This design comes from an exercise in tuning for small area on the open sky130 flow, not from production work. Where RTL was checked, it was by simulation tests only, not by an equivalence proof against the original. The series may have gaps, and a smaller design here may also do less where the tests do not look. Function not checked in runs 4 and 7: the RTL went through the layout flow alone.

File: config.mk
export PLATFORM = sky130hd
export DESIGN_NAME = ai_accel
export DESIGN_NICKNAME = ai_accel
export VERILOG_FILES = /design/flow/design.v
export SDC_FILE = /design/flow/constraint.sdc
export NUM_CORES = 4
export LEC_CHECK = 0
export CAP_MARGIN = 20
export CORE_MARGIN = 2
export CORE_UTILIZATION = 45
export CTS_BUF_LIST = sky130_fd_sc_hd__clkbuf_16
export CTS_CLUSTER_DIAMETER = 100
export CTS_CLUSTER_SIZE = 25
export PLACE_DENSITY = 0.6
export SETUP_SLACK_MARGIN = 0
export SLEW_MARGIN = 20
export SYNTH_HIERARCHICAL = 1
export SYNTH_MINIMUM_KEEP_SIZE = 0
File: design.v
`timescale 1ns/1ps
module ai_accel
(
	rst_n,
	clk,
	addr,
	wr_en,
	accel_select,
	data_in,
	ctr,
	data_out
);
	input rst_n;
	input clk;
	input [31:0] addr;
	input wr_en;
	input accel_select;
	input [31:0] data_in;
	output [31:0] data_out;
	output [15:0] ctr;
	reg go_bit;
	reg [1:0] st;           
	reg [31:0] data_A0, data_A1, data_A2;
	reg [31:0] data_B0, data_B1, data_B2, data_B3;
	reg vA0, vA1, vA2, vB0, vB1, vB2, vB3;
	reg [7:0] res1, res2, res3, res4;
	reg go_seen;            
	wire [3:0] fld = addr[5:2];
	wire wr = wr_en & accel_select;
	wire go_bit_in = wr & (fld == 4'b1000);
	wire done_bit = st[1] & st[0];
	wire [1:0] counter = {st[1], st[0] & ~st[1]};
	assign ctr = {14'b0, counter};
	wire wA0 = wr & (fld == 4'b1010);
	wire wA1 = wr & (fld == 4'b1011);
	wire wA2 = wr & (fld == 4'b1100);
	wire wB0 = wr & (fld == 4'b1101);
	wire wB1 = wr & (fld == 4'b1110);
	wire wB2 = wr & (fld == 4'b1111);
	wire wB3 = wr & (fld == 4'b0000);
	always @(posedge clk or negedge rst_n)
		if (~rst_n) begin
			go_bit <= 1'b0;
			go_seen <= 1'b0;
			st <= 2'd0;
			vA0 <= 1'b0;
			vA1 <= 1'b0;
			vA2 <= 1'b0;
			vB0 <= 1'b0;
			vB1 <= 1'b0;
			vB2 <= 1'b0;
			vB3 <= 1'b0;
		end else begin
			go_bit <= go_bit_in;
			if (go_bit_in) go_seen <= 1'b1;
			st <= go_bit_in ? 2'd0 : (done_bit ? st : st + 2'd1);
			if (wA0) vA0 <= 1'b1;
			if (wA1) vA1 <= 1'b1;
			if (wA2) vA2 <= 1'b1;
			if (wB0) vB0 <= 1'b1;
			if (wB1) vB1 <= 1'b1;
			if (wB2) vB2 <= 1'b1;
			if (wB3) vB3 <= 1'b1;
		end
	always @(posedge clk) begin
		if (wA0) data_A0 <= data_in;
		if (wA1) data_A1 <= data_in;
		if (wA2) data_A2 <= data_in;
		if (wB0) data_B0 <= data_in;
		if (wB1) data_B1 <= data_in;
		if (wB2) data_B2 <= data_in;
		if (wB3) data_B3 <= data_in;
	end
	wire [23:0] a0 = data_A0[23:0];
	wire [23:0] a1 = data_A1[23:0];
	wire [23:0] a2 = data_A2[23:0];
	wire [3:0] s0, s1, s2;
	wsel ws(go_bit_in, st, vA0, vA1, vA2, vB0, vB1, vB2, vB3, s0, s1, s2);
	wire [23:0] b0 = ({24{s0[0]}} & data_B0[31:8]) | ({24{s0[1]}} & data_B0[23:0]) |
	                 ({24{s0[2]}} & data_B1[31:8]) | ({24{s0[3]}} & data_B1[23:0]);
	wire [23:0] b1 = ({24{s1[0]}} & data_B1[31:8]) | ({24{s1[1]}} & data_B1[23:0]) |
	                 ({24{s1[2]}} & data_B2[31:8]) | ({24{s1[3]}} & data_B2[23:0]);
	wire [23:0] b2 = ({24{s2[0]}} & data_B2[31:8]) | ({24{s2[1]}} & data_B2[23:0]) |
	                 ({24{s2[2]}} & data_B3[31:8]) | ({24{s2[3]}} & data_B3[23:0]);
	wire [7:0] r;
	wire p1 = ~(a0[0] & b0[0]);
	wire p2 = ~(a0[0] & b0[1]);
	wire p3 = ~(a0[0] & b0[2]);
	wire p4 = ~(a0[0] & b0[3]);
	wire p5 = ~(a0[0] & b0[4]);
	wire p6 = ~(a0[0] & b0[5]);
	wire p7 = ~(a0[0] & b0[6]);
	wire p8 = ~(a0[0] & b0[7]);
	wire p9 = ~(a0[1] & b0[0]);
	wire p10 = ~(a0[1] & b0[1]);
	wire p11 = ~(a0[1] & b0[2]);
	wire p12 = ~(a0[1] & b0[3]);
	wire p13 = ~(a0[1] & b0[4]);
	wire p14 = ~(a0[1] & b0[5]);
	wire p15 = ~(a0[1] & b0[6]);
	wire p16 = ~(a0[2] & b0[0]);
	wire p17 = ~(a0[2] & b0[1]);
	wire p18 = ~(a0[2] & b0[2]);
	wire p19 = ~(a0[2] & b0[3]);
	wire p20 = ~(a0[2] & b0[4]);
	wire p21 = ~(a0[2] & b0[5]);
	wire p22 = ~(a0[3] & b0[0]);
	wire p23 = ~(a0[3] & b0[1]);
	wire p24 = ~(a0[3] & b0[2]);
	wire p25 = ~(a0[3] & b0[3]);
	wire p26 = ~(a0[3] & b0[4]);
	wire p27 = ~(a0[4] & b0[0]);
	wire p28 = ~(a0[4] & b0[1]);
	wire p29 = ~(a0[4] & b0[2]);
	wire p30 = ~(a0[4] & b0[3]);
	wire p31 = ~(a0[5] & b0[0]);
	wire p32 = ~(a0[5] & b0[1]);
	wire p33 = ~(a0[5] & b0[2]);
	wire p34 = ~(a0[6] & b0[0]);
	wire p35 = ~(a0[6] & b0[1]);
	wire p36 = ~(a0[7] & b0[0]);
	wire p37 = ~(a0[8] & b0[8]);
	wire p38 = ~(a0[8] & b0[9]);
	wire p39 = ~(a0[8] & b0[10]);
	wire p40 = ~(a0[8] & b0[11]);
	wire p41 = ~(a0[8] & b0[12]);
	wire p42 = ~(a0[8] & b0[13]);
	wire p43 = ~(a0[8] & b0[14]);
	wire p44 = ~(a0[8] & b0[15]);
	wire p45 = ~(a0[9] & b0[8]);
	wire p46 = ~(a0[9] & b0[9]);
	wire p47 = ~(a0[9] & b0[10]);
	wire p48 = ~(a0[9] & b0[11]);
	wire p49 = ~(a0[9] & b0[12]);
	wire p50 = ~(a0[9] & b0[13]);
	wire p51 = ~(a0[9] & b0[14]);
	wire p52 = ~(a0[10] & b0[8]);
	wire p53 = ~(a0[10] & b0[9]);
	wire p54 = ~(a0[10] & b0[10]);
	wire p55 = ~(a0[10] & b0[11]);
	wire p56 = ~(a0[10] & b0[12]);
	wire p57 = ~(a0[10] & b0[13]);
	wire p58 = ~(a0[11] & b0[8]);
	wire p59 = ~(a0[11] & b0[9]);
	wire p60 = ~(a0[11] & b0[10]);
	wire p61 = ~(a0[11] & b0[11]);
	wire p62 = ~(a0[11] & b0[12]);
	wire p63 = ~(a0[12] & b0[8]);
	wire p64 = ~(a0[12] & b0[9]);
	wire p65 = ~(a0[12] & b0[10]);
	wire p66 = ~(a0[12] & b0[11]);
	wire p67 = ~(a0[13] & b0[8]);
	wire p68 = ~(a0[13] & b0[9]);
	wire p69 = ~(a0[13] & b0[10]);
	wire p70 = ~(a0[14] & b0[8]);
	wire p71 = ~(a0[14] & b0[9]);
	wire p72 = ~(a0[15] & b0[8]);
	wire p73 = ~(a0[16] & b0[16]);
	wire p74 = ~(a0[16] & b0[17]);
	wire p75 = ~(a0[16] & b0[18]);
	wire p76 = ~(a0[16] & b0[19]);
	wire p77 = ~(a0[16] & b0[20]);
	wire p78 = ~(a0[16] & b0[21]);
	wire p79 = ~(a0[16] & b0[22]);
	wire p80 = ~(a0[16] & b0[23]);
	wire p81 = ~(a0[17] & b0[16]);
	wire p82 = ~(a0[17] & b0[17]);
	wire p83 = ~(a0[17] & b0[18]);
	wire p84 = ~(a0[17] & b0[19]);
	wire p85 = ~(a0[17] & b0[20]);
	wire p86 = ~(a0[17] & b0[21]);
	wire p87 = ~(a0[17] & b0[22]);
	wire p88 = ~(a0[18] & b0[16]);
	wire p89 = ~(a0[18] & b0[17]);
	wire p90 = ~(a0[18] & b0[18]);
	wire p91 = ~(a0[18] & b0[19]);
	wire p92 = ~(a0[18] & b0[20]);
	wire p93 = ~(a0[18] & b0[21]);
	wire p94 = ~(a0[19] & b0[16]);
	wire p95 = ~(a0[19] & b0[17]);
	wire p96 = ~(a0[19] & b0[18]);
	wire p97 = ~(a0[19] & b0[19]);
	wire p98 = ~(a0[19] & b0[20]);
	wire p99 = ~(a0[20] & b0[16]);
	wire p100 = ~(a0[20] & b0[17]);
	wire p101 = ~(a0[20] & b0[18]);
	wire p102 = ~(a0[20] & b0[19]);
	wire p103 = ~(a0[21] & b0[16]);
	wire p104 = ~(a0[21] & b0[17]);
	wire p105 = ~(a0[21] & b0[18]);
	wire p106 = ~(a0[22] & b0[16]);
	wire p107 = ~(a0[22] & b0[17]);
	wire p108 = ~(a0[23] & b0[16]);
	wire p109 = ~(a1[0] & b1[0]);
	wire p110 = ~(a1[0] & b1[1]);
	wire p111 = ~(a1[0] & b1[2]);
	wire p112 = ~(a1[0] & b1[3]);
	wire p113 = ~(a1[0] & b1[4]);
	wire p114 = ~(a1[0] & b1[5]);
	wire p115 = ~(a1[0] & b1[6]);
	wire p116 = ~(a1[0] & b1[7]);
	wire p117 = ~(a1[1] & b1[0]);
	wire p118 = ~(a1[1] & b1[1]);
	wire p119 = ~(a1[1] & b1[2]);
	wire p120 = ~(a1[1] & b1[3]);
	wire p121 = ~(a1[1] & b1[4]);
	wire p122 = ~(a1[1] & b1[5]);
	wire p123 = ~(a1[1] & b1[6]);
	wire p124 = ~(a1[2] & b1[0]);
	wire p125 = ~(a1[2] & b1[1]);
	wire p126 = ~(a1[2] & b1[2]);
	wire p127 = ~(a1[2] & b1[3]);
	wire p128 = ~(a1[2] & b1[4]);
	wire p129 = ~(a1[2] & b1[5]);
	wire p130 = ~(a1[3] & b1[0]);
	wire p131 = ~(a1[3] & b1[1]);
	wire p132 = ~(a1[3] & b1[2]);
	wire p133 = ~(a1[3] & b1[3]);
	wire p134 = ~(a1[3] & b1[4]);
	wire p135 = ~(a1[4] & b1[0]);
	wire p136 = ~(a1[4] & b1[1]);
	wire p137 = ~(a1[4] & b1[2]);
	wire p138 = ~(a1[4] & b1[3]);
	wire p139 = ~(a1[5] & b1[0]);
	wire p140 = ~(a1[5] & b1[1]);
	wire p141 = ~(a1[5] & b1[2]);
	wire p142 = ~(a1[6] & b1[0]);
	wire p143 = ~(a1[6] & b1[1]);
	wire p144 = ~(a1[7] & b1[0]);
	wire p145 = ~(a1[8] & b1[8]);
	wire p146 = ~(a1[8] & b1[9]);
	wire p147 = ~(a1[8] & b1[10]);
	wire p148 = ~(a1[8] & b1[11]);
	wire p149 = ~(a1[8] & b1[12]);
	wire p150 = ~(a1[8] & b1[13]);
	wire p151 = ~(a1[8] & b1[14]);
	wire p152 = ~(a1[8] & b1[15]);
	wire p153 = ~(a1[9] & b1[8]);
	wire p154 = ~(a1[9] & b1[9]);
	wire p155 = ~(a1[9] & b1[10]);
	wire p156 = ~(a1[9] & b1[11]);
	wire p157 = ~(a1[9] & b1[12]);
	wire p158 = ~(a1[9] & b1[13]);
	wire p159 = ~(a1[9] & b1[14]);
	wire p160 = ~(a1[10] & b1[8]);
	wire p161 = ~(a1[10] & b1[9]);
	wire p162 = ~(a1[10] & b1[10]);
	wire p163 = ~(a1[10] & b1[11]);
	wire p164 = ~(a1[10] & b1[12]);
	wire p165 = ~(a1[10] & b1[13]);
	wire p166 = ~(a1[11] & b1[8]);
	wire p167 = ~(a1[11] & b1[9]);
	wire p168 = ~(a1[11] & b1[10]);
	wire p169 = ~(a1[11] & b1[11]);
	wire p170 = ~(a1[11] & b1[12]);
	wire p171 = ~(a1[12] & b1[8]);
	wire p172 = ~(a1[12] & b1[9]);
	wire p173 = ~(a1[12] & b1[10]);
	wire p174 = ~(a1[12] & b1[11]);
	wire p175 = ~(a1[13] & b1[8]);
	wire p176 = ~(a1[13] & b1[9]);
	wire p177 = ~(a1[13] & b1[10]);
	wire p178 = ~(a1[14] & b1[8]);
	wire p179 = ~(a1[14] & b1[9]);
	wire p180 = ~(a1[15] & b1[8]);
	wire p181 = ~(a1[16] & b1[16]);
	wire p182 = ~(a1[16] & b1[17]);
	wire p183 = ~(a1[16] & b1[18]);
	wire p184 = ~(a1[16] & b1[19]);
	wire p185 = ~(a1[16] & b1[20]);
	wire p186 = ~(a1[16] & b1[21]);
	wire p187 = ~(a1[16] & b1[22]);
	wire p188 = ~(a1[16] & b1[23]);
	wire p189 = ~(a1[17] & b1[16]);
	wire p190 = ~(a1[17] & b1[17]);
	wire p191 = ~(a1[17] & b1[18]);
	wire p192 = ~(a1[17] & b1[19]);
	wire p193 = ~(a1[17] & b1[20]);
	wire p194 = ~(a1[17] & b1[21]);
	wire p195 = ~(a1[17] & b1[22]);
	wire p196 = ~(a1[18] & b1[16]);
	wire p197 = ~(a1[18] & b1[17]);
	wire p198 = ~(a1[18] & b1[18]);
	wire p199 = ~(a1[18] & b1[19]);
	wire p200 = ~(a1[18] & b1[20]);
	wire p201 = ~(a1[18] & b1[21]);
	wire p202 = ~(a1[19] & b1[16]);
	wire p203 = ~(a1[19] & b1[17]);
	wire p204 = ~(a1[19] & b1[18]);
	wire p205 = ~(a1[19] & b1[19]);
	wire p206 = ~(a1[19] & b1[20]);
	wire p207 = ~(a1[20] & b1[16]);
	wire p208 = ~(a1[20] & b1[17]);
	wire p209 = ~(a1[20] & b1[18]);
	wire p210 = ~(a1[20] & b1[19]);
	wire p211 = ~(a1[21] & b1[16]);
	wire p212 = ~(a1[21] & b1[17]);
	wire p213 = ~(a1[21] & b1[18]);
	wire p214 = ~(a1[22] & b1[16]);
	wire p215 = ~(a1[22] & b1[17]);
	wire p216 = ~(a1[23] & b1[16]);
	wire p217 = ~(a2[0] & b2[0]);
	wire p218 = ~(a2[0] & b2[1]);
	wire p219 = ~(a2[0] & b2[2]);
	wire p220 = ~(a2[0] & b2[3]);
	wire p221 = ~(a2[0] & b2[4]);
	wire p222 = ~(a2[0] & b2[5]);
	wire p223 = ~(a2[0] & b2[6]);
	wire p224 = ~(a2[0] & b2[7]);
	wire p225 = ~(a2[1] & b2[0]);
	wire p226 = ~(a2[1] & b2[1]);
	wire p227 = ~(a2[1] & b2[2]);
	wire p228 = ~(a2[1] & b2[3]);
	wire p229 = ~(a2[1] & b2[4]);
	wire p230 = ~(a2[1] & b2[5]);
	wire p231 = ~(a2[1] & b2[6]);
	wire p232 = ~(a2[2] & b2[0]);
	wire p233 = ~(a2[2] & b2[1]);
	wire p234 = ~(a2[2] & b2[2]);
	wire p235 = ~(a2[2] & b2[3]);
	wire p236 = ~(a2[2] & b2[4]);
	wire p237 = ~(a2[2] & b2[5]);
	wire p238 = ~(a2[3] & b2[0]);
	wire p239 = ~(a2[3] & b2[1]);
	wire p240 = ~(a2[3] & b2[2]);
	wire p241 = ~(a2[3] & b2[3]);
	wire p242 = ~(a2[3] & b2[4]);
	wire p243 = ~(a2[4] & b2[0]);
	wire p244 = ~(a2[4] & b2[1]);
	wire p245 = ~(a2[4] & b2[2]);
	wire p246 = ~(a2[4] & b2[3]);
	wire p247 = ~(a2[5] & b2[0]);
	wire p248 = ~(a2[5] & b2[1]);
	wire p249 = ~(a2[5] & b2[2]);
	wire p250 = ~(a2[6] & b2[0]);
	wire p251 = ~(a2[6] & b2[1]);
	wire p252 = ~(a2[7] & b2[0]);
	wire p253 = ~(a2[8] & b2[8]);
	wire p254 = ~(a2[8] & b2[9]);
	wire p255 = ~(a2[8] & b2[10]);
	wire p256 = ~(a2[8] & b2[11]);
	wire p257 = ~(a2[8] & b2[12]);
	wire p258 = ~(a2[8] & b2[13]);
	wire p259 = ~(a2[8] & b2[14]);
	wire p260 = ~(a2[8] & b2[15]);
	wire p261 = ~(a2[9] & b2[8]);
	wire p262 = ~(a2[9] & b2[9]);
	wire p263 = ~(a2[9] & b2[10]);
	wire p264 = ~(a2[9] & b2[11]);
	wire p265 = ~(a2[9] & b2[12]);
	wire p266 = ~(a2[9] & b2[13]);
	wire p267 = ~(a2[9] & b2[14]);
	wire p268 = ~(a2[10] & b2[8]);
	wire p269 = ~(a2[10] & b2[9]);
	wire p270 = ~(a2[10] & b2[10]);
	wire p271 = ~(a2[10] & b2[11]);
	wire p272 = ~(a2[10] & b2[12]);
	wire p273 = ~(a2[10] & b2[13]);
	wire p274 = ~(a2[11] & b2[8]);
	wire p275 = ~(a2[11] & b2[9]);
	wire p276 = ~(a2[11] & b2[10]);
	wire p277 = ~(a2[11] & b2[11]);
	wire p278 = ~(a2[11] & b2[12]);
	wire p279 = ~(a2[12] & b2[8]);
	wire p280 = ~(a2[12] & b2[9]);
	wire p281 = ~(a2[12] & b2[10]);
	wire p282 = ~(a2[12] & b2[11]);
	wire p283 = ~(a2[13] & b2[8]);
	wire p284 = ~(a2[13] & b2[9]);
	wire p285 = ~(a2[13] & b2[10]);
	wire p286 = ~(a2[14] & b2[8]);
	wire p287 = ~(a2[14] & b2[9]);
	wire p288 = ~(a2[15] & b2[8]);
	wire p289 = ~(a2[16] & b2[16]);
	wire p290 = ~(a2[16] & b2[17]);
	wire p291 = ~(a2[16] & b2[18]);
	wire p292 = ~(a2[16] & b2[19]);
	wire p293 = ~(a2[16] & b2[20]);
	wire p294 = ~(a2[16] & b2[21]);
	wire p295 = ~(a2[16] & b2[22]);
	wire p296 = ~(a2[16] & b2[23]);
	wire p297 = ~(a2[17] & b2[16]);
	wire p298 = ~(a2[17] & b2[17]);
	wire p299 = ~(a2[17] & b2[18]);
	wire p300 = ~(a2[17] & b2[19]);
	wire p301 = ~(a2[17] & b2[20]);
	wire p302 = ~(a2[17] & b2[21]);
	wire p303 = ~(a2[17] & b2[22]);
	wire p304 = ~(a2[18] & b2[16]);
	wire p305 = ~(a2[18] & b2[17]);
	wire p306 = ~(a2[18] & b2[18]);
	wire p307 = ~(a2[18] & b2[19]);
	wire p308 = ~(a2[18] & b2[20]);
	wire p309 = ~(a2[18] & b2[21]);
	wire p310 = ~(a2[19] & b2[16]);
	wire p311 = ~(a2[19] & b2[17]);
	wire p312 = ~(a2[19] & b2[18]);
	wire p313 = ~(a2[19] & b2[19]);
	wire p314 = ~(a2[19] & b2[20]);
	wire p315 = ~(a2[20] & b2[16]);
	wire p316 = ~(a2[20] & b2[17]);
	wire p317 = ~(a2[20] & b2[18]);
	wire p318 = ~(a2[20] & b2[19]);
	wire p319 = ~(a2[21] & b2[16]);
	wire p320 = ~(a2[21] & b2[17]);
	wire p321 = ~(a2[21] & b2[18]);
	wire p322 = ~(a2[22] & b2[16]);
	wire p323 = ~(a2[22] & b2[17]);
	wire p324 = ~(a2[23] & b2[16]);
	wire s325, c325;
	fa u325 (p1, p37, p73, s325, c325);
	wire s326, c326;
	fa u326 (p109, p145, p181, s326, c326);
	wire s327, c327;
	fa u327 (p217, p253, p289, s327, c327);
	wire s328, c328;
	fa u328 (s325, s326, s327, s328, c328);
	wire s329, c329;
	fa u329 (p2, p9, p38, s329, c329);
	wire s330, c330;
	fa u330 (p45, p74, p81, s330, c330);
	wire s331, c331;
	fa u331 (p110, p117, p146, s331, c331);
	wire s332, c332;
	fa u332 (p153, p182, p189, s332, c332);
	wire s333, c333;
	fa u333 (p218, p225, p254, s333, c333);
	wire s334, c334;
	fa u334 (p261, p290, p297, s334, c334);
	wire s335, c335;
	fa u335 (c325, c326, c327, s335, c335);
	wire s336, c336;
	fa u336 (s329, s330, s331, s336, c336);
	wire s337, c337;
	fa u337 (s332, s333, s334, s337, c337);
	wire s338, c338;
	fa u338 (c328, s335, s336, s338, c338);
	wire s339, c339;
	hai u339 (s337, s338, s339, c339);
	wire s340, c340;
	fa u340 (p3, p10, p16, s340, c340);
	wire s341, c341;
	fa u341 (p39, p46, p52, s341, c341);
	wire s342, c342;
	fa u342 (p75, p82, p88, s342, c342);
	wire s343, c343;
	fa u343 (p111, p118, p124, s343, c343);
	wire s344, c344;
	fa u344 (p147, p154, p160, s344, c344);
	wire s345, c345;
	fa u345 (p183, p190, p196, s345, c345);
	wire s346, c346;
	fa u346 (p219, p226, p232, s346, c346);
	wire s347, c347;
	fa u347 (p255, p262, p268, s347, c347);
	wire s348, c348;
	fa u348 (p291, p298, p304, s348, c348);
	wire s349, c349;
	fa u349 (c329, c330, c331, s349, c349);
	wire s350, c350;
	fa u350 (c332, c333, c334, s350, c350);
	wire s351, c351;
	fa u351 (s340, s341, s342, s351, c351);
	wire s352, c352;
	fa u352 (s343, s344, s345, s352, c352);
	wire s353, c353;
	fa u353 (s346, s347, s348, s353, c353);
	wire s354, c354;
	fa u354 (c335, c336, c337, s354, c354);
	wire s355, c355;
	fa u355 (s349, s350, s351, s355, c355);
	wire s356, c356;
	fa u356 (s352, s353, c338, s356, c356);
	wire i357 = ~c339;
	wire s358, c358;
	fa u358 (s354, s355, i357, s358, c358);
	wire s359, c359;
	hai u359 (s356, s358, s359, c359);
	wire s360, c360;
	fa u360 (p4, p11, p17, s360, c360);
	wire s361, c361;
	fa u361 (p22, p40, p47, s361, c361);
	wire s362, c362;
	fa u362 (p53, p58, p76, s362, c362);
	wire s363, c363;
	fa u363 (p83, p89, p94, s363, c363);
	wire s364, c364;
	fa u364 (p112, p119, p125, s364, c364);
	wire s365, c365;
	fa u365 (p130, p148, p155, s365, c365);
	wire s366, c366;
	fa u366 (p161, p166, p184, s366, c366);
	wire s367, c367;
	fa u367 (p191, p197, p202, s367, c367);
	wire s368, c368;
	fa u368 (p220, p227, p233, s368, c368);
	wire s369, c369;
	fa u369 (p238, p256, p263, s369, c369);
	wire s370, c370;
	fa u370 (p269, p274, p292, s370, c370);
	wire s371, c371;
	fa u371 (p299, p305, p310, s371, c371);
	wire s372, c372;
	fa u372 (c340, c341, c342, s372, c372);
	wire s373, c373;
	fa u373 (c343, c344, c345, s373, c373);
	wire s374, c374;
	fa u374 (c346, c347, c348, s374, c374);
	wire s375, c375;
	fa u375 (s360, s361, s362, s375, c375);
	wire s376, c376;
	fa u376 (s363, s364, s365, s376, c376);
	wire s377, c377;
	fa u377 (s366, s367, s368, s377, c377);
	wire s378, c378;
	fa u378 (s369, s370, s371, s378, c378);
	wire s379, c379;
	fa u379 (c349, c350, c351, s379, c379);
	wire s380, c380;
	fa u380 (c352, c353, s372, s380, c380);
	wire s381, c381;
	fa u381 (s373, s374, s375, s381, c381);
	wire s382, c382;
	fa u382 (s376, s377, s378, s382, c382);
	wire s383, c383;
	fa u383 (c354, c355, s379, s383, c383);
	wire s384, c384;
	fa u384 (s380, s381, s382, s384, c384);
	wire s385, c385;
	fa u385 (c356, s383, s384, s385, c385);
	wire i386 = ~c359;
	wire s387, c387;
	fa u387 (c358, s385, i386, s387, c387);
	wire s388, c388;
	fa u388 (p5, p12, p18, s388, c388);
	wire s389, c389;
	fa u389 (p23, p27, p41, s389, c389);
	wire s390, c390;
	fa u390 (p48, p54, p59, s390, c390);
	wire s391, c391;
	fa u391 (p63, p77, p84, s391, c391);
	wire s392, c392;
	fa u392 (p90, p95, p99, s392, c392);
	wire s393, c393;
	fa u393 (p113, p120, p126, s393, c393);
	wire s394, c394;
	fa u394 (p131, p135, p149, s394, c394);
	wire s395, c395;
	fa u395 (p156, p162, p167, s395, c395);
	wire s396, c396;
	fa u396 (p171, p185, p192, s396, c396);
	wire s397, c397;
	fa u397 (p198, p203, p207, s397, c397);
	wire s398, c398;
	fa u398 (p221, p228, p234, s398, c398);
	wire s399, c399;
	fa u399 (p239, p243, p257, s399, c399);
	wire s400, c400;
	fa u400 (p264, p270, p275, s400, c400);
	wire s401, c401;
	fa u401 (p279, p293, p300, s401, c401);
	wire s402, c402;
	fa u402 (p306, p311, p315, s402, c402);
	wire s403, c403;
	fa u403 (c360, c361, c362, s403, c403);
	wire s404, c404;
	fa u404 (c363, c364, c365, s404, c404);
	wire s405, c405;
	fa u405 (c366, c367, c368, s405, c405);
	wire s406, c406;
	fa u406 (c369, c370, c371, s406, c406);
	wire s407, c407;
	fa u407 (s388, s389, s390, s407, c407);
	wire s408, c408;
	fa u408 (s391, s392, s393, s408, c408);
	wire s409, c409;
	fa u409 (s394, s395, s396, s409, c409);
	wire s410, c410;
	fa u410 (s397, s398, s399, s410, c410);
	wire s411, c411;
	fa u411 (s400, s401, s402, s411, c411);
	wire s412, c412;
	fa u412 (c372, c373, c374, s412, c412);
	wire s413, c413;
	fa u413 (c375, c376, c377, s413, c413);
	wire s414, c414;
	fa u414 (c378, s403, s404, s414, c414);
	wire s415, c415;
	fa u415 (s405, s406, s407, s415, c415);
	wire s416, c416;
	fa u416 (s408, s409, s410, s416, c416);
	wire s417, c417;
	fa u417 (s411, c379, c380, s417, c417);
	wire s418, c418;
	fa u418 (s412, c381, c382, s418, c418);
	wire s419, c419;
	fa u419 (s413, s414, s415, s419, c419);
	wire s420, c420;
	fa u420 (s416, c383, s417, s420, c420);
	wire s421, c421;
	fa u421 (c384, s418, s419, s421, c421);
	wire s422, c422;
	fa u422 (s420, c385, s421, s422, c422);
	wire s423, c423;
	hai u423 (s422, c387, s423, c423);
	wire s424, c424;
	fa u424 (p6, p13, p19, s424, c424);
	wire s425, c425;
	fa u425 (p24, p28, p31, s425, c425);
	wire s426, c426;
	fa u426 (p42, p49, p55, s426, c426);
	wire s427, c427;
	fa u427 (p60, p64, p67, s427, c427);
	wire s428, c428;
	fa u428 (p78, p85, p91, s428, c428);
	wire s429, c429;
	fa u429 (p96, p100, p103, s429, c429);
	wire s430, c430;
	fa u430 (p114, p121, p127, s430, c430);
	wire s431, c431;
	fa u431 (p132, p136, p139, s431, c431);
	wire s432, c432;
	fa u432 (p150, p157, p163, s432, c432);
	wire s433, c433;
	fa u433 (p168, p172, p175, s433, c433);
	wire s434, c434;
	fa u434 (p186, p193, p199, s434, c434);
	wire s435, c435;
	fa u435 (p204, p208, p211, s435, c435);
	wire s436, c436;
	fa u436 (p222, p229, p235, s436, c436);
	wire s437, c437;
	fa u437 (p240, p244, p247, s437, c437);
	wire s438, c438;
	fa u438 (p258, p265, p271, s438, c438);
	wire s439, c439;
	fa u439 (p276, p280, p283, s439, c439);
	wire s440, c440;
	fa u440 (p294, p301, p307, s440, c440);
	wire s441, c441;
	fa u441 (p312, p316, p319, s441, c441);
	wire s442, c442;
	fa u442 (c388, c389, c390, s442, c442);
	wire s443, c443;
	fa u443 (c391, c392, c393, s443, c443);
	wire s444, c444;
	fa u444 (c394, c395, c396, s444, c444);
	wire s445, c445;
	fa u445 (c397, c398, c399, s445, c445);
	wire s446, c446;
	fa u446 (c400, c401, c402, s446, c446);
	wire s447, c447;
	fa u447 (s424, s425, s426, s447, c447);
	wire s448, c448;
	fa u448 (s427, s428, s429, s448, c448);
	wire s449, c449;
	fa u449 (s430, s431, s432, s449, c449);
	wire s450, c450;
	fa u450 (s433, s434, s435, s450, c450);
	wire s451, c451;
	fa u451 (s436, s437, s438, s451, c451);
	wire s452, c452;
	fa u452 (s439, s440, s441, s452, c452);
	wire s453, c453;
	fa u453 (c403, c404, c405, s453, c453);
	wire s454, c454;
	fa u454 (c406, c407, c408, s454, c454);
	wire s455, c455;
	fa u455 (c409, c410, c411, s455, c455);
	wire s456, c456;
	fa u456 (s442, s443, s444, s456, c456);
	wire s457, c457;
	fa u457 (s445, s446, s447, s457, c457);
	wire s458, c458;
	fa u458 (s448, s449, s450, s458, c458);
	wire s459, c459;
	fa u459 (s451, s452, c412, s459, c459);
	wire s460, c460;
	fa u460 (c413, c414, s453, s460, c460);
	wire s461, c461;
	fa u461 (c415, c416, s454, s461, c461);
	wire s462, c462;
	fa u462 (s455, s456, s457, s462, c462);
	wire s463, c463;
	fa u463 (s458, c417, s459, s463, c463);
	wire s464, c464;
	fa u464 (c418, s460, c419, s464, c464);
	wire s465, c465;
	fa u465 (s461, s462, c420, s465, c465);
	wire s466, c466;
	fa u466 (s463, c421, s464, s466, c466);
	wire s467, c467;
	fa u467 (s465, c422, s466, s467, c467);
	wire s468, c468;
	ham u468 (c423, s467, s468, c468);
	wire s469, c469;
	fa u469 (p7, p14, p20, s469, c469);
	wire s470, c470;
	fa u470 (p25, p29, p32, s470, c470);
	wire s471, c471;
	fa u471 (p34, p43, p50, s471, c471);
	wire s472, c472;
	fa u472 (p56, p61, p65, s472, c472);
	wire s473, c473;
	fa u473 (p68, p70, p79, s473, c473);
	wire s474, c474;
	fa u474 (p86, p92, p97, s474, c474);
	wire s475, c475;
	fa u475 (p101, p104, p106, s475, c475);
	wire s476, c476;
	fa u476 (p115, p122, p128, s476, c476);
	wire s477, c477;
	fa u477 (p133, p137, p140, s477, c477);
	wire s478, c478;
	fa u478 (p142, p151, p158, s478, c478);
	wire s479, c479;
	fa u479 (p164, p169, p173, s479, c479);
	wire s480, c480;
	fa u480 (p176, p178, p187, s480, c480);
	wire s481, c481;
	fa u481 (p194, p200, p205, s481, c481);
	wire s482, c482;
	fa u482 (p209, p212, p214, s482, c482);
	wire s483, c483;
	fa u483 (p223, p230, p236, s483, c483);
	wire s484, c484;
	fa u484 (p241, p245, p248, s484, c484);
	wire s485, c485;
	fa u485 (p250, p259, p266, s485, c485);
	wire s486, c486;
	fa u486 (p272, p277, p281, s486, c486);
	wire s487, c487;
	fa u487 (p284, p286, p295, s487, c487);
	wire s488, c488;
	fa u488 (p302, p308, p313, s488, c488);
	wire s489, c489;
	fa u489 (p317, p320, p322, s489, c489);
	wire s490, c490;
	fa u490 (c424, c425, c426, s490, c490);
	wire s491, c491;
	fa u491 (c427, c428, c429, s491, c491);
	wire s492, c492;
	fa u492 (c430, c431, c432, s492, c492);
	wire s493, c493;
	fa u493 (c433, c434, c435, s493, c493);
	wire s494, c494;
	fa u494 (c436, c437, c438, s494, c494);
	wire s495, c495;
	fa u495 (c439, c440, c441, s495, c495);
	wire s496, c496;
	fa u496 (s469, s470, s471, s496, c496);
	wire s497, c497;
	fa u497 (s472, s473, s474, s497, c497);
	wire s498, c498;
	fa u498 (s475, s476, s477, s498, c498);
	wire s499, c499;
	fa u499 (s478, s479, s480, s499, c499);
	wire s500, c500;
	fa u500 (s481, s482, s483, s500, c500);
	wire s501, c501;
	fa u501 (s484, s485, s486, s501, c501);
	wire s502, c502;
	fa u502 (s487, s488, s489, s502, c502);
	wire s503, c503;
	fa u503 (c442, c443, c444, s503, c503);
	wire s504, c504;
	fa u504 (c445, c446, c447, s504, c504);
	wire s505, c505;
	fa u505 (c448, c449, c450, s505, c505);
	wire s506, c506;
	fa u506 (c451, c452, s490, s506, c506);
	wire s507, c507;
	fa u507 (s491, s492, s493, s507, c507);
	wire s508, c508;
	fa u508 (s494, s495, s496, s508, c508);
	wire s509, c509;
	fa u509 (s497, s498, s499, s509, c509);
	wire s510, c510;
	fa u510 (s500, s501, s502, s510, c510);
	wire s511, c511;
	fa u511 (c453, c454, c455, s511, c511);
	wire s512, c512;
	fa u512 (c456, s503, c457, s512, c512);
	wire s513, c513;
	fa u513 (c458, s504, s505, s513, c513);
	wire s514, c514;
	fa u514 (s506, s507, s508, s514, c514);
	wire s515, c515;
	fa u515 (s509, s510, c459, s515, c515);
	wire s516, c516;
	fa u516 (c460, c461, s511, s516, c516);
	wire s517, c517;
	fa u517 (c462, s512, s513, s517, c517);
	wire s518, c518;
	fa u518 (s514, c463, s515, s518, c518);
	wire s519, c519;
	fa u519 (c464, s516, s517, s519, c519);
	wire s520, c520;
	fa u520 (c465, s518, c466, s520, c520);
	wire s521, c521;
	fa u521 (s519, c467, s520, s521, c521);
	wire s522, c522;
	ham u522 (c468, s521, s522, c522);
	wire s523, c523;
	fa u523 (p8, p15, p21, s523, c523);
	wire s524, c524;
	fa u524 (p26, p30, p33, s524, c524);
	wire s525, c525;
	fa u525 (p35, p36, p44, s525, c525);
	wire s526, c526;
	fa u526 (p51, p57, p62, s526, c526);
	wire s527, c527;
	fa u527 (p66, p69, p71, s527, c527);
	wire s528, c528;
	fa u528 (p72, p80, p87, s528, c528);
	wire s529, c529;
	fa u529 (p93, p98, p102, s529, c529);
	wire s530, c530;
	fa u530 (p105, p107, p108, s530, c530);
	wire s531, c531;
	fa u531 (p116, p123, p129, s531, c531);
	wire s532, c532;
	fa u532 (p134, p138, p141, s532, c532);
	wire s533, c533;
	fa u533 (p143, p144, p152, s533, c533);
	wire s534, c534;
	fa u534 (p159, p165, p170, s534, c534);
	wire s535, c535;
	fa u535 (p174, p177, p179, s535, c535);
	wire s536, c536;
	fa u536 (p180, p188, p195, s536, c536);
	wire s537, c537;
	fa u537 (p201, p206, p210, s537, c537);
	wire s538, c538;
	fa u538 (p213, p215, p216, s538, c538);
	wire s539, c539;
	fa u539 (p224, p231, p237, s539, c539);
	wire s540, c540;
	fa u540 (p242, p246, p249, s540, c540);
	wire s541, c541;
	fa u541 (p251, p252, p260, s541, c541);
	wire s542, c542;
	fa u542 (p267, p273, p278, s542, c542);
	wire s543, c543;
	fa u543 (p282, p285, p287, s543, c543);
	wire s544, c544;
	fa u544 (p288, p296, p303, s544, c544);
	wire s545, c545;
	fa u545 (p309, p314, p318, s545, c545);
	wire s546, c546;
	fa u546 (p321, p323, p324, s546, c546);
	wire s547, c547;
	fa u547 (c469, c470, c471, s547, c547);
	wire s548, c548;
	fa u548 (c472, c473, c474, s548, c548);
	wire s549, c549;
	fa u549 (c475, c476, c477, s549, c549);
	wire s550, c550;
	fa u550 (c478, c479, c480, s550, c550);
	wire s551, c551;
	fa u551 (c481, c482, c483, s551, c551);
	wire s552, c552;
	fa u552 (c484, c485, c486, s552, c552);
	wire s553, c553;
	fa u553 (c487, c488, c489, s553, c553);
	wire s554, c554;
	fa u554 (s523, s524, s525, s554, c554);
	wire s555, c555;
	fa u555 (s526, s527, s528, s555, c555);
	wire s556, c556;
	fa u556 (s529, s530, s531, s556, c556);
	wire s557, c557;
	fa u557 (s532, s533, s534, s557, c557);
	wire s558, c558;
	fa u558 (s535, s536, s537, s558, c558);
	wire s559, c559;
	fa u559 (s538, s539, s540, s559, c559);
	wire s560, c560;
	fa u560 (s541, s542, s543, s560, c560);
	wire s561, c561;
	fa u561 (s544, s545, s546, s561, c561);
	wire s562, c562;
	fa u562 (c490, c491, c492, s562, c562);
	wire s563, c563;
	fa u563 (c493, c494, c495, s563, c563);
	wire s564, c564;
	fa u564 (c496, c497, c498, s564, c564);
	wire s565, c565;
	fa u565 (c499, c500, c501, s565, c565);
	wire s566, c566;
	fa u566 (c502, s547, s548, s566, c566);
	wire s567, c567;
	fa u567 (s549, s550, s551, s567, c567);
	wire s568, c568;
	fa u568 (s552, s553, s554, s568, c568);
	wire s569, c569;
	fa u569 (s555, s556, s557, s569, c569);
	wire s570, c570;
	fa u570 (s558, s559, s560, s570, c570);
	wire s571, c571;
	fa u571 (s561, c503, c504, s571, c571);
	wire s572, c572;
	fa u572 (c505, c506, c507, s572, c572);
	wire s573, c573;
	fa u573 (s562, s563, c508, s573, c573);
	wire s574, c574;
	fa u574 (c509, c510, s564, s574, c574);
	wire s575, c575;
	fa u575 (s565, s566, s567, s575, c575);
	wire s576, c576;
	fa u576 (s568, s569, s570, s576, c576);
	wire s577, c577;
	fa u577 (c511, c512, c513, s577, c577);
	wire s578, c578;
	fa u578 (s571, s572, c514, s578, c578);
	wire s579, c579;
	fa u579 (s573, s574, s575, s579, c579);
	wire s580, c580;
	fa u580 (c515, s576, c516, s580, c580);
	wire s581, c581;
	fa u581 (c517, s577, s578, s581, c581);
	wire s582, c582;
	fa u582 (s579, c518, s580, s582, c582);
	wire s583, c583;
	fa u583 (c519, s581, c520, s583, c583);
	wire s584, c584;
	fa u584 (s582, c521, s583, s584, c584);
	wire s585, c585;
	ham u585 (c522, s584, s585, c585);
	wire ovf586 = ~c523 | ~c524 | ~c525 | ~c526 | ~c527 | ~c528 | ~c529 | ~c530 | ~c531 | ~c532 | ~c533 | ~c534 | ~c535 | ~c536 | ~c537 | ~c538 | ~c539 | ~c540 | ~c541 | ~c542 | ~c543 | ~c544 | ~c545 | ~c546 | ~c547 | ~c548 | ~c549 | ~c550 | ~c551 | ~c552 | ~c553 | ~c554 | ~c555 | ~c556 | ~c557 | ~c558 | ~c559 | ~c560 | ~c561 | ~c562 | ~c563 | ~c564 | ~c565 | ~c566 | ~c567 | ~c568 | ~c569 | ~c570 | ~c571 | ~c572 | ~c573 | ~c574 | ~c575 | ~c576 | ~c577 | ~c578 | ~c579 | ~c580 | ~c581 | ~c582 | ~c583 | ~c584 | c585 | (a0[1] & (b0[7])) | (a0[2] & (b0[6] | b0[7])) | (a0[3] & (b0[5] | b0[6] | b0[7])) | (a0[4] & (b0[4] | b0[5] | b0[6] | b0[7])) | (a0[5] & (b0[3] | b0[4] | b0[5] | b0[6] | b0[7])) | (a0[6] & (b0[2] | b0[3] | b0[4] | b0[5] | b0[6] | b0[7])) | (a0[7] & (b0[1] | b0[2] | b0[3] | b0[4] | b0[5] | b0[6] | b0[7])) | (a0[9] & (b0[15])) | (a0[10] & (b0[14] | b0[15])) | (a0[11] & (b0[13] | b0[14] | b0[15])) | (a0[12] & (b0[12] | b0[13] | b0[14] | b0[15])) | (a0[13] & (b0[11] | b0[12] | b0[13] | b0[14] | b0[15])) | (a0[14] & (b0[10] | b0[11] | b0[12] | b0[13] | b0[14] | b0[15])) | (a0[15] & (b0[9] | b0[10] | b0[11] | b0[12] | b0[13] | b0[14] | b0[15])) | (a0[17] & (b0[23])) | (a0[18] & (b0[22] | b0[23])) | (a0[19] & (b0[21] | b0[22] | b0[23])) | (a0[20] & (b0[20] | b0[21] | b0[22] | b0[23])) | (a0[21] & (b0[19] | b0[20] | b0[21] | b0[22] | b0[23])) | (a0[22] & (b0[18] | b0[19] | b0[20] | b0[21] | b0[22] | b0[23])) | (a0[23] & (b0[17] | b0[18] | b0[19] | b0[20] | b0[21] | b0[22] | b0[23])) | (a1[1] & (b1[7])) | (a1[2] & (b1[6] | b1[7])) | (a1[3] & (b1[5] | b1[6] | b1[7])) | (a1[4] & (b1[4] | b1[5] | b1[6] | b1[7])) | (a1[5] & (b1[3] | b1[4] | b1[5] | b1[6] | b1[7])) | (a1[6] & (b1[2] | b1[3] | b1[4] | b1[5] | b1[6] | b1[7])) | (a1[7] & (b1[1] | b1[2] | b1[3] | b1[4] | b1[5] | b1[6] | b1[7])) | (a1[9] & (b1[15])) | (a1[10] & (b1[14] | b1[15])) | (a1[11] & (b1[13] | b1[14] | b1[15])) | (a1[12] & (b1[12] | b1[13] | b1[14] | b1[15])) | (a1[13] & (b1[11] | b1[12] | b1[13] | b1[14] | b1[15])) | (a1[14] & (b1[10] | b1[11] | b1[12] | b1[13] | b1[14] | b1[15])) | (a1[15] & (b1[9] | b1[10] | b1[11] | b1[12] | b1[13] | b1[14] | b1[15])) | (a1[17] & (b1[23])) | (a1[18] & (b1[22] | b1[23])) | (a1[19] & (b1[21] | b1[22] | b1[23])) | (a1[20] & (b1[20] | b1[21] | b1[22] | b1[23])) | (a1[21] & (b1[19] | b1[20] | b1[21] | b1[22] | b1[23])) | (a1[22] & (b1[18] | b1[19] | b1[20] | b1[21] | b1[22] | b1[23])) | (a1[23] & (b1[17] | b1[18] | b1[19] | b1[20] | b1[21] | b1[22] | b1[23])) | (a2[1] & (b2[7])) | (a2[2] & (b2[6] | b2[7])) | (a2[3] & (b2[5] | b2[6] | b2[7])) | (a2[4] & (b2[4] | b2[5] | b2[6] | b2[7])) | (a2[5] & (b2[3] | b2[4] | b2[5] | b2[6] | b2[7])) | (a2[6] & (b2[2] | b2[3] | b2[4] | b2[5] | b2[6] | b2[7])) | (a2[7] & (b2[1] | b2[2] | b2[3] | b2[4] | b2[5] | b2[6] | b2[7])) | (a2[9] & (b2[15])) | (a2[10] & (b2[14] | b2[15])) | (a2[11] & (b2[13] | b2[14] | b2[15])) | (a2[12] & (b2[12] | b2[13] | b2[14] | b2[15])) | (a2[13] & (b2[11] | b2[12] | b2[13] | b2[14] | b2[15])) | (a2[14] & (b2[10] | b2[11] | b2[12] | b2[13] | b2[14] | b2[15])) | (a2[15] & (b2[9] | b2[10] | b2[11] | b2[12] | b2[13] | b2[14] | b2[15])) | (a2[17] & (b2[23])) | (a2[18] & (b2[22] | b2[23])) | (a2[19] & (b2[21] | b2[22] | b2[23])) | (a2[20] & (b2[20] | b2[21] | b2[22] | b2[23])) | (a2[21] & (b2[19] | b2[20] | b2[21] | b2[22] | b2[23])) | (a2[22] & (b2[18] | b2[19] | b2[20] | b2[21] | b2[22] | b2[23])) | (a2[23] & (b2[17] | b2[18] | b2[19] | b2[20] | b2[21] | b2[22] | b2[23]));
	wire r587 = ovf586 | ~s328;
	wire r588 = ovf586 | s339;
	wire r589 = ovf586 | s359;
	wire r590 = ovf586 | ~s387;
	wire r591 = ovf586 | s423;
	wire r592 = ovf586 | s468;
	wire r593 = ovf586 | s522;
	wire r594 = ovf586 | s585;
	assign r = {r594, r593, r592, r591, r590, r589, r588, r587};
	always @(posedge clk) begin
		if (go_bit_in) res1 <= r;
		if (st == 2'd0) res2 <= r;
		if (st == 2'd1) res3 <= r;
		if (st == 2'd2) res4 <= r;
	end
	wire [31:0] data_C, data_C2;
	wire s595, c595;
	fa u595 (res1[0], res2[0], res3[0], s595, c595);
	wire s596, c596;
	ha u596 (res4[0], s595, s596, c596);
	wire s597, c597;
	fa u597 (res1[1], res2[1], res3[1], s597, c597);
	wire s598, c598;
	fa u598 (res4[1], c595, s597, s598, c598);
	wire s599, c599;
	ha u599 (c596, s598, s599, c599);
	wire s600, c600;
	fa u600 (res1[2], res2[2], res3[2], s600, c600);
	wire s601, c601;
	fa u601 (res4[2], c597, s600, s601, c601);
	wire s602, c602;
	fa u602 (c598, s601, c599, s602, c602);
	wire s603, c603;
	fa u603 (res1[3], res2[3], res3[3], s603, c603);
	wire s604, c604;
	fa u604 (res4[3], c600, s603, s604, c604);
	wire s605, c605;
	fa u605 (c601, s604, c602, s605, c605);
	wire s606, c606;
	fa u606 (res1[4], res2[4], res3[4], s606, c606);
	wire s607, c607;
	fa u607 (res4[4], c603, s606, s607, c607);
	wire s608, c608;
	fa u608 (c604, s607, c605, s608, c608);
	wire s609, c609;
	fa u609 (res1[5], res2[5], res3[5], s609, c609);
	wire s610, c610;
	fa u610 (res4[5], c606, s609, s610, c610);
	wire s611, c611;
	fa u611 (c607, s610, c608, s611, c611);
	wire s612, c612;
	fa u612 (res1[6], res2[6], res3[6], s612, c612);
	wire s613, c613;
	fa u613 (res4[6], c609, s612, s613, c613);
	wire s614, c614;
	fa u614 (c610, s613, c611, s614, c614);
	wire s615, c615;
	fa u615 (res1[7], res2[7], res3[7], s615, c615);
	wire s616, c616;
	fa u616 (res4[7], c612, s615, s616, c616);
	wire s617, c617;
	fa u617 (c613, s616, c614, s617, c617);
	wire s618, c618;
	fa u618 (c615, c616, c617, s618, c618);
	wire d619 = ~(res1[0] ^ ~s602);
	wire b620 = res1[0] | ~s602;
	wire i621 = ~s605;
	wire s622, c622;
	fa u622 (res1[1], i621, b620, s622, c622);
	wire i623 = ~s608;
	wire s624, c624;
	fa u624 (res1[2], i623, c622, s624, c624);
	wire i625 = ~s611;
	wire s626, c626;
	fa u626 (res1[3], i625, c624, s626, c626);
	wire i627 = ~s614;
	wire s628, c628;
	fa u628 (res1[4], i627, c626, s628, c628);
	wire i629 = ~s617;
	wire s630, c630;
	fa u630 (res1[5], i629, c628, s630, c630);
	wire i631 = ~s618;
	wire s632, c632;
	fa u632 (res1[6], i631, c630, s632, c632);
	wire i633 = ~c618;
	wire s634, c634;
	fa u634 (res1[7], i633, c632, s634, c634);
	wire pc635 = d619 & c634;
	wire pc636 = s622 & c634;
	wire pc637 = s624 & c634;
	wire pc638 = s626 & c634;
	wire pc639 = s628 & c634;
	wire pc640 = s630 & c634;
	wire pc641 = s632 & c634;
	wire pc642 = s634 & c634;
	wire x643 = d619 ^ ~c634;
	wire s644, c644;
	ham u644 (x643, c634, s644, c644);
	wire x645 = s622 ^ ~c634;
	wire s646, c646;
	ha u646 (x645, c644, s646, c646);
	wire x647 = s624 ^ ~c634;
	wire s648, c648;
	ha u648 (x647, c646, s648, c648);
	wire x649 = s626 ^ ~c634;
	wire s650, c650;
	ha u650 (x649, c648, s650, c650);
	wire x651 = s628 ^ ~c634;
	wire s652, c652;
	ha u652 (x651, c650, s652, c652);
	wire x653 = s630 ^ ~c634;
	wire s654, c654;
	ha u654 (x653, c652, s654, c654);
	wire x655 = s632 ^ ~c634;
	wire s656, c656;
	ha u656 (x655, c654, s656, c656);
	wire x657 = s634 ^ ~c634;
	wire m658 = x657 ^ c656;
	wire p659 = ~(s644 & s646);
	wire p660 = ~(s644 & s648);
	wire p661 = ~(s644 & s650);
	wire p662 = ~(s644 & s652);
	wire p663 = ~(s644 & s654);
	wire p664 = ~(s644 & s656);
	wire p665 = ~(s644 & m658);
	wire p666 = ~(s646 & s648);
	wire p667 = ~(s646 & s650);
	wire p668 = ~(s646 & s652);
	wire p669 = ~(s646 & s654);
	wire p670 = ~(s646 & s656);
	wire p671 = ~(s646 & m658);
	wire p672 = ~(s648 & s650);
	wire p673 = ~(s648 & s652);
	wire p674 = ~(s648 & s654);
	wire p675 = ~(s648 & s656);
	wire p676 = ~(s648 & m658);
	wire p677 = ~(s650 & s652);
	wire p678 = ~(s650 & s654);
	wire p679 = ~(s650 & s656);
	wire p680 = ~(s650 & m658);
	wire p681 = ~(s652 & s654);
	wire p682 = ~(s652 & s656);
	wire p683 = ~(s652 & m658);
	wire p684 = ~(s654 & s656);
	wire p685 = ~(s654 & m658);
	wire p686 = ~(s656 & m658);
	wire d687 = ~(res2[0] ^ ~s602);
	wire b688 = res2[0] | ~s602;
	wire i689 = ~s605;
	wire s690, c690;
	fa u690 (res2[1], i689, b688, s690, c690);
	wire i691 = ~s608;
	wire s692, c692;
	fa u692 (res2[2], i691, c690, s692, c692);
	wire i693 = ~s611;
	wire s694, c694;
	fa u694 (res2[3], i693, c692, s694, c694);
	wire i695 = ~s614;
	wire s696, c696;
	fa u696 (res2[4], i695, c694, s696, c696);
	wire i697 = ~s617;
	wire s698, c698;
	fa u698 (res2[5], i697, c696, s698, c698);
	wire i699 = ~s618;
	wire s700, c700;
	fa u700 (res2[6], i699, c698, s700, c700);
	wire i701 = ~c618;
	wire s702, c702;
	fa u702 (res2[7], i701, c700, s702, c702);
	wire pc703 = d687 & c702;
	wire pc704 = s690 & c702;
	wire pc705 = s692 & c702;
	wire pc706 = s694 & c702;
	wire pc707 = s696 & c702;
	wire pc708 = s698 & c702;
	wire pc709 = s700 & c702;
	wire pc710 = s702 & c702;
	wire x711 = d687 ^ ~c702;
	wire s712, c712;
	ham u712 (x711, c702, s712, c712);
	wire x713 = s690 ^ ~c702;
	wire s714, c714;
	ha u714 (x713, c712, s714, c714);
	wire x715 = s692 ^ ~c702;
	wire s716, c716;
	ha u716 (x715, c714, s716, c716);
	wire x717 = s694 ^ ~c702;
	wire s718, c718;
	ha u718 (x717, c716, s718, c718);
	wire x719 = s696 ^ ~c702;
	wire s720, c720;
	ha u720 (x719, c718, s720, c720);
	wire x721 = s698 ^ ~c702;
	wire s722, c722;
	ha u722 (x721, c720, s722, c722);
	wire x723 = s700 ^ ~c702;
	wire s724, c724;
	ha u724 (x723, c722, s724, c724);
	wire x725 = s702 ^ ~c702;
	wire m726 = x725 ^ c724;
	wire p727 = ~(s712 & s714);
	wire p728 = ~(s712 & s716);
	wire p729 = ~(s712 & s718);
	wire p730 = ~(s712 & s720);
	wire p731 = ~(s712 & s722);
	wire p732 = ~(s712 & s724);
	wire p733 = ~(s712 & m726);
	wire p734 = ~(s714 & s716);
	wire p735 = ~(s714 & s718);
	wire p736 = ~(s714 & s720);
	wire p737 = ~(s714 & s722);
	wire p738 = ~(s714 & s724);
	wire p739 = ~(s714 & m726);
	wire p740 = ~(s716 & s718);
	wire p741 = ~(s716 & s720);
	wire p742 = ~(s716 & s722);
	wire p743 = ~(s716 & s724);
	wire p744 = ~(s716 & m726);
	wire p745 = ~(s718 & s720);
	wire p746 = ~(s718 & s722);
	wire p747 = ~(s718 & s724);
	wire p748 = ~(s718 & m726);
	wire p749 = ~(s720 & s722);
	wire p750 = ~(s720 & s724);
	wire p751 = ~(s720 & m726);
	wire p752 = ~(s722 & s724);
	wire p753 = ~(s722 & m726);
	wire p754 = ~(s724 & m726);
	wire d755 = ~(res3[0] ^ ~s602);
	wire b756 = res3[0] | ~s602;
	wire i757 = ~s605;
	wire s758, c758;
	fa u758 (res3[1], i757, b756, s758, c758);
	wire i759 = ~s608;
	wire s760, c760;
	fa u760 (res3[2], i759, c758, s760, c760);
	wire i761 = ~s611;
	wire s762, c762;
	fa u762 (res3[3], i761, c760, s762, c762);
	wire i763 = ~s614;
	wire s764, c764;
	fa u764 (res3[4], i763, c762, s764, c764);
	wire i765 = ~s617;
	wire s766, c766;
	fa u766 (res3[5], i765, c764, s766, c766);
	wire i767 = ~s618;
	wire s768, c768;
	fa u768 (res3[6], i767, c766, s768, c768);
	wire i769 = ~c618;
	wire s770, c770;
	fa u770 (res3[7], i769, c768, s770, c770);
	wire pc771 = d755 & c770;
	wire pc772 = s758 & c770;
	wire pc773 = s760 & c770;
	wire pc774 = s762 & c770;
	wire pc775 = s764 & c770;
	wire pc776 = s766 & c770;
	wire pc777 = s768 & c770;
	wire pc778 = s770 & c770;
	wire x779 = d755 ^ ~c770;
	wire s780, c780;
	ham u780 (x779, c770, s780, c780);
	wire x781 = s758 ^ ~c770;
	wire s782, c782;
	ha u782 (x781, c780, s782, c782);
	wire x783 = s760 ^ ~c770;
	wire s784, c784;
	ha u784 (x783, c782, s784, c784);
	wire x785 = s762 ^ ~c770;
	wire s786, c786;
	ha u786 (x785, c784, s786, c786);
	wire x787 = s764 ^ ~c770;
	wire s788, c788;
	ha u788 (x787, c786, s788, c788);
	wire x789 = s766 ^ ~c770;
	wire s790, c790;
	ha u790 (x789, c788, s790, c790);
	wire x791 = s768 ^ ~c770;
	wire s792, c792;
	ha u792 (x791, c790, s792, c792);
	wire x793 = s770 ^ ~c770;
	wire m794 = x793 ^ c792;
	wire p795 = ~(s780 & s782);
	wire p796 = ~(s780 & s784);
	wire p797 = ~(s780 & s786);
	wire p798 = ~(s780 & s788);
	wire p799 = ~(s780 & s790);
	wire p800 = ~(s780 & s792);
	wire p801 = ~(s780 & m794);
	wire p802 = ~(s782 & s784);
	wire p803 = ~(s782 & s786);
	wire p804 = ~(s782 & s788);
	wire p805 = ~(s782 & s790);
	wire p806 = ~(s782 & s792);
	wire p807 = ~(s782 & m794);
	wire p808 = ~(s784 & s786);
	wire p809 = ~(s784 & s788);
	wire p810 = ~(s784 & s790);
	wire p811 = ~(s784 & s792);
	wire p812 = ~(s784 & m794);
	wire p813 = ~(s786 & s788);
	wire p814 = ~(s786 & s790);
	wire p815 = ~(s786 & s792);
	wire p816 = ~(s786 & m794);
	wire p817 = ~(s788 & s790);
	wire p818 = ~(s788 & s792);
	wire p819 = ~(s788 & m794);
	wire p820 = ~(s790 & s792);
	wire p821 = ~(s790 & m794);
	wire p822 = ~(s792 & m794);
	wire d823 = ~(res4[0] ^ ~s602);
	wire b824 = res4[0] | ~s602;
	wire i825 = ~s605;
	wire s826, c826;
	fa u826 (res4[1], i825, b824, s826, c826);
	wire i827 = ~s608;
	wire s828, c828;
	fa u828 (res4[2], i827, c826, s828, c828);
	wire i829 = ~s611;
	wire s830, c830;
	fa u830 (res4[3], i829, c828, s830, c830);
	wire i831 = ~s614;
	wire s832, c832;
	fa u832 (res4[4], i831, c830, s832, c832);
	wire i833 = ~s617;
	wire s834, c834;
	fa u834 (res4[5], i833, c832, s834, c834);
	wire i835 = ~s618;
	wire s836, c836;
	fa u836 (res4[6], i835, c834, s836, c836);
	wire i837 = ~c618;
	wire s838, c838;
	fa u838 (res4[7], i837, c836, s838, c838);
	wire pc839 = d823 & c838;
	wire pc840 = s826 & c838;
	wire pc841 = s828 & c838;
	wire pc842 = s830 & c838;
	wire pc843 = s832 & c838;
	wire pc844 = s834 & c838;
	wire pc845 = s836 & c838;
	wire pc846 = s838 & c838;
	wire x847 = d823 ^ ~c838;
	wire s848, c848;
	ham u848 (x847, c838, s848, c848);
	wire x849 = s826 ^ ~c838;
	wire s850, c850;
	ha u850 (x849, c848, s850, c850);
	wire x851 = s828 ^ ~c838;
	wire s852, c852;
	ha u852 (x851, c850, s852, c852);
	wire x853 = s830 ^ ~c838;
	wire s854, c854;
	ha u854 (x853, c852, s854, c854);
	wire x855 = s832 ^ ~c838;
	wire s856, c856;
	ha u856 (x855, c854, s856, c856);
	wire x857 = s834 ^ ~c838;
	wire s858, c858;
	ha u858 (x857, c856, s858, c858);
	wire x859 = s836 ^ ~c838;
	wire s860, c860;
	ha u860 (x859, c858, s860, c860);
	wire x861 = s838 ^ ~c838;
	wire m862 = x861 ^ c860;
	wire p863 = ~(s848 & s850);
	wire p864 = ~(s848 & s852);
	wire p865 = ~(s848 & s854);
	wire p866 = ~(s848 & s856);
	wire p867 = ~(s848 & s858);
	wire p868 = ~(s848 & s860);
	wire p869 = ~(s848 & m862);
	wire p870 = ~(s850 & s852);
	wire p871 = ~(s850 & s854);
	wire p872 = ~(s850 & s856);
	wire p873 = ~(s850 & s858);
	wire p874 = ~(s850 & s860);
	wire p875 = ~(s850 & m862);
	wire p876 = ~(s852 & s854);
	wire p877 = ~(s852 & s856);
	wire p878 = ~(s852 & s858);
	wire p879 = ~(s852 & s860);
	wire p880 = ~(s852 & m862);
	wire p881 = ~(s854 & s856);
	wire p882 = ~(s854 & s858);
	wire p883 = ~(s854 & s860);
	wire p884 = ~(s854 & m862);
	wire p885 = ~(s856 & s858);
	wire p886 = ~(s856 & s860);
	wire p887 = ~(s856 & m862);
	wire p888 = ~(s858 & s860);
	wire p889 = ~(s858 & m862);
	wire p890 = ~(s860 & m862);
	wire s891, c891;
	fa u891 (s646, s714, s782, s891, c891);
	wire s892, c892;
	fa u892 (p659, p727, p795, s892, c892);
	wire i893 = ~p863;
	wire s894, c894;
	fa u894 (s850, i893, s891, s894, c894);
	wire s895, c895;
	ham u895 (s894, s892, s895, c895);
	wire s896, c896;
	fa u896 (p660, p728, p796, s896, c896);
	wire i897 = ~c891;
	wire s898, c898;
	fa u898 (p864, i897, c892, s898, c898);
	wire i899 = ~c894;
	wire s900, c900;
	fa u900 (i899, s896, s898, s900, c900);
	wire s901, c901;
	ham u901 (c895, s900, s901, c901);
	wire s902, c902;
	fa u902 (s648, s716, s784, s902, c902);
	wire s903, c903;
	fa u903 (p666, p734, p802, s903, c903);
	wire s904, c904;
	fa u904 (p870, p661, p729, s904, c904);
	wire i905 = ~s852;
	wire s906, c906;
	fa u906 (i905, p797, p865, s906, c906);
	wire i907 = ~s902;
	wire s908, c908;
	fa u908 (i907, c896, s903, s908, c908);
	wire s909, c909;
	fa u909 (c898, s904, s906, s909, c909);
	wire s910, c910;
	fa u910 (s908, c900, s909, s910, c910);
	wire s911, c911;
	ham u911 (c901, s910, s911, c911);
	wire s912, c912;
	fa u912 (p667, p735, p803, s912, c912);
	wire i913 = ~c902;
	wire s914, c914;
	fa u914 (p871, i913, c903, s914, c914);
	wire s915, c915;
	fa u915 (p662, p730, p798, s915, c915);
	wire s916, c916;
	fa u916 (p866, c904, c906, s916, c916);
	wire s917, c917;
	fa u917 (s912, c908, s914, s917, c917);
	wire s918, c918;
	fa u918 (s915, c909, s916, s918, c918);
	wire s919, c919;
	fa u919 (s917, c910, s918, s919, c919);
	wire s920, c920;
	ham u920 (c911, s919, s920, c920);
	wire s921, c921;
	fa u921 (s650, s718, s786, s921, c921);
	wire s922, c922;
	fa u922 (p672, p740, p808, s922, c922);
	wire s923, c923;
	fa u923 (p876, p668, p736, s923, c923);
	wire i924 = ~s854;
	wire s925, c925;
	fa u925 (i924, p804, p872, s925, c925);
	wire s926, c926;
	fa u926 (c912, p663, p731, s926, c926);
	wire s927, c927;
	fa u927 (p799, p867, s922, s927, c927);
	wire i928 = ~s921;
	wire s929, c929;
	fa u929 (i928, c914, c915, s929, c929);
	wire s930, c930;
	fa u930 (s923, s925, c916, s930, c930);
	wire s931, c931;
	fa u931 (s926, s927, c917, s931, c931);
	wire s932, c932;
	fa u932 (s929, c918, s930, s932, c932);
	wire s933, c933;
	fa u933 (s931, c919, s932, s933, c933);
	wire s934, c934;
	ham u934 (c920, s933, s934, c934);
	wire s935, c935;
	fa u935 (p673, p741, p809, s935, c935);
	wire i936 = ~c921;
	wire s937, c937;
	fa u937 (p877, i936, c922, s937, c937);
	wire s938, c938;
	fa u938 (p669, p737, p805, s938, c938);
	wire s939, c939;
	fa u939 (p873, c923, c925, s939, c939);
	wire s940, c940;
	fa u940 (p664, p732, p800, s940, c940);
	wire s941, c941;
	fa u941 (p868, s935, c926, s941, c941);
	wire s942, c942;
	fa u942 (c927, s937, s938, s942, c942);
	wire s943, c943;
	fa u943 (c929, s939, c930, s943, c943);
	wire s944, c944;
	fa u944 (s940, s941, c931, s944, c944);
	wire s945, c945;
	fa u945 (s942, c932, s943, s945, c945);
	wire s946, c946;
	fa u946 (s944, c933, s945, s946, c946);
	wire s947, c947;
	ham u947 (c934, s946, s947, c947);
	wire s948, c948;
	fa u948 (s652, s720, s788, s948, c948);
	wire s949, c949;
	fa u949 (p677, p745, p813, s949, c949);
	wire s950, c950;
	fa u950 (p881, p674, p742, s950, c950);
	wire i951 = ~s856;
	wire s952, c952;
	fa u952 (i951, p810, p878, s952, c952);
	wire s953, c953;
	fa u953 (c935, p670, p738, s953, c953);
	wire s954, c954;
	fa u954 (p806, p874, s949, s954, c954);
	wire s955, c955;
	fa u955 (c937, p665, p733, s955, c955);
	wire s956, c956;
	fa u956 (p801, p869, c938, s956, c956);
	wire i957 = ~s948;
	wire s958, c958;
	fa u958 (i957, s950, s952, s958, c958);
	wire s959, c959;
	fa u959 (c939, c940, s953, s959, c959);
	wire s960, c960;
	fa u960 (s954, c941, c942, s960, c960);
	wire s961, c961;
	fa u961 (s955, s956, s958, s961, c961);
	wire s962, c962;
	fa u962 (c943, s959, c944, s962, c962);
	wire s963, c963;
	fa u963 (s960, s961, c945, s963, c963);
	wire s964, c964;
	fa u964 (s962, c946, s963, s964, c964);
	wire s965, c965;
	ham u965 (c947, s964, s965, c965);
	wire s966, c966;
	fa u966 (p678, p746, p814, s966, c966);
	wire i967 = ~c948;
	wire s968, c968;
	fa u968 (p882, i967, c949, s968, c968);
	wire s969, c969;
	fa u969 (p675, p743, p811, s969, c969);
	wire s970, c970;
	fa u970 (p879, p671, p739, s970, c970);
	wire s971, c971;
	fa u971 (p807, p875, c950, s971, c971);
	wire s972, c972;
	fa u972 (c952, s966, c953, s972, c972);
	wire s973, c973;
	fa u973 (c954, s968, s969, s973, c973);
	wire s974, c974;
	fa u974 (c955, c956, c958, s974, c974);
	wire s975, c975;
	fa u975 (s970, s971, c959, s975, c975);
	wire s976, c976;
	fa u976 (s972, s973, c960, s976, c976);
	wire s977, c977;
	fa u977 (c961, s974, s975, s977, c977);
	wire s978, c978;
	fa u978 (c962, s976, c963, s978, c978);
	wire s979, c979;
	fa u979 (s977, c964, s978, s979, c979);
	wire s980, c980;
	ham u980 (c965, s979, s980, c980);
	wire s981, c981;
	fa u981 (s654, s722, s790, s981, c981);
	wire s982, c982;
	fa u982 (p681, p749, p817, s982, c982);
	wire s983, c983;
	fa u983 (p885, p679, p747, s983, c983);
	wire i984 = ~s858;
	wire s985, c985;
	fa u985 (i984, p815, p883, s985, c985);
	wire s986, c986;
	fa u986 (p676, p744, p812, s986, c986);
	wire i987 = ~s981;
	wire s988, c988;
	fa u988 (i987, p880, c966, s988, c988);
	wire s989, c989;
	fa u989 (s982, c968, c969, s989, c989);
	wire s990, c990;
	fa u990 (s983, s985, c970, s990, c990);
	wire s991, c991;
	fa u991 (c971, s986, s988, s991, c991);
	wire s992, c992;
	fa u992 (c972, c973, s989, s992, c992);
	wire s993, c993;
	fa u993 (c974, s990, s991, s993, c993);
	wire s994, c994;
	fa u994 (c975, s992, c976, s994, c994);
	wire s995, c995;
	fa u995 (s993, c977, s994, s995, c995);
	wire s996, c996;
	fa u996 (c978, s995, c979, s996, c996);
	wire s997, c997;
	ham u997 (c980, s996, s997, c997);
	wire s998, c998;
	fa u998 (p682, p750, p818, s998, c998);
	wire s999, c999;
	fa u999 (p886, p680, p748, s999, c999);
	wire s1000, c1000;
	fa u1000 (p816, p884, c982, s1000, c1000);
	wire i1001 = ~c981;
	wire s1002, c1002;
	fa u1002 (i1001, c983, c985, s1002, c1002);
	wire s1003, c1003;
	fa u1003 (s998, c986, c988, s1003, c1003);
	wire s1004, c1004;
	fa u1004 (s999, s1000, c989, s1004, c1004);
	wire s1005, c1005;
	fa u1005 (s1002, c990, c991, s1005, c1005);
	wire s1006, c1006;
	fa u1006 (s1003, s1004, c992, s1006, c1006);
	wire s1007, c1007;
	fa u1007 (c993, s1005, s1006, s1007, c1007);
	wire s1008, c1008;
	fa u1008 (c994, s1007, c995, s1008, c1008);
	wire i1009 = ~c997;
	wire s1010, c1010;
	fa u1010 (s1008, c996, i1009, s1010, c1010);
	wire s1011, c1011;
	fa u1011 (s656, s724, s792, s1011, c1011);
	wire s1012, c1012;
	fa u1012 (p684, p752, p820, s1012, c1012);
	wire s1013, c1013;
	fa u1013 (p888, p683, p751, s1013, c1013);
	wire i1014 = ~s860;
	wire s1015, c1015;
	fa u1015 (i1014, p819, p887, s1015, c1015);
	wire i1016 = ~s1011;
	wire s1017, c1017;
	fa u1017 (i1016, c998, s1012, s1017, c1017);
	wire s1018, c1018;
	fa u1018 (c999, c1000, s1013, s1018, c1018);
	wire s1019, c1019;
	fa u1019 (s1015, c1002, c1003, s1019, c1019);
	wire s1020, c1020;
	fa u1020 (s1017, s1018, c1004, s1020, c1020);
	wire s1021, c1021;
	fa u1021 (c1005, s1019, s1020, s1021, c1021);
	wire s1022, c1022;
	fa u1022 (c1006, s1021, c1007, s1022, c1022);
	wire s1023, c1023;
	fa u1023 (s1022, c1008, c1010, s1023, c1023);
	wire s1024, c1024;
	fa u1024 (p685, p753, p821, s1024, c1024);
	wire i1025 = ~c1011;
	wire s1026, c1026;
	fa u1026 (p889, i1025, c1012, s1026, c1026);
	wire s1027, c1027;
	fa u1027 (c1013, c1015, s1024, s1027, c1027);
	wire s1028, c1028;
	fa u1028 (c1017, s1026, c1018, s1028, c1028);
	wire s1029, c1029;
	fa u1029 (s1027, c1019, s1028, s1029, c1029);
	wire s1030, c1030;
	fa u1030 (c1020, s1029, c1021, s1030, c1030);
	wire s1031, c1031;
	fa u1031 (s1030, c1022, c1023, s1031, c1031);
	wire s1032, c1032;
	fa u1032 (m658, m726, m794, s1032, c1032);
	wire s1033, c1033;
	fa u1033 (p686, p754, p822, s1033, c1033);
	wire i1034 = ~p890;
	wire s1035, c1035;
	fa u1035 (m862, i1034, s1032, s1035, c1035);
	wire s1036, c1036;
	fa u1036 (c1024, s1033, c1026, s1036, c1036);
	wire i1037 = ~s1035;
	wire s1038, c1038;
	fa u1038 (i1037, c1027, s1036, s1038, c1038);
	wire s1039, c1039;
	fa u1039 (c1028, s1038, c1029, s1039, c1039);
	wire s1040, c1040;
	fa u1040 (s1039, c1030, c1031, s1040, c1040);
	wire i1041 = ~c1033;
	wire s1042, c1042;
	fa u1042 (c1032, i1041, c1035, s1042, c1042);
	wire i1043 = ~s1042;
	wire s1044, c1044;
	fa u1044 (c1036, i1043, c1038, s1044, c1044);
	wire s1045, c1045;
	fa u1045 (s1044, c1039, c1040, s1045, c1045);
	wire i1046 = ~c1042;
	wire s1047, c1047;
	fa u1047 (i1046, c1044, c1045, s1047, c1047);
	assign data_C = {pc642, pc641, pc640, pc639, pc638, pc637, pc636, pc635, pc710, pc709, pc708, pc707, pc706, pc705, pc704, pc703, pc778, pc777, pc776, pc775, pc774, pc773, pc772, pc771, pc846, pc845, pc844, pc843, pc842, pc841, pc840, pc839};
	assign data_C2 = {16'b0, ~c1047, ~s1047, ~s1045, ~s1040, ~s1031, ~s1023, ~s1010, s997, s980, s965, s947, s934, s920, s911, s901, s895};
	wire [31:0] rdA0 = vA0 ? data_A0 : 32'b0;
	wire [31:0] rdA1 = vA1 ? data_A1 : 32'b0;
	wire [31:0] rdA2 = vA2 ? data_A2 : 32'b0;
	wire [31:0] rdB0 = vB0 ? data_B0 : 32'b0;
	wire [31:0] rdB1 = vB1 ? data_B1 : 32'b0;
	wire [31:0] rdB2 = vB2 ? data_B2 : 32'b0;
	wire [31:0] rdB3 = vB3 ? data_B3 : 32'b0;
	reg [31:0] data_out;
	always @* begin
		case (fld)
		4'b1000: data_out = {done_bit, 30'b0, go_bit};
		4'b1001: data_out = {30'b0, counter};
		4'b1010: data_out = rdA0;
		4'b1011: data_out = rdA1;
		4'b1100: data_out = rdA2;
		4'b1101: data_out = rdB0;
		4'b1110: data_out = rdB1;
		4'b1111: data_out = rdB2;
		4'b0000: data_out = rdB3;
		4'b0001: data_out = go_seen ? data_C : 32'b0;
		4'b0010: data_out = go_seen ? data_C2 : 32'b0;
		default: data_out = 32'b0;
		endcase
	end
endmodule
module wsel(go, st, vA0, vA1, vA2, vB0, vB1, vB2, vB3, s0, s1, s2);
	input go;
	input [1:0] st;
	input vA0, vA1, vA2, vB0, vB1, vB2, vB3;
	output [3:0] s0, s1, s2;
	wire x = ~go & (st != 2'd0);
	wire y = ~go & ~(st == 2'd1);
	assign s0 = {x & y & vB1, x & ~y & vB1, ~x & y & vB0, ~x & ~y & vB0} & {4{vA0}};
	assign s1 = {x & y & vB2, x & ~y & vB2, ~x & y & vB1, ~x & ~y & vB1} & {4{vA1}};
	assign s2 = {x & y & vB3, x & ~y & vB3, ~x & y & vB2, ~x & ~y & vB2} & {4{vA2}};
endmodule
module fa(x, y, z, s, c);
	input x, y, z;
	output s, c;
	assign s = x ^ y ^ z;
	assign c = (x & y) | (x & z) | (y & z);
endmodule
module ha(x, y, s, c);
	input x, y;
	output s, c;
	assign s = x ^ y;
	assign c = x & y;
endmodule
module hai(xn, yn, s, c);
	input xn, yn;
	output s, c;
	assign s = xn ^ yn;
	assign c = ~(xn | yn);
endmodule
module ham(x, yn, s, c);
	input x, yn;
	output s, c;
	assign s = ~(x ^ yn);
	assign c = x & ~yn;
endmodule
File: run.sh
#!/bin/bash
# synth_recipe.tcl (not shown) runs the flow's synth.tcl, then flattens the netlist and writes it again
# the make line also repeats each setting of config.mk as NAME=value (left out here)
make -C /OpenROAD-flow-scripts/flow DESIGN_CONFIG=/design/flow/config.mk WORK_HOME=/design/flow/orfs CLKGATE_MAP_FILE= SYNTH_SCRIPT=/design/flow/synth_recipe.tcl finish
File: constraint.sdc
create_clock -name core_clock -period 32.0 [get_ports {clk}]
set_input_delay 6.4000 -clock core_clock [delete_from_list [all_inputs] [get_ports {clk}]]
set_output_delay 6.4000 -clock core_clock [all_outputs]
set_load 0.01 [all_outputs]
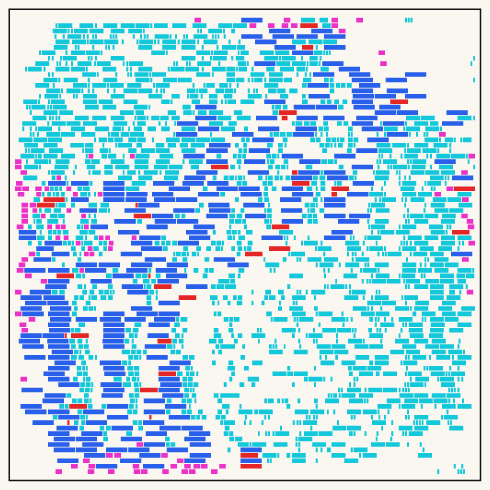
(run_1/cell_classes.png)
Scale: 2 px per micron.
legend:
  red:
    class: clock drivers and dummy loads
    cells: 33
    share_of_their_area: 2.7%
  cyan:
    class: all other logic
    cells: 1632
    share_of_their_area: 62%
  blue:
    class: flops
    cells: 267
    share_of_their_area: 32%
  magenta:
    class: other buffers and delay cells
    cells: 101
    share_of_their_area: 3.7%
Rows: 84
sequential share of cell area: 0.3047
Final Util: 0.4963
final instance area: 26130 sq um
Core ar.: 52660 sq um

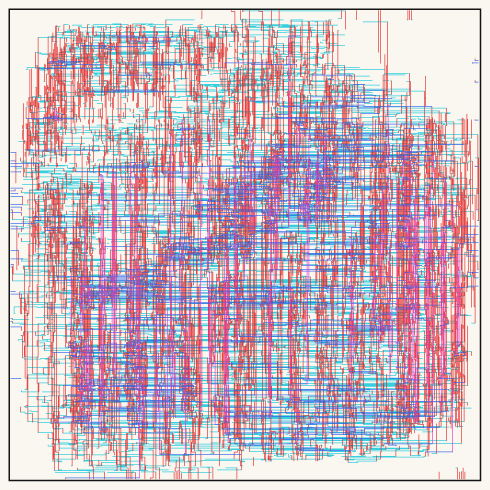
(run_1/metal_stack.png)
Scale: 2 px per micron.
legend:
  blue:
    layer: met3
    wire_length: 11800 microns
  red:
    layer: met2
    wire_length: 42.8 mm
  cyan:
    layer: met1
    wire_length: 37.9 mm
  magenta:
    layer: met4
    wire_length: 5290 microns
Routed WL per cell: 35.94 microns
vias after detailed routing: 18340
All-Layer GR Usage: 0.3550

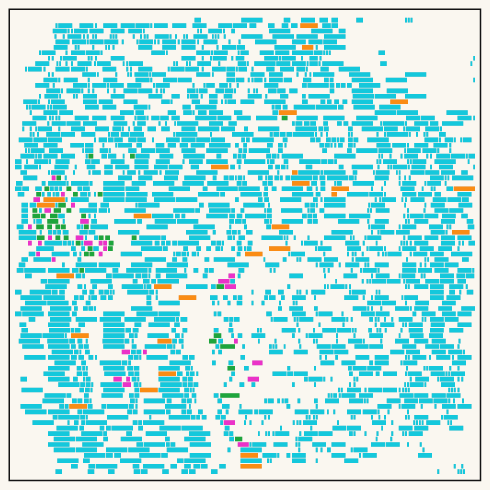
(run_1/drive_strength.png)
Scale: 2 px per micron.
legend:
  green:
    size: drive 3 to 4
    cells: 43
  magenta:
    size: drive 2
    cells: 31
  cyan:
    size: drive 1 or less
    cells: 1932
  orange:
    size: drive 6 and up
    cells: 27
Area growth syn-to-layout: 8.912%
Non-Clock Buffer Count: 101
final worst setup slack: 8.808 ns

==> run notes, run 1 <==
Final cell count without fillers = 2721
Worst Path Buf+Inv = 5
Share of layout cells above drive strength 1 = 0.04968
Met2 wire len = 42.83 mm
# port buffers = 73
Chip height = 234.9 microns
CP max stage cell = fa_1
Critical path's top delay family = adder cells
Max Cap Viol = 0
Top Ports = 116
Synthesis warning total = 7
Post-DP HPWL = 73.97 mm
Critical Path Max Stage Delay = 0.64 ns
M2 GR Usage = 0.5291
Hold WC Path Type = reg2reg
Clock Latency Late Sink = 0.56 ns
Post-Syn Instances = 1988
Hold Crit Start = vB3
WHS Endpoint = vB3
Fraction of registers with async set/reset = 0.04120
Slew Limit Fails = 0
Fillers = 4646
DRC errors left = 0
Worst slack, placed = 9.302 ns
CP Capture Point = data_out[14]
Clock Tree Root = clkbuf_16
Top FF cell, synth = edfxtp_1
Worst path depth = 42
Fmax = 0.04312 GHz
Sequential area share after synthesis = 0.3319
Final Hold Vio Count = 0
Global route total overflow = 0
Mean Syn Cell Area = 12.07 sq um
Setup TNS = 0 ns
Max Root-Sink Buffers = 3
Req. time, crit path = 25.60 ns
Synthesized area = 23990 sq um
TritonCTS Buffers = 19
RSZ-0062 raised after global routing = no
WHS Path Cells = 1
Initial Util = 0.4557
CTS H-Tree Depth = 1
Worst R2R Start = st[1]
Die area = 55180 sq um
# setup viols final = 0
Die X = 234.9 microns
Critical path launch point = res2[1]
Worst-Margin Slew = 1.196 ns
Reg clk slew, reported paths = 0.09 ns
Post-CTS Setup Bufs = 0
Placed inst area = 25450 sq um
Initial antenna violation count = 0
Reg2reg end = res1[0]
Placed insts = 2688
Vias/cell = 6.740
Status = complete, no violations
Area of the multi-input gates = 15320 sq um
FF-to-FF setup slack = 22.03 ns
CTS tree = done
Commonest cells after routing, fill and taps aside = nand2_1 (511), fa_1 (427), edfxtp_1 (256)
DRT met1 WL = 37.92 mm
Sequential cell area = 7963 sq um
Slew margin rel. = 0.2008
First-pass GRT wire length = 139.4 mm
Starting DRT DRC Count = 2885
WL met3 = 11.76 mm
Nets = 2601
Met3 usage = 0.08329
Largest net degree at the start of global routing = 34
Data arrival, critical path = 16.79 ns
Ant. Diodes = 0
Crit share post-route = 0.7247
Vias in the first global route = 18930
CP Class = reg2out
Commonest non-fill, non-tap cell in the layout = nand2_1
First-pass detailed-route iteration total = 7
Met1 GRT Util = 0.4979
==> run 1: Yosys stat by module (local to each module, per instance) <==
module    cells  area, sq um  flops+latches  times used
ham           2        16.27              0          16
ai_accel   1474        14690            267           1
ha            1        12.51              0          26
wsel         20        111.4              0           1
fa            1        20.02              0         427
hai           3        20.02              0           3
==> run 1: cell type report <==
type | instances | share of cell area
multi-input cells | 1534 | 0.5864
inverters | 98 | 0.01408
flip-flops and latches | 267 | 0.3047
repair buffers | 101 | 0.03601
well taps | 688 | 0.03294
clock buffers | 19 | 0.01819
clock inverters | 14 | 0.007709
==> run 1: cell usage after synthesis (all sizes together), types with 9 or more instances <==
| master | n | area share |
|---|---|---|
| ha | 85 | 0.044 |
| nand2 | 513 | 0.080 |
| nand3 | 24 | 0.0050 |
| fa | 427 | 0.36 |
| buf | 47 | 0.011 |
| a22oi | 220 | 0.069 |
| o31ai | 16 | 0.0050 |
| nor2 | 24 | 0.0038 |
| a222oi | 10 | 0.0042 |
| a221oi | 28 | 0.010 |
| dfrtp | 11 | 0.011 |
| or2 | 9 | 0.0023 |
| clkbuf | 55 | 0.0086 |
| o21ai | 20 | 0.0042 |
| edfxtp | 256 | 0.32 |
| and3 | 9 | 0.0023 |
| nand4 | 47 | 0.012 |
| inv | 98 | 0.015 |
| a22o | 19 | 0.0069 |
| nor4 | 15 | 0.0045 |
==> run 1: flip-flops by register name (all words and copies together), names as in the netlist, 8 cells and up <==
register / flops
data_A0: 32
data_A1: 32
data_A2: 32
data_B0: 32
data_B1: 32
data_B2: 32
data_B3: 32
res1: 8
res2: 8
res3: 8
res4: 8
==> run 1: cells by family after synthesis <==
logic type	Yosys count	synth area share
AND/OR/NAND/NOR	674	0.1220
buffers and inverters	200	0.03520
adder cells (fa/ha/maj)	512	0.4006
multiplexers	2	0.0008344
other	1	0.0001563
AO/OA/AOI/OAI	327	0.1075
XOR/XNOR	5	0.001825
flip-flops	267	0.3319
==> run_1/final_congestion.png <==
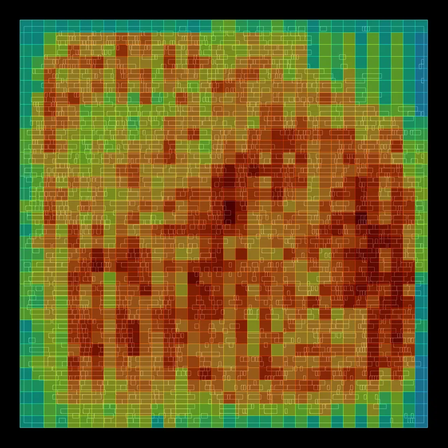

==> run 1 -> run 2 <==
--- a/config.mk
+++ b/config.mk
@@ -8,9 +8,6 @@
 export CAP_MARGIN = 20
 export CORE_MARGIN = 2
 export CORE_UTILIZATION = 45
-export CTS_BUF_LIST = sky130_fd_sc_hd__clkbuf_16
-export CTS_CLUSTER_DIAMETER = 100
-export CTS_CLUSTER_SIZE = 25
 export PLACE_DENSITY = 0.6
 export SETUP_SLACK_MARGIN = 0
 export SLEW_MARGIN = 20
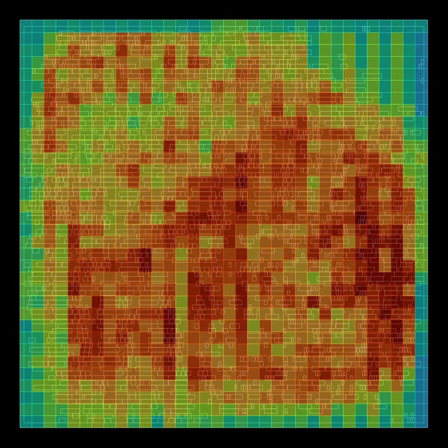
(run_2/final_congestion.png)
Final Util: 0.5037
met1 GRT Util: 0.4981

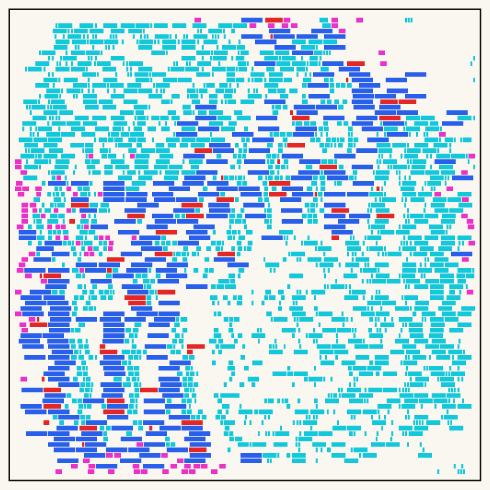
(run_2/cell_classes.png)
Scale: 2 px per micron.
legend:
  cyan:
    class: all other logic
    cells: 1632
    share_of_their_area: 61%
  blue:
    class: flops
    cells: 267
    share_of_their_area: 31%
  magenta:
    class: other buffers and delay cells
    cells: 101
    share_of_their_area: 3.7%
  red:
    class: clock drivers and dummy loads
    cells: 55
    share_of_their_area: 4.2%
final instance area: 26520 sq um
sequential share of cell area: 0.3002

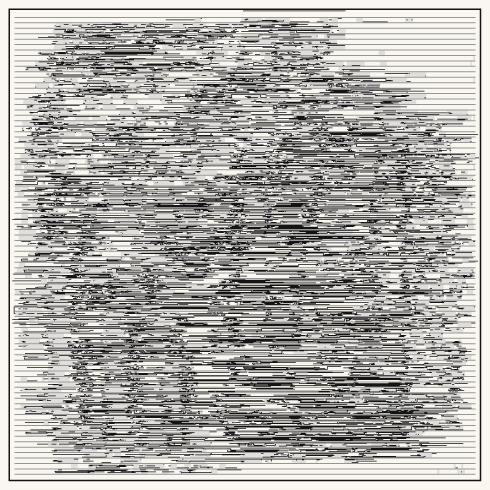
(run_2/met1.png)
Scale: 2 px per micron. Supply wires on this layer in gray.
share of all routed wire: 39%
longest straight run: 82.3 microns

==> run notes, run 2 <==
XOR/XNOR share of the synthesized area = 0.001825 (unchanged)
Top FF cell, synth = edfxtp_1 (unchanged)
All-Layer GR Usage = 0.3560 (was 0.3550)
Critical path's top delay family = adder cells (unchanged)
Vias after detailed routing = 18360 (was 18340)
Area growth syn-to-layout = 10.54% (was 8.912%)
Routed WL per cell = 35.75 microns (was 35.94 microns)
Status = complete, no violations (unchanged)
Hold WC Path Type = reg2reg (unchanged)
CTS H-Tree Depth = 1 (unchanged)
RSZ-0062 raised after global routing = no (unchanged)
Critical Path Max Stage Delay = 0.64 ns (about the same)
DRT met1 WL = 37.88 mm (was 37.92 mm)
Die X = 234.9 microns (unchanged)
Adder-cell share of the synthesized area = 0.4006 (unchanged)
Final Hold Vio Count = 0 (unchanged)
# port buffers = 73 (unchanged)
Core ar. = 52660 sq um (unchanged)
Post-synthesis simple-gate area fraction = 0.1220 (unchanged)
WL met3 = 11.83 mm (was 11.76 mm)
Fmax = 0.04308 GHz (was 0.04312 GHz)
Data arrival, critical path = 16.81 ns (was 16.79 ns)
Clock Tree Root = clkbuf_16 (unchanged)
Synthesis warning total = 7 (unchanged)
Area contributors post-synth = fa_1 (36%), edfxtp_1 (32%), nand2_1 (8.0%) (unchanged)
First-pass detailed-route iteration total = 7 (unchanged)
Complex-gate fraction of the synthesized area = 0.1075 (unchanged)
Req. time, crit path = 25.60 ns (about the same)
Nets = 2612 (was 2601)
Vias in the first global route = 19010 (was 18930)
CP Class = reg2out (unchanged)
DRC errors left = 0 (unchanged)
FF-to-FF setup slack = 22.08 ns (was 22.03 ns)
Commonest cells after routing, fill and taps aside = nand2_1 (511), fa_1 (427), edfxtp_1 (256) (unchanged)
Count leader, synth = nand2_1 (unchanged)
Top Ports = 116 (unchanged)
Max Root-Sink Buffers = 3 (unchanged)
Clock Latency Late Sink = 0.61 ns (was 0.56 ns)
Synth area leader = fa_1 (unchanged)
==> run 2: cell counts after synthesis <==
No cell type changed its count.
==> run 2: through the flow <==
step	instance area, sq um	setup WS [ns]	util	std cells
floorplan	24040	11.05	-	2001
global placement	25450	9.348	0.4834	2688
detailed placement	25450	9.302	0.4834	2688
CTS	26520	8.706	0.5037	2743
global route	26520	8.202	0.5037	2743
finish	26520	8.786	0.5037	2744
==> run 2: cell families (layout without fill, tap and decap cells) <==
logic type | count (synthesis) | count (layout)
simple gates | 674 | 674
fa+ha+maj | 512 | 512
other cells | 1 | 15
xor+xnor | 5 | 5
compound gates | 327 | 327
mux | 2 | 2
flops | 267 | 267
buf+inv | 200 | 254
==> run 2: routing by layer <==
| layer | vias to the layer above | GRT usage |
|---|---|---|
| li1 | 7110 | - |
| met1 | 9483 | 0.4981 |
| met2 | 1463 | 0.5273 |
| met3 | 302 | 0.08741 |
| met4 | 0 | 0.1609 |
| met5 | - | 0 |
==> run 2: worst paths after layout <==
check,startpoint,end,cells after the start
min in group asynchronous,rst_n,go_seen,1
max,res2[1],data_out[14],42
min,vB3,vB3,1
max in group asynchronous,rst_n,st[1],1
min reg2reg,vB3,vB3,1
max reg2reg,st[1],res1[7],24
==> run 2: per-module statistics from Yosys (local to each module, per instance) <==
| module | flip-flops and latches | copies in the design |
|---|---|---|
| hai | 0 | 3 |
| ha | 0 | 26 |
| wsel | 0 | 1 |
| fa | 0 | 427 |
| ham | 0 | 16 |
| ai_accel | 267 | 1 |
==> run 2: cell type report <==
class                   count  area, sq um
inverters                  98        367.9
clock buffers              34        765.7
clock inverters            21        300.3
repair buffers            101        940.9
fillers                  4616        26130
flip-flops and latches    267         7963
well taps                 688        860.8
multi-input cells        1534        15320
diodes                      1        2.502
==> run_2/metal_stack.png <==
Scale: 2 px per micron.
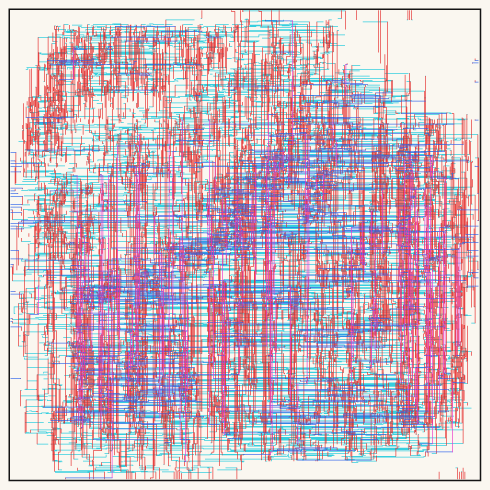

==> run 2 -> run 3 <==
==> flow/run.sh (new file) <==
#!/bin/bash
# Standard layout (standard.sh), except: the synthesis buffers are removed at
# floorplan, ports get buf_2 buffers, and CTS inserts no dummy loads.
set -e
cat >> config.mk <<'EOF'
export REMOVE_ABC_BUFFERS = 1
export BUFFER_PORTS_ARGS = -buffer_cell sky130_fd_sc_hd__buf_2
export CTS_ARGS = -sink_clustering_enable -repair_clock_nets -dont_use_dummy_load -sink_clustering_size 25 -sink_clustering_max_diameter 100 -buf_list sky130_fd_sc_hd__clkbuf_16
EOF
bash standard.sh > standard.log 2>&1
==> standard.sh (new file) <==
#!/bin/bash
# synth_recipe.tcl (not shown) runs the flow's synth.tcl, then flattens the netlist and writes it again
# the make line also repeats each setting of config.mk as NAME=value (left out here)
make -C /OpenROAD-flow-scripts/flow DESIGN_CONFIG=/design/flow/config.mk WORK_HOME=/design/flow/orfs CLKGATE_MAP_FILE= SYNTH_SCRIPT=/design/flow/synth_recipe.tcl "${@:-finish}"
--- a/config.mk
+++ b/config.mk
@@ -7,9 +7,16 @@
 export LEC_CHECK = 0
 export CAP_MARGIN = 20
 export CORE_MARGIN = 2
-export CORE_UTILIZATION = 45
-export PLACE_DENSITY = 0.6
+export CORE_UTILIZATION = 60
+export CTS_BUF_LIST = sky130_fd_sc_hd__clkbuf_16
+export CTS_CLUSTER_DIAMETER = 100
+export CTS_CLUSTER_SIZE = 25
+export GPL_TIMING_DRIVEN = 0
+export PLACE_DENSITY = 0.7
 export SETUP_SLACK_MARGIN = 0
 export SLEW_MARGIN = 20
 export SYNTH_HIERARCHICAL = 1
 export SYNTH_MINIMUM_KEEP_SIZE = 0
+export REMOVE_ABC_BUFFERS = 1
+export BUFFER_PORTS_ARGS = -buffer_cell sky130_fd_sc_hd__buf_2
+export CTS_ARGS = -sink_clustering_enable -repair_clock_nets -dont_use_dummy_load -sink_clustering_size 25 -sink_clustering_max_diameter 100 -buf_list sky130_fd_sc_hd__clkbuf_16
removed: run.sh
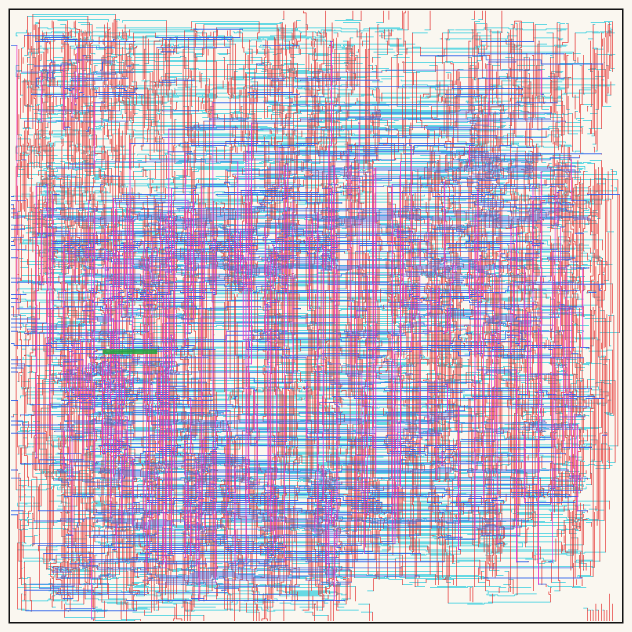
(run_3/metal_stack.png)
Scale: 3 px per micron.
legend:
  red:
    layer: met2
    wire_length: 41.8 mm
  blue:
    layer: met3
    wire_length: 18000 microns
  green:
    layer: met5
    wire_length: 16.6 microns
  magenta:
    layer: met4
    wire_length: 7870 microns
  cyan:
    layer: met1
    wire_length: 33.1 mm

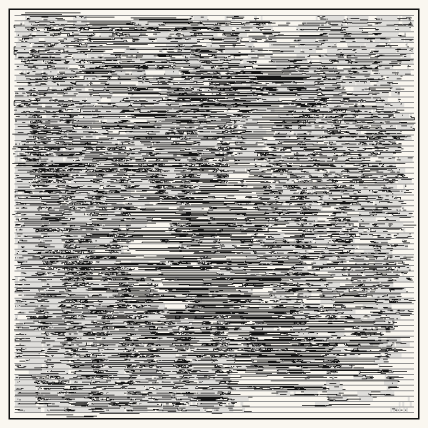
(run_3/met1.png)
Scale: 2 px per micron. Supply wires on this layer in gray.
nets with wire on the layer: 2344
wire length on this layer: 33.1 mm
DRT Wirelength: 100.8 mm
vias after detailed routing: 19400
met1 GRT Util: 0.6544

==> run notes, run 3 <==
Final Util = 0.6432 (was 0.5037)
Req. time, crit path = 25.60 ns (about the same)
Critical Path Source Type = flip-flop (unchanged)
Max Cap Viol = 0 (unchanged)
Synth area leader = fa_1 (unchanged)
Routed WL per cell = 39.72 microns (was 35.75 microns)
TritonCTS Buffers = 15 (was 30)
# port buffers = 73 (unchanged)
Synthesized area = 23990 sq um (unchanged)
Clock Tree Root = clkbuf_16 (unchanged)
Maximum fanout along the worst path = 9 (unchanged)
Nets = 2594 (was 2612)
Proportion of netlist area held by the largest area contributor = 0.3563 (unchanged)
Die X = 204.0 microns (was 234.9 microns)
Largest net degree at the start of global routing = 30 (was 34)
All-Layer GR Usage = 0.4966 (was 0.3560)
Setup TNS = 0 ns (unchanged)
Sequential area share after synthesis = 0.3319 (unchanged)
Reg2reg end = res1[5] (was res1[7])
Clock sink count = 267 (unchanged)
Fmax = 0.04425 GHz (was 0.04308 GHz)
EDFF count, synth = 256 (unchanged)
CTS tree = done (unchanged)
Commonest non-fill, non-tap cell in the layout = nand2_1 (unchanged)
Placed insts = 2522 (was 2688)
Area growth syn-to-layout = 6.263% (was 10.54%)
Post-synth top cells = nand2_1 (511), fa_1 (427), edfxtp_1 (256), a22oi_1 (217), inv_1 (98) (unchanged)
Gpl congestion = 1.105 (was 1.014)
CTS H-Tree Depth = 1 (unchanged)
Hold WC Path Type = reg2reg (unchanged)
Post-cts gate resize count = 0 (unchanged)
RSZ-0062 raised after global routing = no (unchanged)
Reg clk slew, reported paths = 0.10 ns (was 0.06 ns)
Chip height = 204.0 microns (was 234.9 microns)
Worst-Margin Slew = 1.066 ns (was 1.180 ns)
Share of layout cells above drive strength 1 = 0.08499 (was 0.05888)
Yosys reg bits = 267 (unchanged)
DRC errors left = 0 (unchanged)
Crit share post-route = 0.7062 (was 0.7254)
Post-Syn Instances = 1988 (unchanged)
Max Root-Sink Buffers = 3 (unchanged)
Final Hold Vio Count = 0 (unchanged)
# hold bufs at CTS = 0 (unchanged)
Initial Util = 0.6053 (was 0.4557)
Top FF cell, synth = edfxtp_1 (unchanged)
Core ar. = 39640 sq um (was 52660 sq um)
Post-DP HPWL = 78.00 mm (was 73.97 mm)
Placed inst area = 25100 sq um (was 25450 sq um)
First-pass GRT wire length = 142.6 mm (was 139.8 mm)
Top Ports = 116 (unchanged)
DRT antenna net count = 0 (unchanged)
Tmin final = 22.60 ns (was 23.21 ns)
Commonest cells after routing, fill and taps aside = nand2_1 (511), fa_1 (427), edfxtp_1 (256) (unchanged)
# setup viols final = 0 (unchanged)
CP max stage cell = fa_1 (unchanged)
WHS Endpoint = vB3 (unchanged)
Global route total overflow = 0 (unchanged)
Data arrival, critical path = 16.20 ns (was 16.81 ns)
Status = complete, no violations (unchanged)
Worst Path Buf+Inv = 5 (unchanged)
Post-CTS Setup Bufs = 0 (unchanged)
Clock Latency Late Sink = 0.54 ns (was 0.61 ns)
Cell variety after synth = 55 (unchanged)
Critical Path Max Stage Delay = 0.61 ns (was 0.64 ns)
CP Class = reg2out (unchanged)
Mean Syn Cell Area = 12.07 sq um (unchanged)
Final instance area = 25500 sq um (was 26520 sq um)
Worst path depth = 42 (unchanged)
First-pass detailed-route iteration total = 8 (was 7)
Vias in the first global route = 19860 (was 19010)
Rows = 73 (was 84)
FF-to-FF setup slack = 21.00 ns (was 22.08 ns)
Die area = 41600 sq um (was 55180 sq um)
Area contributors post-synth = fa_1 (36%), edfxtp_1 (32%), nand2_1 (8.0%) (unchanged)
Starting DRT DRC Count = 3992 (was 2700)
Fraction of registers with async set/reset = 0.04120 (unchanged)
Worst R2R Start = st[1] (unchanged)
Synthesis warning total = 7 (unchanged)
Most frequent CP cell = fa_1 (unchanged)
R2R depth = 23 (was 24)
Count leader, synth = nand2_1 (unchanged)
Final cell count without fillers = 2538 (was 2744)
Critical path's top delay family = adder cells (unchanged)
Clock skew = 0.09870 ns (was 0.04591 ns)
Hold Crit Start = vB3 (unchanged)
Slew Limit Fails = 0 (unchanged)
Initial antenna violation count = 3 (was 0)
Setup crit end kind = primary output (unchanged)
WHS Path Cells = 1 (unchanged)
Slew margin rel. = 0.2890 (was 0.2116)
Vias/cell = 7.644 (was 6.690)
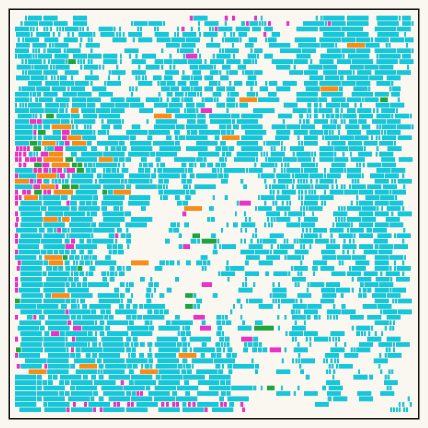
(run_3/drive_strength.png)
Scale: 2 px per micron.
legend:
  orange:
    size: drive 6 and up
    cells: 31
  magenta:
    size: drive 2
    cells: 115
  cyan:
    size: drive 1 or less
    cells: 1841
  green:
    size: drive 3 to 4
    cells: 25

run 3: cell count changes in the layout (fill, tap and decap cells not counted), sizes merged:
cell           before  now
bufinv              6    0
clkdlybuf4s50      73    0
buf                28   98
clkinvlp            1    0
clkinv             11    0
inv               101   98
clkbuf             34   15
run 3: kinds of logic after synthesis:
logic type,count (synthesis),synth area share
simple gates,674,0.1220
fa+ha+maj,512,0.4006
compound gates,327,0.1075
flops,267,0.3319
buf+inv,200,0.03520
xor+xnor,5,0.001825
mux,2,0.0008344
other cells,1,0.0001563
run 3: metal layers:
layer / part of all wire / track usage / up-vias
met5: 0.00016 / 0 / -
met4: 0.078 / 0.2733 / 2
met3: 0.18 / 0.2071 / 565
met2: 0.41 / 0.7010 / 2238
met1: 0.33 / 0.6544 / 9549
li1: - / - / 7046
run 3: worst max-delay path by stage:
| stage | from | to | slack (ns) |
|---|---|---|---|
| final | res2[1] | data_out[14] | 9.40 |
| after global routing | res2[1] | data_out[14] | 8.78 |
| after CTS | res2[1] | data_out[14] | 9.39 |
| after detailed placement | res2[1] | data_out[14] | 9.88 |
| after global placement | res2[1] | data_out[14] | 10.21 |
| after floorplan | res2[1] | data_out[14] | 11.09 |
run 3: through the flow:
step / setup slack [ns] / hold slack (ns)
after floorplan: 11.09 / 0.4540
after global placement: 10.21 / 0.4805
after detailed placement: 9.883 / 0.4839
after CTS: 9.386 / 0.5080
after global routing: 8.778 / 0.5288
final: 9.402 / 0.5239
run 3: cell type report:
type	count	area (sq um)
Multi-Input combinational cell	1534	15370
Fill cell	2944	14140
Sequential cell	267	7963
Timing Repair Buffer	98	760.7
Tap cell	525	656.9
Clock buffer	15	375.4
Inverter	98	367.9
Antenna cell	1	2.502
run 3: modules after synthesis, one instance, submodules excluded:
module    cell area [sq um]  cells inside  flip-flops and latches  times used
ai_accel              14690          1474                     267           1
wsel                  111.4            20                       0           1
fa                    20.02             1                       0         427
hai                   20.02             3                       0           3
ham                   16.27             2                       0          16
ha                    12.51             1                       0          26
==> run_3/final_congestion.png <==
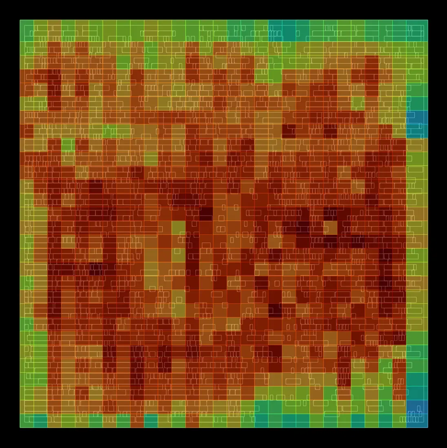

==> run 3 -> run 4 <==
--- a/design.v
+++ b/design.v
@@ -23,7 +23,7 @@
 	reg [31:0] data_A0, data_A1, data_A2;
 	reg [31:0] data_B0, data_B1, data_B2, data_B3;
 	reg vA0, vA1, vA2, vB0, vB1, vB2, vB3;
-	reg [7:0] res1, res2, res3, res4;
+	reg [7:0] res1, res2, res3;
 	reg go_seen;            
 	wire [3:0] fld = addr[5:2];
 	wire wr = wr_en & accel_select;
@@ -75,7 +75,7 @@
 	wire [23:0] a1 = data_A1[23:0];
 	wire [23:0] a2 = data_A2[23:0];
 	wire [3:0] s0, s1, s2;
-	wsel ws(go_bit_in, st, vA0, vA1, vA2, vB0, vB1, vB2, vB3, s0, s1, s2);
+	wsel ws(st, vA0, vA1, vA2, vB0, vB1, vB2, vB3, s0, s1, s2);
 	wire [23:0] b0 = ({24{s0[0]}} & data_B0[31:8]) | ({24{s0[1]}} & data_B0[23:0]) |
 	                 ({24{s0[2]}} & data_B1[31:8]) | ({24{s0[3]}} & data_B1[23:0]);
 	wire [23:0] b1 = ({24{s1[0]}} & data_B1[31:8]) | ({24{s1[1]}} & data_B1[23:0]) |
@@ -938,56 +938,55 @@
 	wire r594 = ovf586 | s585;
 	assign r = {r594, r593, r592, r591, r590, r589, r588, r587};
 	always @(posedge clk) begin
-		if (go_bit_in) res1 <= r;
-		if (st == 2'd0) res2 <= r;
-		if (st == 2'd1) res3 <= r;
-		if (st == 2'd2) res4 <= r;
+		if (st == 2'd0) res1 <= r;
+		if (st == 2'd1) res2 <= r;
+		if (st == 2'd2) res3 <= r;
 	end
 	wire [31:0] data_C, data_C2;
 	wire s595, c595;
 	fa u595 (res1[0], res2[0], res3[0], s595, c595);
 	wire s596, c596;
-	ha u596 (res4[0], s595, s596, c596);
+	ha u596 (s595, r[0], s596, c596);
 	wire s597, c597;
 	fa u597 (res1[1], res2[1], res3[1], s597, c597);
 	wire s598, c598;
-	fa u598 (res4[1], c595, s597, s598, c598);
+	fa u598 (c595, s597, r[1], s598, c598);
 	wire s599, c599;
 	ha u599 (c596, s598, s599, c599);
 	wire s600, c600;
 	fa u600 (res1[2], res2[2], res3[2], s600, c600);
 	wire s601, c601;
-	fa u601 (res4[2], c597, s600, s601, c601);
+	fa u601 (c597, s600, r[2], s601, c601);
 	wire s602, c602;
 	fa u602 (c598, s601, c599, s602, c602);
 	wire s603, c603;
 	fa u603 (res1[3], res2[3], res3[3], s603, c603);
 	wire s604, c604;
-	fa u604 (res4[3], c600, s603, s604, c604);
+	fa u604 (c600, s603, r[3], s604, c604);
 	wire s605, c605;
 	fa u605 (c601, s604, c602, s605, c605);
 	wire s606, c606;
 	fa u606 (res1[4], res2[4], res3[4], s606, c606);
 	wire s607, c607;
-	fa u607 (res4[4], c603, s606, s607, c607);
+	fa u607 (c603, s606, r[4], s607, c607);
 	wire s608, c608;
 	fa u608 (c604, s607, c605, s608, c608);
 	wire s609, c609;
 	fa u609 (res1[5], res2[5], res3[5], s609, c609);
 	wire s610, c610;
-	fa u610 (res4[5], c606, s609, s610, c610);
+	fa u610 (c606, s609, r[5], s610, c610);
 	wire s611, c611;
 	fa u611 (c607, s610, c608, s611, c611);
 	wire s612, c612;
 	fa u612 (res1[6], res2[6], res3[6], s612, c612);
 	wire s613, c613;
-	fa u613 (res4[6], c609, s612, s613, c613);
+	fa u613 (c609, s612, r[6], s613, c613);
 	wire s614, c614;
 	fa u614 (c610, s613, c611, s614, c614);
 	wire s615, c615;
 	fa u615 (res1[7], res2[7], res3[7], s615, c615);
 	wire s616, c616;
-	fa u616 (res4[7], c612, s615, s616, c616);
+	fa u616 (c612, s615, r[7], s616, c616);
 	wire s617, c617;
 	fa u617 (c613, s616, c614, s617, c617);
 	wire s618, c618;
@@ -1238,29 +1237,29 @@
 	wire p820 = ~(s790 & s792);
 	wire p821 = ~(s790 & m794);
 	wire p822 = ~(s792 & m794);
-	wire d823 = ~(res4[0] ^ ~s602);
-	wire b824 = res4[0] | ~s602;
+	wire d823 = ~(r[0] ^ ~s602);
+	wire b824 = r[0] | ~s602;
 	wire i825 = ~s605;
 	wire s826, c826;
-	fa u826 (res4[1], i825, b824, s826, c826);
+	fa u826 (r[1], i825, b824, s826, c826);
 	wire i827 = ~s608;
 	wire s828, c828;
-	fa u828 (res4[2], i827, c826, s828, c828);
+	fa u828 (r[2], i827, c826, s828, c828);
 	wire i829 = ~s611;
 	wire s830, c830;
-	fa u830 (res4[3], i829, c828, s830, c830);
+	fa u830 (r[3], i829, c828, s830, c830);
 	wire i831 = ~s614;
 	wire s832, c832;
-	fa u832 (res4[4], i831, c830, s832, c832);
+	fa u832 (r[4], i831, c830, s832, c832);
 	wire i833 = ~s617;
 	wire s834, c834;
-	fa u834 (res4[5], i833, c832, s834, c834);
+	fa u834 (r[5], i833, c832, s834, c834);
 	wire i835 = ~s618;
 	wire s836, c836;
-	fa u836 (res4[6], i835, c834, s836, c836);
+	fa u836 (r[6], i835, c834, s836, c836);
 	wire i837 = ~c618;
 	wire s838, c838;
-	fa u838 (res4[7], i837, c836, s838, c838);
+	fa u838 (r[7], i837, c836, s838, c838);
 	wire pc839 = d823 & c838;
 	wire pc840 = s826 & c838;
 	wire pc841 = s828 & c838;
@@ -1536,7 +1535,7 @@
 	wire s1005, c1005;
 	fa u1005 (s1002, c990, c991, s1005, c1005);
 	wire s1006, c1006;
-	fa u1006 (s1003, s1004, c992, s1006, c1006);
+	fa u1006 (s1003, c992, s1004, s1006, c1006);
 	wire s1007, c1007;
 	fa u1007 (c993, s1005, s1006, s1007, c1007);
 	wire s1008, c1008;
@@ -1563,9 +1562,9 @@
 	wire s1020, c1020;
 	fa u1020 (s1017, s1018, c1004, s1020, c1020);
 	wire s1021, c1021;
-	fa u1021 (c1005, s1019, s1020, s1021, c1021);
+	fa u1021 (c1005, s1019, c1006, s1021, c1021);
 	wire s1022, c1022;
-	fa u1022 (c1006, s1021, c1007, s1022, c1022);
+	fa u1022 (s1020, c1007, s1021, s1022, c1022);
 	wire s1023, c1023;
 	fa u1023 (s1022, c1008, c1010, s1023, c1023);
 	wire s1024, c1024;
@@ -1582,7 +1581,7 @@
 	wire s1030, c1030;
 	fa u1030 (c1020, s1029, c1021, s1030, c1030);
 	wire s1031, c1031;
-	fa u1031 (s1030, c1022, c1023, s1031, c1031);
+	fa u1031 (c1022, s1030, c1023, s1031, c1031);
 	wire s1032, c1032;
 	fa u1032 (m658, m726, m794, s1032, c1032);
 	wire s1033, c1033;
@@ -1637,13 +1636,12 @@
 		endcase
 	end
 endmodule
-module wsel(go, st, vA0, vA1, vA2, vB0, vB1, vB2, vB3, s0, s1, s2);
-	input go;
+module wsel(st, vA0, vA1, vA2, vB0, vB1, vB2, vB3, s0, s1, s2);
 	input [1:0] st;
 	input vA0, vA1, vA2, vB0, vB1, vB2, vB3;
 	output [3:0] s0, s1, s2;
-	wire x = ~go & (st != 2'd0);
-	wire y = ~go & ~(st == 2'd1);
+	wire x = st[1];
+	wire y = st[0];
 	assign s0 = {x & y & vB1, x & ~y & vB1, ~x & y & vB0, ~x & ~y & vB0} & {4{vA0}};
 	assign s1 = {x & y & vB2, x & ~y & vB2, ~x & y & vB1, ~x & ~y & vB1} & {4{vA1}};
 	assign s2 = {x & y & vB3, x & ~y & vB3, ~x & y & vB2, ~x & ~y & vB2} & {4{vA2}};
==> run.sh (new file) <==
#!/bin/bash
# synth_recipe.tcl (not shown) runs the flow's synth.tcl, then flattens the netlist and writes it again
# the make line also repeats each setting of config.mk as NAME=value (left out here)
make -C /OpenROAD-flow-scripts/flow DESIGN_CONFIG=/design/flow/config.mk WORK_HOME=/design/flow/orfs CLKGATE_MAP_FILE= SYNTH_SCRIPT=/design/flow/synth_recipe.tcl finish
==> config.mk (replaced) <==
export PLATFORM = sky130hd
export DESIGN_NAME = ai_accel
export DESIGN_NICKNAME = ai_accel
export VERILOG_FILES = /design/flow/design.v
export SDC_FILE = /design/flow/constraint.sdc
export NUM_CORES = 4
export LEC_CHECK = 0
export CAP_MARGIN = 20
export CORE_MARGIN = 2
export CORE_UTILIZATION = 45
export CTS_BUF_LIST = sky130_fd_sc_hd__clkbuf_16
export CTS_CLUSTER_DIAMETER = 100
export CTS_CLUSTER_SIZE = 25
export PLACE_DENSITY = 0.6
export SETUP_SLACK_MARGIN = 0
export SLEW_MARGIN = 20
export SYNTH_HIERARCHICAL = 1
export SYNTH_MINIMUM_KEEP_SIZE = 0
removed: flow/run.sh
removed: standard.sh
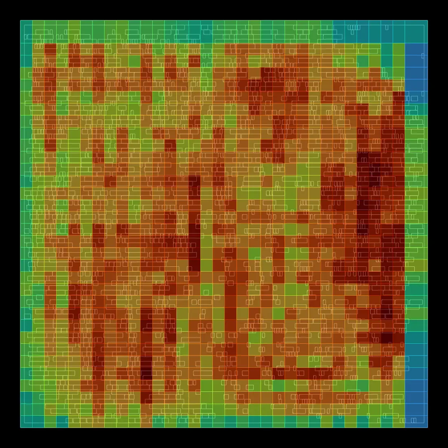
(run_4/final_congestion.png)
met1 GRT Util: 0.5267
Routed WL per cell: 36.80 microns
Final Util: 0.4938
met3 usage: 0.08171
layer with the highest usage: met2

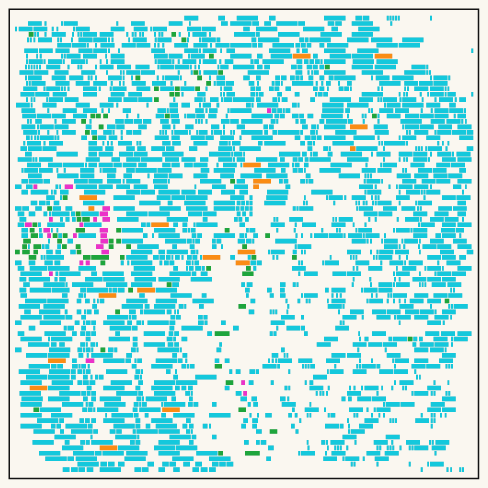
(run_4/drive_strength.png)
Scale: 2 px per micron.
legend:
  cyan:
    size: drive 1 or less
    cells: 1921
  green:
    size: drive 3 to 4
    cells: 80
  orange:
    size: drive 6 and up
    cells: 19
  magenta:
    size: drive 2
    cells: 24

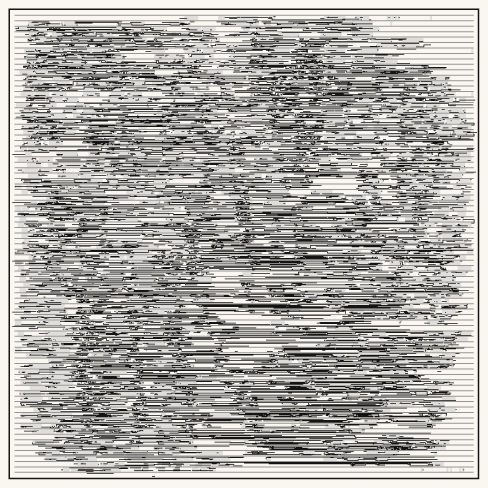
(run_4/met1.png)
Scale: 2 px per micron. Supply wires on this layer in gray.
share of all routed wire: 39%
wire length on this layer: 38.9 mm
longest straight run: 112 microns

==> run notes, run 4 <==
All-Layer GR Usage = 0.3768 (was 0.4966)
TritonCTS Buffers = 15 (unchanged)
Commonest non-fill, non-tap cell in the layout = nand2_1 (unchanged)
Sequential area share after synthesis = 0.3247 (was 0.3319)
Cell variety after synth = 54 (was 55)
Data arrival, critical path = 24.74 ns (was 16.20 ns)
Die X = 233.9 microns (was 204.0 microns)
Final Hold Vio Count = 0 (unchanged)
Rows = 84 (was 73)
Top Ports = 116 (unchanged)
CP max stage cell = nand2_1 (was fa_1)
Mean Syn Cell Area = 12.03 sq um (was 12.07 sq um)
Placed insts = 2708 (was 2522)
Initial antenna violation count = 4 (was 3)
Worst path depth = 62 (was 42)
R2R depth = 23 (unchanged)
First-pass detailed-route iteration total = 7 (was 8)
Area contributors post-synth = fa_1 (36%), edfxtp_1 (31%), nand2_1 (8.1%) (was fa_1 (36%), edfxtp_1 (32%), nand2_1 (8.0%))
Maximum fanout along the worst path = 24 (was 9)
Largest net degree at the start of global routing = 34 (was 30)
Critical Path Max Stage Delay = 0.66 ns (was 0.61 ns)
Area growth syn-to-layout = 8.902% (was 6.263%)
# setup viols final = 0 (unchanged)
Crit share post-route = 0.9730 (was 0.7062)
Fraction of registers with async set/reset = 0.04247 (was 0.04120)
Status = complete, no violations (unchanged)
Initial Util = 0.4534 (was 0.6053)
Setup crit end kind = primary output (unchanged)
Global route total overflow = 0 (unchanged)
WHS Path Cells = 1 (unchanged)
Clock Latency Late Sink = 0.53 ns (was 0.54 ns)
FF-to-FF setup slack = 21.87 ns (was 21.00 ns)
Worst-Margin Slew = 1.230 ns (was 1.066 ns)
Vias/cell = 6.690 (was 7.644)
Critical path launch point = st[1] (was res2[1])
Proportion of netlist area held by the largest area contributor = 0.3595 (was 0.3563)
Yosys reg bits = 259 (was 267)
EDFF count, synth = 248 (was 256)
Clock Tree Root = clkbuf_16 (unchanged)
Critical Path Source Type = flip-flop (unchanged)
Starting DRT DRC Count = 2514 (was 3992)
Nets = 2617 (was 2594)
Slew margin rel. = 0.1801 (was 0.2890)
DRT antenna net count = 0 (unchanged)
Gpl congestion = 0.9904 (was 1.105)
Synthesized area = 23780 sq um (was 23990 sq um)
Reg clk slew, reported paths = 0.10 ns (about the same)
Max Root-Sink Buffers = 3 (unchanged)
Hold WC Path Type = reg2reg (unchanged)
Clock skew = 0.03859 ns (was 0.09870 ns)
Post-cts gate resize count = 0 (unchanged)
Worst R2R Start = st[1] (unchanged)
Count leader, synth = nand2_1 (unchanged)
First-pass GRT wire length = 141.9 mm (was 142.6 mm)
[run 4: changes by cell type after synthesis, moves of 5 or more]
| cell | before | now |
|---|---|---|
| clkbuf_1 | 55 | 50 |
| o41ai_2 | 5 | 0 |
| nand4_1 | 47 | 42 |
| nor4_1 | 14 | 2 |
| edfxtp_1 | 256 | 248 |
| buf_1 | 22 | 28 |
| nor3_1 | 2 | 8 |
| nor2_1 | 24 | 18 |
| o41ai_1 | 3 | 8 |
| or4_1 | 2 | 8 |
[run 4: area by class of cell]
cell class                      count  area, sq um
Multi-Input combinational cell   1531        15310
Timing Repair Buffer              135         1196
Inverter                           95        356.6
Fill cell                        4644        26550
Antenna cell                        3        7.507
Clock buffer                       15        375.4
Clock inverter                      9        70.07
Sequential cell                   259         7722
Tap cell                          688        860.8
[run 4: metrics by stage]
stage               area [sq um]  hold WS [ns]    util  setup slack [ns]
floorplan                  23830        0.4617       -             3.856
global placement           25430        0.4820  0.4848             1.428
detailed placement         25430        0.4885  0.4848             1.306
CTS                        25870        0.5116  0.4933            0.6961
global route               25890        0.5466  0.4937           0.01611
finish                     25900        0.5173  0.4938            0.8644
[run 4: final timing paths]
| path | endpoint |
|---|---|
| worst min register to register | go_seen |
| min in group asynchronous | vB0 |
| worst max register to register | res2[7] |
| worst min-delay path | go_seen |
| worst max-delay path | data_out[14] |
| max in group asynchronous | vA1 |
[run 4: logic make-up after synthesis]
logic type | synth area share
other | 0.0001577
adders and majority gates | 0.4042
AOI/OAI and AO/OA | 0.1069
xor gates and xnor gates | 0.001841
DFF | 0.3247
buffers and inverters | 0.03625
and+or+nand+nor | 0.1251
muxes | 0.0008419
[run 4: per-layer routing]
layer | share of wire | global-route usage | vias to the layer above | wire length [microns]
met5 | 0.00038 | 0 | - | 38
met4 | 0.051 | 0.1493 | 6 | 5178
met3 | 0.12 | 0.08171 | 270 | 11900
met2 | 0.44 | 0.5765 | 1430 | 44620
met1 | 0.39 | 0.5267 | 9489 | 38930
li1 | - | - | 7102 | -
[run 4: per-module statistics from Yosys, one instance, submodules excluded]
module,copies in the design,area (sq um)
ai_accel,1,14430
wsel,1,161.4
fa,427,20.02
hai,3,20.02
ham,16,16.27
ha,26,12.51
==> run_4/metal_stack.png <==
Scale: 2 px per micron.
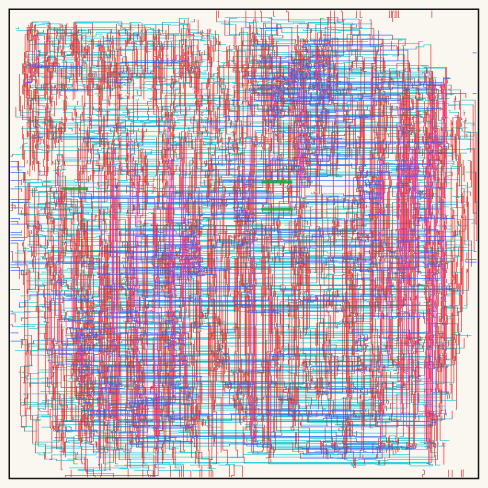

==> run 5: a larger rewrite; changed files in full <==
removed: run.sh
==> design.v <==
`timescale 1ns/1ps
module ai_accel
(
	rst_n,
	clk,
	addr,
	wr_en,
	accel_select,
	data_in,
	ctr,
	data_out
);
	input rst_n;
	input clk;
	input [31:0] addr;
	input wr_en;
	input accel_select;
	input [31:0] data_in;
	output [31:0] data_out;
	output [15:0] ctr;
	reg go_bit;
	reg [1:0] st;           
	reg [31:0] data_A0, data_A1, data_A2;
	reg [31:0] data_B0, data_B1, data_B2, data_B3;
	reg vA0, vA1, vA2, vB0, vB1, vB2, vB3;
	reg [7:0] res1, res2, res3, res4;
	reg go_seen;            
	wire [3:0] fld = addr[5:2];
	wire wr = wr_en & accel_select;
	wire go_bit_in = wr & (fld == 4'b1000);
	wire done_bit = st[1] & st[0];
	wire [1:0] counter = {st[1], st[0] & ~st[1]};
	assign ctr = {14'b0, counter};
	wire wA0 = wr & (fld == 4'b1010);
	wire wA1 = wr & (fld == 4'b1011);
	wire wA2 = wr & (fld == 4'b1100);
	wire wB0 = wr & (fld == 4'b1101);
	wire wB1 = wr & (fld == 4'b1110);
	wire wB2 = wr & (fld == 4'b1111);
	wire wB3 = wr & (fld == 4'b0000);
	always @(posedge clk or negedge rst_n)
		if (~rst_n) begin
			go_bit <= 1'b0;
			go_seen <= 1'b0;
			st <= 2'd0;
			vA0 <= 1'b0;
			vA1 <= 1'b0;
			vA2 <= 1'b0;
			vB0 <= 1'b0;
			vB1 <= 1'b0;
			vB2 <= 1'b0;
			vB3 <= 1'b0;
		end else begin
			go_bit <= go_bit_in;
			if (go_bit_in) go_seen <= 1'b1;
			st <= go_bit_in ? 2'd0 : (done_bit ? st : st + 2'd1);
			if (wA0) vA0 <= 1'b1;
			if (wA1) vA1 <= 1'b1;
			if (wA2) vA2 <= 1'b1;
			if (wB0) vB0 <= 1'b1;
			if (wB1) vB1 <= 1'b1;
			if (wB2) vB2 <= 1'b1;
			if (wB3) vB3 <= 1'b1;
		end
	always @(posedge clk) begin
		if (wA0) data_A0 <= data_in;
		if (wA1) data_A1 <= data_in;
		if (wA2) data_A2 <= data_in;
		if (wB0) data_B0 <= data_in;
		if (wB1) data_B1 <= data_in;
		if (wB2) data_B2 <= data_in;
		if (wB3) data_B3 <= data_in;
	end
	wire [23:0] a0 = data_A0[23:0];
	wire [23:0] a1 = data_A1[23:0];
	wire [23:0] a2 = data_A2[23:0];
	wire [3:0] s0, s1, s2;
	wsel ws(go_bit_in, st, vA0, vA1, vA2, vB0, vB1, vB2, vB3, s0, s1, s2);
	wire [23:0] b0 = ({24{s0[0]}} & data_B0[31:8]) | ({24{s0[1]}} & data_B0[23:0]) |
	                 ({24{s0[2]}} & data_B1[31:8]) | ({24{s0[3]}} & data_B1[23:0]);
	wire [23:0] b1 = ({24{s1[0]}} & data_B1[31:8]) | ({24{s1[1]}} & data_B1[23:0]) |
	                 ({24{s1[2]}} & data_B2[31:8]) | ({24{s1[3]}} & data_B2[23:0]);
	wire [23:0] b2 = ({24{s2[0]}} & data_B2[31:8]) | ({24{s2[1]}} & data_B2[23:0]) |
	                 ({24{s2[2]}} & data_B3[31:8]) | ({24{s2[3]}} & data_B3[23:0]);
	wire [7:0] r;
	wire p1 = ~(a0[0] & b0[0]);
	wire p2 = ~(a0[0] & b0[1]);
	wire p3 = ~(a0[0] & b0[2]);
	wire p4 = ~(a0[0] & b0[3]);
	wire p5 = ~(a0[0] & b0[4]);
	wire p6 = ~(a0[0] & b0[5]);
	wire p7 = ~(a0[0] & b0[6]);
	wire p8 = ~(a0[0] & b0[7]);
	wire p9 = ~(a0[1] & b0[0]);
	wire p10 = ~(a0[1] & b0[1]);
	wire p11 = ~(a0[1] & b0[2]);
	wire p12 = ~(a0[1] & b0[3]);
	wire p13 = ~(a0[1] & b0[4]);
	wire p14 = ~(a0[1] & b0[5]);
	wire p15 = ~(a0[1] & b0[6]);
	wire p16 = ~(a0[2] & b0[0]);
	wire p17 = ~(a0[2] & b0[1]);
	wire p18 = ~(a0[2] & b0[2]);
	wire p19 = ~(a0[2] & b0[3]);
	wire p20 = ~(a0[2] & b0[4]);
	wire p21 = ~(a0[2] & b0[5]);
	wire p22 = ~(a0[3] & b0[0]);
	wire p23 = ~(a0[3] & b0[1]);
	wire p24 = ~(a0[3] & b0[2]);
	wire p25 = ~(a0[3] & b0[3]);
	wire p26 = ~(a0[3] & b0[4]);
	wire p27 = ~(a0[4] & b0[0]);
	wire p28 = ~(a0[4] & b0[1]);
	wire p29 = ~(a0[4] & b0[2]);
	wire p30 = ~(a0[4] & b0[3]);
	wire p31 = ~(a0[5] & b0[0]);
	wire p32 = ~(a0[5] & b0[1]);
	wire p33 = ~(a0[5] & b0[2]);
	wire p34 = ~(a0[6] & b0[0]);
	wire p35 = ~(a0[6] & b0[1]);
	wire p36 = ~(a0[7] & b0[0]);
	wire p37 = ~(a0[8] & b0[8]);
	wire p38 = ~(a0[8] & b0[9]);
	wire p39 = ~(a0[8] & b0[10]);
	wire p40 = ~(a0[8] & b0[11]);
	wire p41 = ~(a0[8] & b0[12]);
	wire p42 = ~(a0[8] & b0[13]);
	wire p43 = ~(a0[8] & b0[14]);
	wire p44 = ~(a0[8] & b0[15]);
	wire p45 = ~(a0[9] & b0[8]);
	wire p46 = ~(a0[9] & b0[9]);
	wire p47 = ~(a0[9] & b0[10]);
	wire p48 = ~(a0[9] & b0[11]);
	wire p49 = ~(a0[9] & b0[12]);
	wire p50 = ~(a0[9] & b0[13]);
	wire p51 = ~(a0[9] & b0[14]);
	wire p52 = ~(a0[10] & b0[8]);
	wire p53 = ~(a0[10] & b0[9]);
	wire p54 = ~(a0[10] & b0[10]);
	wire p55 = ~(a0[10] & b0[11]);
	wire p56 = ~(a0[10] & b0[12]);
	wire p57 = ~(a0[10] & b0[13]);
	wire p58 = ~(a0[11] & b0[8]);
	wire p59 = ~(a0[11] & b0[9]);
	wire p60 = ~(a0[11] & b0[10]);
	wire p61 = ~(a0[11] & b0[11]);
	wire p62 = ~(a0[11] & b0[12]);
	wire p63 = ~(a0[12] & b0[8]);
	wire p64 = ~(a0[12] & b0[9]);
	wire p65 = ~(a0[12] & b0[10]);
	wire p66 = ~(a0[12] & b0[11]);
	wire p67 = ~(a0[13] & b0[8]);
	wire p68 = ~(a0[13] & b0[9]);
	wire p69 = ~(a0[13] & b0[10]);
	wire p70 = ~(a0[14] & b0[8]);
	wire p71 = ~(a0[14] & b0[9]);
	wire p72 = ~(a0[15] & b0[8]);
	wire p73 = ~(a0[16] & b0[16]);
	wire p74 = ~(a0[16] & b0[17]);
	wire p75 = ~(a0[16] & b0[18]);
	wire p76 = ~(a0[16] & b0[19]);
	wire p77 = ~(a0[16] & b0[20]);
	wire p78 = ~(a0[16] & b0[21]);
	wire p79 = ~(a0[16] & b0[22]);
	wire p80 = ~(a0[16] & b0[23]);
	wire p81 = ~(a0[17] & b0[16]);
	wire p82 = ~(a0[17] & b0[17]);
	wire p83 = ~(a0[17] & b0[18]);
	wire p84 = ~(a0[17] & b0[19]);
	wire p85 = ~(a0[17] & b0[20]);
	wire p86 = ~(a0[17] & b0[21]);
	wire p87 = ~(a0[17] & b0[22]);
	wire p88 = ~(a0[18] & b0[16]);
	wire p89 = ~(a0[18] & b0[17]);
	wire p90 = ~(a0[18] & b0[18]);
	wire p91 = ~(a0[18] & b0[19]);
	wire p92 = ~(a0[18] & b0[20]);
	wire p93 = ~(a0[18] & b0[21]);
	wire p94 = ~(a0[19] & b0[16]);
	wire p95 = ~(a0[19] & b0[17]);
	wire p96 = ~(a0[19] & b0[18]);
	wire p97 = ~(a0[19] & b0[19]);
	wire p98 = ~(a0[19] & b0[20]);
	wire p99 = ~(a0[20] & b0[16]);
	wire p100 = ~(a0[20] & b0[17]);
	wire p101 = ~(a0[20] & b0[18]);
	wire p102 = ~(a0[20] & b0[19]);
	wire p103 = ~(a0[21] & b0[16]);
	wire p104 = ~(a0[21] & b0[17]);
	wire p105 = ~(a0[21] & b0[18]);
	wire p106 = ~(a0[22] & b0[16]);
	wire p107 = ~(a0[22] & b0[17]);
	wire p108 = ~(a0[23] & b0[16]);
	wire p109 = ~(a1[0] & b1[0]);
	wire p110 = ~(a1[0] & b1[1]);
	wire p111 = ~(a1[0] & b1[2]);
	wire p112 = ~(a1[0] & b1[3]);
	wire p113 = ~(a1[0] & b1[4]);
	wire p114 = ~(a1[0] & b1[5]);
	wire p115 = ~(a1[0] & b1[6]);
	wire p116 = ~(a1[0] & b1[7]);
	wire p117 = ~(a1[1] & b1[0]);
	wire p118 = ~(a1[1] & b1[1]);
	wire p119 = ~(a1[1] & b1[2]);
	wire p120 = ~(a1[1] & b1[3]);
	wire p121 = ~(a1[1] & b1[4]);
	wire p122 = ~(a1[1] & b1[5]);
	wire p123 = ~(a1[1] & b1[6]);
	wire p124 = ~(a1[2] & b1[0]);
	wire p125 = ~(a1[2] & b1[1]);
	wire p126 = ~(a1[2] & b1[2]);
	wire p127 = ~(a1[2] & b1[3]);
	wire p128 = ~(a1[2] & b1[4]);
	wire p129 = ~(a1[2] & b1[5]);
	wire p130 = ~(a1[3] & b1[0]);
	wire p131 = ~(a1[3] & b1[1]);
	wire p132 = ~(a1[3] & b1[2]);
	wire p133 = ~(a1[3] & b1[3]);
	wire p134 = ~(a1[3] & b1[4]);
	wire p135 = ~(a1[4] & b1[0]);
	wire p136 = ~(a1[4] & b1[1]);
	wire p137 = ~(a1[4] & b1[2]);
	wire p138 = ~(a1[4] & b1[3]);
	wire p139 = ~(a1[5] & b1[0]);
	wire p140 = ~(a1[5] & b1[1]);
	wire p141 = ~(a1[5] & b1[2]);
	wire p142 = ~(a1[6] & b1[0]);
	wire p143 = ~(a1[6] & b1[1]);
	wire p144 = ~(a1[7] & b1[0]);
	wire p145 = ~(a1[8] & b1[8]);
	wire p146 = ~(a1[8] & b1[9]);
	wire p147 = ~(a1[8] & b1[10]);
	wire p148 = ~(a1[8] & b1[11]);
	wire p149 = ~(a1[8] & b1[12]);
	wire p150 = ~(a1[8] & b1[13]);
	wire p151 = ~(a1[8] & b1[14]);
	wire p152 = ~(a1[8] & b1[15]);
	wire p153 = ~(a1[9] & b1[8]);
	wire p154 = ~(a1[9] & b1[9]);
	wire p155 = ~(a1[9] & b1[10]);
	wire p156 = ~(a1[9] & b1[11]);
	wire p157 = ~(a1[9] & b1[12]);
	wire p158 = ~(a1[9] & b1[13]);
	wire p159 = ~(a1[9] & b1[14]);
	wire p160 = ~(a1[10] & b1[8]);
	wire p161 = ~(a1[10] & b1[9]);
	wire p162 = ~(a1[10] & b1[10]);
	wire p163 = ~(a1[10] & b1[11]);
	wire p164 = ~(a1[10] & b1[12]);
	wire p165 = ~(a1[10] & b1[13]);
	wire p166 = ~(a1[11] & b1[8]);
	wire p167 = ~(a1[11] & b1[9]);
	wire p168 = ~(a1[11] & b1[10]);
	wire p169 = ~(a1[11] & b1[11]);
	wire p170 = ~(a1[11] & b1[12]);
	wire p171 = ~(a1[12] & b1[8]);
	wire p172 = ~(a1[12] & b1[9]);
	wire p173 = ~(a1[12] & b1[10]);
	wire p174 = ~(a1[12] & b1[11]);
	wire p175 = ~(a1[13] & b1[8]);
	wire p176 = ~(a1[13] & b1[9]);
	wire p177 = ~(a1[13] & b1[10]);
	wire p178 = ~(a1[14] & b1[8]);
	wire p179 = ~(a1[14] & b1[9]);
	wire p180 = ~(a1[15] & b1[8]);
	wire p181 = ~(a1[16] & b1[16]);
	wire p182 = ~(a1[16] & b1[17]);
	wire p183 = ~(a1[16] & b1[18]);
	wire p184 = ~(a1[16] & b1[19]);
	wire p185 = ~(a1[16] & b1[20]);
	wire p186 = ~(a1[16] & b1[21]);
	wire p187 = ~(a1[16] & b1[22]);
	wire p188 = ~(a1[16] & b1[23]);
	wire p189 = ~(a1[17] & b1[16]);
	wire p190 = ~(a1[17] & b1[17]);
	wire p191 = ~(a1[17] & b1[18]);
	wire p192 = ~(a1[17] & b1[19]);
	wire p193 = ~(a1[17] & b1[20]);
	wire p194 = ~(a1[17] & b1[21]);
	wire p195 = ~(a1[17] & b1[22]);
	wire p196 = ~(a1[18] & b1[16]);
	wire p197 = ~(a1[18] & b1[17]);
	wire p198 = ~(a1[18] & b1[18]);
	wire p199 = ~(a1[18] & b1[19]);
	wire p200 = ~(a1[18] & b1[20]);
	wire p201 = ~(a1[18] & b1[21]);
	wire p202 = ~(a1[19] & b1[16]);
	wire p203 = ~(a1[19] & b1[17]);
	wire p204 = ~(a1[19] & b1[18]);
	wire p205 = ~(a1[19] & b1[19]);
	wire p206 = ~(a1[19] & b1[20]);
	wire p207 = ~(a1[20] & b1[16]);
	wire p208 = ~(a1[20] & b1[17]);
	wire p209 = ~(a1[20] & b1[18]);
	wire p210 = ~(a1[20] & b1[19]);
	wire p211 = ~(a1[21] & b1[16]);
	wire p212 = ~(a1[21] & b1[17]);
	wire p213 = ~(a1[21] & b1[18]);
	wire p214 = ~(a1[22] & b1[16]);
	wire p215 = ~(a1[22] & b1[17]);
	wire p216 = ~(a1[23] & b1[16]);
	wire p217 = ~(a2[0] & b2[0]);
	wire p218 = ~(a2[0] & b2[1]);
	wire p219 = ~(a2[0] & b2[2]);
	wire p220 = ~(a2[0] & b2[3]);
	wire p221 = ~(a2[0] & b2[4]);
	wire p222 = ~(a2[0] & b2[5]);
	wire p223 = ~(a2[0] & b2[6]);
	wire p224 = ~(a2[0] & b2[7]);
	wire p225 = ~(a2[1] & b2[0]);
	wire p226 = ~(a2[1] & b2[1]);
	wire p227 = ~(a2[1] & b2[2]);
	wire p228 = ~(a2[1] & b2[3]);
	wire p229 = ~(a2[1] & b2[4]);
	wire p230 = ~(a2[1] & b2[5]);
	wire p231 = ~(a2[1] & b2[6]);
	wire p232 = ~(a2[2] & b2[0]);
	wire p233 = ~(a2[2] & b2[1]);
	wire p234 = ~(a2[2] & b2[2]);
	wire p235 = ~(a2[2] & b2[3]);
	wire p236 = ~(a2[2] & b2[4]);
	wire p237 = ~(a2[2] & b2[5]);
	wire p238 = ~(a2[3] & b2[0]);
	wire p239 = ~(a2[3] & b2[1]);
	wire p240 = ~(a2[3] & b2[2]);
	wire p241 = ~(a2[3] & b2[3]);
	wire p242 = ~(a2[3] & b2[4]);
	wire p243 = ~(a2[4] & b2[0]);
	wire p244 = ~(a2[4] & b2[1]);
	wire p245 = ~(a2[4] & b2[2]);
	wire p246 = ~(a2[4] & b2[3]);
	wire p247 = ~(a2[5] & b2[0]);
	wire p248 = ~(a2[5] & b2[1]);
	wire p249 = ~(a2[5] & b2[2]);
	wire p250 = ~(a2[6] & b2[0]);
	wire p251 = ~(a2[6] & b2[1]);
	wire p252 = ~(a2[7] & b2[0]);
	wire p253 = ~(a2[8] & b2[8]);
	wire p254 = ~(a2[8] & b2[9]);
	wire p255 = ~(a2[8] & b2[10]);
	wire p256 = ~(a2[8] & b2[11]);
	wire p257 = ~(a2[8] & b2[12]);
	wire p258 = ~(a2[8] & b2[13]);
	wire p259 = ~(a2[8] & b2[14]);
	wire p260 = ~(a2[8] & b2[15]);
	wire p261 = ~(a2[9] & b2[8]);
	wire p262 = ~(a2[9] & b2[9]);
	wire p263 = ~(a2[9] & b2[10]);
	wire p264 = ~(a2[9] & b2[11]);
	wire p265 = ~(a2[9] & b2[12]);
	wire p266 = ~(a2[9] & b2[13]);
	wire p267 = ~(a2[9] & b2[14]);
	wire p268 = ~(a2[10] & b2[8]);
	wire p269 = ~(a2[10] & b2[9]);
	wire p270 = ~(a2[10] & b2[10]);
	wire p271 = ~(a2[10] & b2[11]);
	wire p272 = ~(a2[10] & b2[12]);
	wire p273 = ~(a2[10] & b2[13]);
	wire p274 = ~(a2[11] & b2[8]);
	wire p275 = ~(a2[11] & b2[9]);
	wire p276 = ~(a2[11] & b2[10]);
	wire p277 = ~(a2[11] & b2[11]);
	wire p278 = ~(a2[11] & b2[12]);
	wire p279 = ~(a2[12] & b2[8]);
	wire p280 = ~(a2[12] & b2[9]);
	wire p281 = ~(a2[12] & b2[10]);
	wire p282 = ~(a2[12] & b2[11]);
	wire p283 = ~(a2[13] & b2[8]);
	wire p284 = ~(a2[13] & b2[9]);
	wire p285 = ~(a2[13] & b2[10]);
	wire p286 = ~(a2[14] & b2[8]);
	wire p287 = ~(a2[14] & b2[9]);
	wire p288 = ~(a2[15] & b2[8]);
	wire p289 = ~(a2[16] & b2[16]);
	wire p290 = ~(a2[16] & b2[17]);
	wire p291 = ~(a2[16] & b2[18]);
	wire p292 = ~(a2[16] & b2[19]);
	wire p293 = ~(a2[16] & b2[20]);
	wire p294 = ~(a2[16] & b2[21]);
	wire p295 = ~(a2[16] & b2[22]);
	wire p296 = ~(a2[16] & b2[23]);
	wire p297 = ~(a2[17] & b2[16]);
	wire p298 = ~(a2[17] & b2[17]);
	wire p299 = ~(a2[17] & b2[18]);
	wire p300 = ~(a2[17] & b2[19]);
	wire p301 = ~(a2[17] & b2[20]);
	wire p302 = ~(a2[17] & b2[21]);
	wire p303 = ~(a2[17] & b2[22]);
	wire p304 = ~(a2[18] & b2[16]);
	wire p305 = ~(a2[18] & b2[17]);
	wire p306 = ~(a2[18] & b2[18]);
	wire p307 = ~(a2[18] & b2[19]);
	wire p308 = ~(a2[18] & b2[20]);
	wire p309 = ~(a2[18] & b2[21]);
	wire p310 = ~(a2[19] & b2[16]);
	wire p311 = ~(a2[19] & b2[17]);
	wire p312 = ~(a2[19] & b2[18]);
	wire p313 = ~(a2[19] & b2[19]);
	wire p314 = ~(a2[19] & b2[20]);
	wire p315 = ~(a2[20] & b2[16]);
	wire p316 = ~(a2[20] & b2[17]);
	wire p317 = ~(a2[20] & b2[18]);
	wire p318 = ~(a2[20] & b2[19]);
	wire p319 = ~(a2[21] & b2[16]);
	wire p320 = ~(a2[21] & b2[17]);
	wire p321 = ~(a2[21] & b2[18]);
	wire p322 = ~(a2[22] & b2[16]);
	wire p323 = ~(a2[22] & b2[17]);
	wire p324 = ~(a2[23] & b2[16]);
	wire s325, c325;
	fa u325 (p1, p37, p73, s325, c325);
	wire s326, c326;
	fa u326 (p109, p145, p181, s326, c326);
	wire s327, c327;
	fa u327 (p217, p253, p289, s327, c327);
	wire s328, c328;
	fa u328 (s325, s326, s327, s328, c328);
	wire s329, c329;
	fa u329 (p2, p9, p38, s329, c329);
	wire s330, c330;
	fa u330 (p45, p74, p81, s330, c330);
	wire s331, c331;
	fa u331 (p110, p117, p146, s331, c331);
	wire s332, c332;
	fa u332 (p153, p182, p189, s332, c332);
	wire s333, c333;
	fa u333 (p218, p225, p254, s333, c333);
	wire s334, c334;
	fa u334 (p261, p290, p297, s334, c334);
	wire s335, c335;
	fa u335 (c325, c326, c327, s335, c335);
	wire s336, c336;
	fa u336 (s329, s330, s331, s336, c336);
	wire s337, c337;
	fa u337 (s332, s333, s334, s337, c337);
	wire s338, c338;
	fa u338 (c328, s335, s336, s338, c338);
	wire s339, c339;
	hai u339 (s337, s338, s339, c339);
	wire s340, c340;
	fa u340 (p3, p10, p16, s340, c340);
	wire s341, c341;
	fa u341 (p39, p46, p52, s341, c341);
	wire s342, c342;
	fa u342 (p75, p82, p88, s342, c342);
	wire s343, c343;
	fa u343 (p111, p118, p124, s343, c343);
	wire s344, c344;
	fa u344 (p147, p154, p160, s344, c344);
	wire s345, c345;
	fa u345 (p183, p190, p196, s345, c345);
	wire s346, c346;
	fa u346 (p219, p226, p232, s346, c346);
	wire s347, c347;
	fa u347 (p255, p262, p268, s347, c347);
	wire s348, c348;
	fa u348 (p291, p298, p304, s348, c348);
	wire s349, c349;
	fa u349 (c329, c330, c331, s349, c349);
	wire s350, c350;
	fa u350 (c332, c333, c334, s350, c350);
	wire s351, c351;
	fa u351 (s340, s341, s342, s351, c351);
	wire s352, c352;
	fa u352 (s343, s344, s345, s352, c352);
	wire s353, c353;
	fa u353 (s346, s347, s348, s353, c353);
	wire s354, c354;
	fa u354 (c335, c336, c337, s354, c354);
	wire s355, c355;
	fa u355 (s349, s350, s351, s355, c355);
	wire s356, c356;
	fa u356 (s352, s353, c338, s356, c356);
	wire i357 = ~c339;
	wire s358, c358;
	fa u358 (s354, s355, i357, s358, c358);
	wire s359, c359;
	hai u359 (s356, s358, s359, c359);
	wire s360, c360;
	fa u360 (p4, p11, p17, s360, c360);
	wire s361, c361;
	fa u361 (p22, p40, p47, s361, c361);
	wire s362, c362;
	fa u362 (p53, p58, p76, s362, c362);
	wire s363, c363;
	fa u363 (p83, p89, p94, s363, c363);
	wire s364, c364;
	fa u364 (p112, p119, p125, s364, c364);
	wire s365, c365;
	fa u365 (p130, p148, p155, s365, c365);
	wire s366, c366;
	fa u366 (p161, p166, p184, s366, c366);
	wire s367, c367;
	fa u367 (p191, p197, p202, s367, c367);
	wire s368, c368;
	fa u368 (p220, p227, p233, s368, c368);
	wire s369, c369;
	fa u369 (p238, p256, p263, s369, c369);
	wire s370, c370;
	fa u370 (p269, p274, p292, s370, c370);
	wire s371, c371;
	fa u371 (p299, p305, p310, s371, c371);
	wire s372, c372;
	fa u372 (c340, c341, c342, s372, c372);
	wire s373, c373;
	fa u373 (c343, c344, c345, s373, c373);
	wire s374, c374;
	fa u374 (c346, c347, c348, s374, c374);
	wire s375, c375;
	fa u375 (s360, s361, s362, s375, c375);
	wire s376, c376;
	fa u376 (s363, s364, s365, s376, c376);
	wire s377, c377;
	fa u377 (s366, s367, s368, s377, c377);
	wire s378, c378;
	fa u378 (s369, s370, s371, s378, c378);
	wire s379, c379;
	fa u379 (c349, c350, c351, s379, c379);
	wire s380, c380;
	fa u380 (c352, c353, s372, s380, c380);
	wire s381, c381;
	fa u381 (s373, s374, s375, s381, c381);
	wire s382, c382;
	fa u382 (s376, s377, s378, s382, c382);
	wire s383, c383;
	fa u383 (c354, c355, s379, s383, c383);
	wire s384, c384;
	fa u384 (s380, s381, s382, s384, c384);
	wire s385, c385;
	fa u385 (c356, s383, s384, s385, c385);
	wire i386 = ~c359;
	wire s387, c387;
	fa u387 (c358, s385, i386, s387, c387);
	wire s388, c388;
	fa u388 (p5, p12, p18, s388, c388);
	wire s389, c389;
	fa u389 (p23, p27, p41, s389, c389);
	wire s390, c390;
	fa u390 (p48, p54, p59, s390, c390);
	wire s391, c391;
	fa u391 (p63, p77, p84, s391, c391);
	wire s392, c392;
	fa u392 (p90, p95, p99, s392, c392);
	wire s393, c393;
	fa u393 (p113, p120, p126, s393, c393);
	wire s394, c394;
	fa u394 (p131, p135, p149, s394, c394);
	wire s395, c395;
	fa u395 (p156, p162, p167, s395, c395);
	wire s396, c396;
	fa u396 (p171, p185, p192, s396, c396);
	wire s397, c397;
	fa u397 (p198, p203, p207, s397, c397);
	wire s398, c398;
	fa u398 (p221, p228, p234, s398, c398);
	wire s399, c399;
	fa u399 (p239, p243, p257, s399, c399);
	wire s400, c400;
	fa u400 (p264, p270, p275, s400, c400);
	wire s401, c401;
	fa u401 (p279, p293, p300, s401, c401);
	wire s402, c402;
	fa u402 (p306, p311, p315, s402, c402);
	wire s403, c403;
	fa u403 (c360, c361, c362, s403, c403);
	wire s404, c404;
	fa u404 (c363, c364, c365, s404, c404);
	wire s405, c405;
	fa u405 (c366, c367, c368, s405, c405);
	wire s406, c406;
	fa u406 (c369, c370, c371, s406, c406);
	wire s407, c407;
	fa u407 (s388, s389, s390, s407, c407);
	wire s408, c408;
	fa u408 (s391, s392, s393, s408, c408);
	wire s409, c409;
	fa u409 (s394, s395, s396, s409, c409);
	wire s410, c410;
	fa u410 (s397, s398, s399, s410, c410);
	wire s411, c411;
	fa u411 (s400, s401, s402, s411, c411);
	wire s412, c412;
	fa u412 (c372, c373, c374, s412, c412);
	wire s413, c413;
	fa u413 (c375, c376, c377, s413, c413);
	wire s414, c414;
	fa u414 (c378, s403, s404, s414, c414);
	wire s415, c415;
	fa u415 (s405, s406, s407, s415, c415);
	wire s416, c416;
	fa u416 (s408, s409, s410, s416, c416);
	wire s417, c417;
	fa u417 (s411, c379, c380, s417, c417);
	wire s418, c418;
	fa u418 (s412, c381, c382, s418, c418);
	wire s419, c419;
	fa u419 (s413, s414, s415, s419, c419);
	wire s420, c420;
	fa u420 (s416, c383, s417, s420, c420);
	wire s421, c421;
	fa u421 (c384, s418, s419, s421, c421);
	wire s422, c422;
	fa u422 (s420, c385, s421, s422, c422);
	wire s423, c423;
	hai u423 (s422, c387, s423, c423);
	wire s424, c424;
	fa u424 (p6, p13, p19, s424, c424);
	wire s425, c425;
	fa u425 (p24, p28, p31, s425, c425);
	wire s426, c426;
	fa u426 (p42, p49, p55, s426, c426);
	wire s427, c427;
	fa u427 (p60, p64, p67, s427, c427);
	wire s428, c428;
	fa u428 (p78, p85, p91, s428, c428);
	wire s429, c429;
	fa u429 (p96, p100, p103, s429, c429);
	wire s430, c430;
	fa u430 (p114, p121, p127, s430, c430);
	wire s431, c431;
	fa u431 (p132, p136, p139, s431, c431);
	wire s432, c432;
	fa u432 (p150, p157, p163, s432, c432);
	wire s433, c433;
	fa u433 (p168, p172, p175, s433, c433);
	wire s434, c434;
	fa u434 (p186, p193, p199, s434, c434);
	wire s435, c435;
	fa u435 (p204, p208, p211, s435, c435);
	wire s436, c436;
	fa u436 (p222, p229, p235, s436, c436);
	wire s437, c437;
	fa u437 (p240, p244, p247, s437, c437);
	wire s438, c438;
	fa u438 (p258, p265, p271, s438, c438);
	wire s439, c439;
	fa u439 (p276, p280, p283, s439, c439);
	wire s440, c440;
	fa u440 (p294, p301, p307, s440, c440);
	wire s441, c441;
	fa u441 (p312, p316, p319, s441, c441);
	wire s442, c442;
	fa u442 (c388, c389, c390, s442, c442);
	wire s443, c443;
	fa u443 (c391, c392, c393, s443, c443);
	wire s444, c444;
	fa u444 (c394, c395, c396, s444, c444);
	wire s445, c445;
	fa u445 (c397, c398, c399, s445, c445);
	wire s446, c446;
	fa u446 (c400, c401, c402, s446, c446);
	wire s447, c447;
	fa u447 (s424, s425, s426, s447, c447);
	wire s448, c448;
	fa u448 (s427, s428, s429, s448, c448);
	wire s449, c449;
	fa u449 (s430, s431, s432, s449, c449);
	wire s450, c450;
	fa u450 (s433, s434, s435, s450, c450);
	wire s451, c451;
	fa u451 (s436, s437, s438, s451, c451);
	wire s452, c452;
	fa u452 (s439, s440, s441, s452, c452);
	wire s453, c453;
	fa u453 (c403, c404, c405, s453, c453);
	wire s454, c454;
	fa u454 (c406, c407, c408, s454, c454);
	wire s455, c455;
	fa u455 (c409, c410, c411, s455, c455);
	wire s456, c456;
	fa u456 (s442, s443, s444, s456, c456);
	wire s457, c457;
	fa u457 (s445, s446, s447, s457, c457);
	wire s458, c458;
	fa u458 (s448, s449, s450, s458, c458);
	wire s459, c459;
	fa u459 (s451, s452, c412, s459, c459);
	wire s460, c460;
	fa u460 (c413, c414, s453, s460, c460);
	wire s461, c461;
	fa u461 (c415, c416, s454, s461, c461);
	wire s462, c462;
	fa u462 (s455, s456, s457, s462, c462);
	wire s463, c463;
	fa u463 (s458, c417, s459, s463, c463);
	wire s464, c464;
	fa u464 (c418, s460, c419, s464, c464);
	wire s465, c465;
	fa u465 (s461, s462, c420, s465, c465);
	wire s466, c466;
	fa u466 (s463, c421, s464, s466, c466);
	wire s467, c467;
	fa u467 (s465, c422, s466, s467, c467);
	wire s468, c468;
	ham u468 (c423, s467, s468, c468);
	wire s469, c469;
	fa u469 (p7, p14, p20, s469, c469);
	wire s470, c470;
	fa u470 (p25, p29, p32, s470, c470);
	wire s471, c471;
	fa u471 (p34, p43, p50, s471, c471);
	wire s472, c472;
	fa u472 (p56, p61, p65, s472, c472);
	wire s473, c473;
	fa u473 (p68, p70, p79, s473, c473);
	wire s474, c474;
	fa u474 (p86, p92, p97, s474, c474);
	wire s475, c475;
	fa u475 (p101, p104, p106, s475, c475);
	wire s476, c476;
	fa u476 (p115, p122, p128, s476, c476);
	wire s477, c477;
	fa u477 (p133, p137, p140, s477, c477);
	wire s478, c478;
	fa u478 (p142, p151, p158, s478, c478);
	wire s479, c479;
	fa u479 (p164, p169, p173, s479, c479);
	wire s480, c480;
	fa u480 (p176, p178, p187, s480, c480);
	wire s481, c481;
	fa u481 (p194, p200, p205, s481, c481);
	wire s482, c482;
	fa u482 (p209, p212, p214, s482, c482);
	wire s483, c483;
	fa u483 (p223, p230, p236, s483, c483);
	wire s484, c484;
	fa u484 (p241, p245, p248, s484, c484);
	wire s485, c485;
	fa u485 (p250, p259, p266, s485, c485);
	wire s486, c486;
	fa u486 (p272, p277, p281, s486, c486);
	wire s487, c487;
	fa u487 (p284, p286, p295, s487, c487);
	wire s488, c488;
	fa u488 (p302, p308, p313, s488, c488);
	wire s489, c489;
	fa u489 (p317, p320, p322, s489, c489);
	wire s490, c490;
	fa u490 (c424, c425, c426, s490, c490);
	wire s491, c491;
	fa u491 (c427, c428, c429, s491, c491);
	wire s492, c492;
	fa u492 (c430, c431, c432, s492, c492);
	wire s493, c493;
	fa u493 (c433, c434, c435, s493, c493);
	wire s494, c494;
	fa u494 (c436, c437, c438, s494, c494);
	wire s495, c495;
	fa u495 (c439, c440, c441, s495, c495);
	wire s496, c496;
	fa u496 (s469, s470, s471, s496, c496);
	wire s497, c497;
	fa u497 (s472, s473, s474, s497, c497);
	wire s498, c498;
	fa u498 (s475, s476, s477, s498, c498);
	wire s499, c499;
	fa u499 (s478, s479, s480, s499, c499);
	wire s500, c500;
	fa u500 (s481, s482, s483, s500, c500);
	wire s501, c501;
	fa u501 (s484, s485, s486, s501, c501);
	wire s502, c502;
	fa u502 (s487, s488, s489, s502, c502);
	wire s503, c503;
	fa u503 (c442, c443, c444, s503, c503);
	wire s504, c504;
	fa u504 (c445, c446, c447, s504, c504);
	wire s505, c505;
	fa u505 (c448, c449, c450, s505, c505);
	wire s506, c506;
	fa u506 (c451, c452, s490, s506, c506);
	wire s507, c507;
	fa u507 (s491, s492, s493, s507, c507);
	wire s508, c508;
	fa u508 (s494, s495, s496, s508, c508);
	wire s509, c509;
	fa u509 (s497, s498, s499, s509, c509);
	wire s510, c510;
	fa u510 (s500, s501, s502, s510, c510);
	wire s511, c511;
	fa u511 (c453, c454, c455, s511, c511);
	wire s512, c512;
	fa u512 (c456, s503, c457, s512, c512);
	wire s513, c513;
	fa u513 (c458, s504, s505, s513, c513);
	wire s514, c514;
	fa u514 (s506, s507, s508, s514, c514);
	wire s515, c515;
	fa u515 (s509, s510, c459, s515, c515);
	wire s516, c516;
	fa u516 (c460, c461, s511, s516, c516);
	wire s517, c517;
	fa u517 (c462, s512, s513, s517, c517);
	wire s518, c518;
	fa u518 (s514, c463, s515, s518, c518);
	wire s519, c519;
	fa u519 (c464, s516, s517, s519, c519);
	wire s520, c520;
	fa u520 (c465, s518, c466, s520, c520);
	wire s521, c521;
	fa u521 (s519, c467, s520, s521, c521);
	wire s522, c522;
	ham u522 (c468, s521, s522, c522);
	wire s523, c523;
	fa u523 (p8, p15, p21, s523, c523);
	wire s524, c524;
	fa u524 (p26, p30, p33, s524, c524);
	wire s525, c525;
	fa u525 (p35, p36, p44, s525, c525);
	wire s526, c526;
	fa u526 (p51, p57, p62, s526, c526);
	wire s527, c527;
	fa u527 (p66, p69, p71, s527, c527);
	wire s528, c528;
	fa u528 (p72, p80, p87, s528, c528);
	wire s529, c529;
	fa u529 (p93, p98, p102, s529, c529);
	wire s530, c530;
	fa u530 (p105, p107, p108, s530, c530);
	wire s531, c531;
	fa u531 (p116, p123, p129, s531, c531);
	wire s532, c532;
	fa u532 (p134, p138, p141, s532, c532);
	wire s533, c533;
	fa u533 (p143, p144, p152, s533, c533);
	wire s534, c534;
	fa u534 (p159, p165, p170, s534, c534);
	wire s535, c535;
	fa u535 (p174, p177, p179, s535, c535);
	wire s536, c536;
	fa u536 (p180, p188, p195, s536, c536);
	wire s537, c537;
	fa u537 (p201, p206, p210, s537, c537);
	wire s538, c538;
	fa u538 (p213, p215, p216, s538, c538);
	wire s539, c539;
	fa u539 (p224, p231, p237, s539, c539);
	wire s540, c540;
	fa u540 (p242, p246, p249, s540, c540);
	wire s541, c541;
	fa u541 (p251, p252, p260, s541, c541);
	wire s542, c542;
	fa u542 (p267, p273, p278, s542, c542);
	wire s543, c543;
	fa u543 (p282, p285, p287, s543, c543);
	wire s544, c544;
	fa u544 (p288, p296, p303, s544, c544);
	wire s545, c545;
	fa u545 (p309, p314, p318, s545, c545);
	wire s546, c546;
	fa u546 (p321, p323, p324, s546, c546);
	wire s547, c547;
	fa u547 (c469, c470, c471, s547, c547);
	wire s548, c548;
	fa u548 (c472, c473, c474, s548, c548);
	wire s549, c549;
	fa u549 (c475, c476, c477, s549, c549);
	wire s550, c550;
	fa u550 (c478, c479, c480, s550, c550);
	wire s551, c551;
	fa u551 (c481, c482, c483, s551, c551);
	wire s552, c552;
	fa u552 (c484, c485, c486, s552, c552);
	wire s553, c553;
	fa u553 (c487, c488, c489, s553, c553);
	wire s554, c554;
	fa u554 (s523, s524, s525, s554, c554);
	wire s555, c555;
	fa u555 (s526, s527, s528, s555, c555);
	wire s556, c556;
	fa u556 (s529, s530, s531, s556, c556);
	wire s557, c557;
	fa u557 (s532, s533, s534, s557, c557);
	wire s558, c558;
	fa u558 (s535, s536, s537, s558, c558);
	wire s559, c559;
	fa u559 (s538, s539, s540, s559, c559);
	wire s560, c560;
	fa u560 (s541, s542, s543, s560, c560);
	wire s561, c561;
	fa u561 (s544, s545, s546, s561, c561);
	wire s562, c562;
	fa u562 (c490, c491, c492, s562, c562);
	wire s563, c563;
	fa u563 (c493, c494, c495, s563, c563);
	wire s564, c564;
	fa u564 (c496, c497, c498, s564, c564);
	wire s565, c565;
	fa u565 (c499, c500, c501, s565, c565);
	wire s566, c566;
	fa u566 (c502, s547, s548, s566, c566);
	wire s567, c567;
	fa u567 (s549, s550, s551, s567, c567);
	wire s568, c568;
	fa u568 (s552, s553, s554, s568, c568);
	wire s569, c569;
	fa u569 (s555, s556, s557, s569, c569);
	wire s570, c570;
	fa u570 (s558, s559, s560, s570, c570);
	wire s571, c571;
	fa u571 (s561, c503, c504, s571, c571);
	wire s572, c572;
	fa u572 (c505, c506, c507, s572, c572);
	wire s573, c573;
	fa u573 (s562, s563, c508, s573, c573);
	wire s574, c574;
	fa u574 (c509, c510, s564, s574, c574);
	wire s575, c575;
	fa u575 (s565, s566, s567, s575, c575);
	wire s576, c576;
	fa u576 (s568, s569, s570, s576, c576);
	wire s577, c577;
	fa u577 (c511, c512, c513, s577, c577);
	wire s578, c578;
	fa u578 (s571, s572, c514, s578, c578);
	wire s579, c579;
	fa u579 (s573, s574, s575, s579, c579);
	wire s580, c580;
	fa u580 (c515, s576, c516, s580, c580);
	wire s581, c581;
	fa u581 (c517, s577, s578, s581, c581);
	wire s582, c582;
	fa u582 (s579, c518, s580, s582, c582);
	wire s583, c583;
	fa u583 (c519, s581, c520, s583, c583);
	wire s584, c584;
	fa u584 (s582, c521, s583, s584, c584);
	wire s585, c585;
	ham u585 (c522, s584, s585, c585);
	wire ovf586 = ~c523 | ~c524 | ~c525 | ~c526 | ~c527 | ~c528 | ~c529 | ~c530 | ~c531 | ~c532 | ~c533 | ~c534 | ~c535 | ~c536 | ~c537 | ~c538 | ~c539 | ~c540 | ~c541 | ~c542 | ~c543 | ~c544 | ~c545 | ~c546 | ~c547 | ~c548 | ~c549 | ~c550 | ~c551 | ~c552 | ~c553 | ~c554 | ~c555 | ~c556 | ~c557 | ~c558 | ~c559 | ~c560 | ~c561 | ~c562 | ~c563 | ~c564 | ~c565 | ~c566 | ~c567 | ~c568 | ~c569 | ~c570 | ~c571 | ~c572 | ~c573 | ~c574 | ~c575 | ~c576 | ~c577 | ~c578 | ~c579 | ~c580 | ~c581 | ~c582 | ~c583 | ~c584 | c585 | (a0[1] & (b0[7])) | (a0[2] & (b0[6] | b0[7])) | (a0[3] & (b0[5] | b0[6] | b0[7])) | (a0[4] & (b0[4] | b0[5] | b0[6] | b0[7])) | (a0[5] & (b0[3] | b0[4] | b0[5] | b0[6] | b0[7])) | (a0[6] & (b0[2] | b0[3] | b0[4] | b0[5] | b0[6] | b0[7])) | (a0[7] & (b0[1] | b0[2] | b0[3] | b0[4] | b0[5] | b0[6] | b0[7])) | (a0[9] & (b0[15])) | (a0[10] & (b0[14] | b0[15])) | (a0[11] & (b0[13] | b0[14] | b0[15])) | (a0[12] & (b0[12] | b0[13] | b0[14] | b0[15])) | (a0[13] & (b0[11] | b0[12] | b0[13] | b0[14] | b0[15])) | (a0[14] & (b0[10] | b0[11] | b0[12] | b0[13] | b0[14] | b0[15])) | (a0[15] & (b0[9] | b0[10] | b0[11] | b0[12] | b0[13] | b0[14] | b0[15])) | (a0[17] & (b0[23])) | (a0[18] & (b0[22] | b0[23])) | (a0[19] & (b0[21] | b0[22] | b0[23])) | (a0[20] & (b0[20] | b0[21] | b0[22] | b0[23])) | (a0[21] & (b0[19] | b0[20] | b0[21] | b0[22] | b0[23])) | (a0[22] & (b0[18] | b0[19] | b0[20] | b0[21] | b0[22] | b0[23])) | (a0[23] & (b0[17] | b0[18] | b0[19] | b0[20] | b0[21] | b0[22] | b0[23])) | (a1[1] & (b1[7])) | (a1[2] & (b1[6] | b1[7])) | (a1[3] & (b1[5] | b1[6] | b1[7])) | (a1[4] & (b1[4] | b1[5] | b1[6] | b1[7])) | (a1[5] & (b1[3] | b1[4] | b1[5] | b1[6] | b1[7])) | (a1[6] & (b1[2] | b1[3] | b1[4] | b1[5] | b1[6] | b1[7])) | (a1[7] & (b1[1] | b1[2] | b1[3] | b1[4] | b1[5] | b1[6] | b1[7])) | (a1[9] & (b1[15])) | (a1[10] & (b1[14] | b1[15])) | (a1[11] & (b1[13] | b1[14] | b1[15])) | (a1[12] & (b1[12] | b1[13] | b1[14] | b1[15])) | (a1[13] & (b1[11] | b1[12] | b1[13] | b1[14] | b1[15])) | (a1[14] & (b1[10] | b1[11] | b1[12] | b1[13] | b1[14] | b1[15])) | (a1[15] & (b1[9] | b1[10] | b1[11] | b1[12] | b1[13] | b1[14] | b1[15])) | (a1[17] & (b1[23])) | (a1[18] & (b1[22] | b1[23])) | (a1[19] & (b1[21] | b1[22] | b1[23])) | (a1[20] & (b1[20] | b1[21] | b1[22] | b1[23])) | (a1[21] & (b1[19] | b1[20] | b1[21] | b1[22] | b1[23])) | (a1[22] & (b1[18] | b1[19] | b1[20] | b1[21] | b1[22] | b1[23])) | (a1[23] & (b1[17] | b1[18] | b1[19] | b1[20] | b1[21] | b1[22] | b1[23])) | (a2[1] & (b2[7])) | (a2[2] & (b2[6] | b2[7])) | (a2[3] & (b2[5] | b2[6] | b2[7])) | (a2[4] & (b2[4] | b2[5] | b2[6] | b2[7])) | (a2[5] & (b2[3] | b2[4] | b2[5] | b2[6] | b2[7])) | (a2[6] & (b2[2] | b2[3] | b2[4] | b2[5] | b2[6] | b2[7])) | (a2[7] & (b2[1] | b2[2] | b2[3] | b2[4] | b2[5] | b2[6] | b2[7])) | (a2[9] & (b2[15])) | (a2[10] & (b2[14] | b2[15])) | (a2[11] & (b2[13] | b2[14] | b2[15])) | (a2[12] & (b2[12] | b2[13] | b2[14] | b2[15])) | (a2[13] & (b2[11] | b2[12] | b2[13] | b2[14] | b2[15])) | (a2[14] & (b2[10] | b2[11] | b2[12] | b2[13] | b2[14] | b2[15])) | (a2[15] & (b2[9] | b2[10] | b2[11] | b2[12] | b2[13] | b2[14] | b2[15])) | (a2[17] & (b2[23])) | (a2[18] & (b2[22] | b2[23])) | (a2[19] & (b2[21] | b2[22] | b2[23])) | (a2[20] & (b2[20] | b2[21] | b2[22] | b2[23])) | (a2[21] & (b2[19] | b2[20] | b2[21] | b2[22] | b2[23])) | (a2[22] & (b2[18] | b2[19] | b2[20] | b2[21] | b2[22] | b2[23])) | (a2[23] & (b2[17] | b2[18] | b2[19] | b2[20] | b2[21] | b2[22] | b2[23]));
	wire r587 = ovf586 | ~s328;
	wire r588 = ovf586 | s339;
	wire r589 = ovf586 | s359;
	wire r590 = ovf586 | ~s387;
	wire r591 = ovf586 | s423;
	wire r592 = ovf586 | s468;
	wire r593 = ovf586 | s522;
	wire r594 = ovf586 | s585;
	assign r = {r594, r593, r592, r591, r590, r589, r588, r587};
	always @(posedge clk) begin
		if (go_bit_in) res1 <= r;
		if (st == 2'd0) res2 <= r;
		if (st == 2'd1) res3 <= r;
		if (st == 2'd2) res4 <= r;
	end
	wire [31:0] data_C, data_C2;
	wire s595, c595;
	fa u595 (res1[0], res2[0], res3[0], s595, c595);
	wire s596, c596;
	ha u596 (res4[0], s595, s596, c596);
	wire s597, c597;
	fa u597 (res1[1], res2[1], res3[1], s597, c597);
	wire s598, c598;
	fa u598 (res4[1], c595, s597, s598, c598);
	wire s599, c599;
	ha u599 (c596, s598, s599, c599);
	wire s600, c600;
	fa u600 (res1[2], res2[2], res3[2], s600, c600);
	wire s601, c601;
	fa u601 (res4[2], c597, s600, s601, c601);
	wire s602, c602;
	fa u602 (c598, s601, c599, s602, c602);
	wire s603, c603;
	fa u603 (res1[3], res2[3], res3[3], s603, c603);
	wire s604, c604;
	fa u604 (res4[3], c600, s603, s604, c604);
	wire s605, c605;
	fa u605 (c601, s604, c602, s605, c605);
	wire s606, c606;
	fa u606 (res1[4], res2[4], res3[4], s606, c606);
	wire s607, c607;
	fa u607 (res4[4], c603, s606, s607, c607);
	wire s608, c608;
	fa u608 (c604, s607, c605, s608, c608);
	wire s609, c609;
	fa u609 (res1[5], res2[5], res3[5], s609, c609);
	wire s610, c610;
	fa u610 (res4[5], c606, s609, s610, c610);
	wire s611, c611;
	fa u611 (c607, s610, c608, s611, c611);
	wire s612, c612;
	fa u612 (res1[6], res2[6], res3[6], s612, c612);
	wire s613, c613;
	fa u613 (res4[6], c609, s612, s613, c613);
	wire s614, c614;
	fa u614 (c610, s613, c611, s614, c614);
	wire s615, c615;
	fa u615 (res1[7], res2[7], res3[7], s615, c615);
	wire s616, c616;
	fa u616 (res4[7], c612, s615, s616, c616);
	wire s617, c617;
	fa u617 (c613, s616, c614, s617, c617);
	wire s618, c618;
	fa u618 (c615, c616, c617, s618, c618);
	wire d619 = ~(res1[0] ^ ~s602);
	wire b620 = res1[0] | ~s602;
	wire i621 = ~s605;
	wire s622, c622;
	fa u622 (res1[1], i621, b620, s622, c622);
	wire i623 = ~s608;
	wire s624, c624;
	fa u624 (res1[2], i623, c622, s624, c624);
	wire i625 = ~s611;
	wire s626, c626;
	fa u626 (res1[3], i625, c624, s626, c626);
	wire i627 = ~s614;
	wire s628, c628;
	fa u628 (res1[4], i627, c626, s628, c628);
	wire i629 = ~s617;
	wire s630, c630;
	fa u630 (res1[5], i629, c628, s630, c630);
	wire i631 = ~s618;
	wire s632, c632;
	fa u632 (res1[6], i631, c630, s632, c632);
	wire i633 = ~c618;
	wire s634, c634;
	fa u634 (res1[7], i633, c632, s634, c634);
	wire pc635 = d619 & c634;
	wire pc636 = s622 & c634;
	wire pc637 = s624 & c634;
	wire pc638 = s626 & c634;
	wire pc639 = s628 & c634;
	wire pc640 = s630 & c634;
	wire pc641 = s632 & c634;
	wire pc642 = s634 & c634;
	wire u643 = ~c634 & d619;
	wire m644 = s622 ^ u643;
	wire u645 = u643 | (~c634 & s622);
	wire m646 = s624 ^ u645;
	wire u647 = u645 | (~c634 & s624);
	wire m648 = s626 ^ u647;
	wire u649 = u647 | (~c634 & s626);
	wire m650 = s628 ^ u649;
	wire u651 = u649 | (~c634 & s628);
	wire m652 = s630 ^ u651;
	wire u653 = u651 | (~c634 & s630);
	wire m654 = s632 ^ u653;
	wire u655 = u653 | (~c634 & s632);
	wire m656 = s634 ^ u655;
	wire p657 = ~(d619 & m644);
	wire p658 = ~(d619 & m646);
	wire p659 = ~(d619 & m648);
	wire p660 = ~(d619 & m650);
	wire p661 = ~(d619 & m652);
	wire p662 = ~(d619 & m654);
	wire p663 = ~(d619 & m656);
	wire p664 = ~(m644 & m646);
	wire p665 = ~(m644 & m648);
	wire p666 = ~(m644 & m650);
	wire p667 = ~(m644 & m652);
	wire p668 = ~(m644 & m654);
	wire p669 = ~(m644 & m656);
	wire p670 = ~(m646 & m648);
	wire p671 = ~(m646 & m650);
	wire p672 = ~(m646 & m652);
	wire p673 = ~(m646 & m654);
	wire p674 = ~(m646 & m656);
	wire p675 = ~(m648 & m650);
	wire p676 = ~(m648 & m652);
	wire p677 = ~(m648 & m654);
	wire p678 = ~(m648 & m656);
	wire p679 = ~(m650 & m652);
	wire p680 = ~(m650 & m654);
	wire p681 = ~(m650 & m656);
	wire p682 = ~(m652 & m654);
	wire p683 = ~(m652 & m656);
	wire p684 = ~(m654 & m656);
	wire d685 = ~(res2[0] ^ ~s602);
	wire b686 = res2[0] | ~s602;
	wire i687 = ~s605;
	wire s688, c688;
	fa u688 (res2[1], i687, b686, s688, c688);
	wire i689 = ~s608;
	wire s690, c690;
	fa u690 (res2[2], i689, c688, s690, c690);
	wire i691 = ~s611;
	wire s692, c692;
	fa u692 (res2[3], i691, c690, s692, c692);
	wire i693 = ~s614;
	wire s694, c694;
	fa u694 (res2[4], i693, c692, s694, c694);
	wire i695 = ~s617;
	wire s696, c696;
	fa u696 (res2[5], i695, c694, s696, c696);
	wire i697 = ~s618;
	wire s698, c698;
	fa u698 (res2[6], i697, c696, s698, c698);
	wire i699 = ~c618;
	wire s700, c700;
	fa u700 (res2[7], i699, c698, s700, c700);
	wire pc701 = d685 & c700;
	wire pc702 = s688 & c700;
	wire pc703 = s690 & c700;
	wire pc704 = s692 & c700;
	wire pc705 = s694 & c700;
	wire pc706 = s696 & c700;
	wire pc707 = s698 & c700;
	wire pc708 = s700 & c700;
	wire u709 = ~c700 & d685;
	wire m710 = s688 ^ u709;
	wire u711 = u709 | (~c700 & s688);
	wire m712 = s690 ^ u711;
	wire u713 = u711 | (~c700 & s690);
	wire m714 = s692 ^ u713;
	wire u715 = u713 | (~c700 & s692);
	wire m716 = s694 ^ u715;
	wire u717 = u715 | (~c700 & s694);
	wire m718 = s696 ^ u717;
	wire u719 = u717 | (~c700 & s696);
	wire m720 = s698 ^ u719;
	wire u721 = u719 | (~c700 & s698);
	wire m722 = s700 ^ u721;
	wire p723 = ~(d685 & m710);
	wire p724 = ~(d685 & m712);
	wire p725 = ~(d685 & m714);
	wire p726 = ~(d685 & m716);
	wire p727 = ~(d685 & m718);
	wire p728 = ~(d685 & m720);
	wire p729 = ~(d685 & m722);
	wire p730 = ~(m710 & m712);
	wire p731 = ~(m710 & m714);
	wire p732 = ~(m710 & m716);
	wire p733 = ~(m710 & m718);
	wire p734 = ~(m710 & m720);
	wire p735 = ~(m710 & m722);
	wire p736 = ~(m712 & m714);
	wire p737 = ~(m712 & m716);
	wire p738 = ~(m712 & m718);
	wire p739 = ~(m712 & m720);
	wire p740 = ~(m712 & m722);
	wire p741 = ~(m714 & m716);
	wire p742 = ~(m714 & m718);
	wire p743 = ~(m714 & m720);
	wire p744 = ~(m714 & m722);
	wire p745 = ~(m716 & m718);
	wire p746 = ~(m716 & m720);
	wire p747 = ~(m716 & m722);
	wire p748 = ~(m718 & m720);
	wire p749 = ~(m718 & m722);
	wire p750 = ~(m720 & m722);
	wire d751 = ~(res3[0] ^ ~s602);
	wire b752 = res3[0] | ~s602;
	wire i753 = ~s605;
	wire s754, c754;
	fa u754 (res3[1], i753, b752, s754, c754);
	wire i755 = ~s608;
	wire s756, c756;
	fa u756 (res3[2], i755, c754, s756, c756);
	wire i757 = ~s611;
	wire s758, c758;
	fa u758 (res3[3], i757, c756, s758, c758);
	wire i759 = ~s614;
	wire s760, c760;
	fa u760 (res3[4], i759, c758, s760, c760);
	wire i761 = ~s617;
	wire s762, c762;
	fa u762 (res3[5], i761, c760, s762, c762);
	wire i763 = ~s618;
	wire s764, c764;
	fa u764 (res3[6], i763, c762, s764, c764);
	wire i765 = ~c618;
	wire s766, c766;
	fa u766 (res3[7], i765, c764, s766, c766);
	wire pc767 = d751 & c766;
	wire pc768 = s754 & c766;
	wire pc769 = s756 & c766;
	wire pc770 = s758 & c766;
	wire pc771 = s760 & c766;
	wire pc772 = s762 & c766;
	wire pc773 = s764 & c766;
	wire pc774 = s766 & c766;
	wire u775 = ~c766 & d751;
	wire m776 = s754 ^ u775;
	wire u777 = u775 | (~c766 & s754);
	wire m778 = s756 ^ u777;
	wire u779 = u777 | (~c766 & s756);
	wire m780 = s758 ^ u779;
	wire u781 = u779 | (~c766 & s758);
	wire m782 = s760 ^ u781;
	wire u783 = u781 | (~c766 & s760);
	wire m784 = s762 ^ u783;
	wire u785 = u783 | (~c766 & s762);
	wire m786 = s764 ^ u785;
	wire u787 = u785 | (~c766 & s764);
	wire m788 = s766 ^ u787;
	wire p789 = ~(d751 & m776);
	wire p790 = ~(d751 & m778);
	wire p791 = ~(d751 & m780);
	wire p792 = ~(d751 & m782);
	wire p793 = ~(d751 & m784);
	wire p794 = ~(d751 & m786);
	wire p795 = ~(d751 & m788);
	wire p796 = ~(m776 & m778);
	wire p797 = ~(m776 & m780);
	wire p798 = ~(m776 & m782);
	wire p799 = ~(m776 & m784);
	wire p800 = ~(m776 & m786);
	wire p801 = ~(m776 & m788);
	wire p802 = ~(m778 & m780);
	wire p803 = ~(m778 & m782);
	wire p804 = ~(m778 & m784);
	wire p805 = ~(m778 & m786);
	wire p806 = ~(m778 & m788);
	wire p807 = ~(m780 & m782);
	wire p808 = ~(m780 & m784);
	wire p809 = ~(m780 & m786);
	wire p810 = ~(m780 & m788);
	wire p811 = ~(m782 & m784);
	wire p812 = ~(m782 & m786);
	wire p813 = ~(m782 & m788);
	wire p814 = ~(m784 & m786);
	wire p815 = ~(m784 & m788);
	wire p816 = ~(m786 & m788);
	wire d817 = ~(res4[0] ^ ~s602);
	wire b818 = res4[0] | ~s602;
	wire i819 = ~s605;
	wire s820, c820;
	fa u820 (res4[1], i819, b818, s820, c820);
	wire i821 = ~s608;
	wire s822, c822;
	fa u822 (res4[2], i821, c820, s822, c822);
	wire i823 = ~s611;
	wire s824, c824;
	fa u824 (res4[3], i823, c822, s824, c824);
	wire i825 = ~s614;
	wire s826, c826;
	fa u826 (res4[4], i825, c824, s826, c826);
	wire i827 = ~s617;
	wire s828, c828;
	fa u828 (res4[5], i827, c826, s828, c828);
	wire i829 = ~s618;
	wire s830, c830;
	fa u830 (res4[6], i829, c828, s830, c830);
	wire i831 = ~c618;
	wire s832, c832;
	fa u832 (res4[7], i831, c830, s832, c832);
	wire pc833 = d817 & c832;
	wire pc834 = s820 & c832;
	wire pc835 = s822 & c832;
	wire pc836 = s824 & c832;
	wire pc837 = s826 & c832;
	wire pc838 = s828 & c832;
	wire pc839 = s830 & c832;
	wire pc840 = s832 & c832;
	wire u841 = ~c832 & d817;
	wire m842 = s820 ^ u841;
	wire u843 = u841 | (~c832 & s820);
	wire m844 = s822 ^ u843;
	wire u845 = u843 | (~c832 & s822);
	wire m846 = s824 ^ u845;
	wire u847 = u845 | (~c832 & s824);
	wire m848 = s826 ^ u847;
	wire u849 = u847 | (~c832 & s826);
	wire m850 = s828 ^ u849;
	wire u851 = u849 | (~c832 & s828);
	wire m852 = s830 ^ u851;
	wire u853 = u851 | (~c832 & s830);
	wire m854 = s832 ^ u853;
	wire p855 = ~(d817 & m842);
	wire p856 = ~(d817 & m844);
	wire p857 = ~(d817 & m846);
	wire p858 = ~(d817 & m848);
	wire p859 = ~(d817 & m850);
	wire p860 = ~(d817 & m852);
	wire p861 = ~(d817 & m854);
	wire p862 = ~(m842 & m844);
	wire p863 = ~(m842 & m846);
	wire p864 = ~(m842 & m848);
	wire p865 = ~(m842 & m850);
	wire p866 = ~(m842 & m852);
	wire p867 = ~(m842 & m854);
	wire p868 = ~(m844 & m846);
	wire p869 = ~(m844 & m848);
	wire p870 = ~(m844 & m850);
	wire p871 = ~(m844 & m852);
	wire p872 = ~(m844 & m854);
	wire p873 = ~(m846 & m848);
	wire p874 = ~(m846 & m850);
	wire p875 = ~(m846 & m852);
	wire p876 = ~(m846 & m854);
	wire p877 = ~(m848 & m850);
	wire p878 = ~(m848 & m852);
	wire p879 = ~(m848 & m854);
	wire p880 = ~(m850 & m852);
	wire p881 = ~(m850 & m854);
	wire p882 = ~(m852 & m854);
	wire s883, c883;
	fa u883 (m644, m710, m776, s883, c883);
	wire s884, c884;
	fa u884 (p657, p723, p789, s884, c884);
	wire i885 = ~p855;
	wire s886, c886;
	fa u886 (m842, i885, s883, s886, c886);
	wire s887, c887;
	ham u887 (s886, s884, s887, c887);
	wire s888, c888;
	fa u888 (p658, p724, p790, s888, c888);
	wire i889 = ~c883;
	wire s890, c890;
	fa u890 (p856, i889, c884, s890, c890);
	wire i891 = ~c886;
	wire s892, c892;
	fa u892 (s888, i891, s890, s892, c892);
	wire s893, c893;
	ham u893 (c887, s892, s893, c893);
	wire s894, c894;
	fa u894 (m646, m712, m778, s894, c894);
	wire s895, c895;
	fa u895 (p664, p730, p796, s895, c895);
	wire s896, c896;
	fa u896 (p862, p659, p725, s896, c896);
	wire i897 = ~m844;
	wire s898, c898;
	fa u898 (i897, p791, p857, s898, c898);
	wire i899 = ~s894;
	wire s900, c900;
	fa u900 (i899, c888, s895, s900, c900);
	wire s901, c901;
	fa u901 (c890, s896, s898, s901, c901);
	wire s902, c902;
	fa u902 (s900, c892, s901, s902, c902);
	wire s903, c903;
	ham u903 (c893, s902, s903, c903);
	wire s904, c904;
	fa u904 (p665, p731, p797, s904, c904);
	wire s905, c905;
	fa u905 (p863, p660, p726, s905, c905);
	wire s906, c906;
	fa u906 (p792, p858, c895, s906, c906);
	wire i907 = ~c894;
	wire s908, c908;
	fa u908 (i907, c896, c898, s908, c908);
	wire s909, c909;
	fa u909 (s904, c900, s905, s909, c909);
	wire s910, c910;
	fa u910 (s906, c901, s908, s910, c910);
	wire s911, c911;
	fa u911 (s909, c902, s910, s911, c911);
	wire s912, c912;
	ham u912 (c903, s911, s912, c912);
	wire s913, c913;
	fa u913 (m648, m714, m780, s913, c913);
	wire s914, c914;
	fa u914 (p670, p736, p802, s914, c914);
	wire s915, c915;
	fa u915 (p868, p666, p732, s915, c915);
	wire i916 = ~m846;
	wire s917, c917;
	fa u917 (i916, p798, p864, s917, c917);
	wire s918, c918;
	fa u918 (p661, p727, p793, s918, c918);
	wire i919 = ~s913;
	wire s920, c920;
	fa u920 (i919, p859, c904, s920, c920);
	wire s921, c921;
	fa u921 (s914, c905, c906, s921, c921);
	wire s922, c922;
	fa u922 (s915, s917, c908, s922, c922);
	wire s923, c923;
	fa u923 (s918, s920, c909, s923, c923);
	wire s924, c924;
	fa u924 (s921, c910, s922, s924, c924);
	wire s925, c925;
	fa u925 (s923, c911, s924, s925, c925);
	wire s926, c926;
	ham u926 (c912, s925, s926, c926);
	wire s927, c927;
	fa u927 (p671, p737, p803, s927, c927);
	wire s928, c928;
	fa u928 (p869, p667, p733, s928, c928);
	wire s929, c929;
	fa u929 (p799, p865, c914, s929, c929);
	wire s930, c930;
	fa u930 (p662, p728, p794, s930, c930);
	wire s931, c931;
	fa u931 (p860, c915, c917, s931, c931);
	wire i932 = ~c913;
	wire s933, c933;
	fa u933 (i932, s927, c918, s933, c933);
	wire s934, c934;
	fa u934 (c920, s928, s929, s934, c934);
	wire s935, c935;
	fa u935 (c921, s930, s931, s935, c935);
	wire s936, c936;
	fa u936 (c922, s933, s934, s936, c936);
	wire s937, c937;
	fa u937 (c923, s935, c924, s937, c937);
	wire s938, c938;
	fa u938 (s936, c925, s937, s938, c938);
	wire s939, c939;
	ham u939 (c926, s938, s939, c939);
	wire s940, c940;
	fa u940 (m650, m716, m782, s940, c940);
	wire s941, c941;
	fa u941 (p675, p741, p807, s941, c941);
	wire s942, c942;
	fa u942 (p873, p672, p738, s942, c942);
	wire i943 = ~m848;
	wire s944, c944;
	fa u944 (i943, p804, p870, s944, c944);
	wire s945, c945;
	fa u945 (p668, p734, p800, s945, c945);
	wire i946 = ~s940;
	wire s947, c947;
	fa u947 (i946, p866, c927, s947, c947);
	wire s948, c948;
	fa u948 (s941, p663, p729, s948, c948);
	wire s949, c949;
	fa u949 (p795, p861, c928, s949, c949);
	wire s950, c950;
	fa u950 (c929, s942, s944, s950, c950);
	wire s951, c951;
	fa u951 (c930, c931, s945, s951, c951);
	wire s952, c952;
	fa u952 (s947, c933, c934, s952, c952);
	wire s953, c953;
	fa u953 (s948, s949, s950, s953, c953);
	wire s954, c954;
	fa u954 (c935, s951, c936, s954, c954);
	wire s955, c955;
	fa u955 (s952, s953, c937, s955, c955);
	wire s956, c956;
	fa u956 (s954, c938, s955, s956, c956);
	wire s957, c957;
	ham u957 (c939, s956, s957, c957);
	wire s958, c958;
	fa u958 (p676, p742, p808, s958, c958);
	wire s959, c959;
	fa u959 (p874, p673, p739, s959, c959);
	wire s960, c960;
	fa u960 (p805, p871, c941, s960, c960);
	wire s961, c961;
	fa u961 (p669, p735, p801, s961, c961);
	wire s962, c962;
	fa u962 (p867, c942, c944, s962, c962);
	wire i963 = ~c940;
	wire s964, c964;
	fa u964 (i963, s958, c945, s964, c964);
	wire s965, c965;
	fa u965 (c947, s959, s960, s965, c965);
	wire s966, c966;
	fa u966 (c948, c949, c950, s966, c966);
	wire s967, c967;
	fa u967 (s961, s962, c951, s967, c967);
	wire s968, c968;
	fa u968 (s964, s965, c952, s968, c968);
	wire s969, c969;
	fa u969 (c953, s966, s967, s969, c969);
	wire s970, c970;
	fa u970 (c954, s968, c955, s970, c970);
	wire s971, c971;
	fa u971 (s969, c956, s970, s971, c971);
	wire s972, c972;
	ham u972 (c957, s971, s972, c972);
	wire s973, c973;
	fa u973 (m652, m718, m784, s973, c973);
	wire s974, c974;
	fa u974 (p679, p745, p811, s974, c974);
	wire s975, c975;
	fa u975 (p877, p677, p743, s975, c975);
	wire i976 = ~m850;
	wire s977, c977;
	fa u977 (i976, p809, p875, s977, c977);
	wire s978, c978;
	fa u978 (p674, p740, p806, s978, c978);
	wire i979 = ~s973;
	wire s980, c980;
	fa u980 (i979, p872, c958, s980, c980);
	wire s981, c981;
	fa u981 (s974, c959, c960, s981, c981);
	wire s982, c982;
	fa u982 (s975, s977, c961, s982, c982);
	wire s983, c983;
	fa u983 (c962, s978, s980, s983, c983);
	wire s984, c984;
	fa u984 (c964, c965, s981, s984, c984);
	wire s985, c985;
	fa u985 (c966, s982, s983, s985, c985);
	wire s986, c986;
	fa u986 (c967, s984, c968, s986, c986);
	wire s987, c987;
	fa u987 (s985, c969, s986, s987, c987);
	wire s988, c988;
	fa u988 (c970, s987, c971, s988, c988);
	wire s989, c989;
	ham u989 (c972, s988, s989, c989);
	wire s990, c990;
	fa u990 (p680, p746, p812, s990, c990);
	wire s991, c991;
	fa u991 (p878, p678, p744, s991, c991);
	wire s992, c992;
	fa u992 (p810, p876, c974, s992, c992);
	wire i993 = ~c973;
	wire s994, c994;
	fa u994 (i993, c975, c977, s994, c994);
	wire s995, c995;
	fa u995 (s990, c978, c980, s995, c995);
	wire s996, c996;
	fa u996 (s991, s992, c981, s996, c996);
	wire s997, c997;
	fa u997 (s994, c982, c983, s997, c997);
	wire s998, c998;
	fa u998 (s995, c984, s996, s998, c998);
	wire s999, c999;
	fa u999 (c985, s997, s998, s999, c999);
	wire s1000, c1000;
	fa u1000 (c986, s999, c987, s1000, c1000);
	wire i1001 = ~c989;
	wire s1002, c1002;
	fa u1002 (s1000, c988, i1001, s1002, c1002);
	wire s1003, c1003;
	fa u1003 (m654, m720, m786, s1003, c1003);
	wire s1004, c1004;
	fa u1004 (p682, p748, p814, s1004, c1004);
	wire s1005, c1005;
	fa u1005 (p880, p681, p747, s1005, c1005);
	wire i1006 = ~m852;
	wire s1007, c1007;
	fa u1007 (i1006, p813, p879, s1007, c1007);
	wire i1008 = ~s1003;
	wire s1009, c1009;
	fa u1009 (i1008, c990, s1004, s1009, c1009);
	wire s1010, c1010;
	fa u1010 (c991, c992, s1005, s1010, c1010);
	wire s1011, c1011;
	fa u1011 (s1007, c994, s1009, s1011, c1011);
	wire s1012, c1012;
	fa u1012 (c995, s1010, c996, s1012, c1012);
	wire s1013, c1013;
	fa u1013 (s1011, c997, c998, s1013, c1013);
	wire s1014, c1014;
	fa u1014 (s1012, c999, s1013, s1014, c1014);
	wire s1015, c1015;
	fa u1015 (s1014, c1000, c1002, s1015, c1015);
	wire s1016, c1016;
	fa u1016 (p683, p749, p815, s1016, c1016);
	wire i1017 = ~c1003;
	wire s1018, c1018;
	fa u1018 (p881, i1017, c1004, s1018, c1018);
	wire s1019, c1019;
	fa u1019 (c1005, c1007, s1016, s1019, c1019);
	wire s1020, c1020;
	fa u1020 (c1009, s1018, c1010, s1020, c1020);
	wire s1021, c1021;
	fa u1021 (s1019, c1011, c1012, s1021, c1021);
	wire s1022, c1022;
	fa u1022 (s1020, c1013, s1021, s1022, c1022);
	wire s1023, c1023;
	fa u1023 (c1014, s1022, c1015, s1023, c1023);
	wire s1024, c1024;
	fa u1024 (m656, m722, m788, s1024, c1024);
	wire s1025, c1025;
	fa u1025 (p684, p750, p816, s1025, c1025);
	wire i1026 = ~p882;
	wire s1027, c1027;
	fa u1027 (m854, i1026, s1024, s1027, c1027);
	wire s1028, c1028;
	fa u1028 (c1016, s1025, c1018, s1028, c1028);
	wire i1029 = ~s1027;
	wire s1030, c1030;
	fa u1030 (i1029, c1019, s1028, s1030, c1030);
	wire s1031, c1031;
	fa u1031 (c1020, s1030, c1021, s1031, c1031);
	wire s1032, c1032;
	fa u1032 (c1022, s1031, c1023, s1032, c1032);
	wire i1033 = ~c1025;
	wire s1034, c1034;
	fa u1034 (c1024, i1033, c1027, s1034, c1034);
	wire i1035 = ~s1034;
	wire s1036, c1036;
	fa u1036 (c1028, i1035, c1030, s1036, c1036);
	wire s1037, c1037;
	fa u1037 (s1036, c1031, c1032, s1037, c1037);
	wire i1038 = ~c1034;
	wire s1039, c1039;
	fa u1039 (i1038, c1036, c1037, s1039, c1039);
	assign data_C = {pc642, pc641, pc640, pc639, pc638, pc637, pc636, pc635, pc708, pc707, pc706, pc705, pc704, pc703, pc702, pc701, pc774, pc773, pc772, pc771, pc770, pc769, pc768, pc767, pc840, pc839, pc838, pc837, pc836, pc835, pc834, pc833};
	assign data_C2 = {16'b0, ~c1039, ~s1039, ~s1037, ~s1032, ~s1023, ~s1015, ~s1002, s989, s972, s957, s939, s926, s912, s903, s893, s887};
	wire [31:0] rdA0 = vA0 ? data_A0 : 32'b0;
	wire [31:0] rdA1 = vA1 ? data_A1 : 32'b0;
	wire [31:0] rdA2 = vA2 ? data_A2 : 32'b0;
	wire [31:0] rdB0 = vB0 ? data_B0 : 32'b0;
	wire [31:0] rdB1 = vB1 ? data_B1 : 32'b0;
	wire [31:0] rdB2 = vB2 ? data_B2 : 32'b0;
	wire [31:0] rdB3 = vB3 ? data_B3 : 32'b0;
	reg [31:0] data_out;
	always @* begin
		case (fld)
		4'b1000: data_out = {done_bit, 30'b0, go_bit};
		4'b1001: data_out = {30'b0, counter};
		4'b1010: data_out = rdA0;
		4'b1011: data_out = rdA1;
		4'b1100: data_out = rdA2;
		4'b1101: data_out = rdB0;
		4'b1110: data_out = rdB1;
		4'b1111: data_out = rdB2;
		4'b0000: data_out = rdB3;
		4'b0001: data_out = go_seen ? data_C : 32'b0;
		4'b0010: data_out = go_seen ? data_C2 : 32'b0;
		default: data_out = 32'b0;
		endcase
	end
endmodule
module wsel(go, st, vA0, vA1, vA2, vB0, vB1, vB2, vB3, s0, s1, s2);
	input go;
	input [1:0] st;
	input vA0, vA1, vA2, vB0, vB1, vB2, vB3;
	output [3:0] s0, s1, s2;
	wire x = ~go & (st != 2'd0);
	wire y = ~go & ~(st == 2'd1);
	assign s0 = {x & y & vB1, x & ~y & vB1, ~x & y & vB0, ~x & ~y & vB0} & {4{vA0}};
	assign s1 = {x & y & vB2, x & ~y & vB2, ~x & y & vB1, ~x & ~y & vB1} & {4{vA1}};
	assign s2 = {x & y & vB3, x & ~y & vB3, ~x & y & vB2, ~x & ~y & vB2} & {4{vA2}};
endmodule
module fa(x, y, z, s, c);
	input x, y, z;
	output s, c;
	assign s = x ^ y ^ z;
	assign c = (x & y) | (x & z) | (y & z);
endmodule
module ha(x, y, s, c);
	input x, y;
	output s, c;
	assign s = x ^ y;
	assign c = x & y;
endmodule
module hai(xn, yn, s, c);
	input xn, yn;
	output s, c;
	assign s = xn ^ yn;
	assign c = ~(xn | yn);
endmodule
module ham(x, yn, s, c);
	input x, yn;
	output s, c;
	assign s = ~(x ^ yn);
	assign c = x & ~yn;
endmodule
==> flow/run.sh <==
#!/bin/bash
# Standard layout (standard.sh), except: the synthesis buffers are removed at
# floorplan, ports get buf_2 buffers, and CTS inserts no dummy loads.
set -e
cat >> config.mk <<'EOF'
export REMOVE_ABC_BUFFERS = 1
export BUFFER_PORTS_ARGS = -buffer_cell sky130_fd_sc_hd__buf_2
export CTS_ARGS = -sink_clustering_enable -repair_clock_nets -dont_use_dummy_load -sink_clustering_size 25 -sink_clustering_max_diameter 100 -buf_list sky130_fd_sc_hd__clkbuf_16
EOF
bash standard.sh > standard.log 2>&1
==> standard.sh <==
#!/bin/bash
# synth_recipe.tcl (not shown) runs the flow's synth.tcl, then flattens the netlist and writes it again
# the make line also repeats each setting of config.mk as NAME=value (left out here)
make -C /OpenROAD-flow-scripts/flow DESIGN_CONFIG=/design/flow/config.mk WORK_HOME=/design/flow/orfs CLKGATE_MAP_FILE= SYNTH_SCRIPT=/design/flow/synth_recipe.tcl "${@:-finish}"
==> config.mk <==
export PLATFORM = sky130hd
export DESIGN_NAME = ai_accel
export DESIGN_NICKNAME = ai_accel
export VERILOG_FILES = /design/flow/design.v
export SDC_FILE = /design/flow/constraint.sdc
export NUM_CORES = 4
export LEC_CHECK = 0
export CAP_MARGIN = 20
export CORE_MARGIN = 2
export CORE_UTILIZATION = 60
export CTS_BUF_LIST = sky130_fd_sc_hd__clkbuf_16
export CTS_CLUSTER_DIAMETER = 100
export CTS_CLUSTER_SIZE = 25
export GPL_TIMING_DRIVEN = 0
export PLACE_DENSITY = 0.7
export SETUP_SLACK_MARGIN = 0
export SLEW_MARGIN = 20
export SYNTH_HIERARCHICAL = 1
export SYNTH_MINIMUM_KEEP_SIZE = 0
export REMOVE_ABC_BUFFERS = 1
export BUFFER_PORTS_ARGS = -buffer_cell sky130_fd_sc_hd__buf_2
export CTS_ARGS = -sink_clustering_enable -repair_clock_nets -dont_use_dummy_load -sink_clustering_size 25 -sink_clustering_max_diameter 100 -buf_list sky130_fd_sc_hd__clkbuf_16
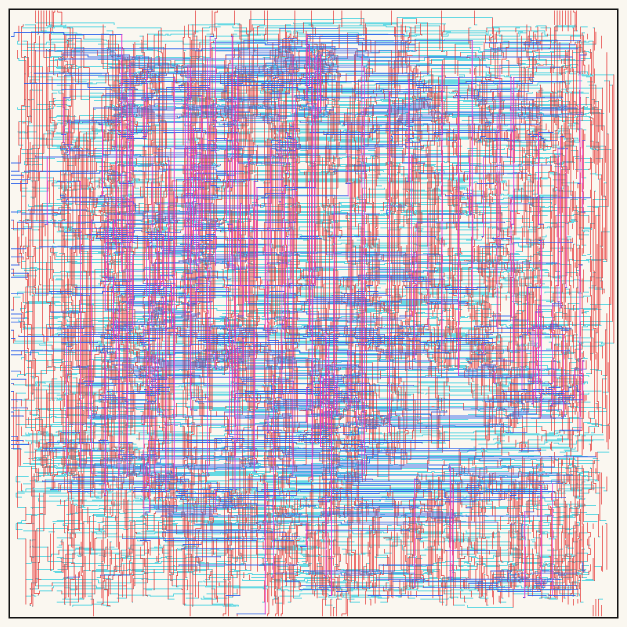
(run_5/metal_stack.png)
Scale: 3 px per micron.
legend:
  blue:
    layer: met3
    wire_length: 14700 microns
  magenta:
    layer: met4
    wire_length: 6200 microns
  cyan:
    layer: met1
    wire_length: 32.5 mm
  red:
    layer: met2
    wire_length: 38.2 mm

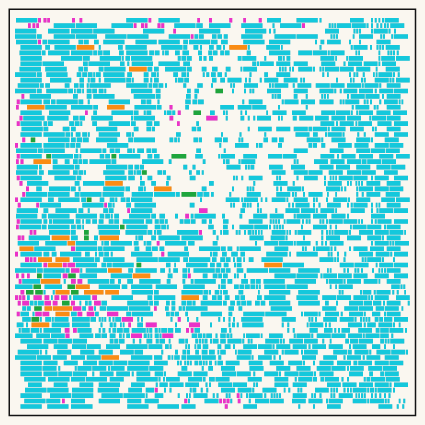
(run_5/drive_strength.png)
Scale: 2 px per micron.
legend:
  green:
    size: drive 3 to 4
    cells: 23
  orange:
    size: drive 6 and up
    cells: 29
  magenta:
    size: drive 2
    cells: 121
  cyan:
    size: drive 1 or less
    cells: 1849

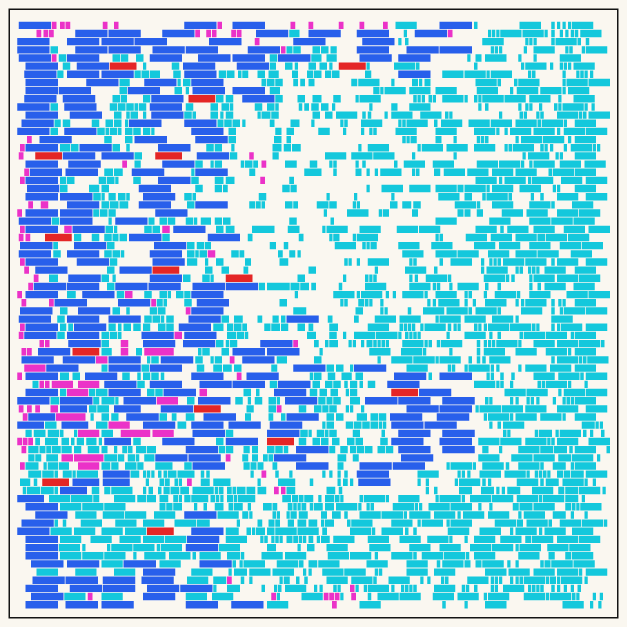
(run_5/cell_classes.png)
Scale: 3 px per micron.
legend:
  magenta:
    class: other buffers and delay cells
    cells: 107
    share_of_their_area: 3.3%
  blue:
    class: flops
    cells: 267
    share_of_their_area: 32%
  red:
    class: cells driving clock nets
    cells: 14
    share_of_their_area: 1.4%
  cyan:
    class: all other logic
    cells: 1634
    share_of_their_area: 63%
Core ar.: 38740 sq um
final instance area: 25170 sq um
Rows: 72

==> run notes, run 5 <==
Status = complete, no violations (unchanged)
Slew Limit Fails = 0 (unchanged)
# setup viols final = 0 (unchanged)
Mux contribution to synthesized area = 0.0009014 (was 0.0008418)
Adder-cell share of the synthesized area = 0.3755 (was 0.4042)
Post-CTS Setup Bufs = 0 (unchanged)
Final Util = 0.6498 (was 0.4938)
Reg2reg end = res3[6] (was res2[7])
Die X = 202.3 microns (was 233.9 microns)
CP Capture Point = data_out[14] (unchanged)
Cell variety after synth = 57 (was 54)
Post-cts gate resize count = 0 (unchanged)
Initial antenna violation count = 5 (was 4)
All-Layer GR Usage = 0.4586 (was 0.3768)
Most frequent CP cell = fa_1 (unchanged)
XOR/XNOR share of the synthesized area = 0.01076 (was 0.001842)
Setup TNS = 0 ns (unchanged)
Clock skew = 0.02752 ns (was 0.03859 ns)
Post-synth top cells = nand2_1 (520), fa_1 (427), edfxtp_1 (256), a22oi_1 (226), inv_1 (72) (was nand2_1 (513), fa_1 (427), edfxtp_1 (248), a22oi_1 (218), inv_1 (95))
# port buffers = 73 (unchanged)
Synthesis warning total = 7 (unchanged)
Complex-gate fraction of the synthesized area = 0.1085 (was 0.1069)
Maximum fanout along the worst path = 8 (was 24)
Data arrival, critical path = 16.09 ns (was 24.74 ns)
Yosys reg bits = 267 (was 259)
Clock sink count = 267 (was 259)
CTS tree = done (unchanged)
Critical path launch point = res2[1] (was st[1])
Starting DRT DRC Count = 3482 (was 2514)
Worst R2R Start = st[0] (was st[1])
Commonest cells after routing, fill and taps aside = nand2_1 (520), fa_1 (427), edfxtp_1 (256) (was nand2_1 (512), fa_1 (427), edfxtp_1 (248))
Final Hold Vio Count = 0 (unchanged)
DRT antenna net count = 0 (unchanged)
Chip height = 202.3 microns (was 233.9 microns)
Worst-Margin Slew = 1.272 ns (was 1.230 ns)
Vias/cell = 7.421 (was 6.690)
Synth area leader = fa_1 (unchanged)
Mean Syn Cell Area = 11.85 sq um (was 12.03 sq um)
Req. time, crit path = 25.60 ns (about the same)
Top FF cell, synth = edfxtp_1 (unchanged)
Synthesized area = 23600 sq um (was 23780 sq um)
Global route total overflow = 0 (unchanged)
Critical Path Max Stage Delay = 1.00 ns (was 0.66 ns)
Hold WC Path Type = reg2reg (unchanged)
Post-Syn Instances = 1991 (was 1977)
Gpl congestion = 1.065 (was 0.9904)
Post-DP HPWL = 70.89 mm (was 78.08 mm)
Slew margin rel. = 0.1460 (was 0.1801)
Nets = 2544 (was 2617)
Setup crit end kind = primary output (unchanged)
Fraction of registers with async set/reset = 0.04120 (was 0.04247)
Share of layout cells above drive strength 1 = 0.08556 (was 0.06018)
Tmin final = 22.49 ns (was 31.14 ns)
CTS H-Tree Depth = 1 (unchanged)
First-pass GRT wire length = 133.1 mm (was 141.9 mm)
Post-synthesis simple-gate area fraction = 0.1362 (was 0.1251)
Die area = 40930 sq um (was 54700 sq um)
Largest net degree at the start of global routing = 26 (was 34)
Vias after detailed routing = 18890 (was 18300)
First-pass detailed-route iteration total = 10 (was 7)
R2R depth = 23 (unchanged)
CP max stage cell = xnor2_1 (was nand2_1)
Max Cap Viol = 0 (unchanged)
Largest family of logic cells by synthesized area = adder cells (unchanged)
# hold bufs at CTS = 0 (unchanged)
DRC errors left = 0 (unchanged)
Top Ports = 116 (unchanged)
Routed WL per cell = 35.99 microns (was 36.80 microns)
Placed inst area = 24790 sq um (was 25430 sq um)
Max Root-Sink Buffers = 3 (unchanged)
Area contributors post-synth = fa_1 (36%), edfxtp_1 (33%), nand2_1 (8.3%) (was fa_1 (36%), edfxtp_1 (31%), nand2_1 (8.1%))
Critical Path Source Type = flip-flop (unchanged)
Proportion of netlist area held by the largest area contributor = 0.3622 (was 0.3595)
FF-to-FF setup slack = 20.97 ns (was 21.87 ns)
Initial Util = 0.6092 (was 0.4534)
Sequential area share after synthesis = 0.3374 (was 0.3247)
Reg clk slew, reported paths = 0.09 ns (was 0.10 ns)
Area growth syn-to-layout = 6.676% (was 8.902%)
Crit share post-route = 0.7029 (was 0.9730)
RSZ-0062 raised after global routing = no (unchanged)
TritonCTS Buffers = 14 (was 15)
Clock Latency Late Sink = 0.52 ns (was 0.53 ns)
CP Class = reg2out (unchanged)
DRT Wirelength = 91.62 mm (was 100.7 mm)
Clock Tree Root = clkbuf_16 (unchanged)
Fmax = 0.04446 GHz (was 0.03212 GHz)
EDFF count, synth = 256 (was 248)
Commonest non-fill, non-tap cell in the layout = nand2_1 (unchanged)
run 5: cell count changes in the layout (fill, tap and decap cells not counted), moves of 10 or more:
cell / delta
buf_2: +81
nand4_1: +17
a221oi_1: -17
ha_1: -60
and3_2: +10
a21oi_1: +10
nand3_1: -15
nor2_1: +10
buf_4: -52
clkdlybuf4s50_1: -73
inv_1: -27
xor2_1: +13
nand2b_1: +22
run 5: worst min-delay path by stage:
| stage | startpoint | to | slack [ns] | cells after the start |
|---|---|---|---|---|
| CTS | vB3 | vB3 | 0.52 | 1 |
| floorplan | vB3 | vB3 | 0.45 | 1 |
| finish | vB3 | vB3 | 0.54 | 1 |
| global placement | vB3 | vB3 | 0.50 | 1 |
| detailed placement | vB3 | vB3 | 0.49 | 1 |
| global route | vB3 | vB3 | 0.56 | 1 |
run 5: kinds of logic after synthesis:
logic type | count (synthesis)
flops | 267
other cells | 1
mux | 2
fa+ha+maj | 452
simple gates | 726
xor+xnor | 29
buf+inv | 175
compound gates | 339
run 5: final cells by class:
type	count	area, sq um
clock buffers	14	350.3
well taps	518	648.1
multi-input cells	1562	15130
diodes	6	15.01
inverters	72	270.3
repair buffers	107	798.3
fillers	2988	13560
flip-flops and latches	267	7963
run 5: per-stage QoR:
stage	setup slack, ns	cells	hold WS (ns)
finish	9.506	2546	0.5411
global route	9.051	2543	0.5600
CTS	9.363	2539	0.5180
detailed placement	9.889	2525	0.4948
global placement	10.04	2492	0.4965
floorplan	11.60	1901	0.4540
run 5: Yosys stat by module (local to each module, per instance):
module	area [sq um]	cells inside	flip-flops and latches	copies in the design
ai_accel	14660	1509	267	1
wsel	111.4	20	0	1
fa	20.02	1	0	427
hai	20.02	3	0	3
ham	16.27	2	0	12
ha	12.51	1	0	2
run 5: critical path: cells and delay by family (launching register included):
family	cells	cell delay [ns]
buffers and inverters	5	0.57
AOI/OAI and AO/OA	2	0.41
DFF	1	0.45
xor gates and xnor gates	1	1.00
and+or+nand+nor	3	0.68
adders and majority gates	28	12.48
run 5: layer usage:
metal  share of wire  GRT usage
met1            0.36     0.6398
met5               0          0
met4           0.068     0.2291
met2            0.42     0.6479
met3            0.16     0.1548
==> run_5/met1.png <==
Scale: 2 px per micron. Supply wires on this layer in gray.
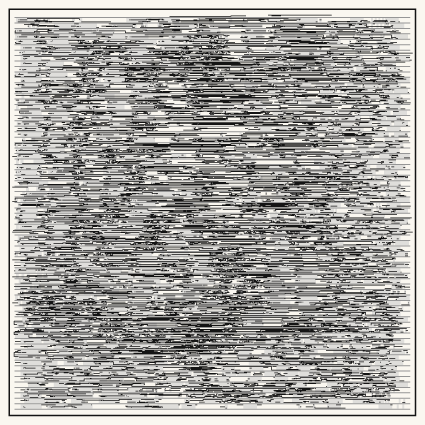

## Run 6: large edit since run 5, in outline
design.v: 1638 -> 1669 lines; modules unchanged: 4
  ai_accel: edited, 1602 -> 1629 lines
  wsel: edited, 11 -> 10 lines
  xo2: new, 5 lines
==> module wsel as of run 6 <==
module wsel(st, vA0, vA1, vA2, vB0, vB1, vB2, vB3, s0, s1, s2);
	input [1:0] st;
	input vA0, vA1, vA2, vB0, vB1, vB2, vB3;
	output [3:0] s0, s1, s2;
	wire x = st[1];
	wire y = st[0];
	assign s0 = {x & y & vB1, x & ~y & vB1, ~x & y & vB0, ~x & ~y & vB0} & {4{vA0}};
	assign s1 = {x & y & vB2, x & ~y & vB2, ~x & y & vB1, ~x & ~y & vB1} & {4{vA1}};
	assign s2 = {x & y & vB3, x & ~y & vB3, ~x & y & vB2, ~x & ~y & vB2} & {4{vA2}};
endmodule
==> module xo2 as of run 6 <==
module xo2(x, y, s);
	input x, y;
	output s;
	assign s = x ^ y;
endmodule
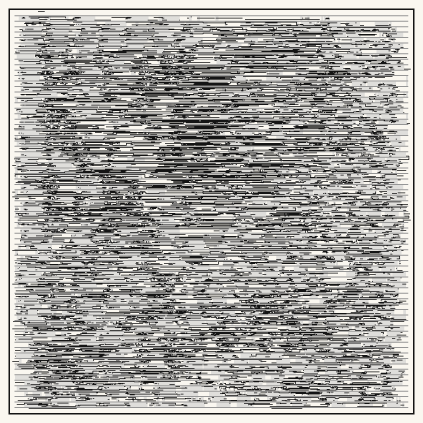
(run_6/met1.png)
Scale: 2 px per micron. Supply wires on this layer in gray.
longest straight run: 81.4 microns
nets with wire on the layer: 2239

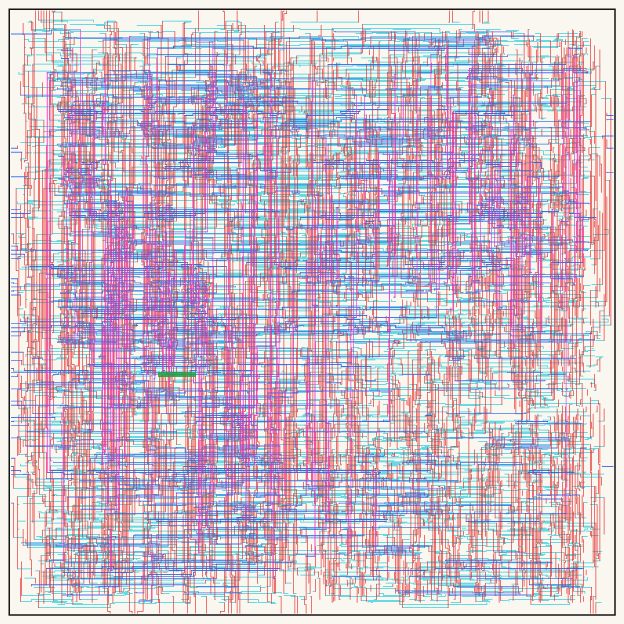
(run_6/metal_stack.png)
Scale: 3 px per micron.
legend:
  green:
    layer: met5
    wire_length: 11.0 microns
  red:
    layer: met2
    wire_length: 38.5 mm
  cyan:
    layer: met1
    wire_length: 31.9 mm
  blue:
    layer: met3
    wire_length: 14600 microns
  magenta:
    layer: met4
    wire_length: 6950 microns

==> run notes, run 6 <==
Status = complete, no violations (unchanged)
Hold WC Path Type = reg2reg (unchanged)
Synthesized area = 23390 sq um (was 23600 sq um)
Global route total overflow = 0 (unchanged)
CTS tree = done (unchanged)
Synth area leader = fa_1 (unchanged)
Final worst setup slack = 0.7415 ns (was 9.506 ns)
Commonest non-fill, non-tap cell in the layout = nand2_1 (unchanged)
CTS H-Tree Depth = 1 (unchanged)
Top FF cell, synth = edfxtp_1 (unchanged)
Worst slack, placed = 0.8793 ns (was 9.889 ns)
First-pass GRT wire length = 131.2 mm (was 133.1 mm)
Req. time, crit path = 25.60 ns (about the same)
TritonCTS Buffers = 14 (unchanged)
Data arrival, critical path = 24.86 ns (was 16.09 ns)
Post-DP HPWL = 70.04 mm (was 70.89 mm)
Setup crit end kind = primary output (unchanged)
Fillers = 2998 (was 2988)
Final instance area = 24870 sq um (was 25170 sq um)
Post-cts gate resize count = 0 (unchanged)
Vias after detailed routing = 18520 (was 18890)
Mean Syn Cell Area = 11.78 sq um (was 11.85 sq um)
Crit share post-route = 0.9768 (was 0.7029)
Commonest cells after routing, fill and taps aside = nand2_1 (539), fa_1 (427), edfxtp_1 (248) (was nand2_1 (520), fa_1 (427), edfxtp_1 (256))
Count leader, synth = nand2_1 (unchanged)
DRT Wirelength = 91.93 mm (was 91.62 mm)
Slew Limit Fails = 0 (unchanged)
Clock Latency Late Sink = 0.53 ns (was 0.52 ns)
Final Hold Vio Count = 0 (unchanged)
Initial Util = 0.6067 (was 0.6092)
Max Cap Viol = 0 (unchanged)
First-pass detailed-route iteration total = 8 (was 10)
Synthesis warning total = 7 (unchanged)
Fmax = 0.03199 GHz (was 0.04446 GHz)
Area contributors post-synth = fa_1 (37%), edfxtp_1 (32%), nand2_1 (8.7%) (was fa_1 (36%), edfxtp_1 (33%), nand2_1 (8.3%))
Cell variety after synth = 52 (was 57)
Area of the multi-input gates = 15120 sq um (was 15130 sq um)
Post-synth top cells = nand2_1 (545), fa_1 (427), edfxtp_1 (248), a22oi_1 (205), inv_1 (69) (was nand2_1 (520), fa_1 (427), edfxtp_1 (256), a22oi_1 (226), inv_1 (72))
CP max stage cell = fa_1 (was xnor2_1)
Post-CTS Setup Bufs = 0 (unchanged)
Clock skew = 0.06830 ns (was 0.02752 ns)
Reg clk slew, reported paths = 0.10 ns (was 0.09 ns)
Gpl congestion = 1.061 (was 1.065)
Final cell count without fillers = 2519 (was 2546)
Most frequent CP cell = fa_1 (unchanged)
Maximum fanout along the worst path = 20 (was 8)
# hold bufs at CTS = 0 (unchanged)
Tmin final = 31.26 ns (was 22.49 ns)
DRT antenna net count = 0 (unchanged)
Top Ports = 116 (unchanged)
Area growth syn-to-layout = 6.317% (was 6.676%)
Core ar. = 38560 sq um (was 38740 sq um)
DRC errors left = 0 (unchanged)
All-Layer GR Usage = 0.4577 (was 0.4586)
Starting DRT DRC Count = 3627 (was 3482)
Largest net degree at the start of global routing = 27 (was 26)
Critical Path Max Stage Delay = 0.61 ns (was 1.00 ns)
Vias in the first global route = 18860 (was 19380)
Clock Tree Root = clkbuf_16 (unchanged)
Share of layout cells above drive strength 1 = 0.08158 (was 0.08556)
Sequential cell area = 7725 sq um (was 7963 sq um)
Placed insts = 2499 (was 2525)
Nets = 2520 (was 2544)
Setup TNS = 0 ns (unchanged)
EDFF count, synth = 248 (was 256)
# port buffers = 73 (unchanged)
Die area = 40580 sq um (was 40930 sq um)
Die X = 201.4 microns (was 202.3 microns)
Proportion of netlist area held by the largest area contributor = 0.3654 (was 0.3622)
Placed inst area = 24410 sq um (was 24790 sq um)
Critical Path Source Type = flip-flop (unchanged)
Yosys reg bits = 259 (was 267)
Fraction of registers with async set/reset = 0.04247 (was 0.04120)
Rows = 72 (unchanged)
Clock sink count = 259 (was 267)
Max Root-Sink Buffers = 3 (unchanged)
Sequential area share after synthesis = 0.3301 (was 0.3374)
Post-Syn Instances = 1985 (was 1991)
Chip height = 201.4 microns (was 202.3 microns)
Vias/cell = 7.353 (was 7.421)
# setup viols final = 0 (unchanged)
CP Class = reg2out (unchanged)
Worst-Margin Slew = 1.211 ns (was 1.272 ns)
Worst hold slack = 0.5535 ns (was 0.5411 ns)
RSZ-0062 raised after global routing = no (unchanged)
Initial antenna violation count = 3 (was 5)
Slew margin rel. = 0.1855 (was 0.1460)
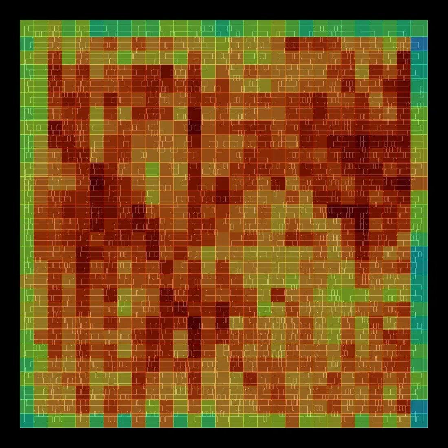
(run_6/final_congestion.png)
Final Util: 0.6450
met1 GRT Util: 0.6263
M2 GR Usage: 0.6688
Routed WL per cell: 36.49 microns
met3 usage: 0.1506

-- run 6: changes by cell type after synthesis, sizes merged, moves of 8 or more --
cell    before  now
a22oi      226  205
edfxtp     256  248
nand2      520  545
a222oi      17   32
xnor2       13    0
clkbuf      55   64
xor2        16   29
nor2b        4   12
-- run 6: final cells by class --
| cell class | count | share of cell area |
|---|---|---|
| multi-input combinational | 1562 | 0.6082 |
| sequential | 259 | 0.3106 |
| timing repair buffer | 94 | 0.03034 |
| tap | 518 | 0.02606 |
| clock buffer | 14 | 0.01409 |
| inverter | 69 | 0.01041 |
| antenna | 3 | 0.0003019 |
-- run 6: final timing paths --
check	from	endpoint	slack, ns	cells past startpoint
setup / recovery	st[1]	data_out[15]	0.74	61
hold / removal	vB3	vB3	0.55	1
setup reg to reg	st[1]	res3[5]	21.83	23
hold reg to reg	vB3	vB3	0.55	1
max in group asynchronous	rst_n	st[1]	26.07	1
min in group asynchronous	rst_n	vB0	5.72	1
-- run 6: critical path, delay by kind of cell (launching register included) --
kind | cells | cell delay [ns]
AO/OA/AOI/OAI | 2 | 0.49
XOR/XNOR | 1 | 0.49
adder cells (fa/ha/maj) | 38 | 17.16
buffers and inverters | 6 | 0.79
flip-flops | 1 | 0.59
AND/OR/NAND/NOR | 14 | 4.79
-- run 6: logic make-up after synthesis --
family / synth area share
DFF: 0.3301
xor gates and xnor gates: 0.01086
other: 0.0001603
buffers and inverters: 0.03252
AOI/OAI and AO/OA: 0.1037
adders and majority gates: 0.3788
muxes: 0.0008559
and+or+nand+nor: 0.1430
-- run 6: Yosys stat by module (local to each module, per instance) --
module | cell area, sq um | cells inside | times used | flip-flops and latches
ai_accel | 14160 | 1481 | 1 | 259
fa | 20.02 | 1 | 427 | 0
ha | 12.51 | 1 | 2 | 0
hai | 20.02 | 3 | 3 | 0
ham | 16.27 | 2 | 12 | 0
wsel | 161.4 | 14 | 1 | 0
xo2 | 8.758 | 1 | 28 | 0
-- run 6: metal layers --
metal  track usage  vias to the layer above  routed length [microns]
li1              -                     6997                        -
met1        0.6263                     9316                    31880
met2        0.6688                     1801                    38500
met3        0.1506                      405                    14590
met4        0.2172                        2                     6945
met5             0                        -                       11
==> run_6/drive_strength.png <==
Scale: 2 px per micron.
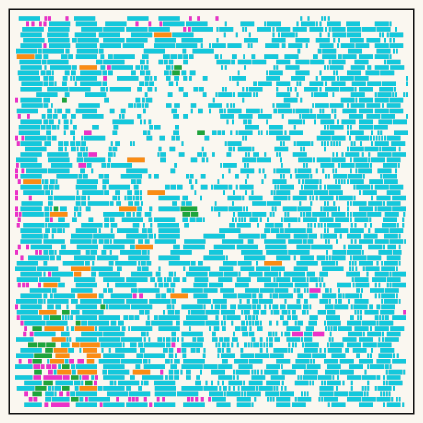

==> run 7: too many edits to list; what changed since run 6 <==
design.v: 1669 -> 1886 lines; modules unchanged: 6
  ai_accel: edited, 1629 -> 1821 lines
  aoi222: new, 5 lines
  aoi22: new, 5 lines
  nd2: new, 5 lines
  nd3: new, 5 lines
  nd4: new, 5 lines
==> module nd3 as of run 7 <==
module nd3(a, b, c, y);
	input a, b, c;
	output y;
	assign y = ~(a & b & c);
endmodule
==> module nd2 as of run 7 <==
module nd2(a, b, y);
	input a, b;
	output y;
	assign y = ~(a & b);
endmodule
==> module aoi222 as of run 7 <==
module aoi222(a1, b1, a2, b2, a3, b3, y);
	input a1, b1, a2, b2, a3, b3;
	output y;
	assign y = ~((a1 & b1) | (a2 & b2) | (a3 & b3));
endmodule
==> module aoi22 as of run 7 <==
module aoi22(a1, b1, a2, b2, y);
	input a1, b1, a2, b2;
	output y;
	assign y = ~((a1 & b1) | (a2 & b2));
endmodule
==> module nd4 as of run 7 <==
module nd4(a, b, c, d, y);
	input a, b, c, d;
	output y;
	assign y = ~(a & b & c & d);
endmodule
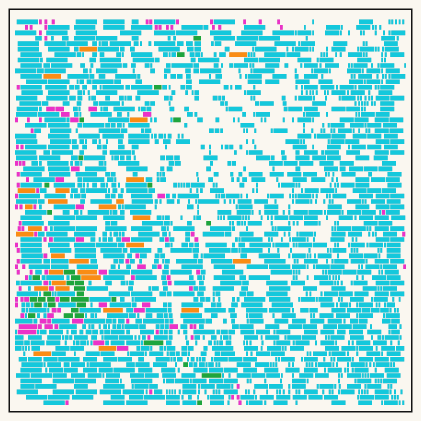
(run_7/drive_strength.png)
Scale: 2 px per micron.
legend:
  orange:
    size: drive 6 and up
    cells: 28
  magenta:
    size: drive 2
    cells: 123
  green:
    size: drive 3 to 4
    cells: 35
  cyan:
    size: drive 1 or less
    cells: 1777

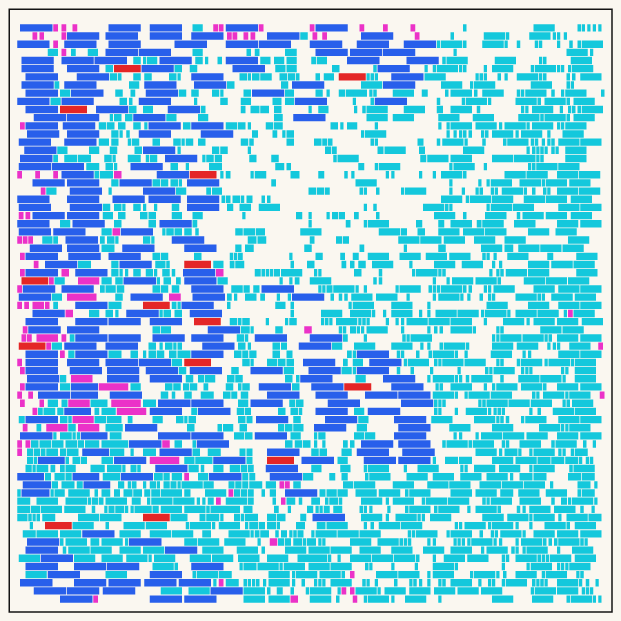
(run_7/cell_classes.png)
Scale: 3 px per micron.
legend:
  magenta:
    class: other buffers and delay cells
    cells: 96
    share_of_their_area: 3.0%
  cyan:
    class: all other logic
    cells: 1594
    share_of_their_area: 64%
  blue:
    class: flops
    cells: 259
    share_of_their_area: 32%
  red:
    class: cells driving clock nets
    cells: 14
    share_of_their_area: 1.5%

==> run notes, run 7 <==
Status = complete, no violations (unchanged)
FF-to-FF setup slack = 22.20 ns (was 21.83 ns)
Fmax = 0.03193 GHz (was 0.03199 GHz)
M2 GR Usage = 0.6310 (was 0.6688)
# port buffers = 73 (unchanged)
Post-Syn Instances = 1909 (was 1985)
Core ar. = 37840 sq um (was 38560 sq um)
CP Class = reg2out (unchanged)
Slew margin rel. = 0.2254 (was 0.1855)
Commonest cells after routing, fill and taps aside = nand2_1 (505), fa_1 (427), edfxtp_1 (248) (was nand2_1 (539), fa_1 (427), edfxtp_1 (248))
Final cell count without fillers = 2475 (was 2519)
Data arrival, critical path = 24.92 ns (was 24.86 ns)
R2R depth = 22 (was 23)
Area growth syn-to-layout = 7.068% (was 6.317%)
Sequential area share after synthesis = 0.3335 (was 0.3301)
Cell variety after synth = 56 (was 52)
Max Cap Viol = 0 (unchanged)
Yosys reg bits = 259 (unchanged)
Global route total overflow = 0 (unchanged)
Hold WC Path Type = reg2reg (unchanged)
Clock Tree Root = clkbuf_16 (unchanged)
Req. time, crit path = 25.60 ns (about the same)
Tmin final = 31.32 ns (was 31.26 ns)
Max Root-Sink Buffers = 3 (unchanged)
Share of layout cells above drive strength 1 = 0.09475 (was 0.08158)
Die X = 200.4 microns (was 201.4 microns)
Clock sink count = 259 (unchanged)
Proportion of netlist area held by the largest area contributor = 0.3692 (was 0.3654)
Maximum fanout along the worst path = 24 (was 20)
Crit share post-route = 0.9786 (was 0.9768)
Fillers = 2897 (was 2998)
Initial Util = 0.6118 (was 0.6067)
Nets = 2485 (was 2520)
Fraction of registers with async set/reset = 0.04247 (unchanged)
TritonCTS Buffers = 14 (unchanged)
Worst Path Buf+Inv = 6 (unchanged)
# hold bufs at CTS = 0 (unchanged)
Most frequent CP cell = fa_1 (unchanged)
Count leader, synth = nand2_1 (unchanged)
Chip height = 200.4 microns (was 201.4 microns)
Final Util = 0.6551 (was 0.6450)
Vias/cell = 7.349 (was 7.353)
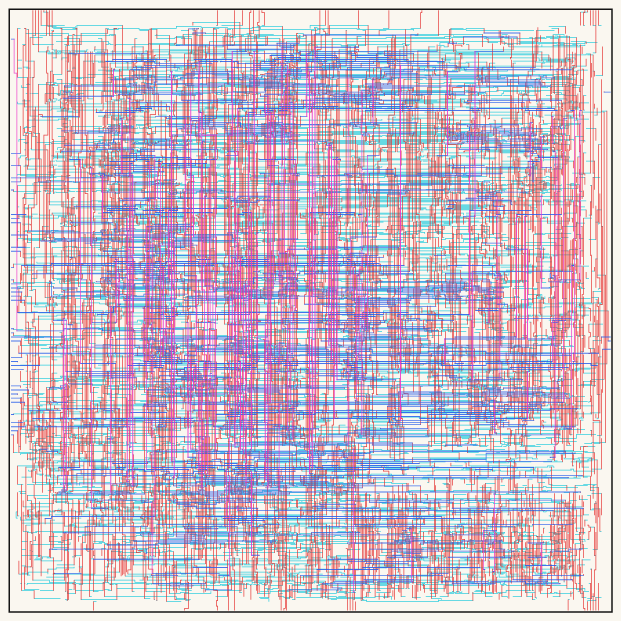
(run_7/metal_stack.png)
Scale: 3 px per micron.
legend:
  magenta:
    layer: met4
    wire_length: 6150 microns
  red:
    layer: met2
    wire_length: 36.6 mm
  blue:
    layer: met3
    wire_length: 14300 microns
  cyan:
    layer: met1
    wire_length: 31.4 mm

run 7: changes by cell type after synthesis, sizes merged, moves of 5 or more:
cell,previous run,this run
a222oi,32,82
a22o,10,1
a22oi,205,162
clkbuf,64,25
inv,69,84
nand2,545,516
nand2b,19,7
nand3,8,41
nand4,54,29
nand4b,7,1
nor4,3,17
o21ai,23,12
o41ai,7,2
or4,12,6
run 7: layout make-up:
| class | instances | area, sq um | area share |
|---|---|---|---|
| diodes | 1 | 2.502 | 0.0001009 |
| clock buffers | 14 | 350.3 | 0.01413 |
| inverters | 87 | 326.6 | 0.01317 |
| multi-input cells | 1507 | 15010 | 0.6056 |
| flip-flops and latches | 259 | 7725 | 0.3116 |
| well taps | 511 | 639.4 | 0.02579 |
| repair buffers | 96 | 733.2 | 0.02958 |
run 7: cells by family after synthesis:
| family | Yosys count | share of synthesized area |
|---|---|---|
| flip-flops | 259 | 0.3335 |
| XOR/XNOR | 29 | 0.01097 |
| multiplexers | 1 | 0.0004323 |
| buffers and inverters | 156 | 0.02896 |
| AO/OA/AOI/OAI | 302 | 0.1093 |
| adder cells (fa/ha/maj) | 452 | 0.3827 |
| other | 1 | 0.0001620 |
| AND/OR/NAND/NOR | 709 | 0.1340 |
run 7: worst max-delay path by stage:
stage | startpoint | endpoint | slack, ns | cells after the start
finish | st[0] | data_out[14] | 0.68 | 60
global route | st[1] | data_out[14] | 0.07 | 60
detailed placement | st[1] | data_out[14] | 0.41 | 60
global placement | st[1] | data_out[14] | 0.75 | 60
floorplan | st[1] | data_out[14] | 4.29 | 59
CTS | st[1] | data_out[14] | 0.05 | 60
run 7: what timing repair did:
item                       4_1_cts  5_1_grt
pin swaps                        0        2
setup endpoints to repair        1        3
setup buffers                    0        0
cloned                           0        0
gates resized for setup          2       31
run 7: stage by stage:
stage | hold WS [ns] | cell area, sq um
CTS | 0.4736 | 24640
global route | 0.4972 | 24790
finish | 0.4721 | 24790
global placement | 0.4532 | 23860
floorplan | 0.4394 | 22860
detailed placement | 0.4552 | 24290
==> run_7/met1.png <==
Scale: 2 px per micron. Supply wires on this layer in gray.
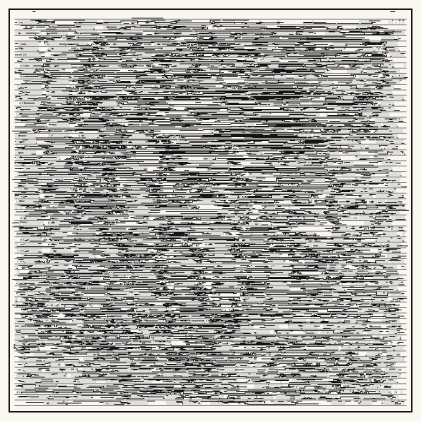

--- run 8: outline of the changes from run 7 ---
design.v: 1886 -> 1915 lines; modules unchanged: 11
  ai_accel: edited, 1821 -> 1850 lines
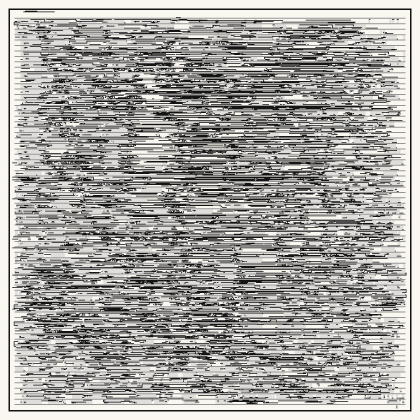
(run_8/met1.png)
Scale: 2 px per micron. Supply wires on this layer in gray.
longest straight run: 86.9 microns
main direction: horizontal
share of all routed wire: 35%
DRT Wirelength: 90.27 mm
met1 GRT Util: 0.6465
vias after detailed routing: 18370

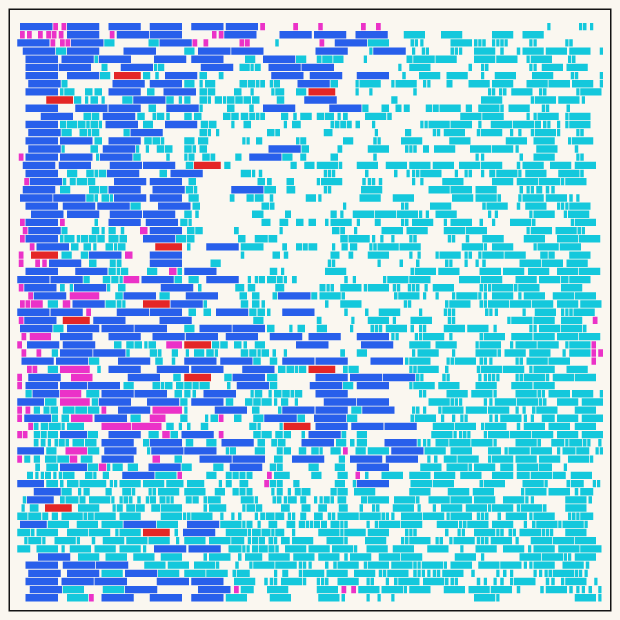
(run_8/cell_classes.png)
Scale: 3 px per micron.
legend:
  red:
    class: cells driving clock nets
    cells: 14
    share_of_their_area: 1.5%
  cyan:
    class: all other logic
    cells: 1606
    share_of_their_area: 63%
  magenta:
    class: other buffers and delay cells
    cells: 96
    share_of_their_area: 3.1%
  blue:
    class: flops
    cells: 259
    share_of_their_area: 32%
Core ar.: 37760 sq um
sequential share of cell area: 0.3133
final instance area: 24650 sq um
Final Util: 0.6530

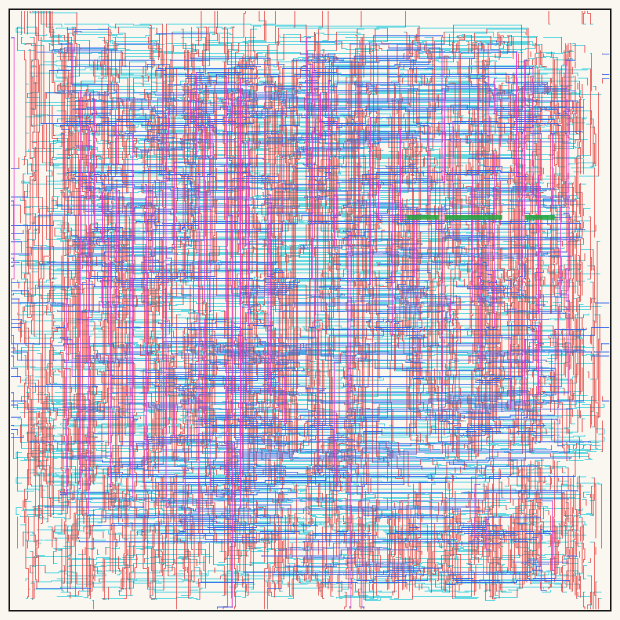
(run_8/metal_stack.png)
Scale: 3 px per micron.
legend:
  red:
    layer: met2
    wire_length: 37.3 mm
  blue:
    layer: met3
    wire_length: 15700 microns
  cyan:
    layer: met1
    wire_length: 31.2 mm
  magenta:
    layer: met4
    wire_length: 6020 microns
  green:
    layer: met5
    wire_length: 35.0 microns
All-Layer GR Usage: 0.4693
Routed WL per cell: 36.25 microns

==> run notes, run 8 <==
Status = complete, no violations (unchanged)
Synthesized area = 23050 sq um (was 23150 sq um)
Complex-gate fraction of the synthesized area = 0.1002 (was 0.1093)
Met3 usage = 0.1734 (was 0.1404)
Most frequent CP cell = fa_1 (unchanged)
Critical path launch point = st[0] (unchanged)
M2 GR Usage = 0.6511 (was 0.6310)
# port buffers = 73 (unchanged)
First-pass GRT wire length = 129.8 mm (was 128.7 mm)
Hold WC Path Type = reg2reg (unchanged)
Maximum fanout along the worst path = 24 (unchanged)
Initial antenna violation count = 6 (was 1)
Clock sink count = 259 (unchanged)
Yosys reg bits = 259 (unchanged)
Gpl congestion = 1.055 (was 1.058)
Final worst setup slack = 0.5194 ns (was 0.6839 ns)
R2R depth = 21 (was 22)
Adder-cell share of the synthesized area = 0.3835 (was 0.3827)
RSZ-0062 raised after global routing = no (unchanged)
Global route total overflow = 0 (unchanged)
Post-synthesis simple-gate area fraction = 0.1432 (was 0.1340)
Area growth syn-to-layout = 6.936% (was 7.068%)
Setup TNS = 0 ns (unchanged)
Commonest cells after routing, fill and taps aside = nand2_1 (554), fa_1 (426), edfxtp_1 (248) (was nand2_1 (505), fa_1 (427), edfxtp_1 (248))
Worst-Margin Slew = 1.218 ns (was 1.158 ns)
CP Class = reg2out (unchanged)
Chip height = 200.0 microns (was 200.4 microns)
Fmax = 0.03177 GHz (was 0.03193 GHz)
Placed inst area = 24250 sq um (was 24290 sq um)
Clock Tree Root = clkbuf_16 (unchanged)
Placed insts = 2472 (was 2458)
WL met3 = 15.73 mm (was 14.30 mm)
Post-Syn Instances = 1919 (was 1909)
Die X = 200.0 microns (was 200.4 microns)
Tmin final = 31.48 ns (was 31.32 ns)
Crit share post-route = 0.9838 (was 0.9786)
Largest family of logic cells by synthesized area = adder cells (unchanged)
CTS tree = done (unchanged)
Synthesis warning total = 7 (unchanged)
Slew margin rel. = 0.1854 (was 0.2254)
Final Hold Vio Count = 0 (unchanged)
Post-CTS Setup Bufs = 0 (unchanged)
TritonCTS Buffers = 14 (unchanged)
Reg clk slew, reported paths = 0.07 ns (about the same)
Sequential area share after synthesis = 0.3350 (was 0.3335)
Cell variety after synth = 57 (was 56)
Fraction of registers with async set/reset = 0.04247 (unchanged)
FF-to-FF setup slack = 21.39 ns (was 22.20 ns)
# setup viols final = 0 (unchanged)
Final cell count without fillers = 2490 (was 2475)
Vias/cell = 7.376 (was 7.349)
Commonest non-fill, non-tap cell in the layout = nand2_1 (unchanged)
Req. time, crit path = 25.60 ns (about the same)
Clock skew = 0.04449 ns (was 0.03361 ns)
Mean Syn Cell Area = 12.01 sq um (was 12.13 sq um)
Share of layout cells above drive strength 1 = 0.07899 (was 0.09475)
Starting DRT DRC Count = 3499 (was 3664)
# hold bufs at CTS = 0 (unchanged)
EDFF count, synth = 248 (unchanged)
Max Cap Viol = 0 (unchanged)
Initial Util = 0.6106 (was 0.6118)
Layer with the highest usage = met2 (was met1)
Reg2reg end = res1[7] (was res1[5])
DRT antenna net count = 0 (unchanged)
Synth area leader = fa_1 (unchanged)
Slew Limit Fails = 0 (unchanged)
CTS H-Tree Depth = 1 (unchanged)
DRC errors left = 0 (unchanged)
Count leader, synth = nand2_1 (unchanged)
Vias in the first global route = 18920 (was 18930)
Critical Path Source Type = flip-flop (unchanged)
Area contributors post-synth = fa_1 (37%), edfxtp_1 (32%), nand2_1 (9.0%) (was fa_1 (37%), edfxtp_1 (32%), nand2_1 (8.4%))
First-pass detailed-route iteration total = 10 (unchanged)
Met2 wire len = 37.25 mm (was 36.63 mm)
Top FF cell, synth = edfxtp_1 (unchanged)
Top routing layer in use = met5 (was met4)
Mux contribution to synthesized area = 0.0004342 (was 0.0004323)
Setup crit end kind = primary output (unchanged)
Worst slack, placed = 1.405 ns (was 0.4055 ns)
Nets = 2496 (was 2485)
Data arrival, critical path = 25.08 ns (was 24.92 ns)
Largest net degree at the start of global routing = 33 (was 32)
Clock Latency Late Sink = 0.50 ns (was 0.51 ns)
-- run 8: changes by cell type in the layout (fill, tap and decap cells not counted), sizes merged, moves of 4 or more --
cell	delta
a2111oi	-4
a22oi	-15
inv	-10
nand2	+39
nand3	-22
nand4	+19
or3	+5
-- run 8: worst min path at each step --
stage	start	endpoint
CTS	go_seen	go_seen
floorplan	go_seen	go_seen
global route	go_seen	go_seen
finish	go_seen	go_seen
global placement	go_seen	go_seen
detailed placement	go_seen	go_seen
-- run 8: cell type report --
type	instances	area, sq um
well taps	511	639.4
inverters	77	289.0
diodes	4	10.01
flip-flops and latches	259	7722
repair buffers	96	747.0
clock buffers	14	350.3
fillers	2884	13100
multi-input cells	1529	14890
-- run 8: logic make-up (layout without fill, tap and decap cells) --
logic type      Yosys count  in the layout
compound gates          283            283
xor+xnor                 29             29
fa+ha+maj               451            451
buf+inv                 144            187
flops                   259            259
mux                       1              1
other cells               1             18
simple gates            751            751
-- run 8: worst max-delay path: cells and delay by family, from the launching register on --
| family | cells | cell delay [ns] |
|---|---|---|
| fa+ha+maj | 37 | 17.04 |
| simple gates | 11 | 4.29 |
| compound gates | 3 | 1.39 |
| flops | 1 | 0.68 |
| buf+inv | 6 | 0.63 |
| xor+xnor | 1 | 0.52 |
-- run 8: metrics by stage --
stage            util  hold WS, ns
5_1_grt        0.6528       0.5037
3_3_place_gp   0.6300       0.4526
2_1_floorplan       -       0.4394
6_report       0.6530       0.4751
3_5_place_dp   0.6422       0.4558
4_1_cts        0.6515       0.4729
-- run 8: modules after synthesis, one instance, submodules excluded --
module	cell area (sq um)	cells inside	times used
aoi22	12.51	1	1
fa	20.02	1	426
hai	20.02	3	3
ai_accel	12720	1269	1
nd2	3.754	1	35
aoi222	10.01	1	79
nd3	5.005	1	13
wsel	161.4	14	1
xo2	8.758	1	28
ha	12.51	1	2
ham	16.27	2	12
nd4	6.256	1	19
==> run_8/final_congestion.png <==
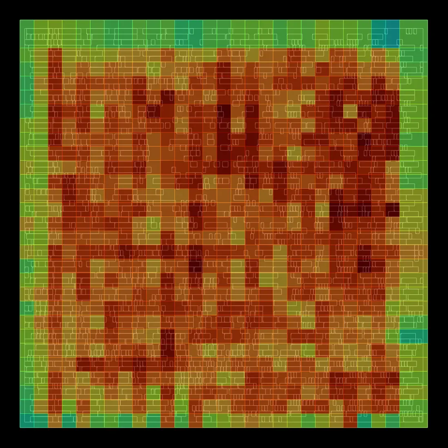

==> run 8 -> run 9 <==
--- a/config.mk
+++ b/config.mk
@@ -5,7 +5,7 @@
 export SDC_FILE = /design/flow/constraint.sdc
 export NUM_CORES = 4
 export LEC_CHECK = 0
-export CAP_MARGIN = 20
+export CAP_MARGIN = 0
 export CORE_MARGIN = 2
 export CORE_UTILIZATION = 60
 export CTS_BUF_LIST = sky130_fd_sc_hd__clkbuf_16
@@ -14,7 +14,7 @@
 export GPL_TIMING_DRIVEN = 0
 export PLACE_DENSITY = 0.7
 export SETUP_SLACK_MARGIN = 0
-export SLEW_MARGIN = 20
+export SLEW_MARGIN = 0
 export SYNTH_HIERARCHICAL = 1
 export SYNTH_MINIMUM_KEEP_SIZE = 0
 export REMOVE_ABC_BUFFERS = 1
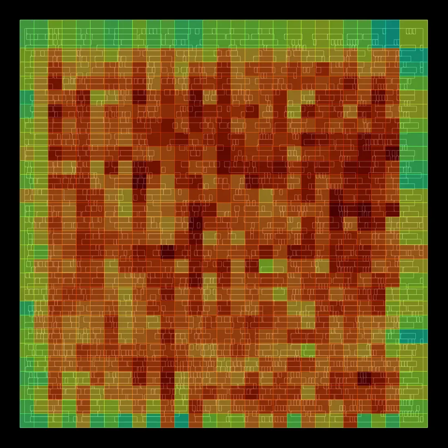
(run_9/final_congestion.png)
M2 GR Usage: 0.6448
Final Util: 0.6487
Routed WL per cell: 36.35 microns
met3 usage: 0.1771

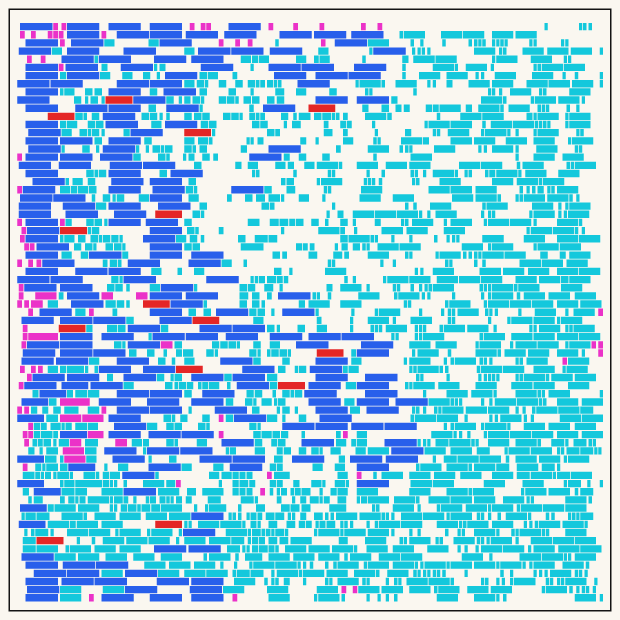
(run_9/cell_classes.png)
Scale: 3 px per micron.
legend:
  red:
    class: cells driving clock nets
    cells: 14
    share_of_their_area: 1.5%
  cyan:
    class: all other logic
    cells: 1606
    share_of_their_area: 64%
  magenta:
    class: other buffers and delay cells
    cells: 87
    share_of_their_area: 2.5%
  blue:
    class: flops
    cells: 259
    share_of_their_area: 32%

==> run notes, run 9 <==
Status = complete, no violations (unchanged)
Clock Tree Root = clkbuf_16 (unchanged)
Crit share post-route = 0.9772 (was 0.9838)
Post-DP HPWL = 68.49 mm (was 69.07 mm)
Synthesized area = 23050 sq um (unchanged)
Fmax = 0.03198 GHz (was 0.03177 GHz)
# hold bufs at CTS = 0 (unchanged)
Starting DRT DRC Count = 3316 (was 3499)
TritonCTS Buffers = 14 (unchanged)
CP Class = reg2out (unchanged)
DRT Wirelength = 90.16 mm (was 90.27 mm)
All-Layer GR Usage = 0.4694 (was 0.4693)
Setup TNS = 0 ns (unchanged)
Worst R2R Start = st[1] (was st[0])
Req. time, crit path = 25.60 ns (about the same)
Count leader, synth = nand2_1 (unchanged)
DRC errors left = 0 (unchanged)
Initial Util = 0.6106 (unchanged)
Critical Path Max Stage Delay = 0.81 ns (was 0.89 ns)
Post-synth top cells = nand2_1 (555), fa_1 (426), edfxtp_1 (248), a22oi_1 (146), a222oi_1 (81) (unchanged)
Area of the multi-input gates = 14880 sq um (was 14890 sq um)
Mean Syn Cell Area = 12.01 sq um (unchanged)
Max Cap Viol = 0 (unchanged)
Synthesis warning total = 7 (unchanged)
Clock skew = 0.03790 ns (was 0.04449 ns)
Synth area leader = fa_1 (unchanged)
Sequential cell area = 7722 sq um (unchanged)
Max Root-Sink Buffers = 3 (unchanged)
Slew Limit Fails = 0 (unchanged)
Worst-Margin Slew = 1.215 ns (was 1.218 ns)
Critical path's top delay family = adder cells (unchanged)
Proportion of netlist area held by the largest area contributor = 0.3699 (unchanged)
Critical path launch point = st[1] (was st[0])
First-pass detailed-route iteration total = 11 (was 10)
Hold Crit Start = go_seen (unchanged)
CTS H-Tree Depth = 1 (unchanged)
Commonest cells after routing, fill and taps aside = nand2_1 (554), fa_1 (426), edfxtp_1 (248) (unchanged)
Die X = 200.0 microns (unchanged)
First-pass GRT wire length = 129.7 mm (was 129.8 mm)
Fraction of registers with async set/reset = 0.04247 (unchanged)
Clock sink count = 259 (unchanged)
Reg clk slew, reported paths = 0.07 ns (about the same)
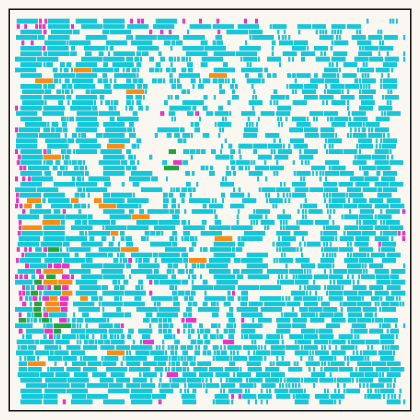
(run_9/drive_strength.png)
Scale: 2 px per micron.
legend:
  green:
    size: drive 3 to 4
    cells: 14
  orange:
    size: drive 6 and up
    cells: 28
  magenta:
    size: drive 2
    cells: 104
  cyan:
    size: drive 1 or less
    cells: 1820
Area growth syn-to-layout: 6.247%
Non-Clock Buffer Count: 87
final worst setup slack: 0.7281 ns
final instance area: 24490 sq um

## run 9: logic make-up (layout without fill, tap and decap cells)
| logic type | count (synthesis) | count (layout) | share of synthesized area |
|---|---|---|---|
| AOI/OAI and AO/OA | 283 | 283 | 0.1002 |
| adders and majority gates | 451 | 451 | 0.3835 |
| and+or+nand+nor | 751 | 751 | 0.1432 |
| muxes | 1 | 1 | 0.0004342 |
| other | 1 | 17 | 0.0001627 |
| xor gates and xnor gates | 29 | 29 | 0.01102 |
| DFF | 259 | 259 | 0.3350 |
| buffers and inverters | 144 | 178 | 0.02649 |
## run 9: Yosys stat by module (local to each module, per instance)
module,area [sq um],flip-flops and latches,times used
nd4,6.256,0,19
wsel,161.4,0,1
ham,16.27,0,12
aoi222,10.01,0,79
aoi22,12.51,0,1
ai_accel,12720,259,1
hai,20.02,0,3
nd3,5.005,0,13
nd2,3.754,0,35
xo2,8.758,0,28
ha,12.51,0,2
fa,20.02,0,426
## run 9: layer usage
layer | vias to the layer above | global-route usage | routed length (microns)
li1 | 6908 | - | -
met4 | 10 | 0.2650 | 6291
met3 | 361 | 0.1771 | 15820
met1 | 9166 | 0.6447 | 31200
met2 | 1792 | 0.6448 | 36710
met5 | - | 0.01728 | 137
## run 9: area by class of cell
class | count | share of cell area
Multi-Input combinational cell | 1529 | 0.6076
Sequential cell | 259 | 0.3153
Tap cell | 511 | 0.02610
Timing Repair Buffer | 87 | 0.02462
Clock buffer | 14 | 0.01430
Inverter | 77 | 0.01180
Antenna cell | 3 | 0.0003065
## run 9: final timing paths
kind                           endpoint  slack [ns]  depth (start not counted)
setup / recovery           data_out[13]        0.73                         58
hold / removal                  go_seen        0.48                          1
setup reg to reg                res3[7]       21.56                         21
hold reg to reg                 go_seen        0.48                          1
max in group asynchronous         st[1]       26.01                          1
min in group asynchronous           vA1        5.75                          1
## run 9: metrics by stage
stage	cells	instance area, sq um	hold WS [ns]	setup WS, ns
3_3_place_gp	2449	23790	0.4526	1.190
5_1_grt	2480	24490	0.5016	0.03119
3_5_place_dp	2463	24100	0.4608	1.125
4_1_cts	2477	24450	0.4781	0.5317
6_report	2480	24490	0.4756	0.7281
2_1_floorplan	1865	22780	0.4394	4.733
==> run_9/met1.png <==
Scale: 2 px per micron. Supply wires on this layer in gray.
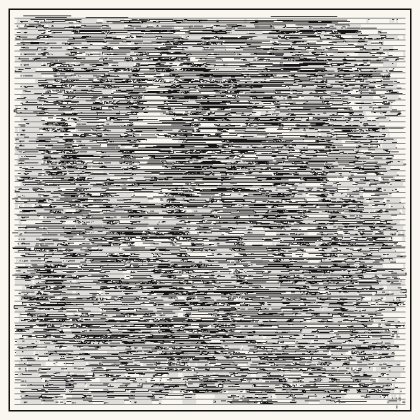

==> run 9 -> run 10 <==
--- a/config.mk
+++ b/config.mk
@@ -5,7 +5,7 @@
 export SDC_FILE = /design/flow/constraint.sdc
 export NUM_CORES = 4
 export LEC_CHECK = 0
-export CAP_MARGIN = 0
+export CAP_MARGIN = 5
 export CORE_MARGIN = 2
 export CORE_UTILIZATION = 60
 export CTS_BUF_LIST = sky130_fd_sc_hd__clkbuf_16
@@ -14,7 +14,7 @@
 export GPL_TIMING_DRIVEN = 0
 export PLACE_DENSITY = 0.7
 export SETUP_SLACK_MARGIN = 0
-export SLEW_MARGIN = 0
+export SLEW_MARGIN = 5
 export SYNTH_HIERARCHICAL = 1
 export SYNTH_MINIMUM_KEEP_SIZE = 0
 export REMOVE_ABC_BUFFERS = 1
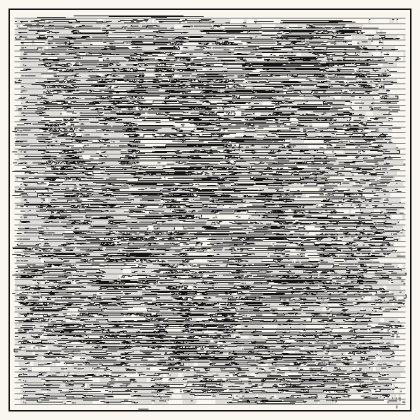
(run_10/met1.png)
Scale: 2 px per micron. Supply wires on this layer in gray.
nets with wire on the layer: 2209
wire length on this layer: 31.1 mm
longest straight run: 86.9 microns
met1 GRT Util: 0.6422
vias after detailed routing: 18170
DRT Wirelength: 89.62 mm

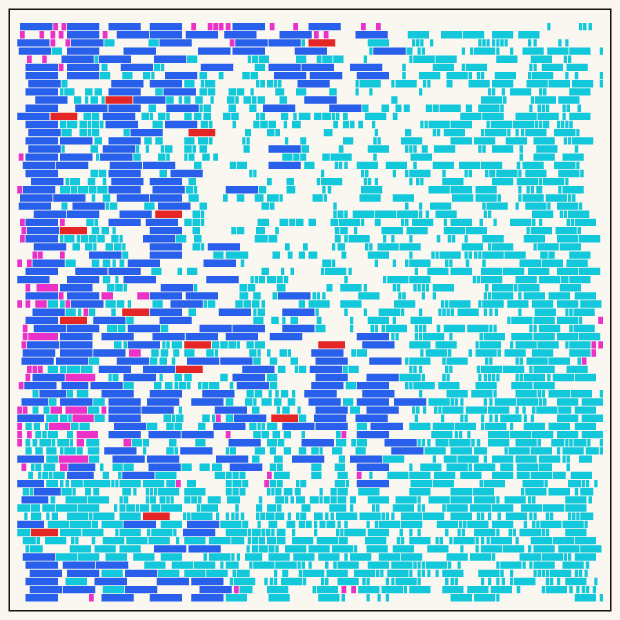
(run_10/cell_classes.png)
Scale: 3 px per micron.
legend:
  blue:
    class: flops
    cells: 259
    share_of_their_area: 32%
  cyan:
    class: all other logic
    cells: 1606
    share_of_their_area: 64%
  red:
    class: cells driving clock nets
    cells: 14
    share_of_their_area: 1.5%
  magenta:
    class: other buffers and delay cells
    cells: 89
    share_of_their_area: 2.6%

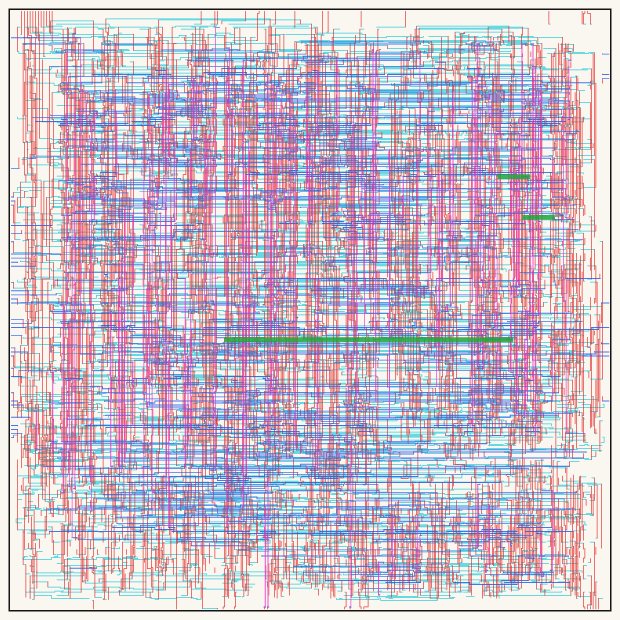
(run_10/metal_stack.png)
Scale: 3 px per micron.
legend:
  red:
    layer: met2
    wire_length: 36.7 mm
  magenta:
    layer: met4
    wire_length: 6340 microns
  green:
    layer: met5
    wire_length: 113 microns
  cyan:
    layer: met1
    wire_length: 31.1 mm
  blue:
    layer: met3
    wire_length: 15400 microns
Routed WL per cell: 36.08 microns
All-Layer GR Usage: 0.4685

==> run notes, run 10 <==
Status = complete, no violations (unchanged)
Share of layout cells above drive strength 1 = 0.07470 (was 0.07426)
Post-cts gate resize count = 0 (unchanged)
EDFF count, synth = 248 (unchanged)
Top FF cell, synth = edfxtp_1 (unchanged)
Slew margin rel. = 0.1539 (was 0.1872)
Hold WC Path Type = reg2reg (unchanged)
Vias/cell = 7.313 (was 7.354)
Final Util = 0.6492 (was 0.6487)
Clock sink count = 259 (unchanged)
Sequential area share after synthesis = 0.3350 (unchanged)
Starting DRT DRC Count = 3429 (was 3316)
Proportion of netlist area held by the largest area contributor = 0.3699 (unchanged)
Clock Latency Late Sink = 0.51 ns (was 0.52 ns)
RSZ-0062 raised after global routing = no (unchanged)
Post-synth top cells = nand2_1 (555), fa_1 (426), edfxtp_1 (248), a22oi_1 (146), a222oi_1 (81) (unchanged)
Critical Path Source Type = flip-flop (unchanged)
CP max stage cell = xor2_1 (was and4b_2)
Setup TNS = 0 ns (unchanged)
Worst slack, placed = 1.093 ns (was 1.125 ns)
Final worst setup slack = 0.6831 ns (was 0.7281 ns)
Vias in the first global route = 19000 (was 18970)
Placed inst area = 24120 sq um (was 24100 sq um)
Final cell count without fillers = 2484 (was 2480)
# port buffers = 73 (unchanged)
First-pass GRT wire length = 129.4 mm (was 129.7 mm)
Commonest cells after routing, fill and taps aside = nand2_1 (555), fa_1 (426), edfxtp_1 (248) (was nand2_1 (554), fa_1 (426), edfxtp_1 (248))
CTS H-Tree Depth = 1 (unchanged)
Largest net degree at the start of global routing = 33 (unchanged)
Critical Path Max Stage Delay = 0.99 ns (was 0.81 ns)
Data arrival, critical path = 24.92 ns (was 24.87 ns)
Setup crit end kind = primary output (unchanged)
Crit share post-route = 0.9787 (was 0.9772)
Fmax = 0.03193 GHz (was 0.03198 GHz)
Die area = 40010 sq um (unchanged)
CP Class = reg2out (unchanged)
Worst hold slack = 0.4751 ns (was 0.4756 ns)
Area growth syn-to-layout = 6.329% (was 6.247%)
# hold bufs at CTS = 0 (unchanged)
Post-DP HPWL = 68.52 mm (was 68.49 mm)
Rows = 71 (unchanged)
First-pass detailed-route iteration total = 12 (was 11)
Worst-Margin Slew = 1.265 ns (was 1.215 ns)
Count leader, synth = nand2_1 (unchanged)
Initial Util = 0.6106 (unchanged)
DRC errors left = 0 (unchanged)
Synthesized area = 23050 sq um (unchanged)
CTS tree = done (unchanged)
Fraction of registers with async set/reset = 0.04247 (unchanged)
Req. time, crit path = 25.60 ns (about the same)
Max Cap Viol = 0 (unchanged)
Maximum fanout along the worst path = 24 (unchanged)
Nets = 2489 (was 2487)
Global route total overflow = 0 (unchanged)
Post-CTS Setup Bufs = 0 (unchanged)
Top Ports = 116 (unchanged)
==> run 10: cell count changes in the layout (fill, tap and decap cells not counted), sizes merged <==
| cell | change |
|---|---|
| diode | +2 |
| buf | +2 |
==> run 10: layer usage <==
| layer | up-vias | share of wire | track usage |
|---|---|---|---|
| met5 | - | 0.0013 | 0.01975 |
| met4 | 6 | 0.071 | 0.2571 |
| met3 | 338 | 0.17 | 0.1749 |
| met2 | 1800 | 0.41 | 0.6494 |
| met1 | 9097 | 0.35 | 0.6422 |
| li1 | 6924 | - | - |
==> run 10: cell families (layout without fill, tap and decap cells) <==
| kind of cell | after synthesis | count (layout) | synth area share |
|---|---|---|---|
| buffers and inverters | 144 | 180 | 0.02649 |
| DFF | 259 | 259 | 0.3350 |
| other | 1 | 19 | 0.0001627 |
| xor gates and xnor gates | 29 | 29 | 0.01102 |
| and+or+nand+nor | 751 | 751 | 0.1432 |
| adders and majority gates | 451 | 451 | 0.3835 |
| AOI/OAI and AO/OA | 283 | 283 | 0.1002 |
| muxes | 1 | 1 | 0.0004342 |
==> run 10: final timing paths <==
kind | cells past startpoint | slack, ns | endpoint | start
max in group asynchronous | 1 | 26.01 | st[1] | rst_n
min | 1 | 0.48 | go_seen | go_seen
min reg2reg | 1 | 0.48 | go_seen | go_seen
max reg2reg | 21 | 21.72 | res2[6] | st[1]
min in group asynchronous | 1 | 5.76 | vB1 | rst_n
max | 57 | 0.68 | data_out[13] | st[1]
==> run 10: worst max-delay path: cells and delay by family (launching register included) <==
kind | cells | cell delay [ns]
AO/OA/AOI/OAI | 3 | 1.33
XOR/XNOR | 1 | 0.99
buffers and inverters | 6 | 0.59
flip-flops | 1 | 0.70
AND/OR/NAND/NOR | 11 | 4.17
adder cells (fa/ha/maj) | 36 | 16.59
==> run 10: final cells by class <==
type                    instances  area (sq um)
diodes                          5         12.51
clock buffers                  14         350.3
flip-flops and latches        259          7722
multi-input cells            1529         14870
well taps                     511         639.4
fillers                      2866         13240
inverters                      77         289.0
repair buffers                 89         626.9
==> run 10: modules after synthesis (local to each module, per instance), a selection <==
module,times used,cells,flops+latches
fa,426,1,0
ha,2,1,0
aoi22,1,1,0
xo2,28,1,0
nd3,13,1,0
nd2,35,1,0
==> run_10/drive_strength.png <==
Scale: 2 px per micron.
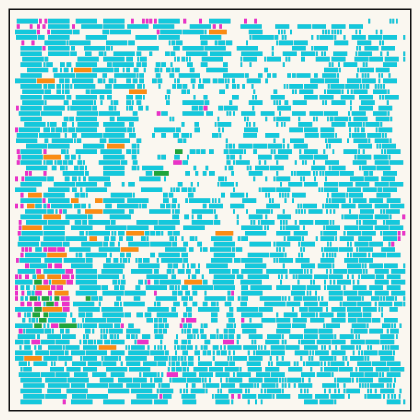

==> run 10 -> run 11 <==
==> flow/run.sh (replaced) <==
#!/bin/bash
# Standard layout (standard.sh), except: the synthesis buffers are removed at
# floorplan, ports get buf_1 buffers, and CTS inserts no dummy loads.
set -e
cat >> config.mk <<'EOF'
export REMOVE_ABC_BUFFERS = 1
export BUFFER_PORTS_ARGS = -buffer_cell sky130_fd_sc_hd__buf_1
export CTS_ARGS = -sink_clustering_enable -repair_clock_nets -dont_use_dummy_load -sink_clustering_size 16 -sink_clustering_max_diameter 80 -buf_list sky130_fd_sc_hd__clkbuf_8
EOF
bash standard.sh > standard.log 2>&1
==> config.mk (replaced) <==
export PLATFORM = sky130hd
export DESIGN_NAME = ai_accel
export DESIGN_NICKNAME = ai_accel
export VERILOG_FILES = /design/flow/design.v
export SDC_FILE = /design/flow/constraint.sdc
export NUM_CORES = 4
export LEC_CHECK = 0
export CAP_MARGIN = 5
export CORE_MARGIN = 2
export CORE_UTILIZATION = 60
export CTS_BUF_LIST = sky130_fd_sc_hd__clkbuf_8
export CTS_CLUSTER_DIAMETER = 80
export CTS_CLUSTER_SIZE = 16
export GPL_TIMING_DRIVEN = 0
export PLACE_DENSITY = 0.7
export SETUP_SLACK_MARGIN = 0
export SLEW_MARGIN = 5
export SYNTH_HIERARCHICAL = 1
export SYNTH_MINIMUM_KEEP_SIZE = 0
export REMOVE_ABC_BUFFERS = 1
export BUFFER_PORTS_ARGS = -buffer_cell sky130_fd_sc_hd__buf_1
export CTS_ARGS = -sink_clustering_enable -repair_clock_nets -dont_use_dummy_load -sink_clustering_size 16 -sink_clustering_max_diameter 80 -buf_list sky130_fd_sc_hd__clkbuf_8
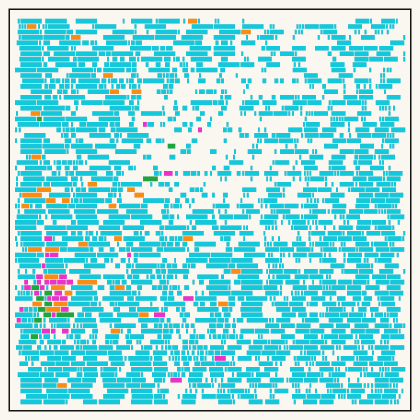
(run_11/drive_strength.png)
Scale: 2 px per micron.
legend:
  green:
    size: drive 3 to 4
    cells: 12
  orange:
    size: drive 6 and up
    cells: 36
  cyan:
    size: drive 1 or less
    cells: 1893
  magenta:
    size: drive 2
    cells: 34

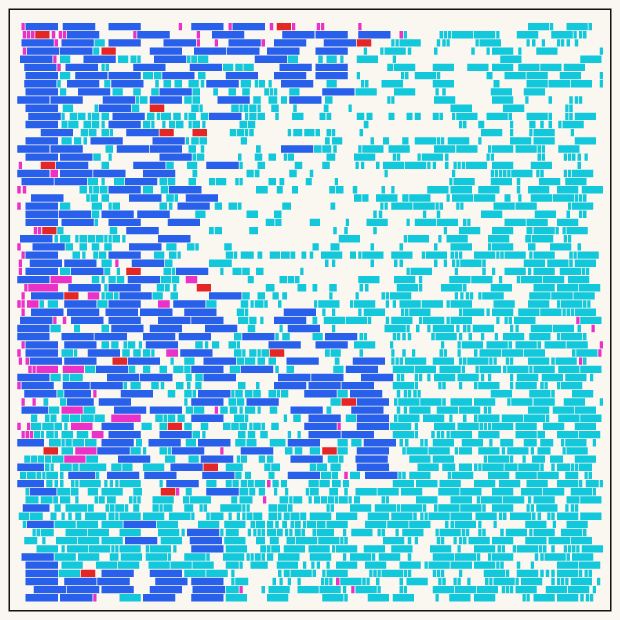
(run_11/cell_classes.png)
Scale: 3 px per micron.
legend:
  red:
    class: cells driving clock nets
    cells: 21
    share_of_their_area: 1.2%
  cyan:
    class: all other logic
    cells: 1606
    share_of_their_area: 64%
  blue:
    class: flops
    cells: 259
    share_of_their_area: 33%
  magenta:
    class: other buffers and delay cells
    cells: 89
    share_of_their_area: 2.3%

==> run notes, run 11 <==
Clock sink count = 259 (unchanged)
Status = complete, no violations (unchanged)
Chip height = 200.0 microns (unchanged)
Clock Tree Root = clkbuf_8 (was clkbuf_16)
Die area = 40010 sq um (unchanged)
Top Ports = 116 (unchanged)
Gpl congestion = 1.051 (was 1.055)
WL met3 = 15.15 mm (was 15.37 mm)
Commonest non-fill, non-tap cell in the layout = nand2_1 (unchanged)
Hold WC Path Type = reg2reg (unchanged)
Mean Syn Cell Area = 12.01 sq um (unchanged)
Post-synthesis simple-gate area fraction = 0.1432 (unchanged)
Clock skew = 0.09483 ns (was 0.03065 ns)
Maximum fanout along the worst path = 24 (unchanged)
Top routing layer in use = met5 (unchanged)
Placed inst area = 24040 sq um (was 24120 sq um)
Req. time, crit path = 25.60 ns (about the same)
XOR/XNOR share of the synthesized area = 0.01102 (unchanged)
First-pass GRT wire length = 129.6 mm (was 129.4 mm)
Final instance area = 24360 sq um (was 24510 sq um)
Starting DRT DRC Count = 3652 (was 3429)
Critical Path Source Type = flip-flop (unchanged)
Vias in the first global route = 18730 (was 19000)
Commonest cells after routing, fill and taps aside = nand2_1 (554), fa_1 (426), edfxtp_1 (248) (was nand2_1 (555), fa_1 (426), edfxtp_1 (248))
RSZ-0062 raised after global routing = no (unchanged)
Post-DP HPWL = 68.81 mm (was 68.52 mm)
Most frequent CP cell = fa_1 (unchanged)
Global route total overflow = 0 (unchanged)
TritonCTS Buffers = 21 (was 14)
Reg clk slew, reported paths = 0.09 ns (was 0.06 ns)
DRT met1 WL = 31.98 mm (was 31.09 mm)
CP Class = reg2out (unchanged)
DRC errors left = 0 (unchanged)
DRT antenna net count = 0 (unchanged)
Post-synth top cells = nand2_1 (555), fa_1 (426), edfxtp_1 (248), a22oi_1 (146), a222oi_1 (81) (unchanged)
Setup crit end kind = primary output (unchanged)
Met3 usage = 0.1725 (was 0.1749)
Sequential area share after synthesis = 0.3350 (unchanged)
Largest family of logic cells by synthesized area = adder cells (unchanged)
Critical Path Max Stage Delay = 0.96 ns (was 0.99 ns)
Area growth syn-to-layout = 5.672% (was 6.329%)
EDFF count, synth = 248 (unchanged)
Slew Limit Fails = 0 (unchanged)
Core ar. = 37760 sq um (unchanged)
Critical path launch point = st[1] (unchanged)
Proportion of netlist area held by the largest area contributor = 0.3699 (unchanged)
Fraction of registers with async set/reset = 0.04247 (unchanged)
Rows = 71 (unchanged)
Yosys reg bits = 259 (unchanged)
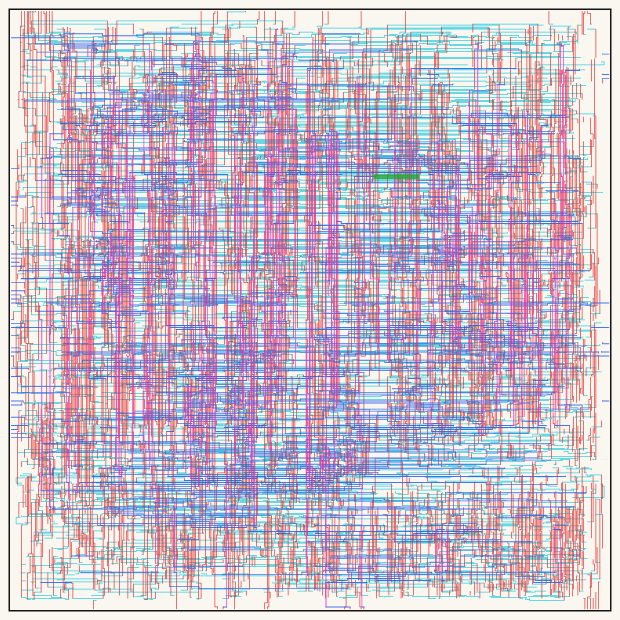
(run_11/metal_stack.png)
Scale: 3 px per micron.
legend:
  blue:
    layer: met3
    wire_length: 15100 microns
  red:
    layer: met2
    wire_length: 36.4 mm
  green:
    layer: met5
    wire_length: 13.8 microns
  magenta:
    layer: met4
    wire_length: 6640 microns
  cyan:
    layer: met1
    wire_length: 32.0 mm
DRT Wirelength: 90.22 mm
Routed WL per cell: 36.28 microns
All-Layer GR Usage: 0.4711
vias after detailed routing: 18300

run 11: modules after synthesis, one instance, submodules excluded:
module    flip-flops and latches  cell area (sq um)  cells  copies in the design
ai_accel                     259              12720   1269                     1
wsel                           0              161.4     14                     1
fa                             0              20.02      1                   426
hai                            0              20.02      3                     3
ham                            0              16.27      2                    12
aoi22                          0              12.51      1                     1
ha                             0              12.51      1                     2
aoi222                         0              10.01      1                    79
xo2                            0              8.758      1                    28
nd4                            0              6.256      1                    19
nd3                            0              5.005      1                    13
nd2                            0              3.754      1                    35
run 11: worst max-delay path, delay by kind of cell (launching register included):
kind | cells | cell delay (ns)
XOR/XNOR | 1 | 0.53
AO/OA/AOI/OAI | 3 | 1.27
AND/OR/NAND/NOR | 11 | 4.66
adder cells (fa/ha/maj) | 37 | 16.72
buffers and inverters | 6 | 0.55
flip-flops | 1 | 0.60
run 11: per-stage QoR:
stage	utilization	instances	setup slack, ns	hold WS (ns)
2_1_floorplan	-	1865	4.733	0.4394
3_3_place_gp	0.6276	2449	1.201	0.4535
3_5_place_dp	0.6367	2465	1.134	0.4585
4_1_cts	0.6444	2486	0.4868	0.4766
5_1_grt	0.6452	2486	0.04397	0.4935
6_report	0.6452	2487	0.6000	0.4785
run 11: repair_timing:
item	in CTS	in global routing
setup endpoints to repair	0	2
buffers inserted	0	0
gates resized for setup	0	8
run 11: cell type report:
class	count	area, sq um
antenna	1	2.502
clock buffer	21	289.0
fill	2898	13390
inverter	77	289.0
multi-input combinational	1529	14870
sequential	259	7722
tap	511	639.4
timing repair buffer	89	544.3
run 11: worst min path at each step:
stage               depth (start not counted)  slack (ns)       to
finish                                      1        0.48  go_seen
global route                                1        0.49  go_seen
CTS                                         1        0.48  go_seen
detailed placement                          1        0.46  go_seen
global placement                            1        0.45  go_seen
floorplan                                   1        0.44  go_seen

## Gallery

Cell classes on the final placement.
image #1
Scale: 3 px per micron.
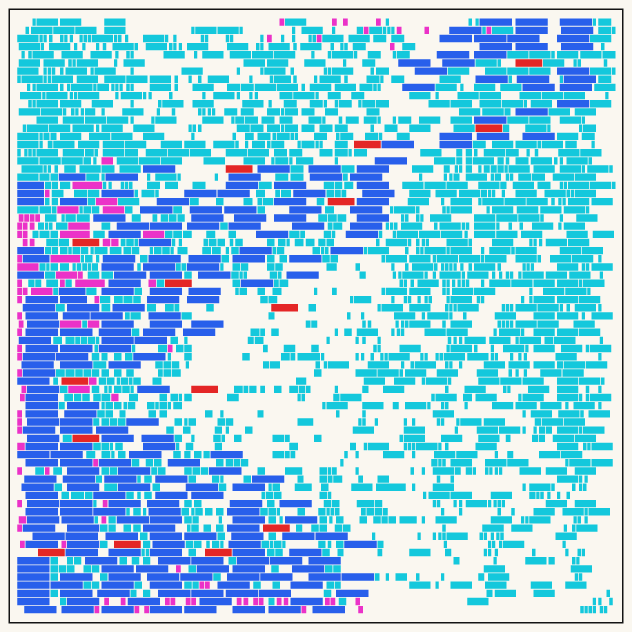
image #2
Scale: 3 px per micron.
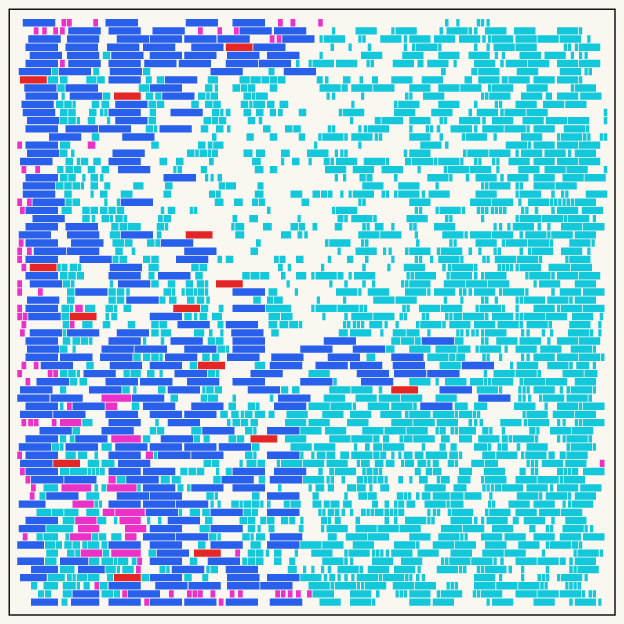
image #3
Scale: 2 px per micron.
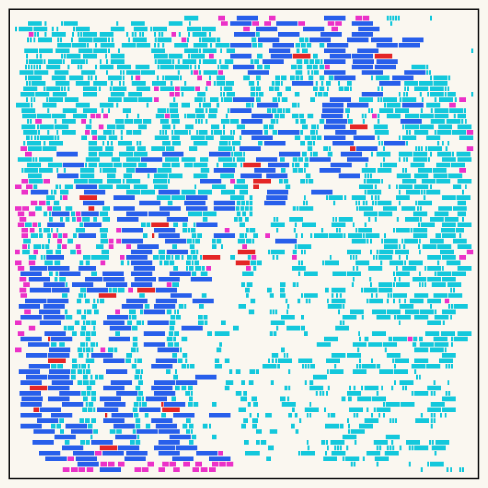
run 4: image #3
run 3: image #1
run 6: image #2
- largest die: image #3

[what the ideal ports hide]
Ports are ideal in the flow. The routed layouts listed here were re-timed in OpenROAD. Step 1 assumes that a clkbuf_16 drives the clock port and a buf_2 every other input. Step 2 also shifts input and output timing later by t, the mid clock arrival at the registers, as if the neighbouring blocks saw the same clock. a / b / c = ideal ports / drivers / drivers and shift; a / b = the first two.
| run | shift t [ns] | setup slack, ns | slew at the worst register clock pin (ns) | worst data-port slew with drivers (ns) |
|---|---|---|---|---|
| run 1 | 0.609 | 8.808 / 8.748 / 9.358 | 0.11 / 0.11 | 0.05 |
| run 2 | 0.646 | 8.786 / 8.730 / 9.376 | 0.08 / 0.08 | 0.05 |
| run 3 | 0.545 | 9.402 / 9.344 / 9.889 | 0.11 / 0.11 | 0.07 |
| run 4 | 0.570 | 0.864 / 0.809 / 1.379 | 0.10 / 0.10 | 0.06 |
| run 5 | 0.555 | 9.506 / 9.454 / 10.009 | 0.11 / 0.11 | 0.08 |
| run 6 | 0.551 | 0.741 / 0.688 / 1.239 | 0.11 / 0.11 | 0.04 |
| run 7 | 0.546 | 0.684 / 0.633 / 1.179 | 0.10 / 0.10 | 0.07 |
| run 8 | 0.530 | 0.519 / 0.472 / 1.001 | 0.11 / 0.11 | 0.09 |
| run 9 | 0.547 | 0.728 / 0.675 / 1.222 | 0.11 / 0.11 | 0.09 |
| run 10 | 0.544 | 0.683 / 0.628 / 1.173 | 0.11 / 0.11 | 0.07 |
| run 11 | 0.603 | 0.600 / 0.553 / 1.156 | 0.11 / 0.11 | 0.07 |
After both steps every run listed still meets setup and hold.
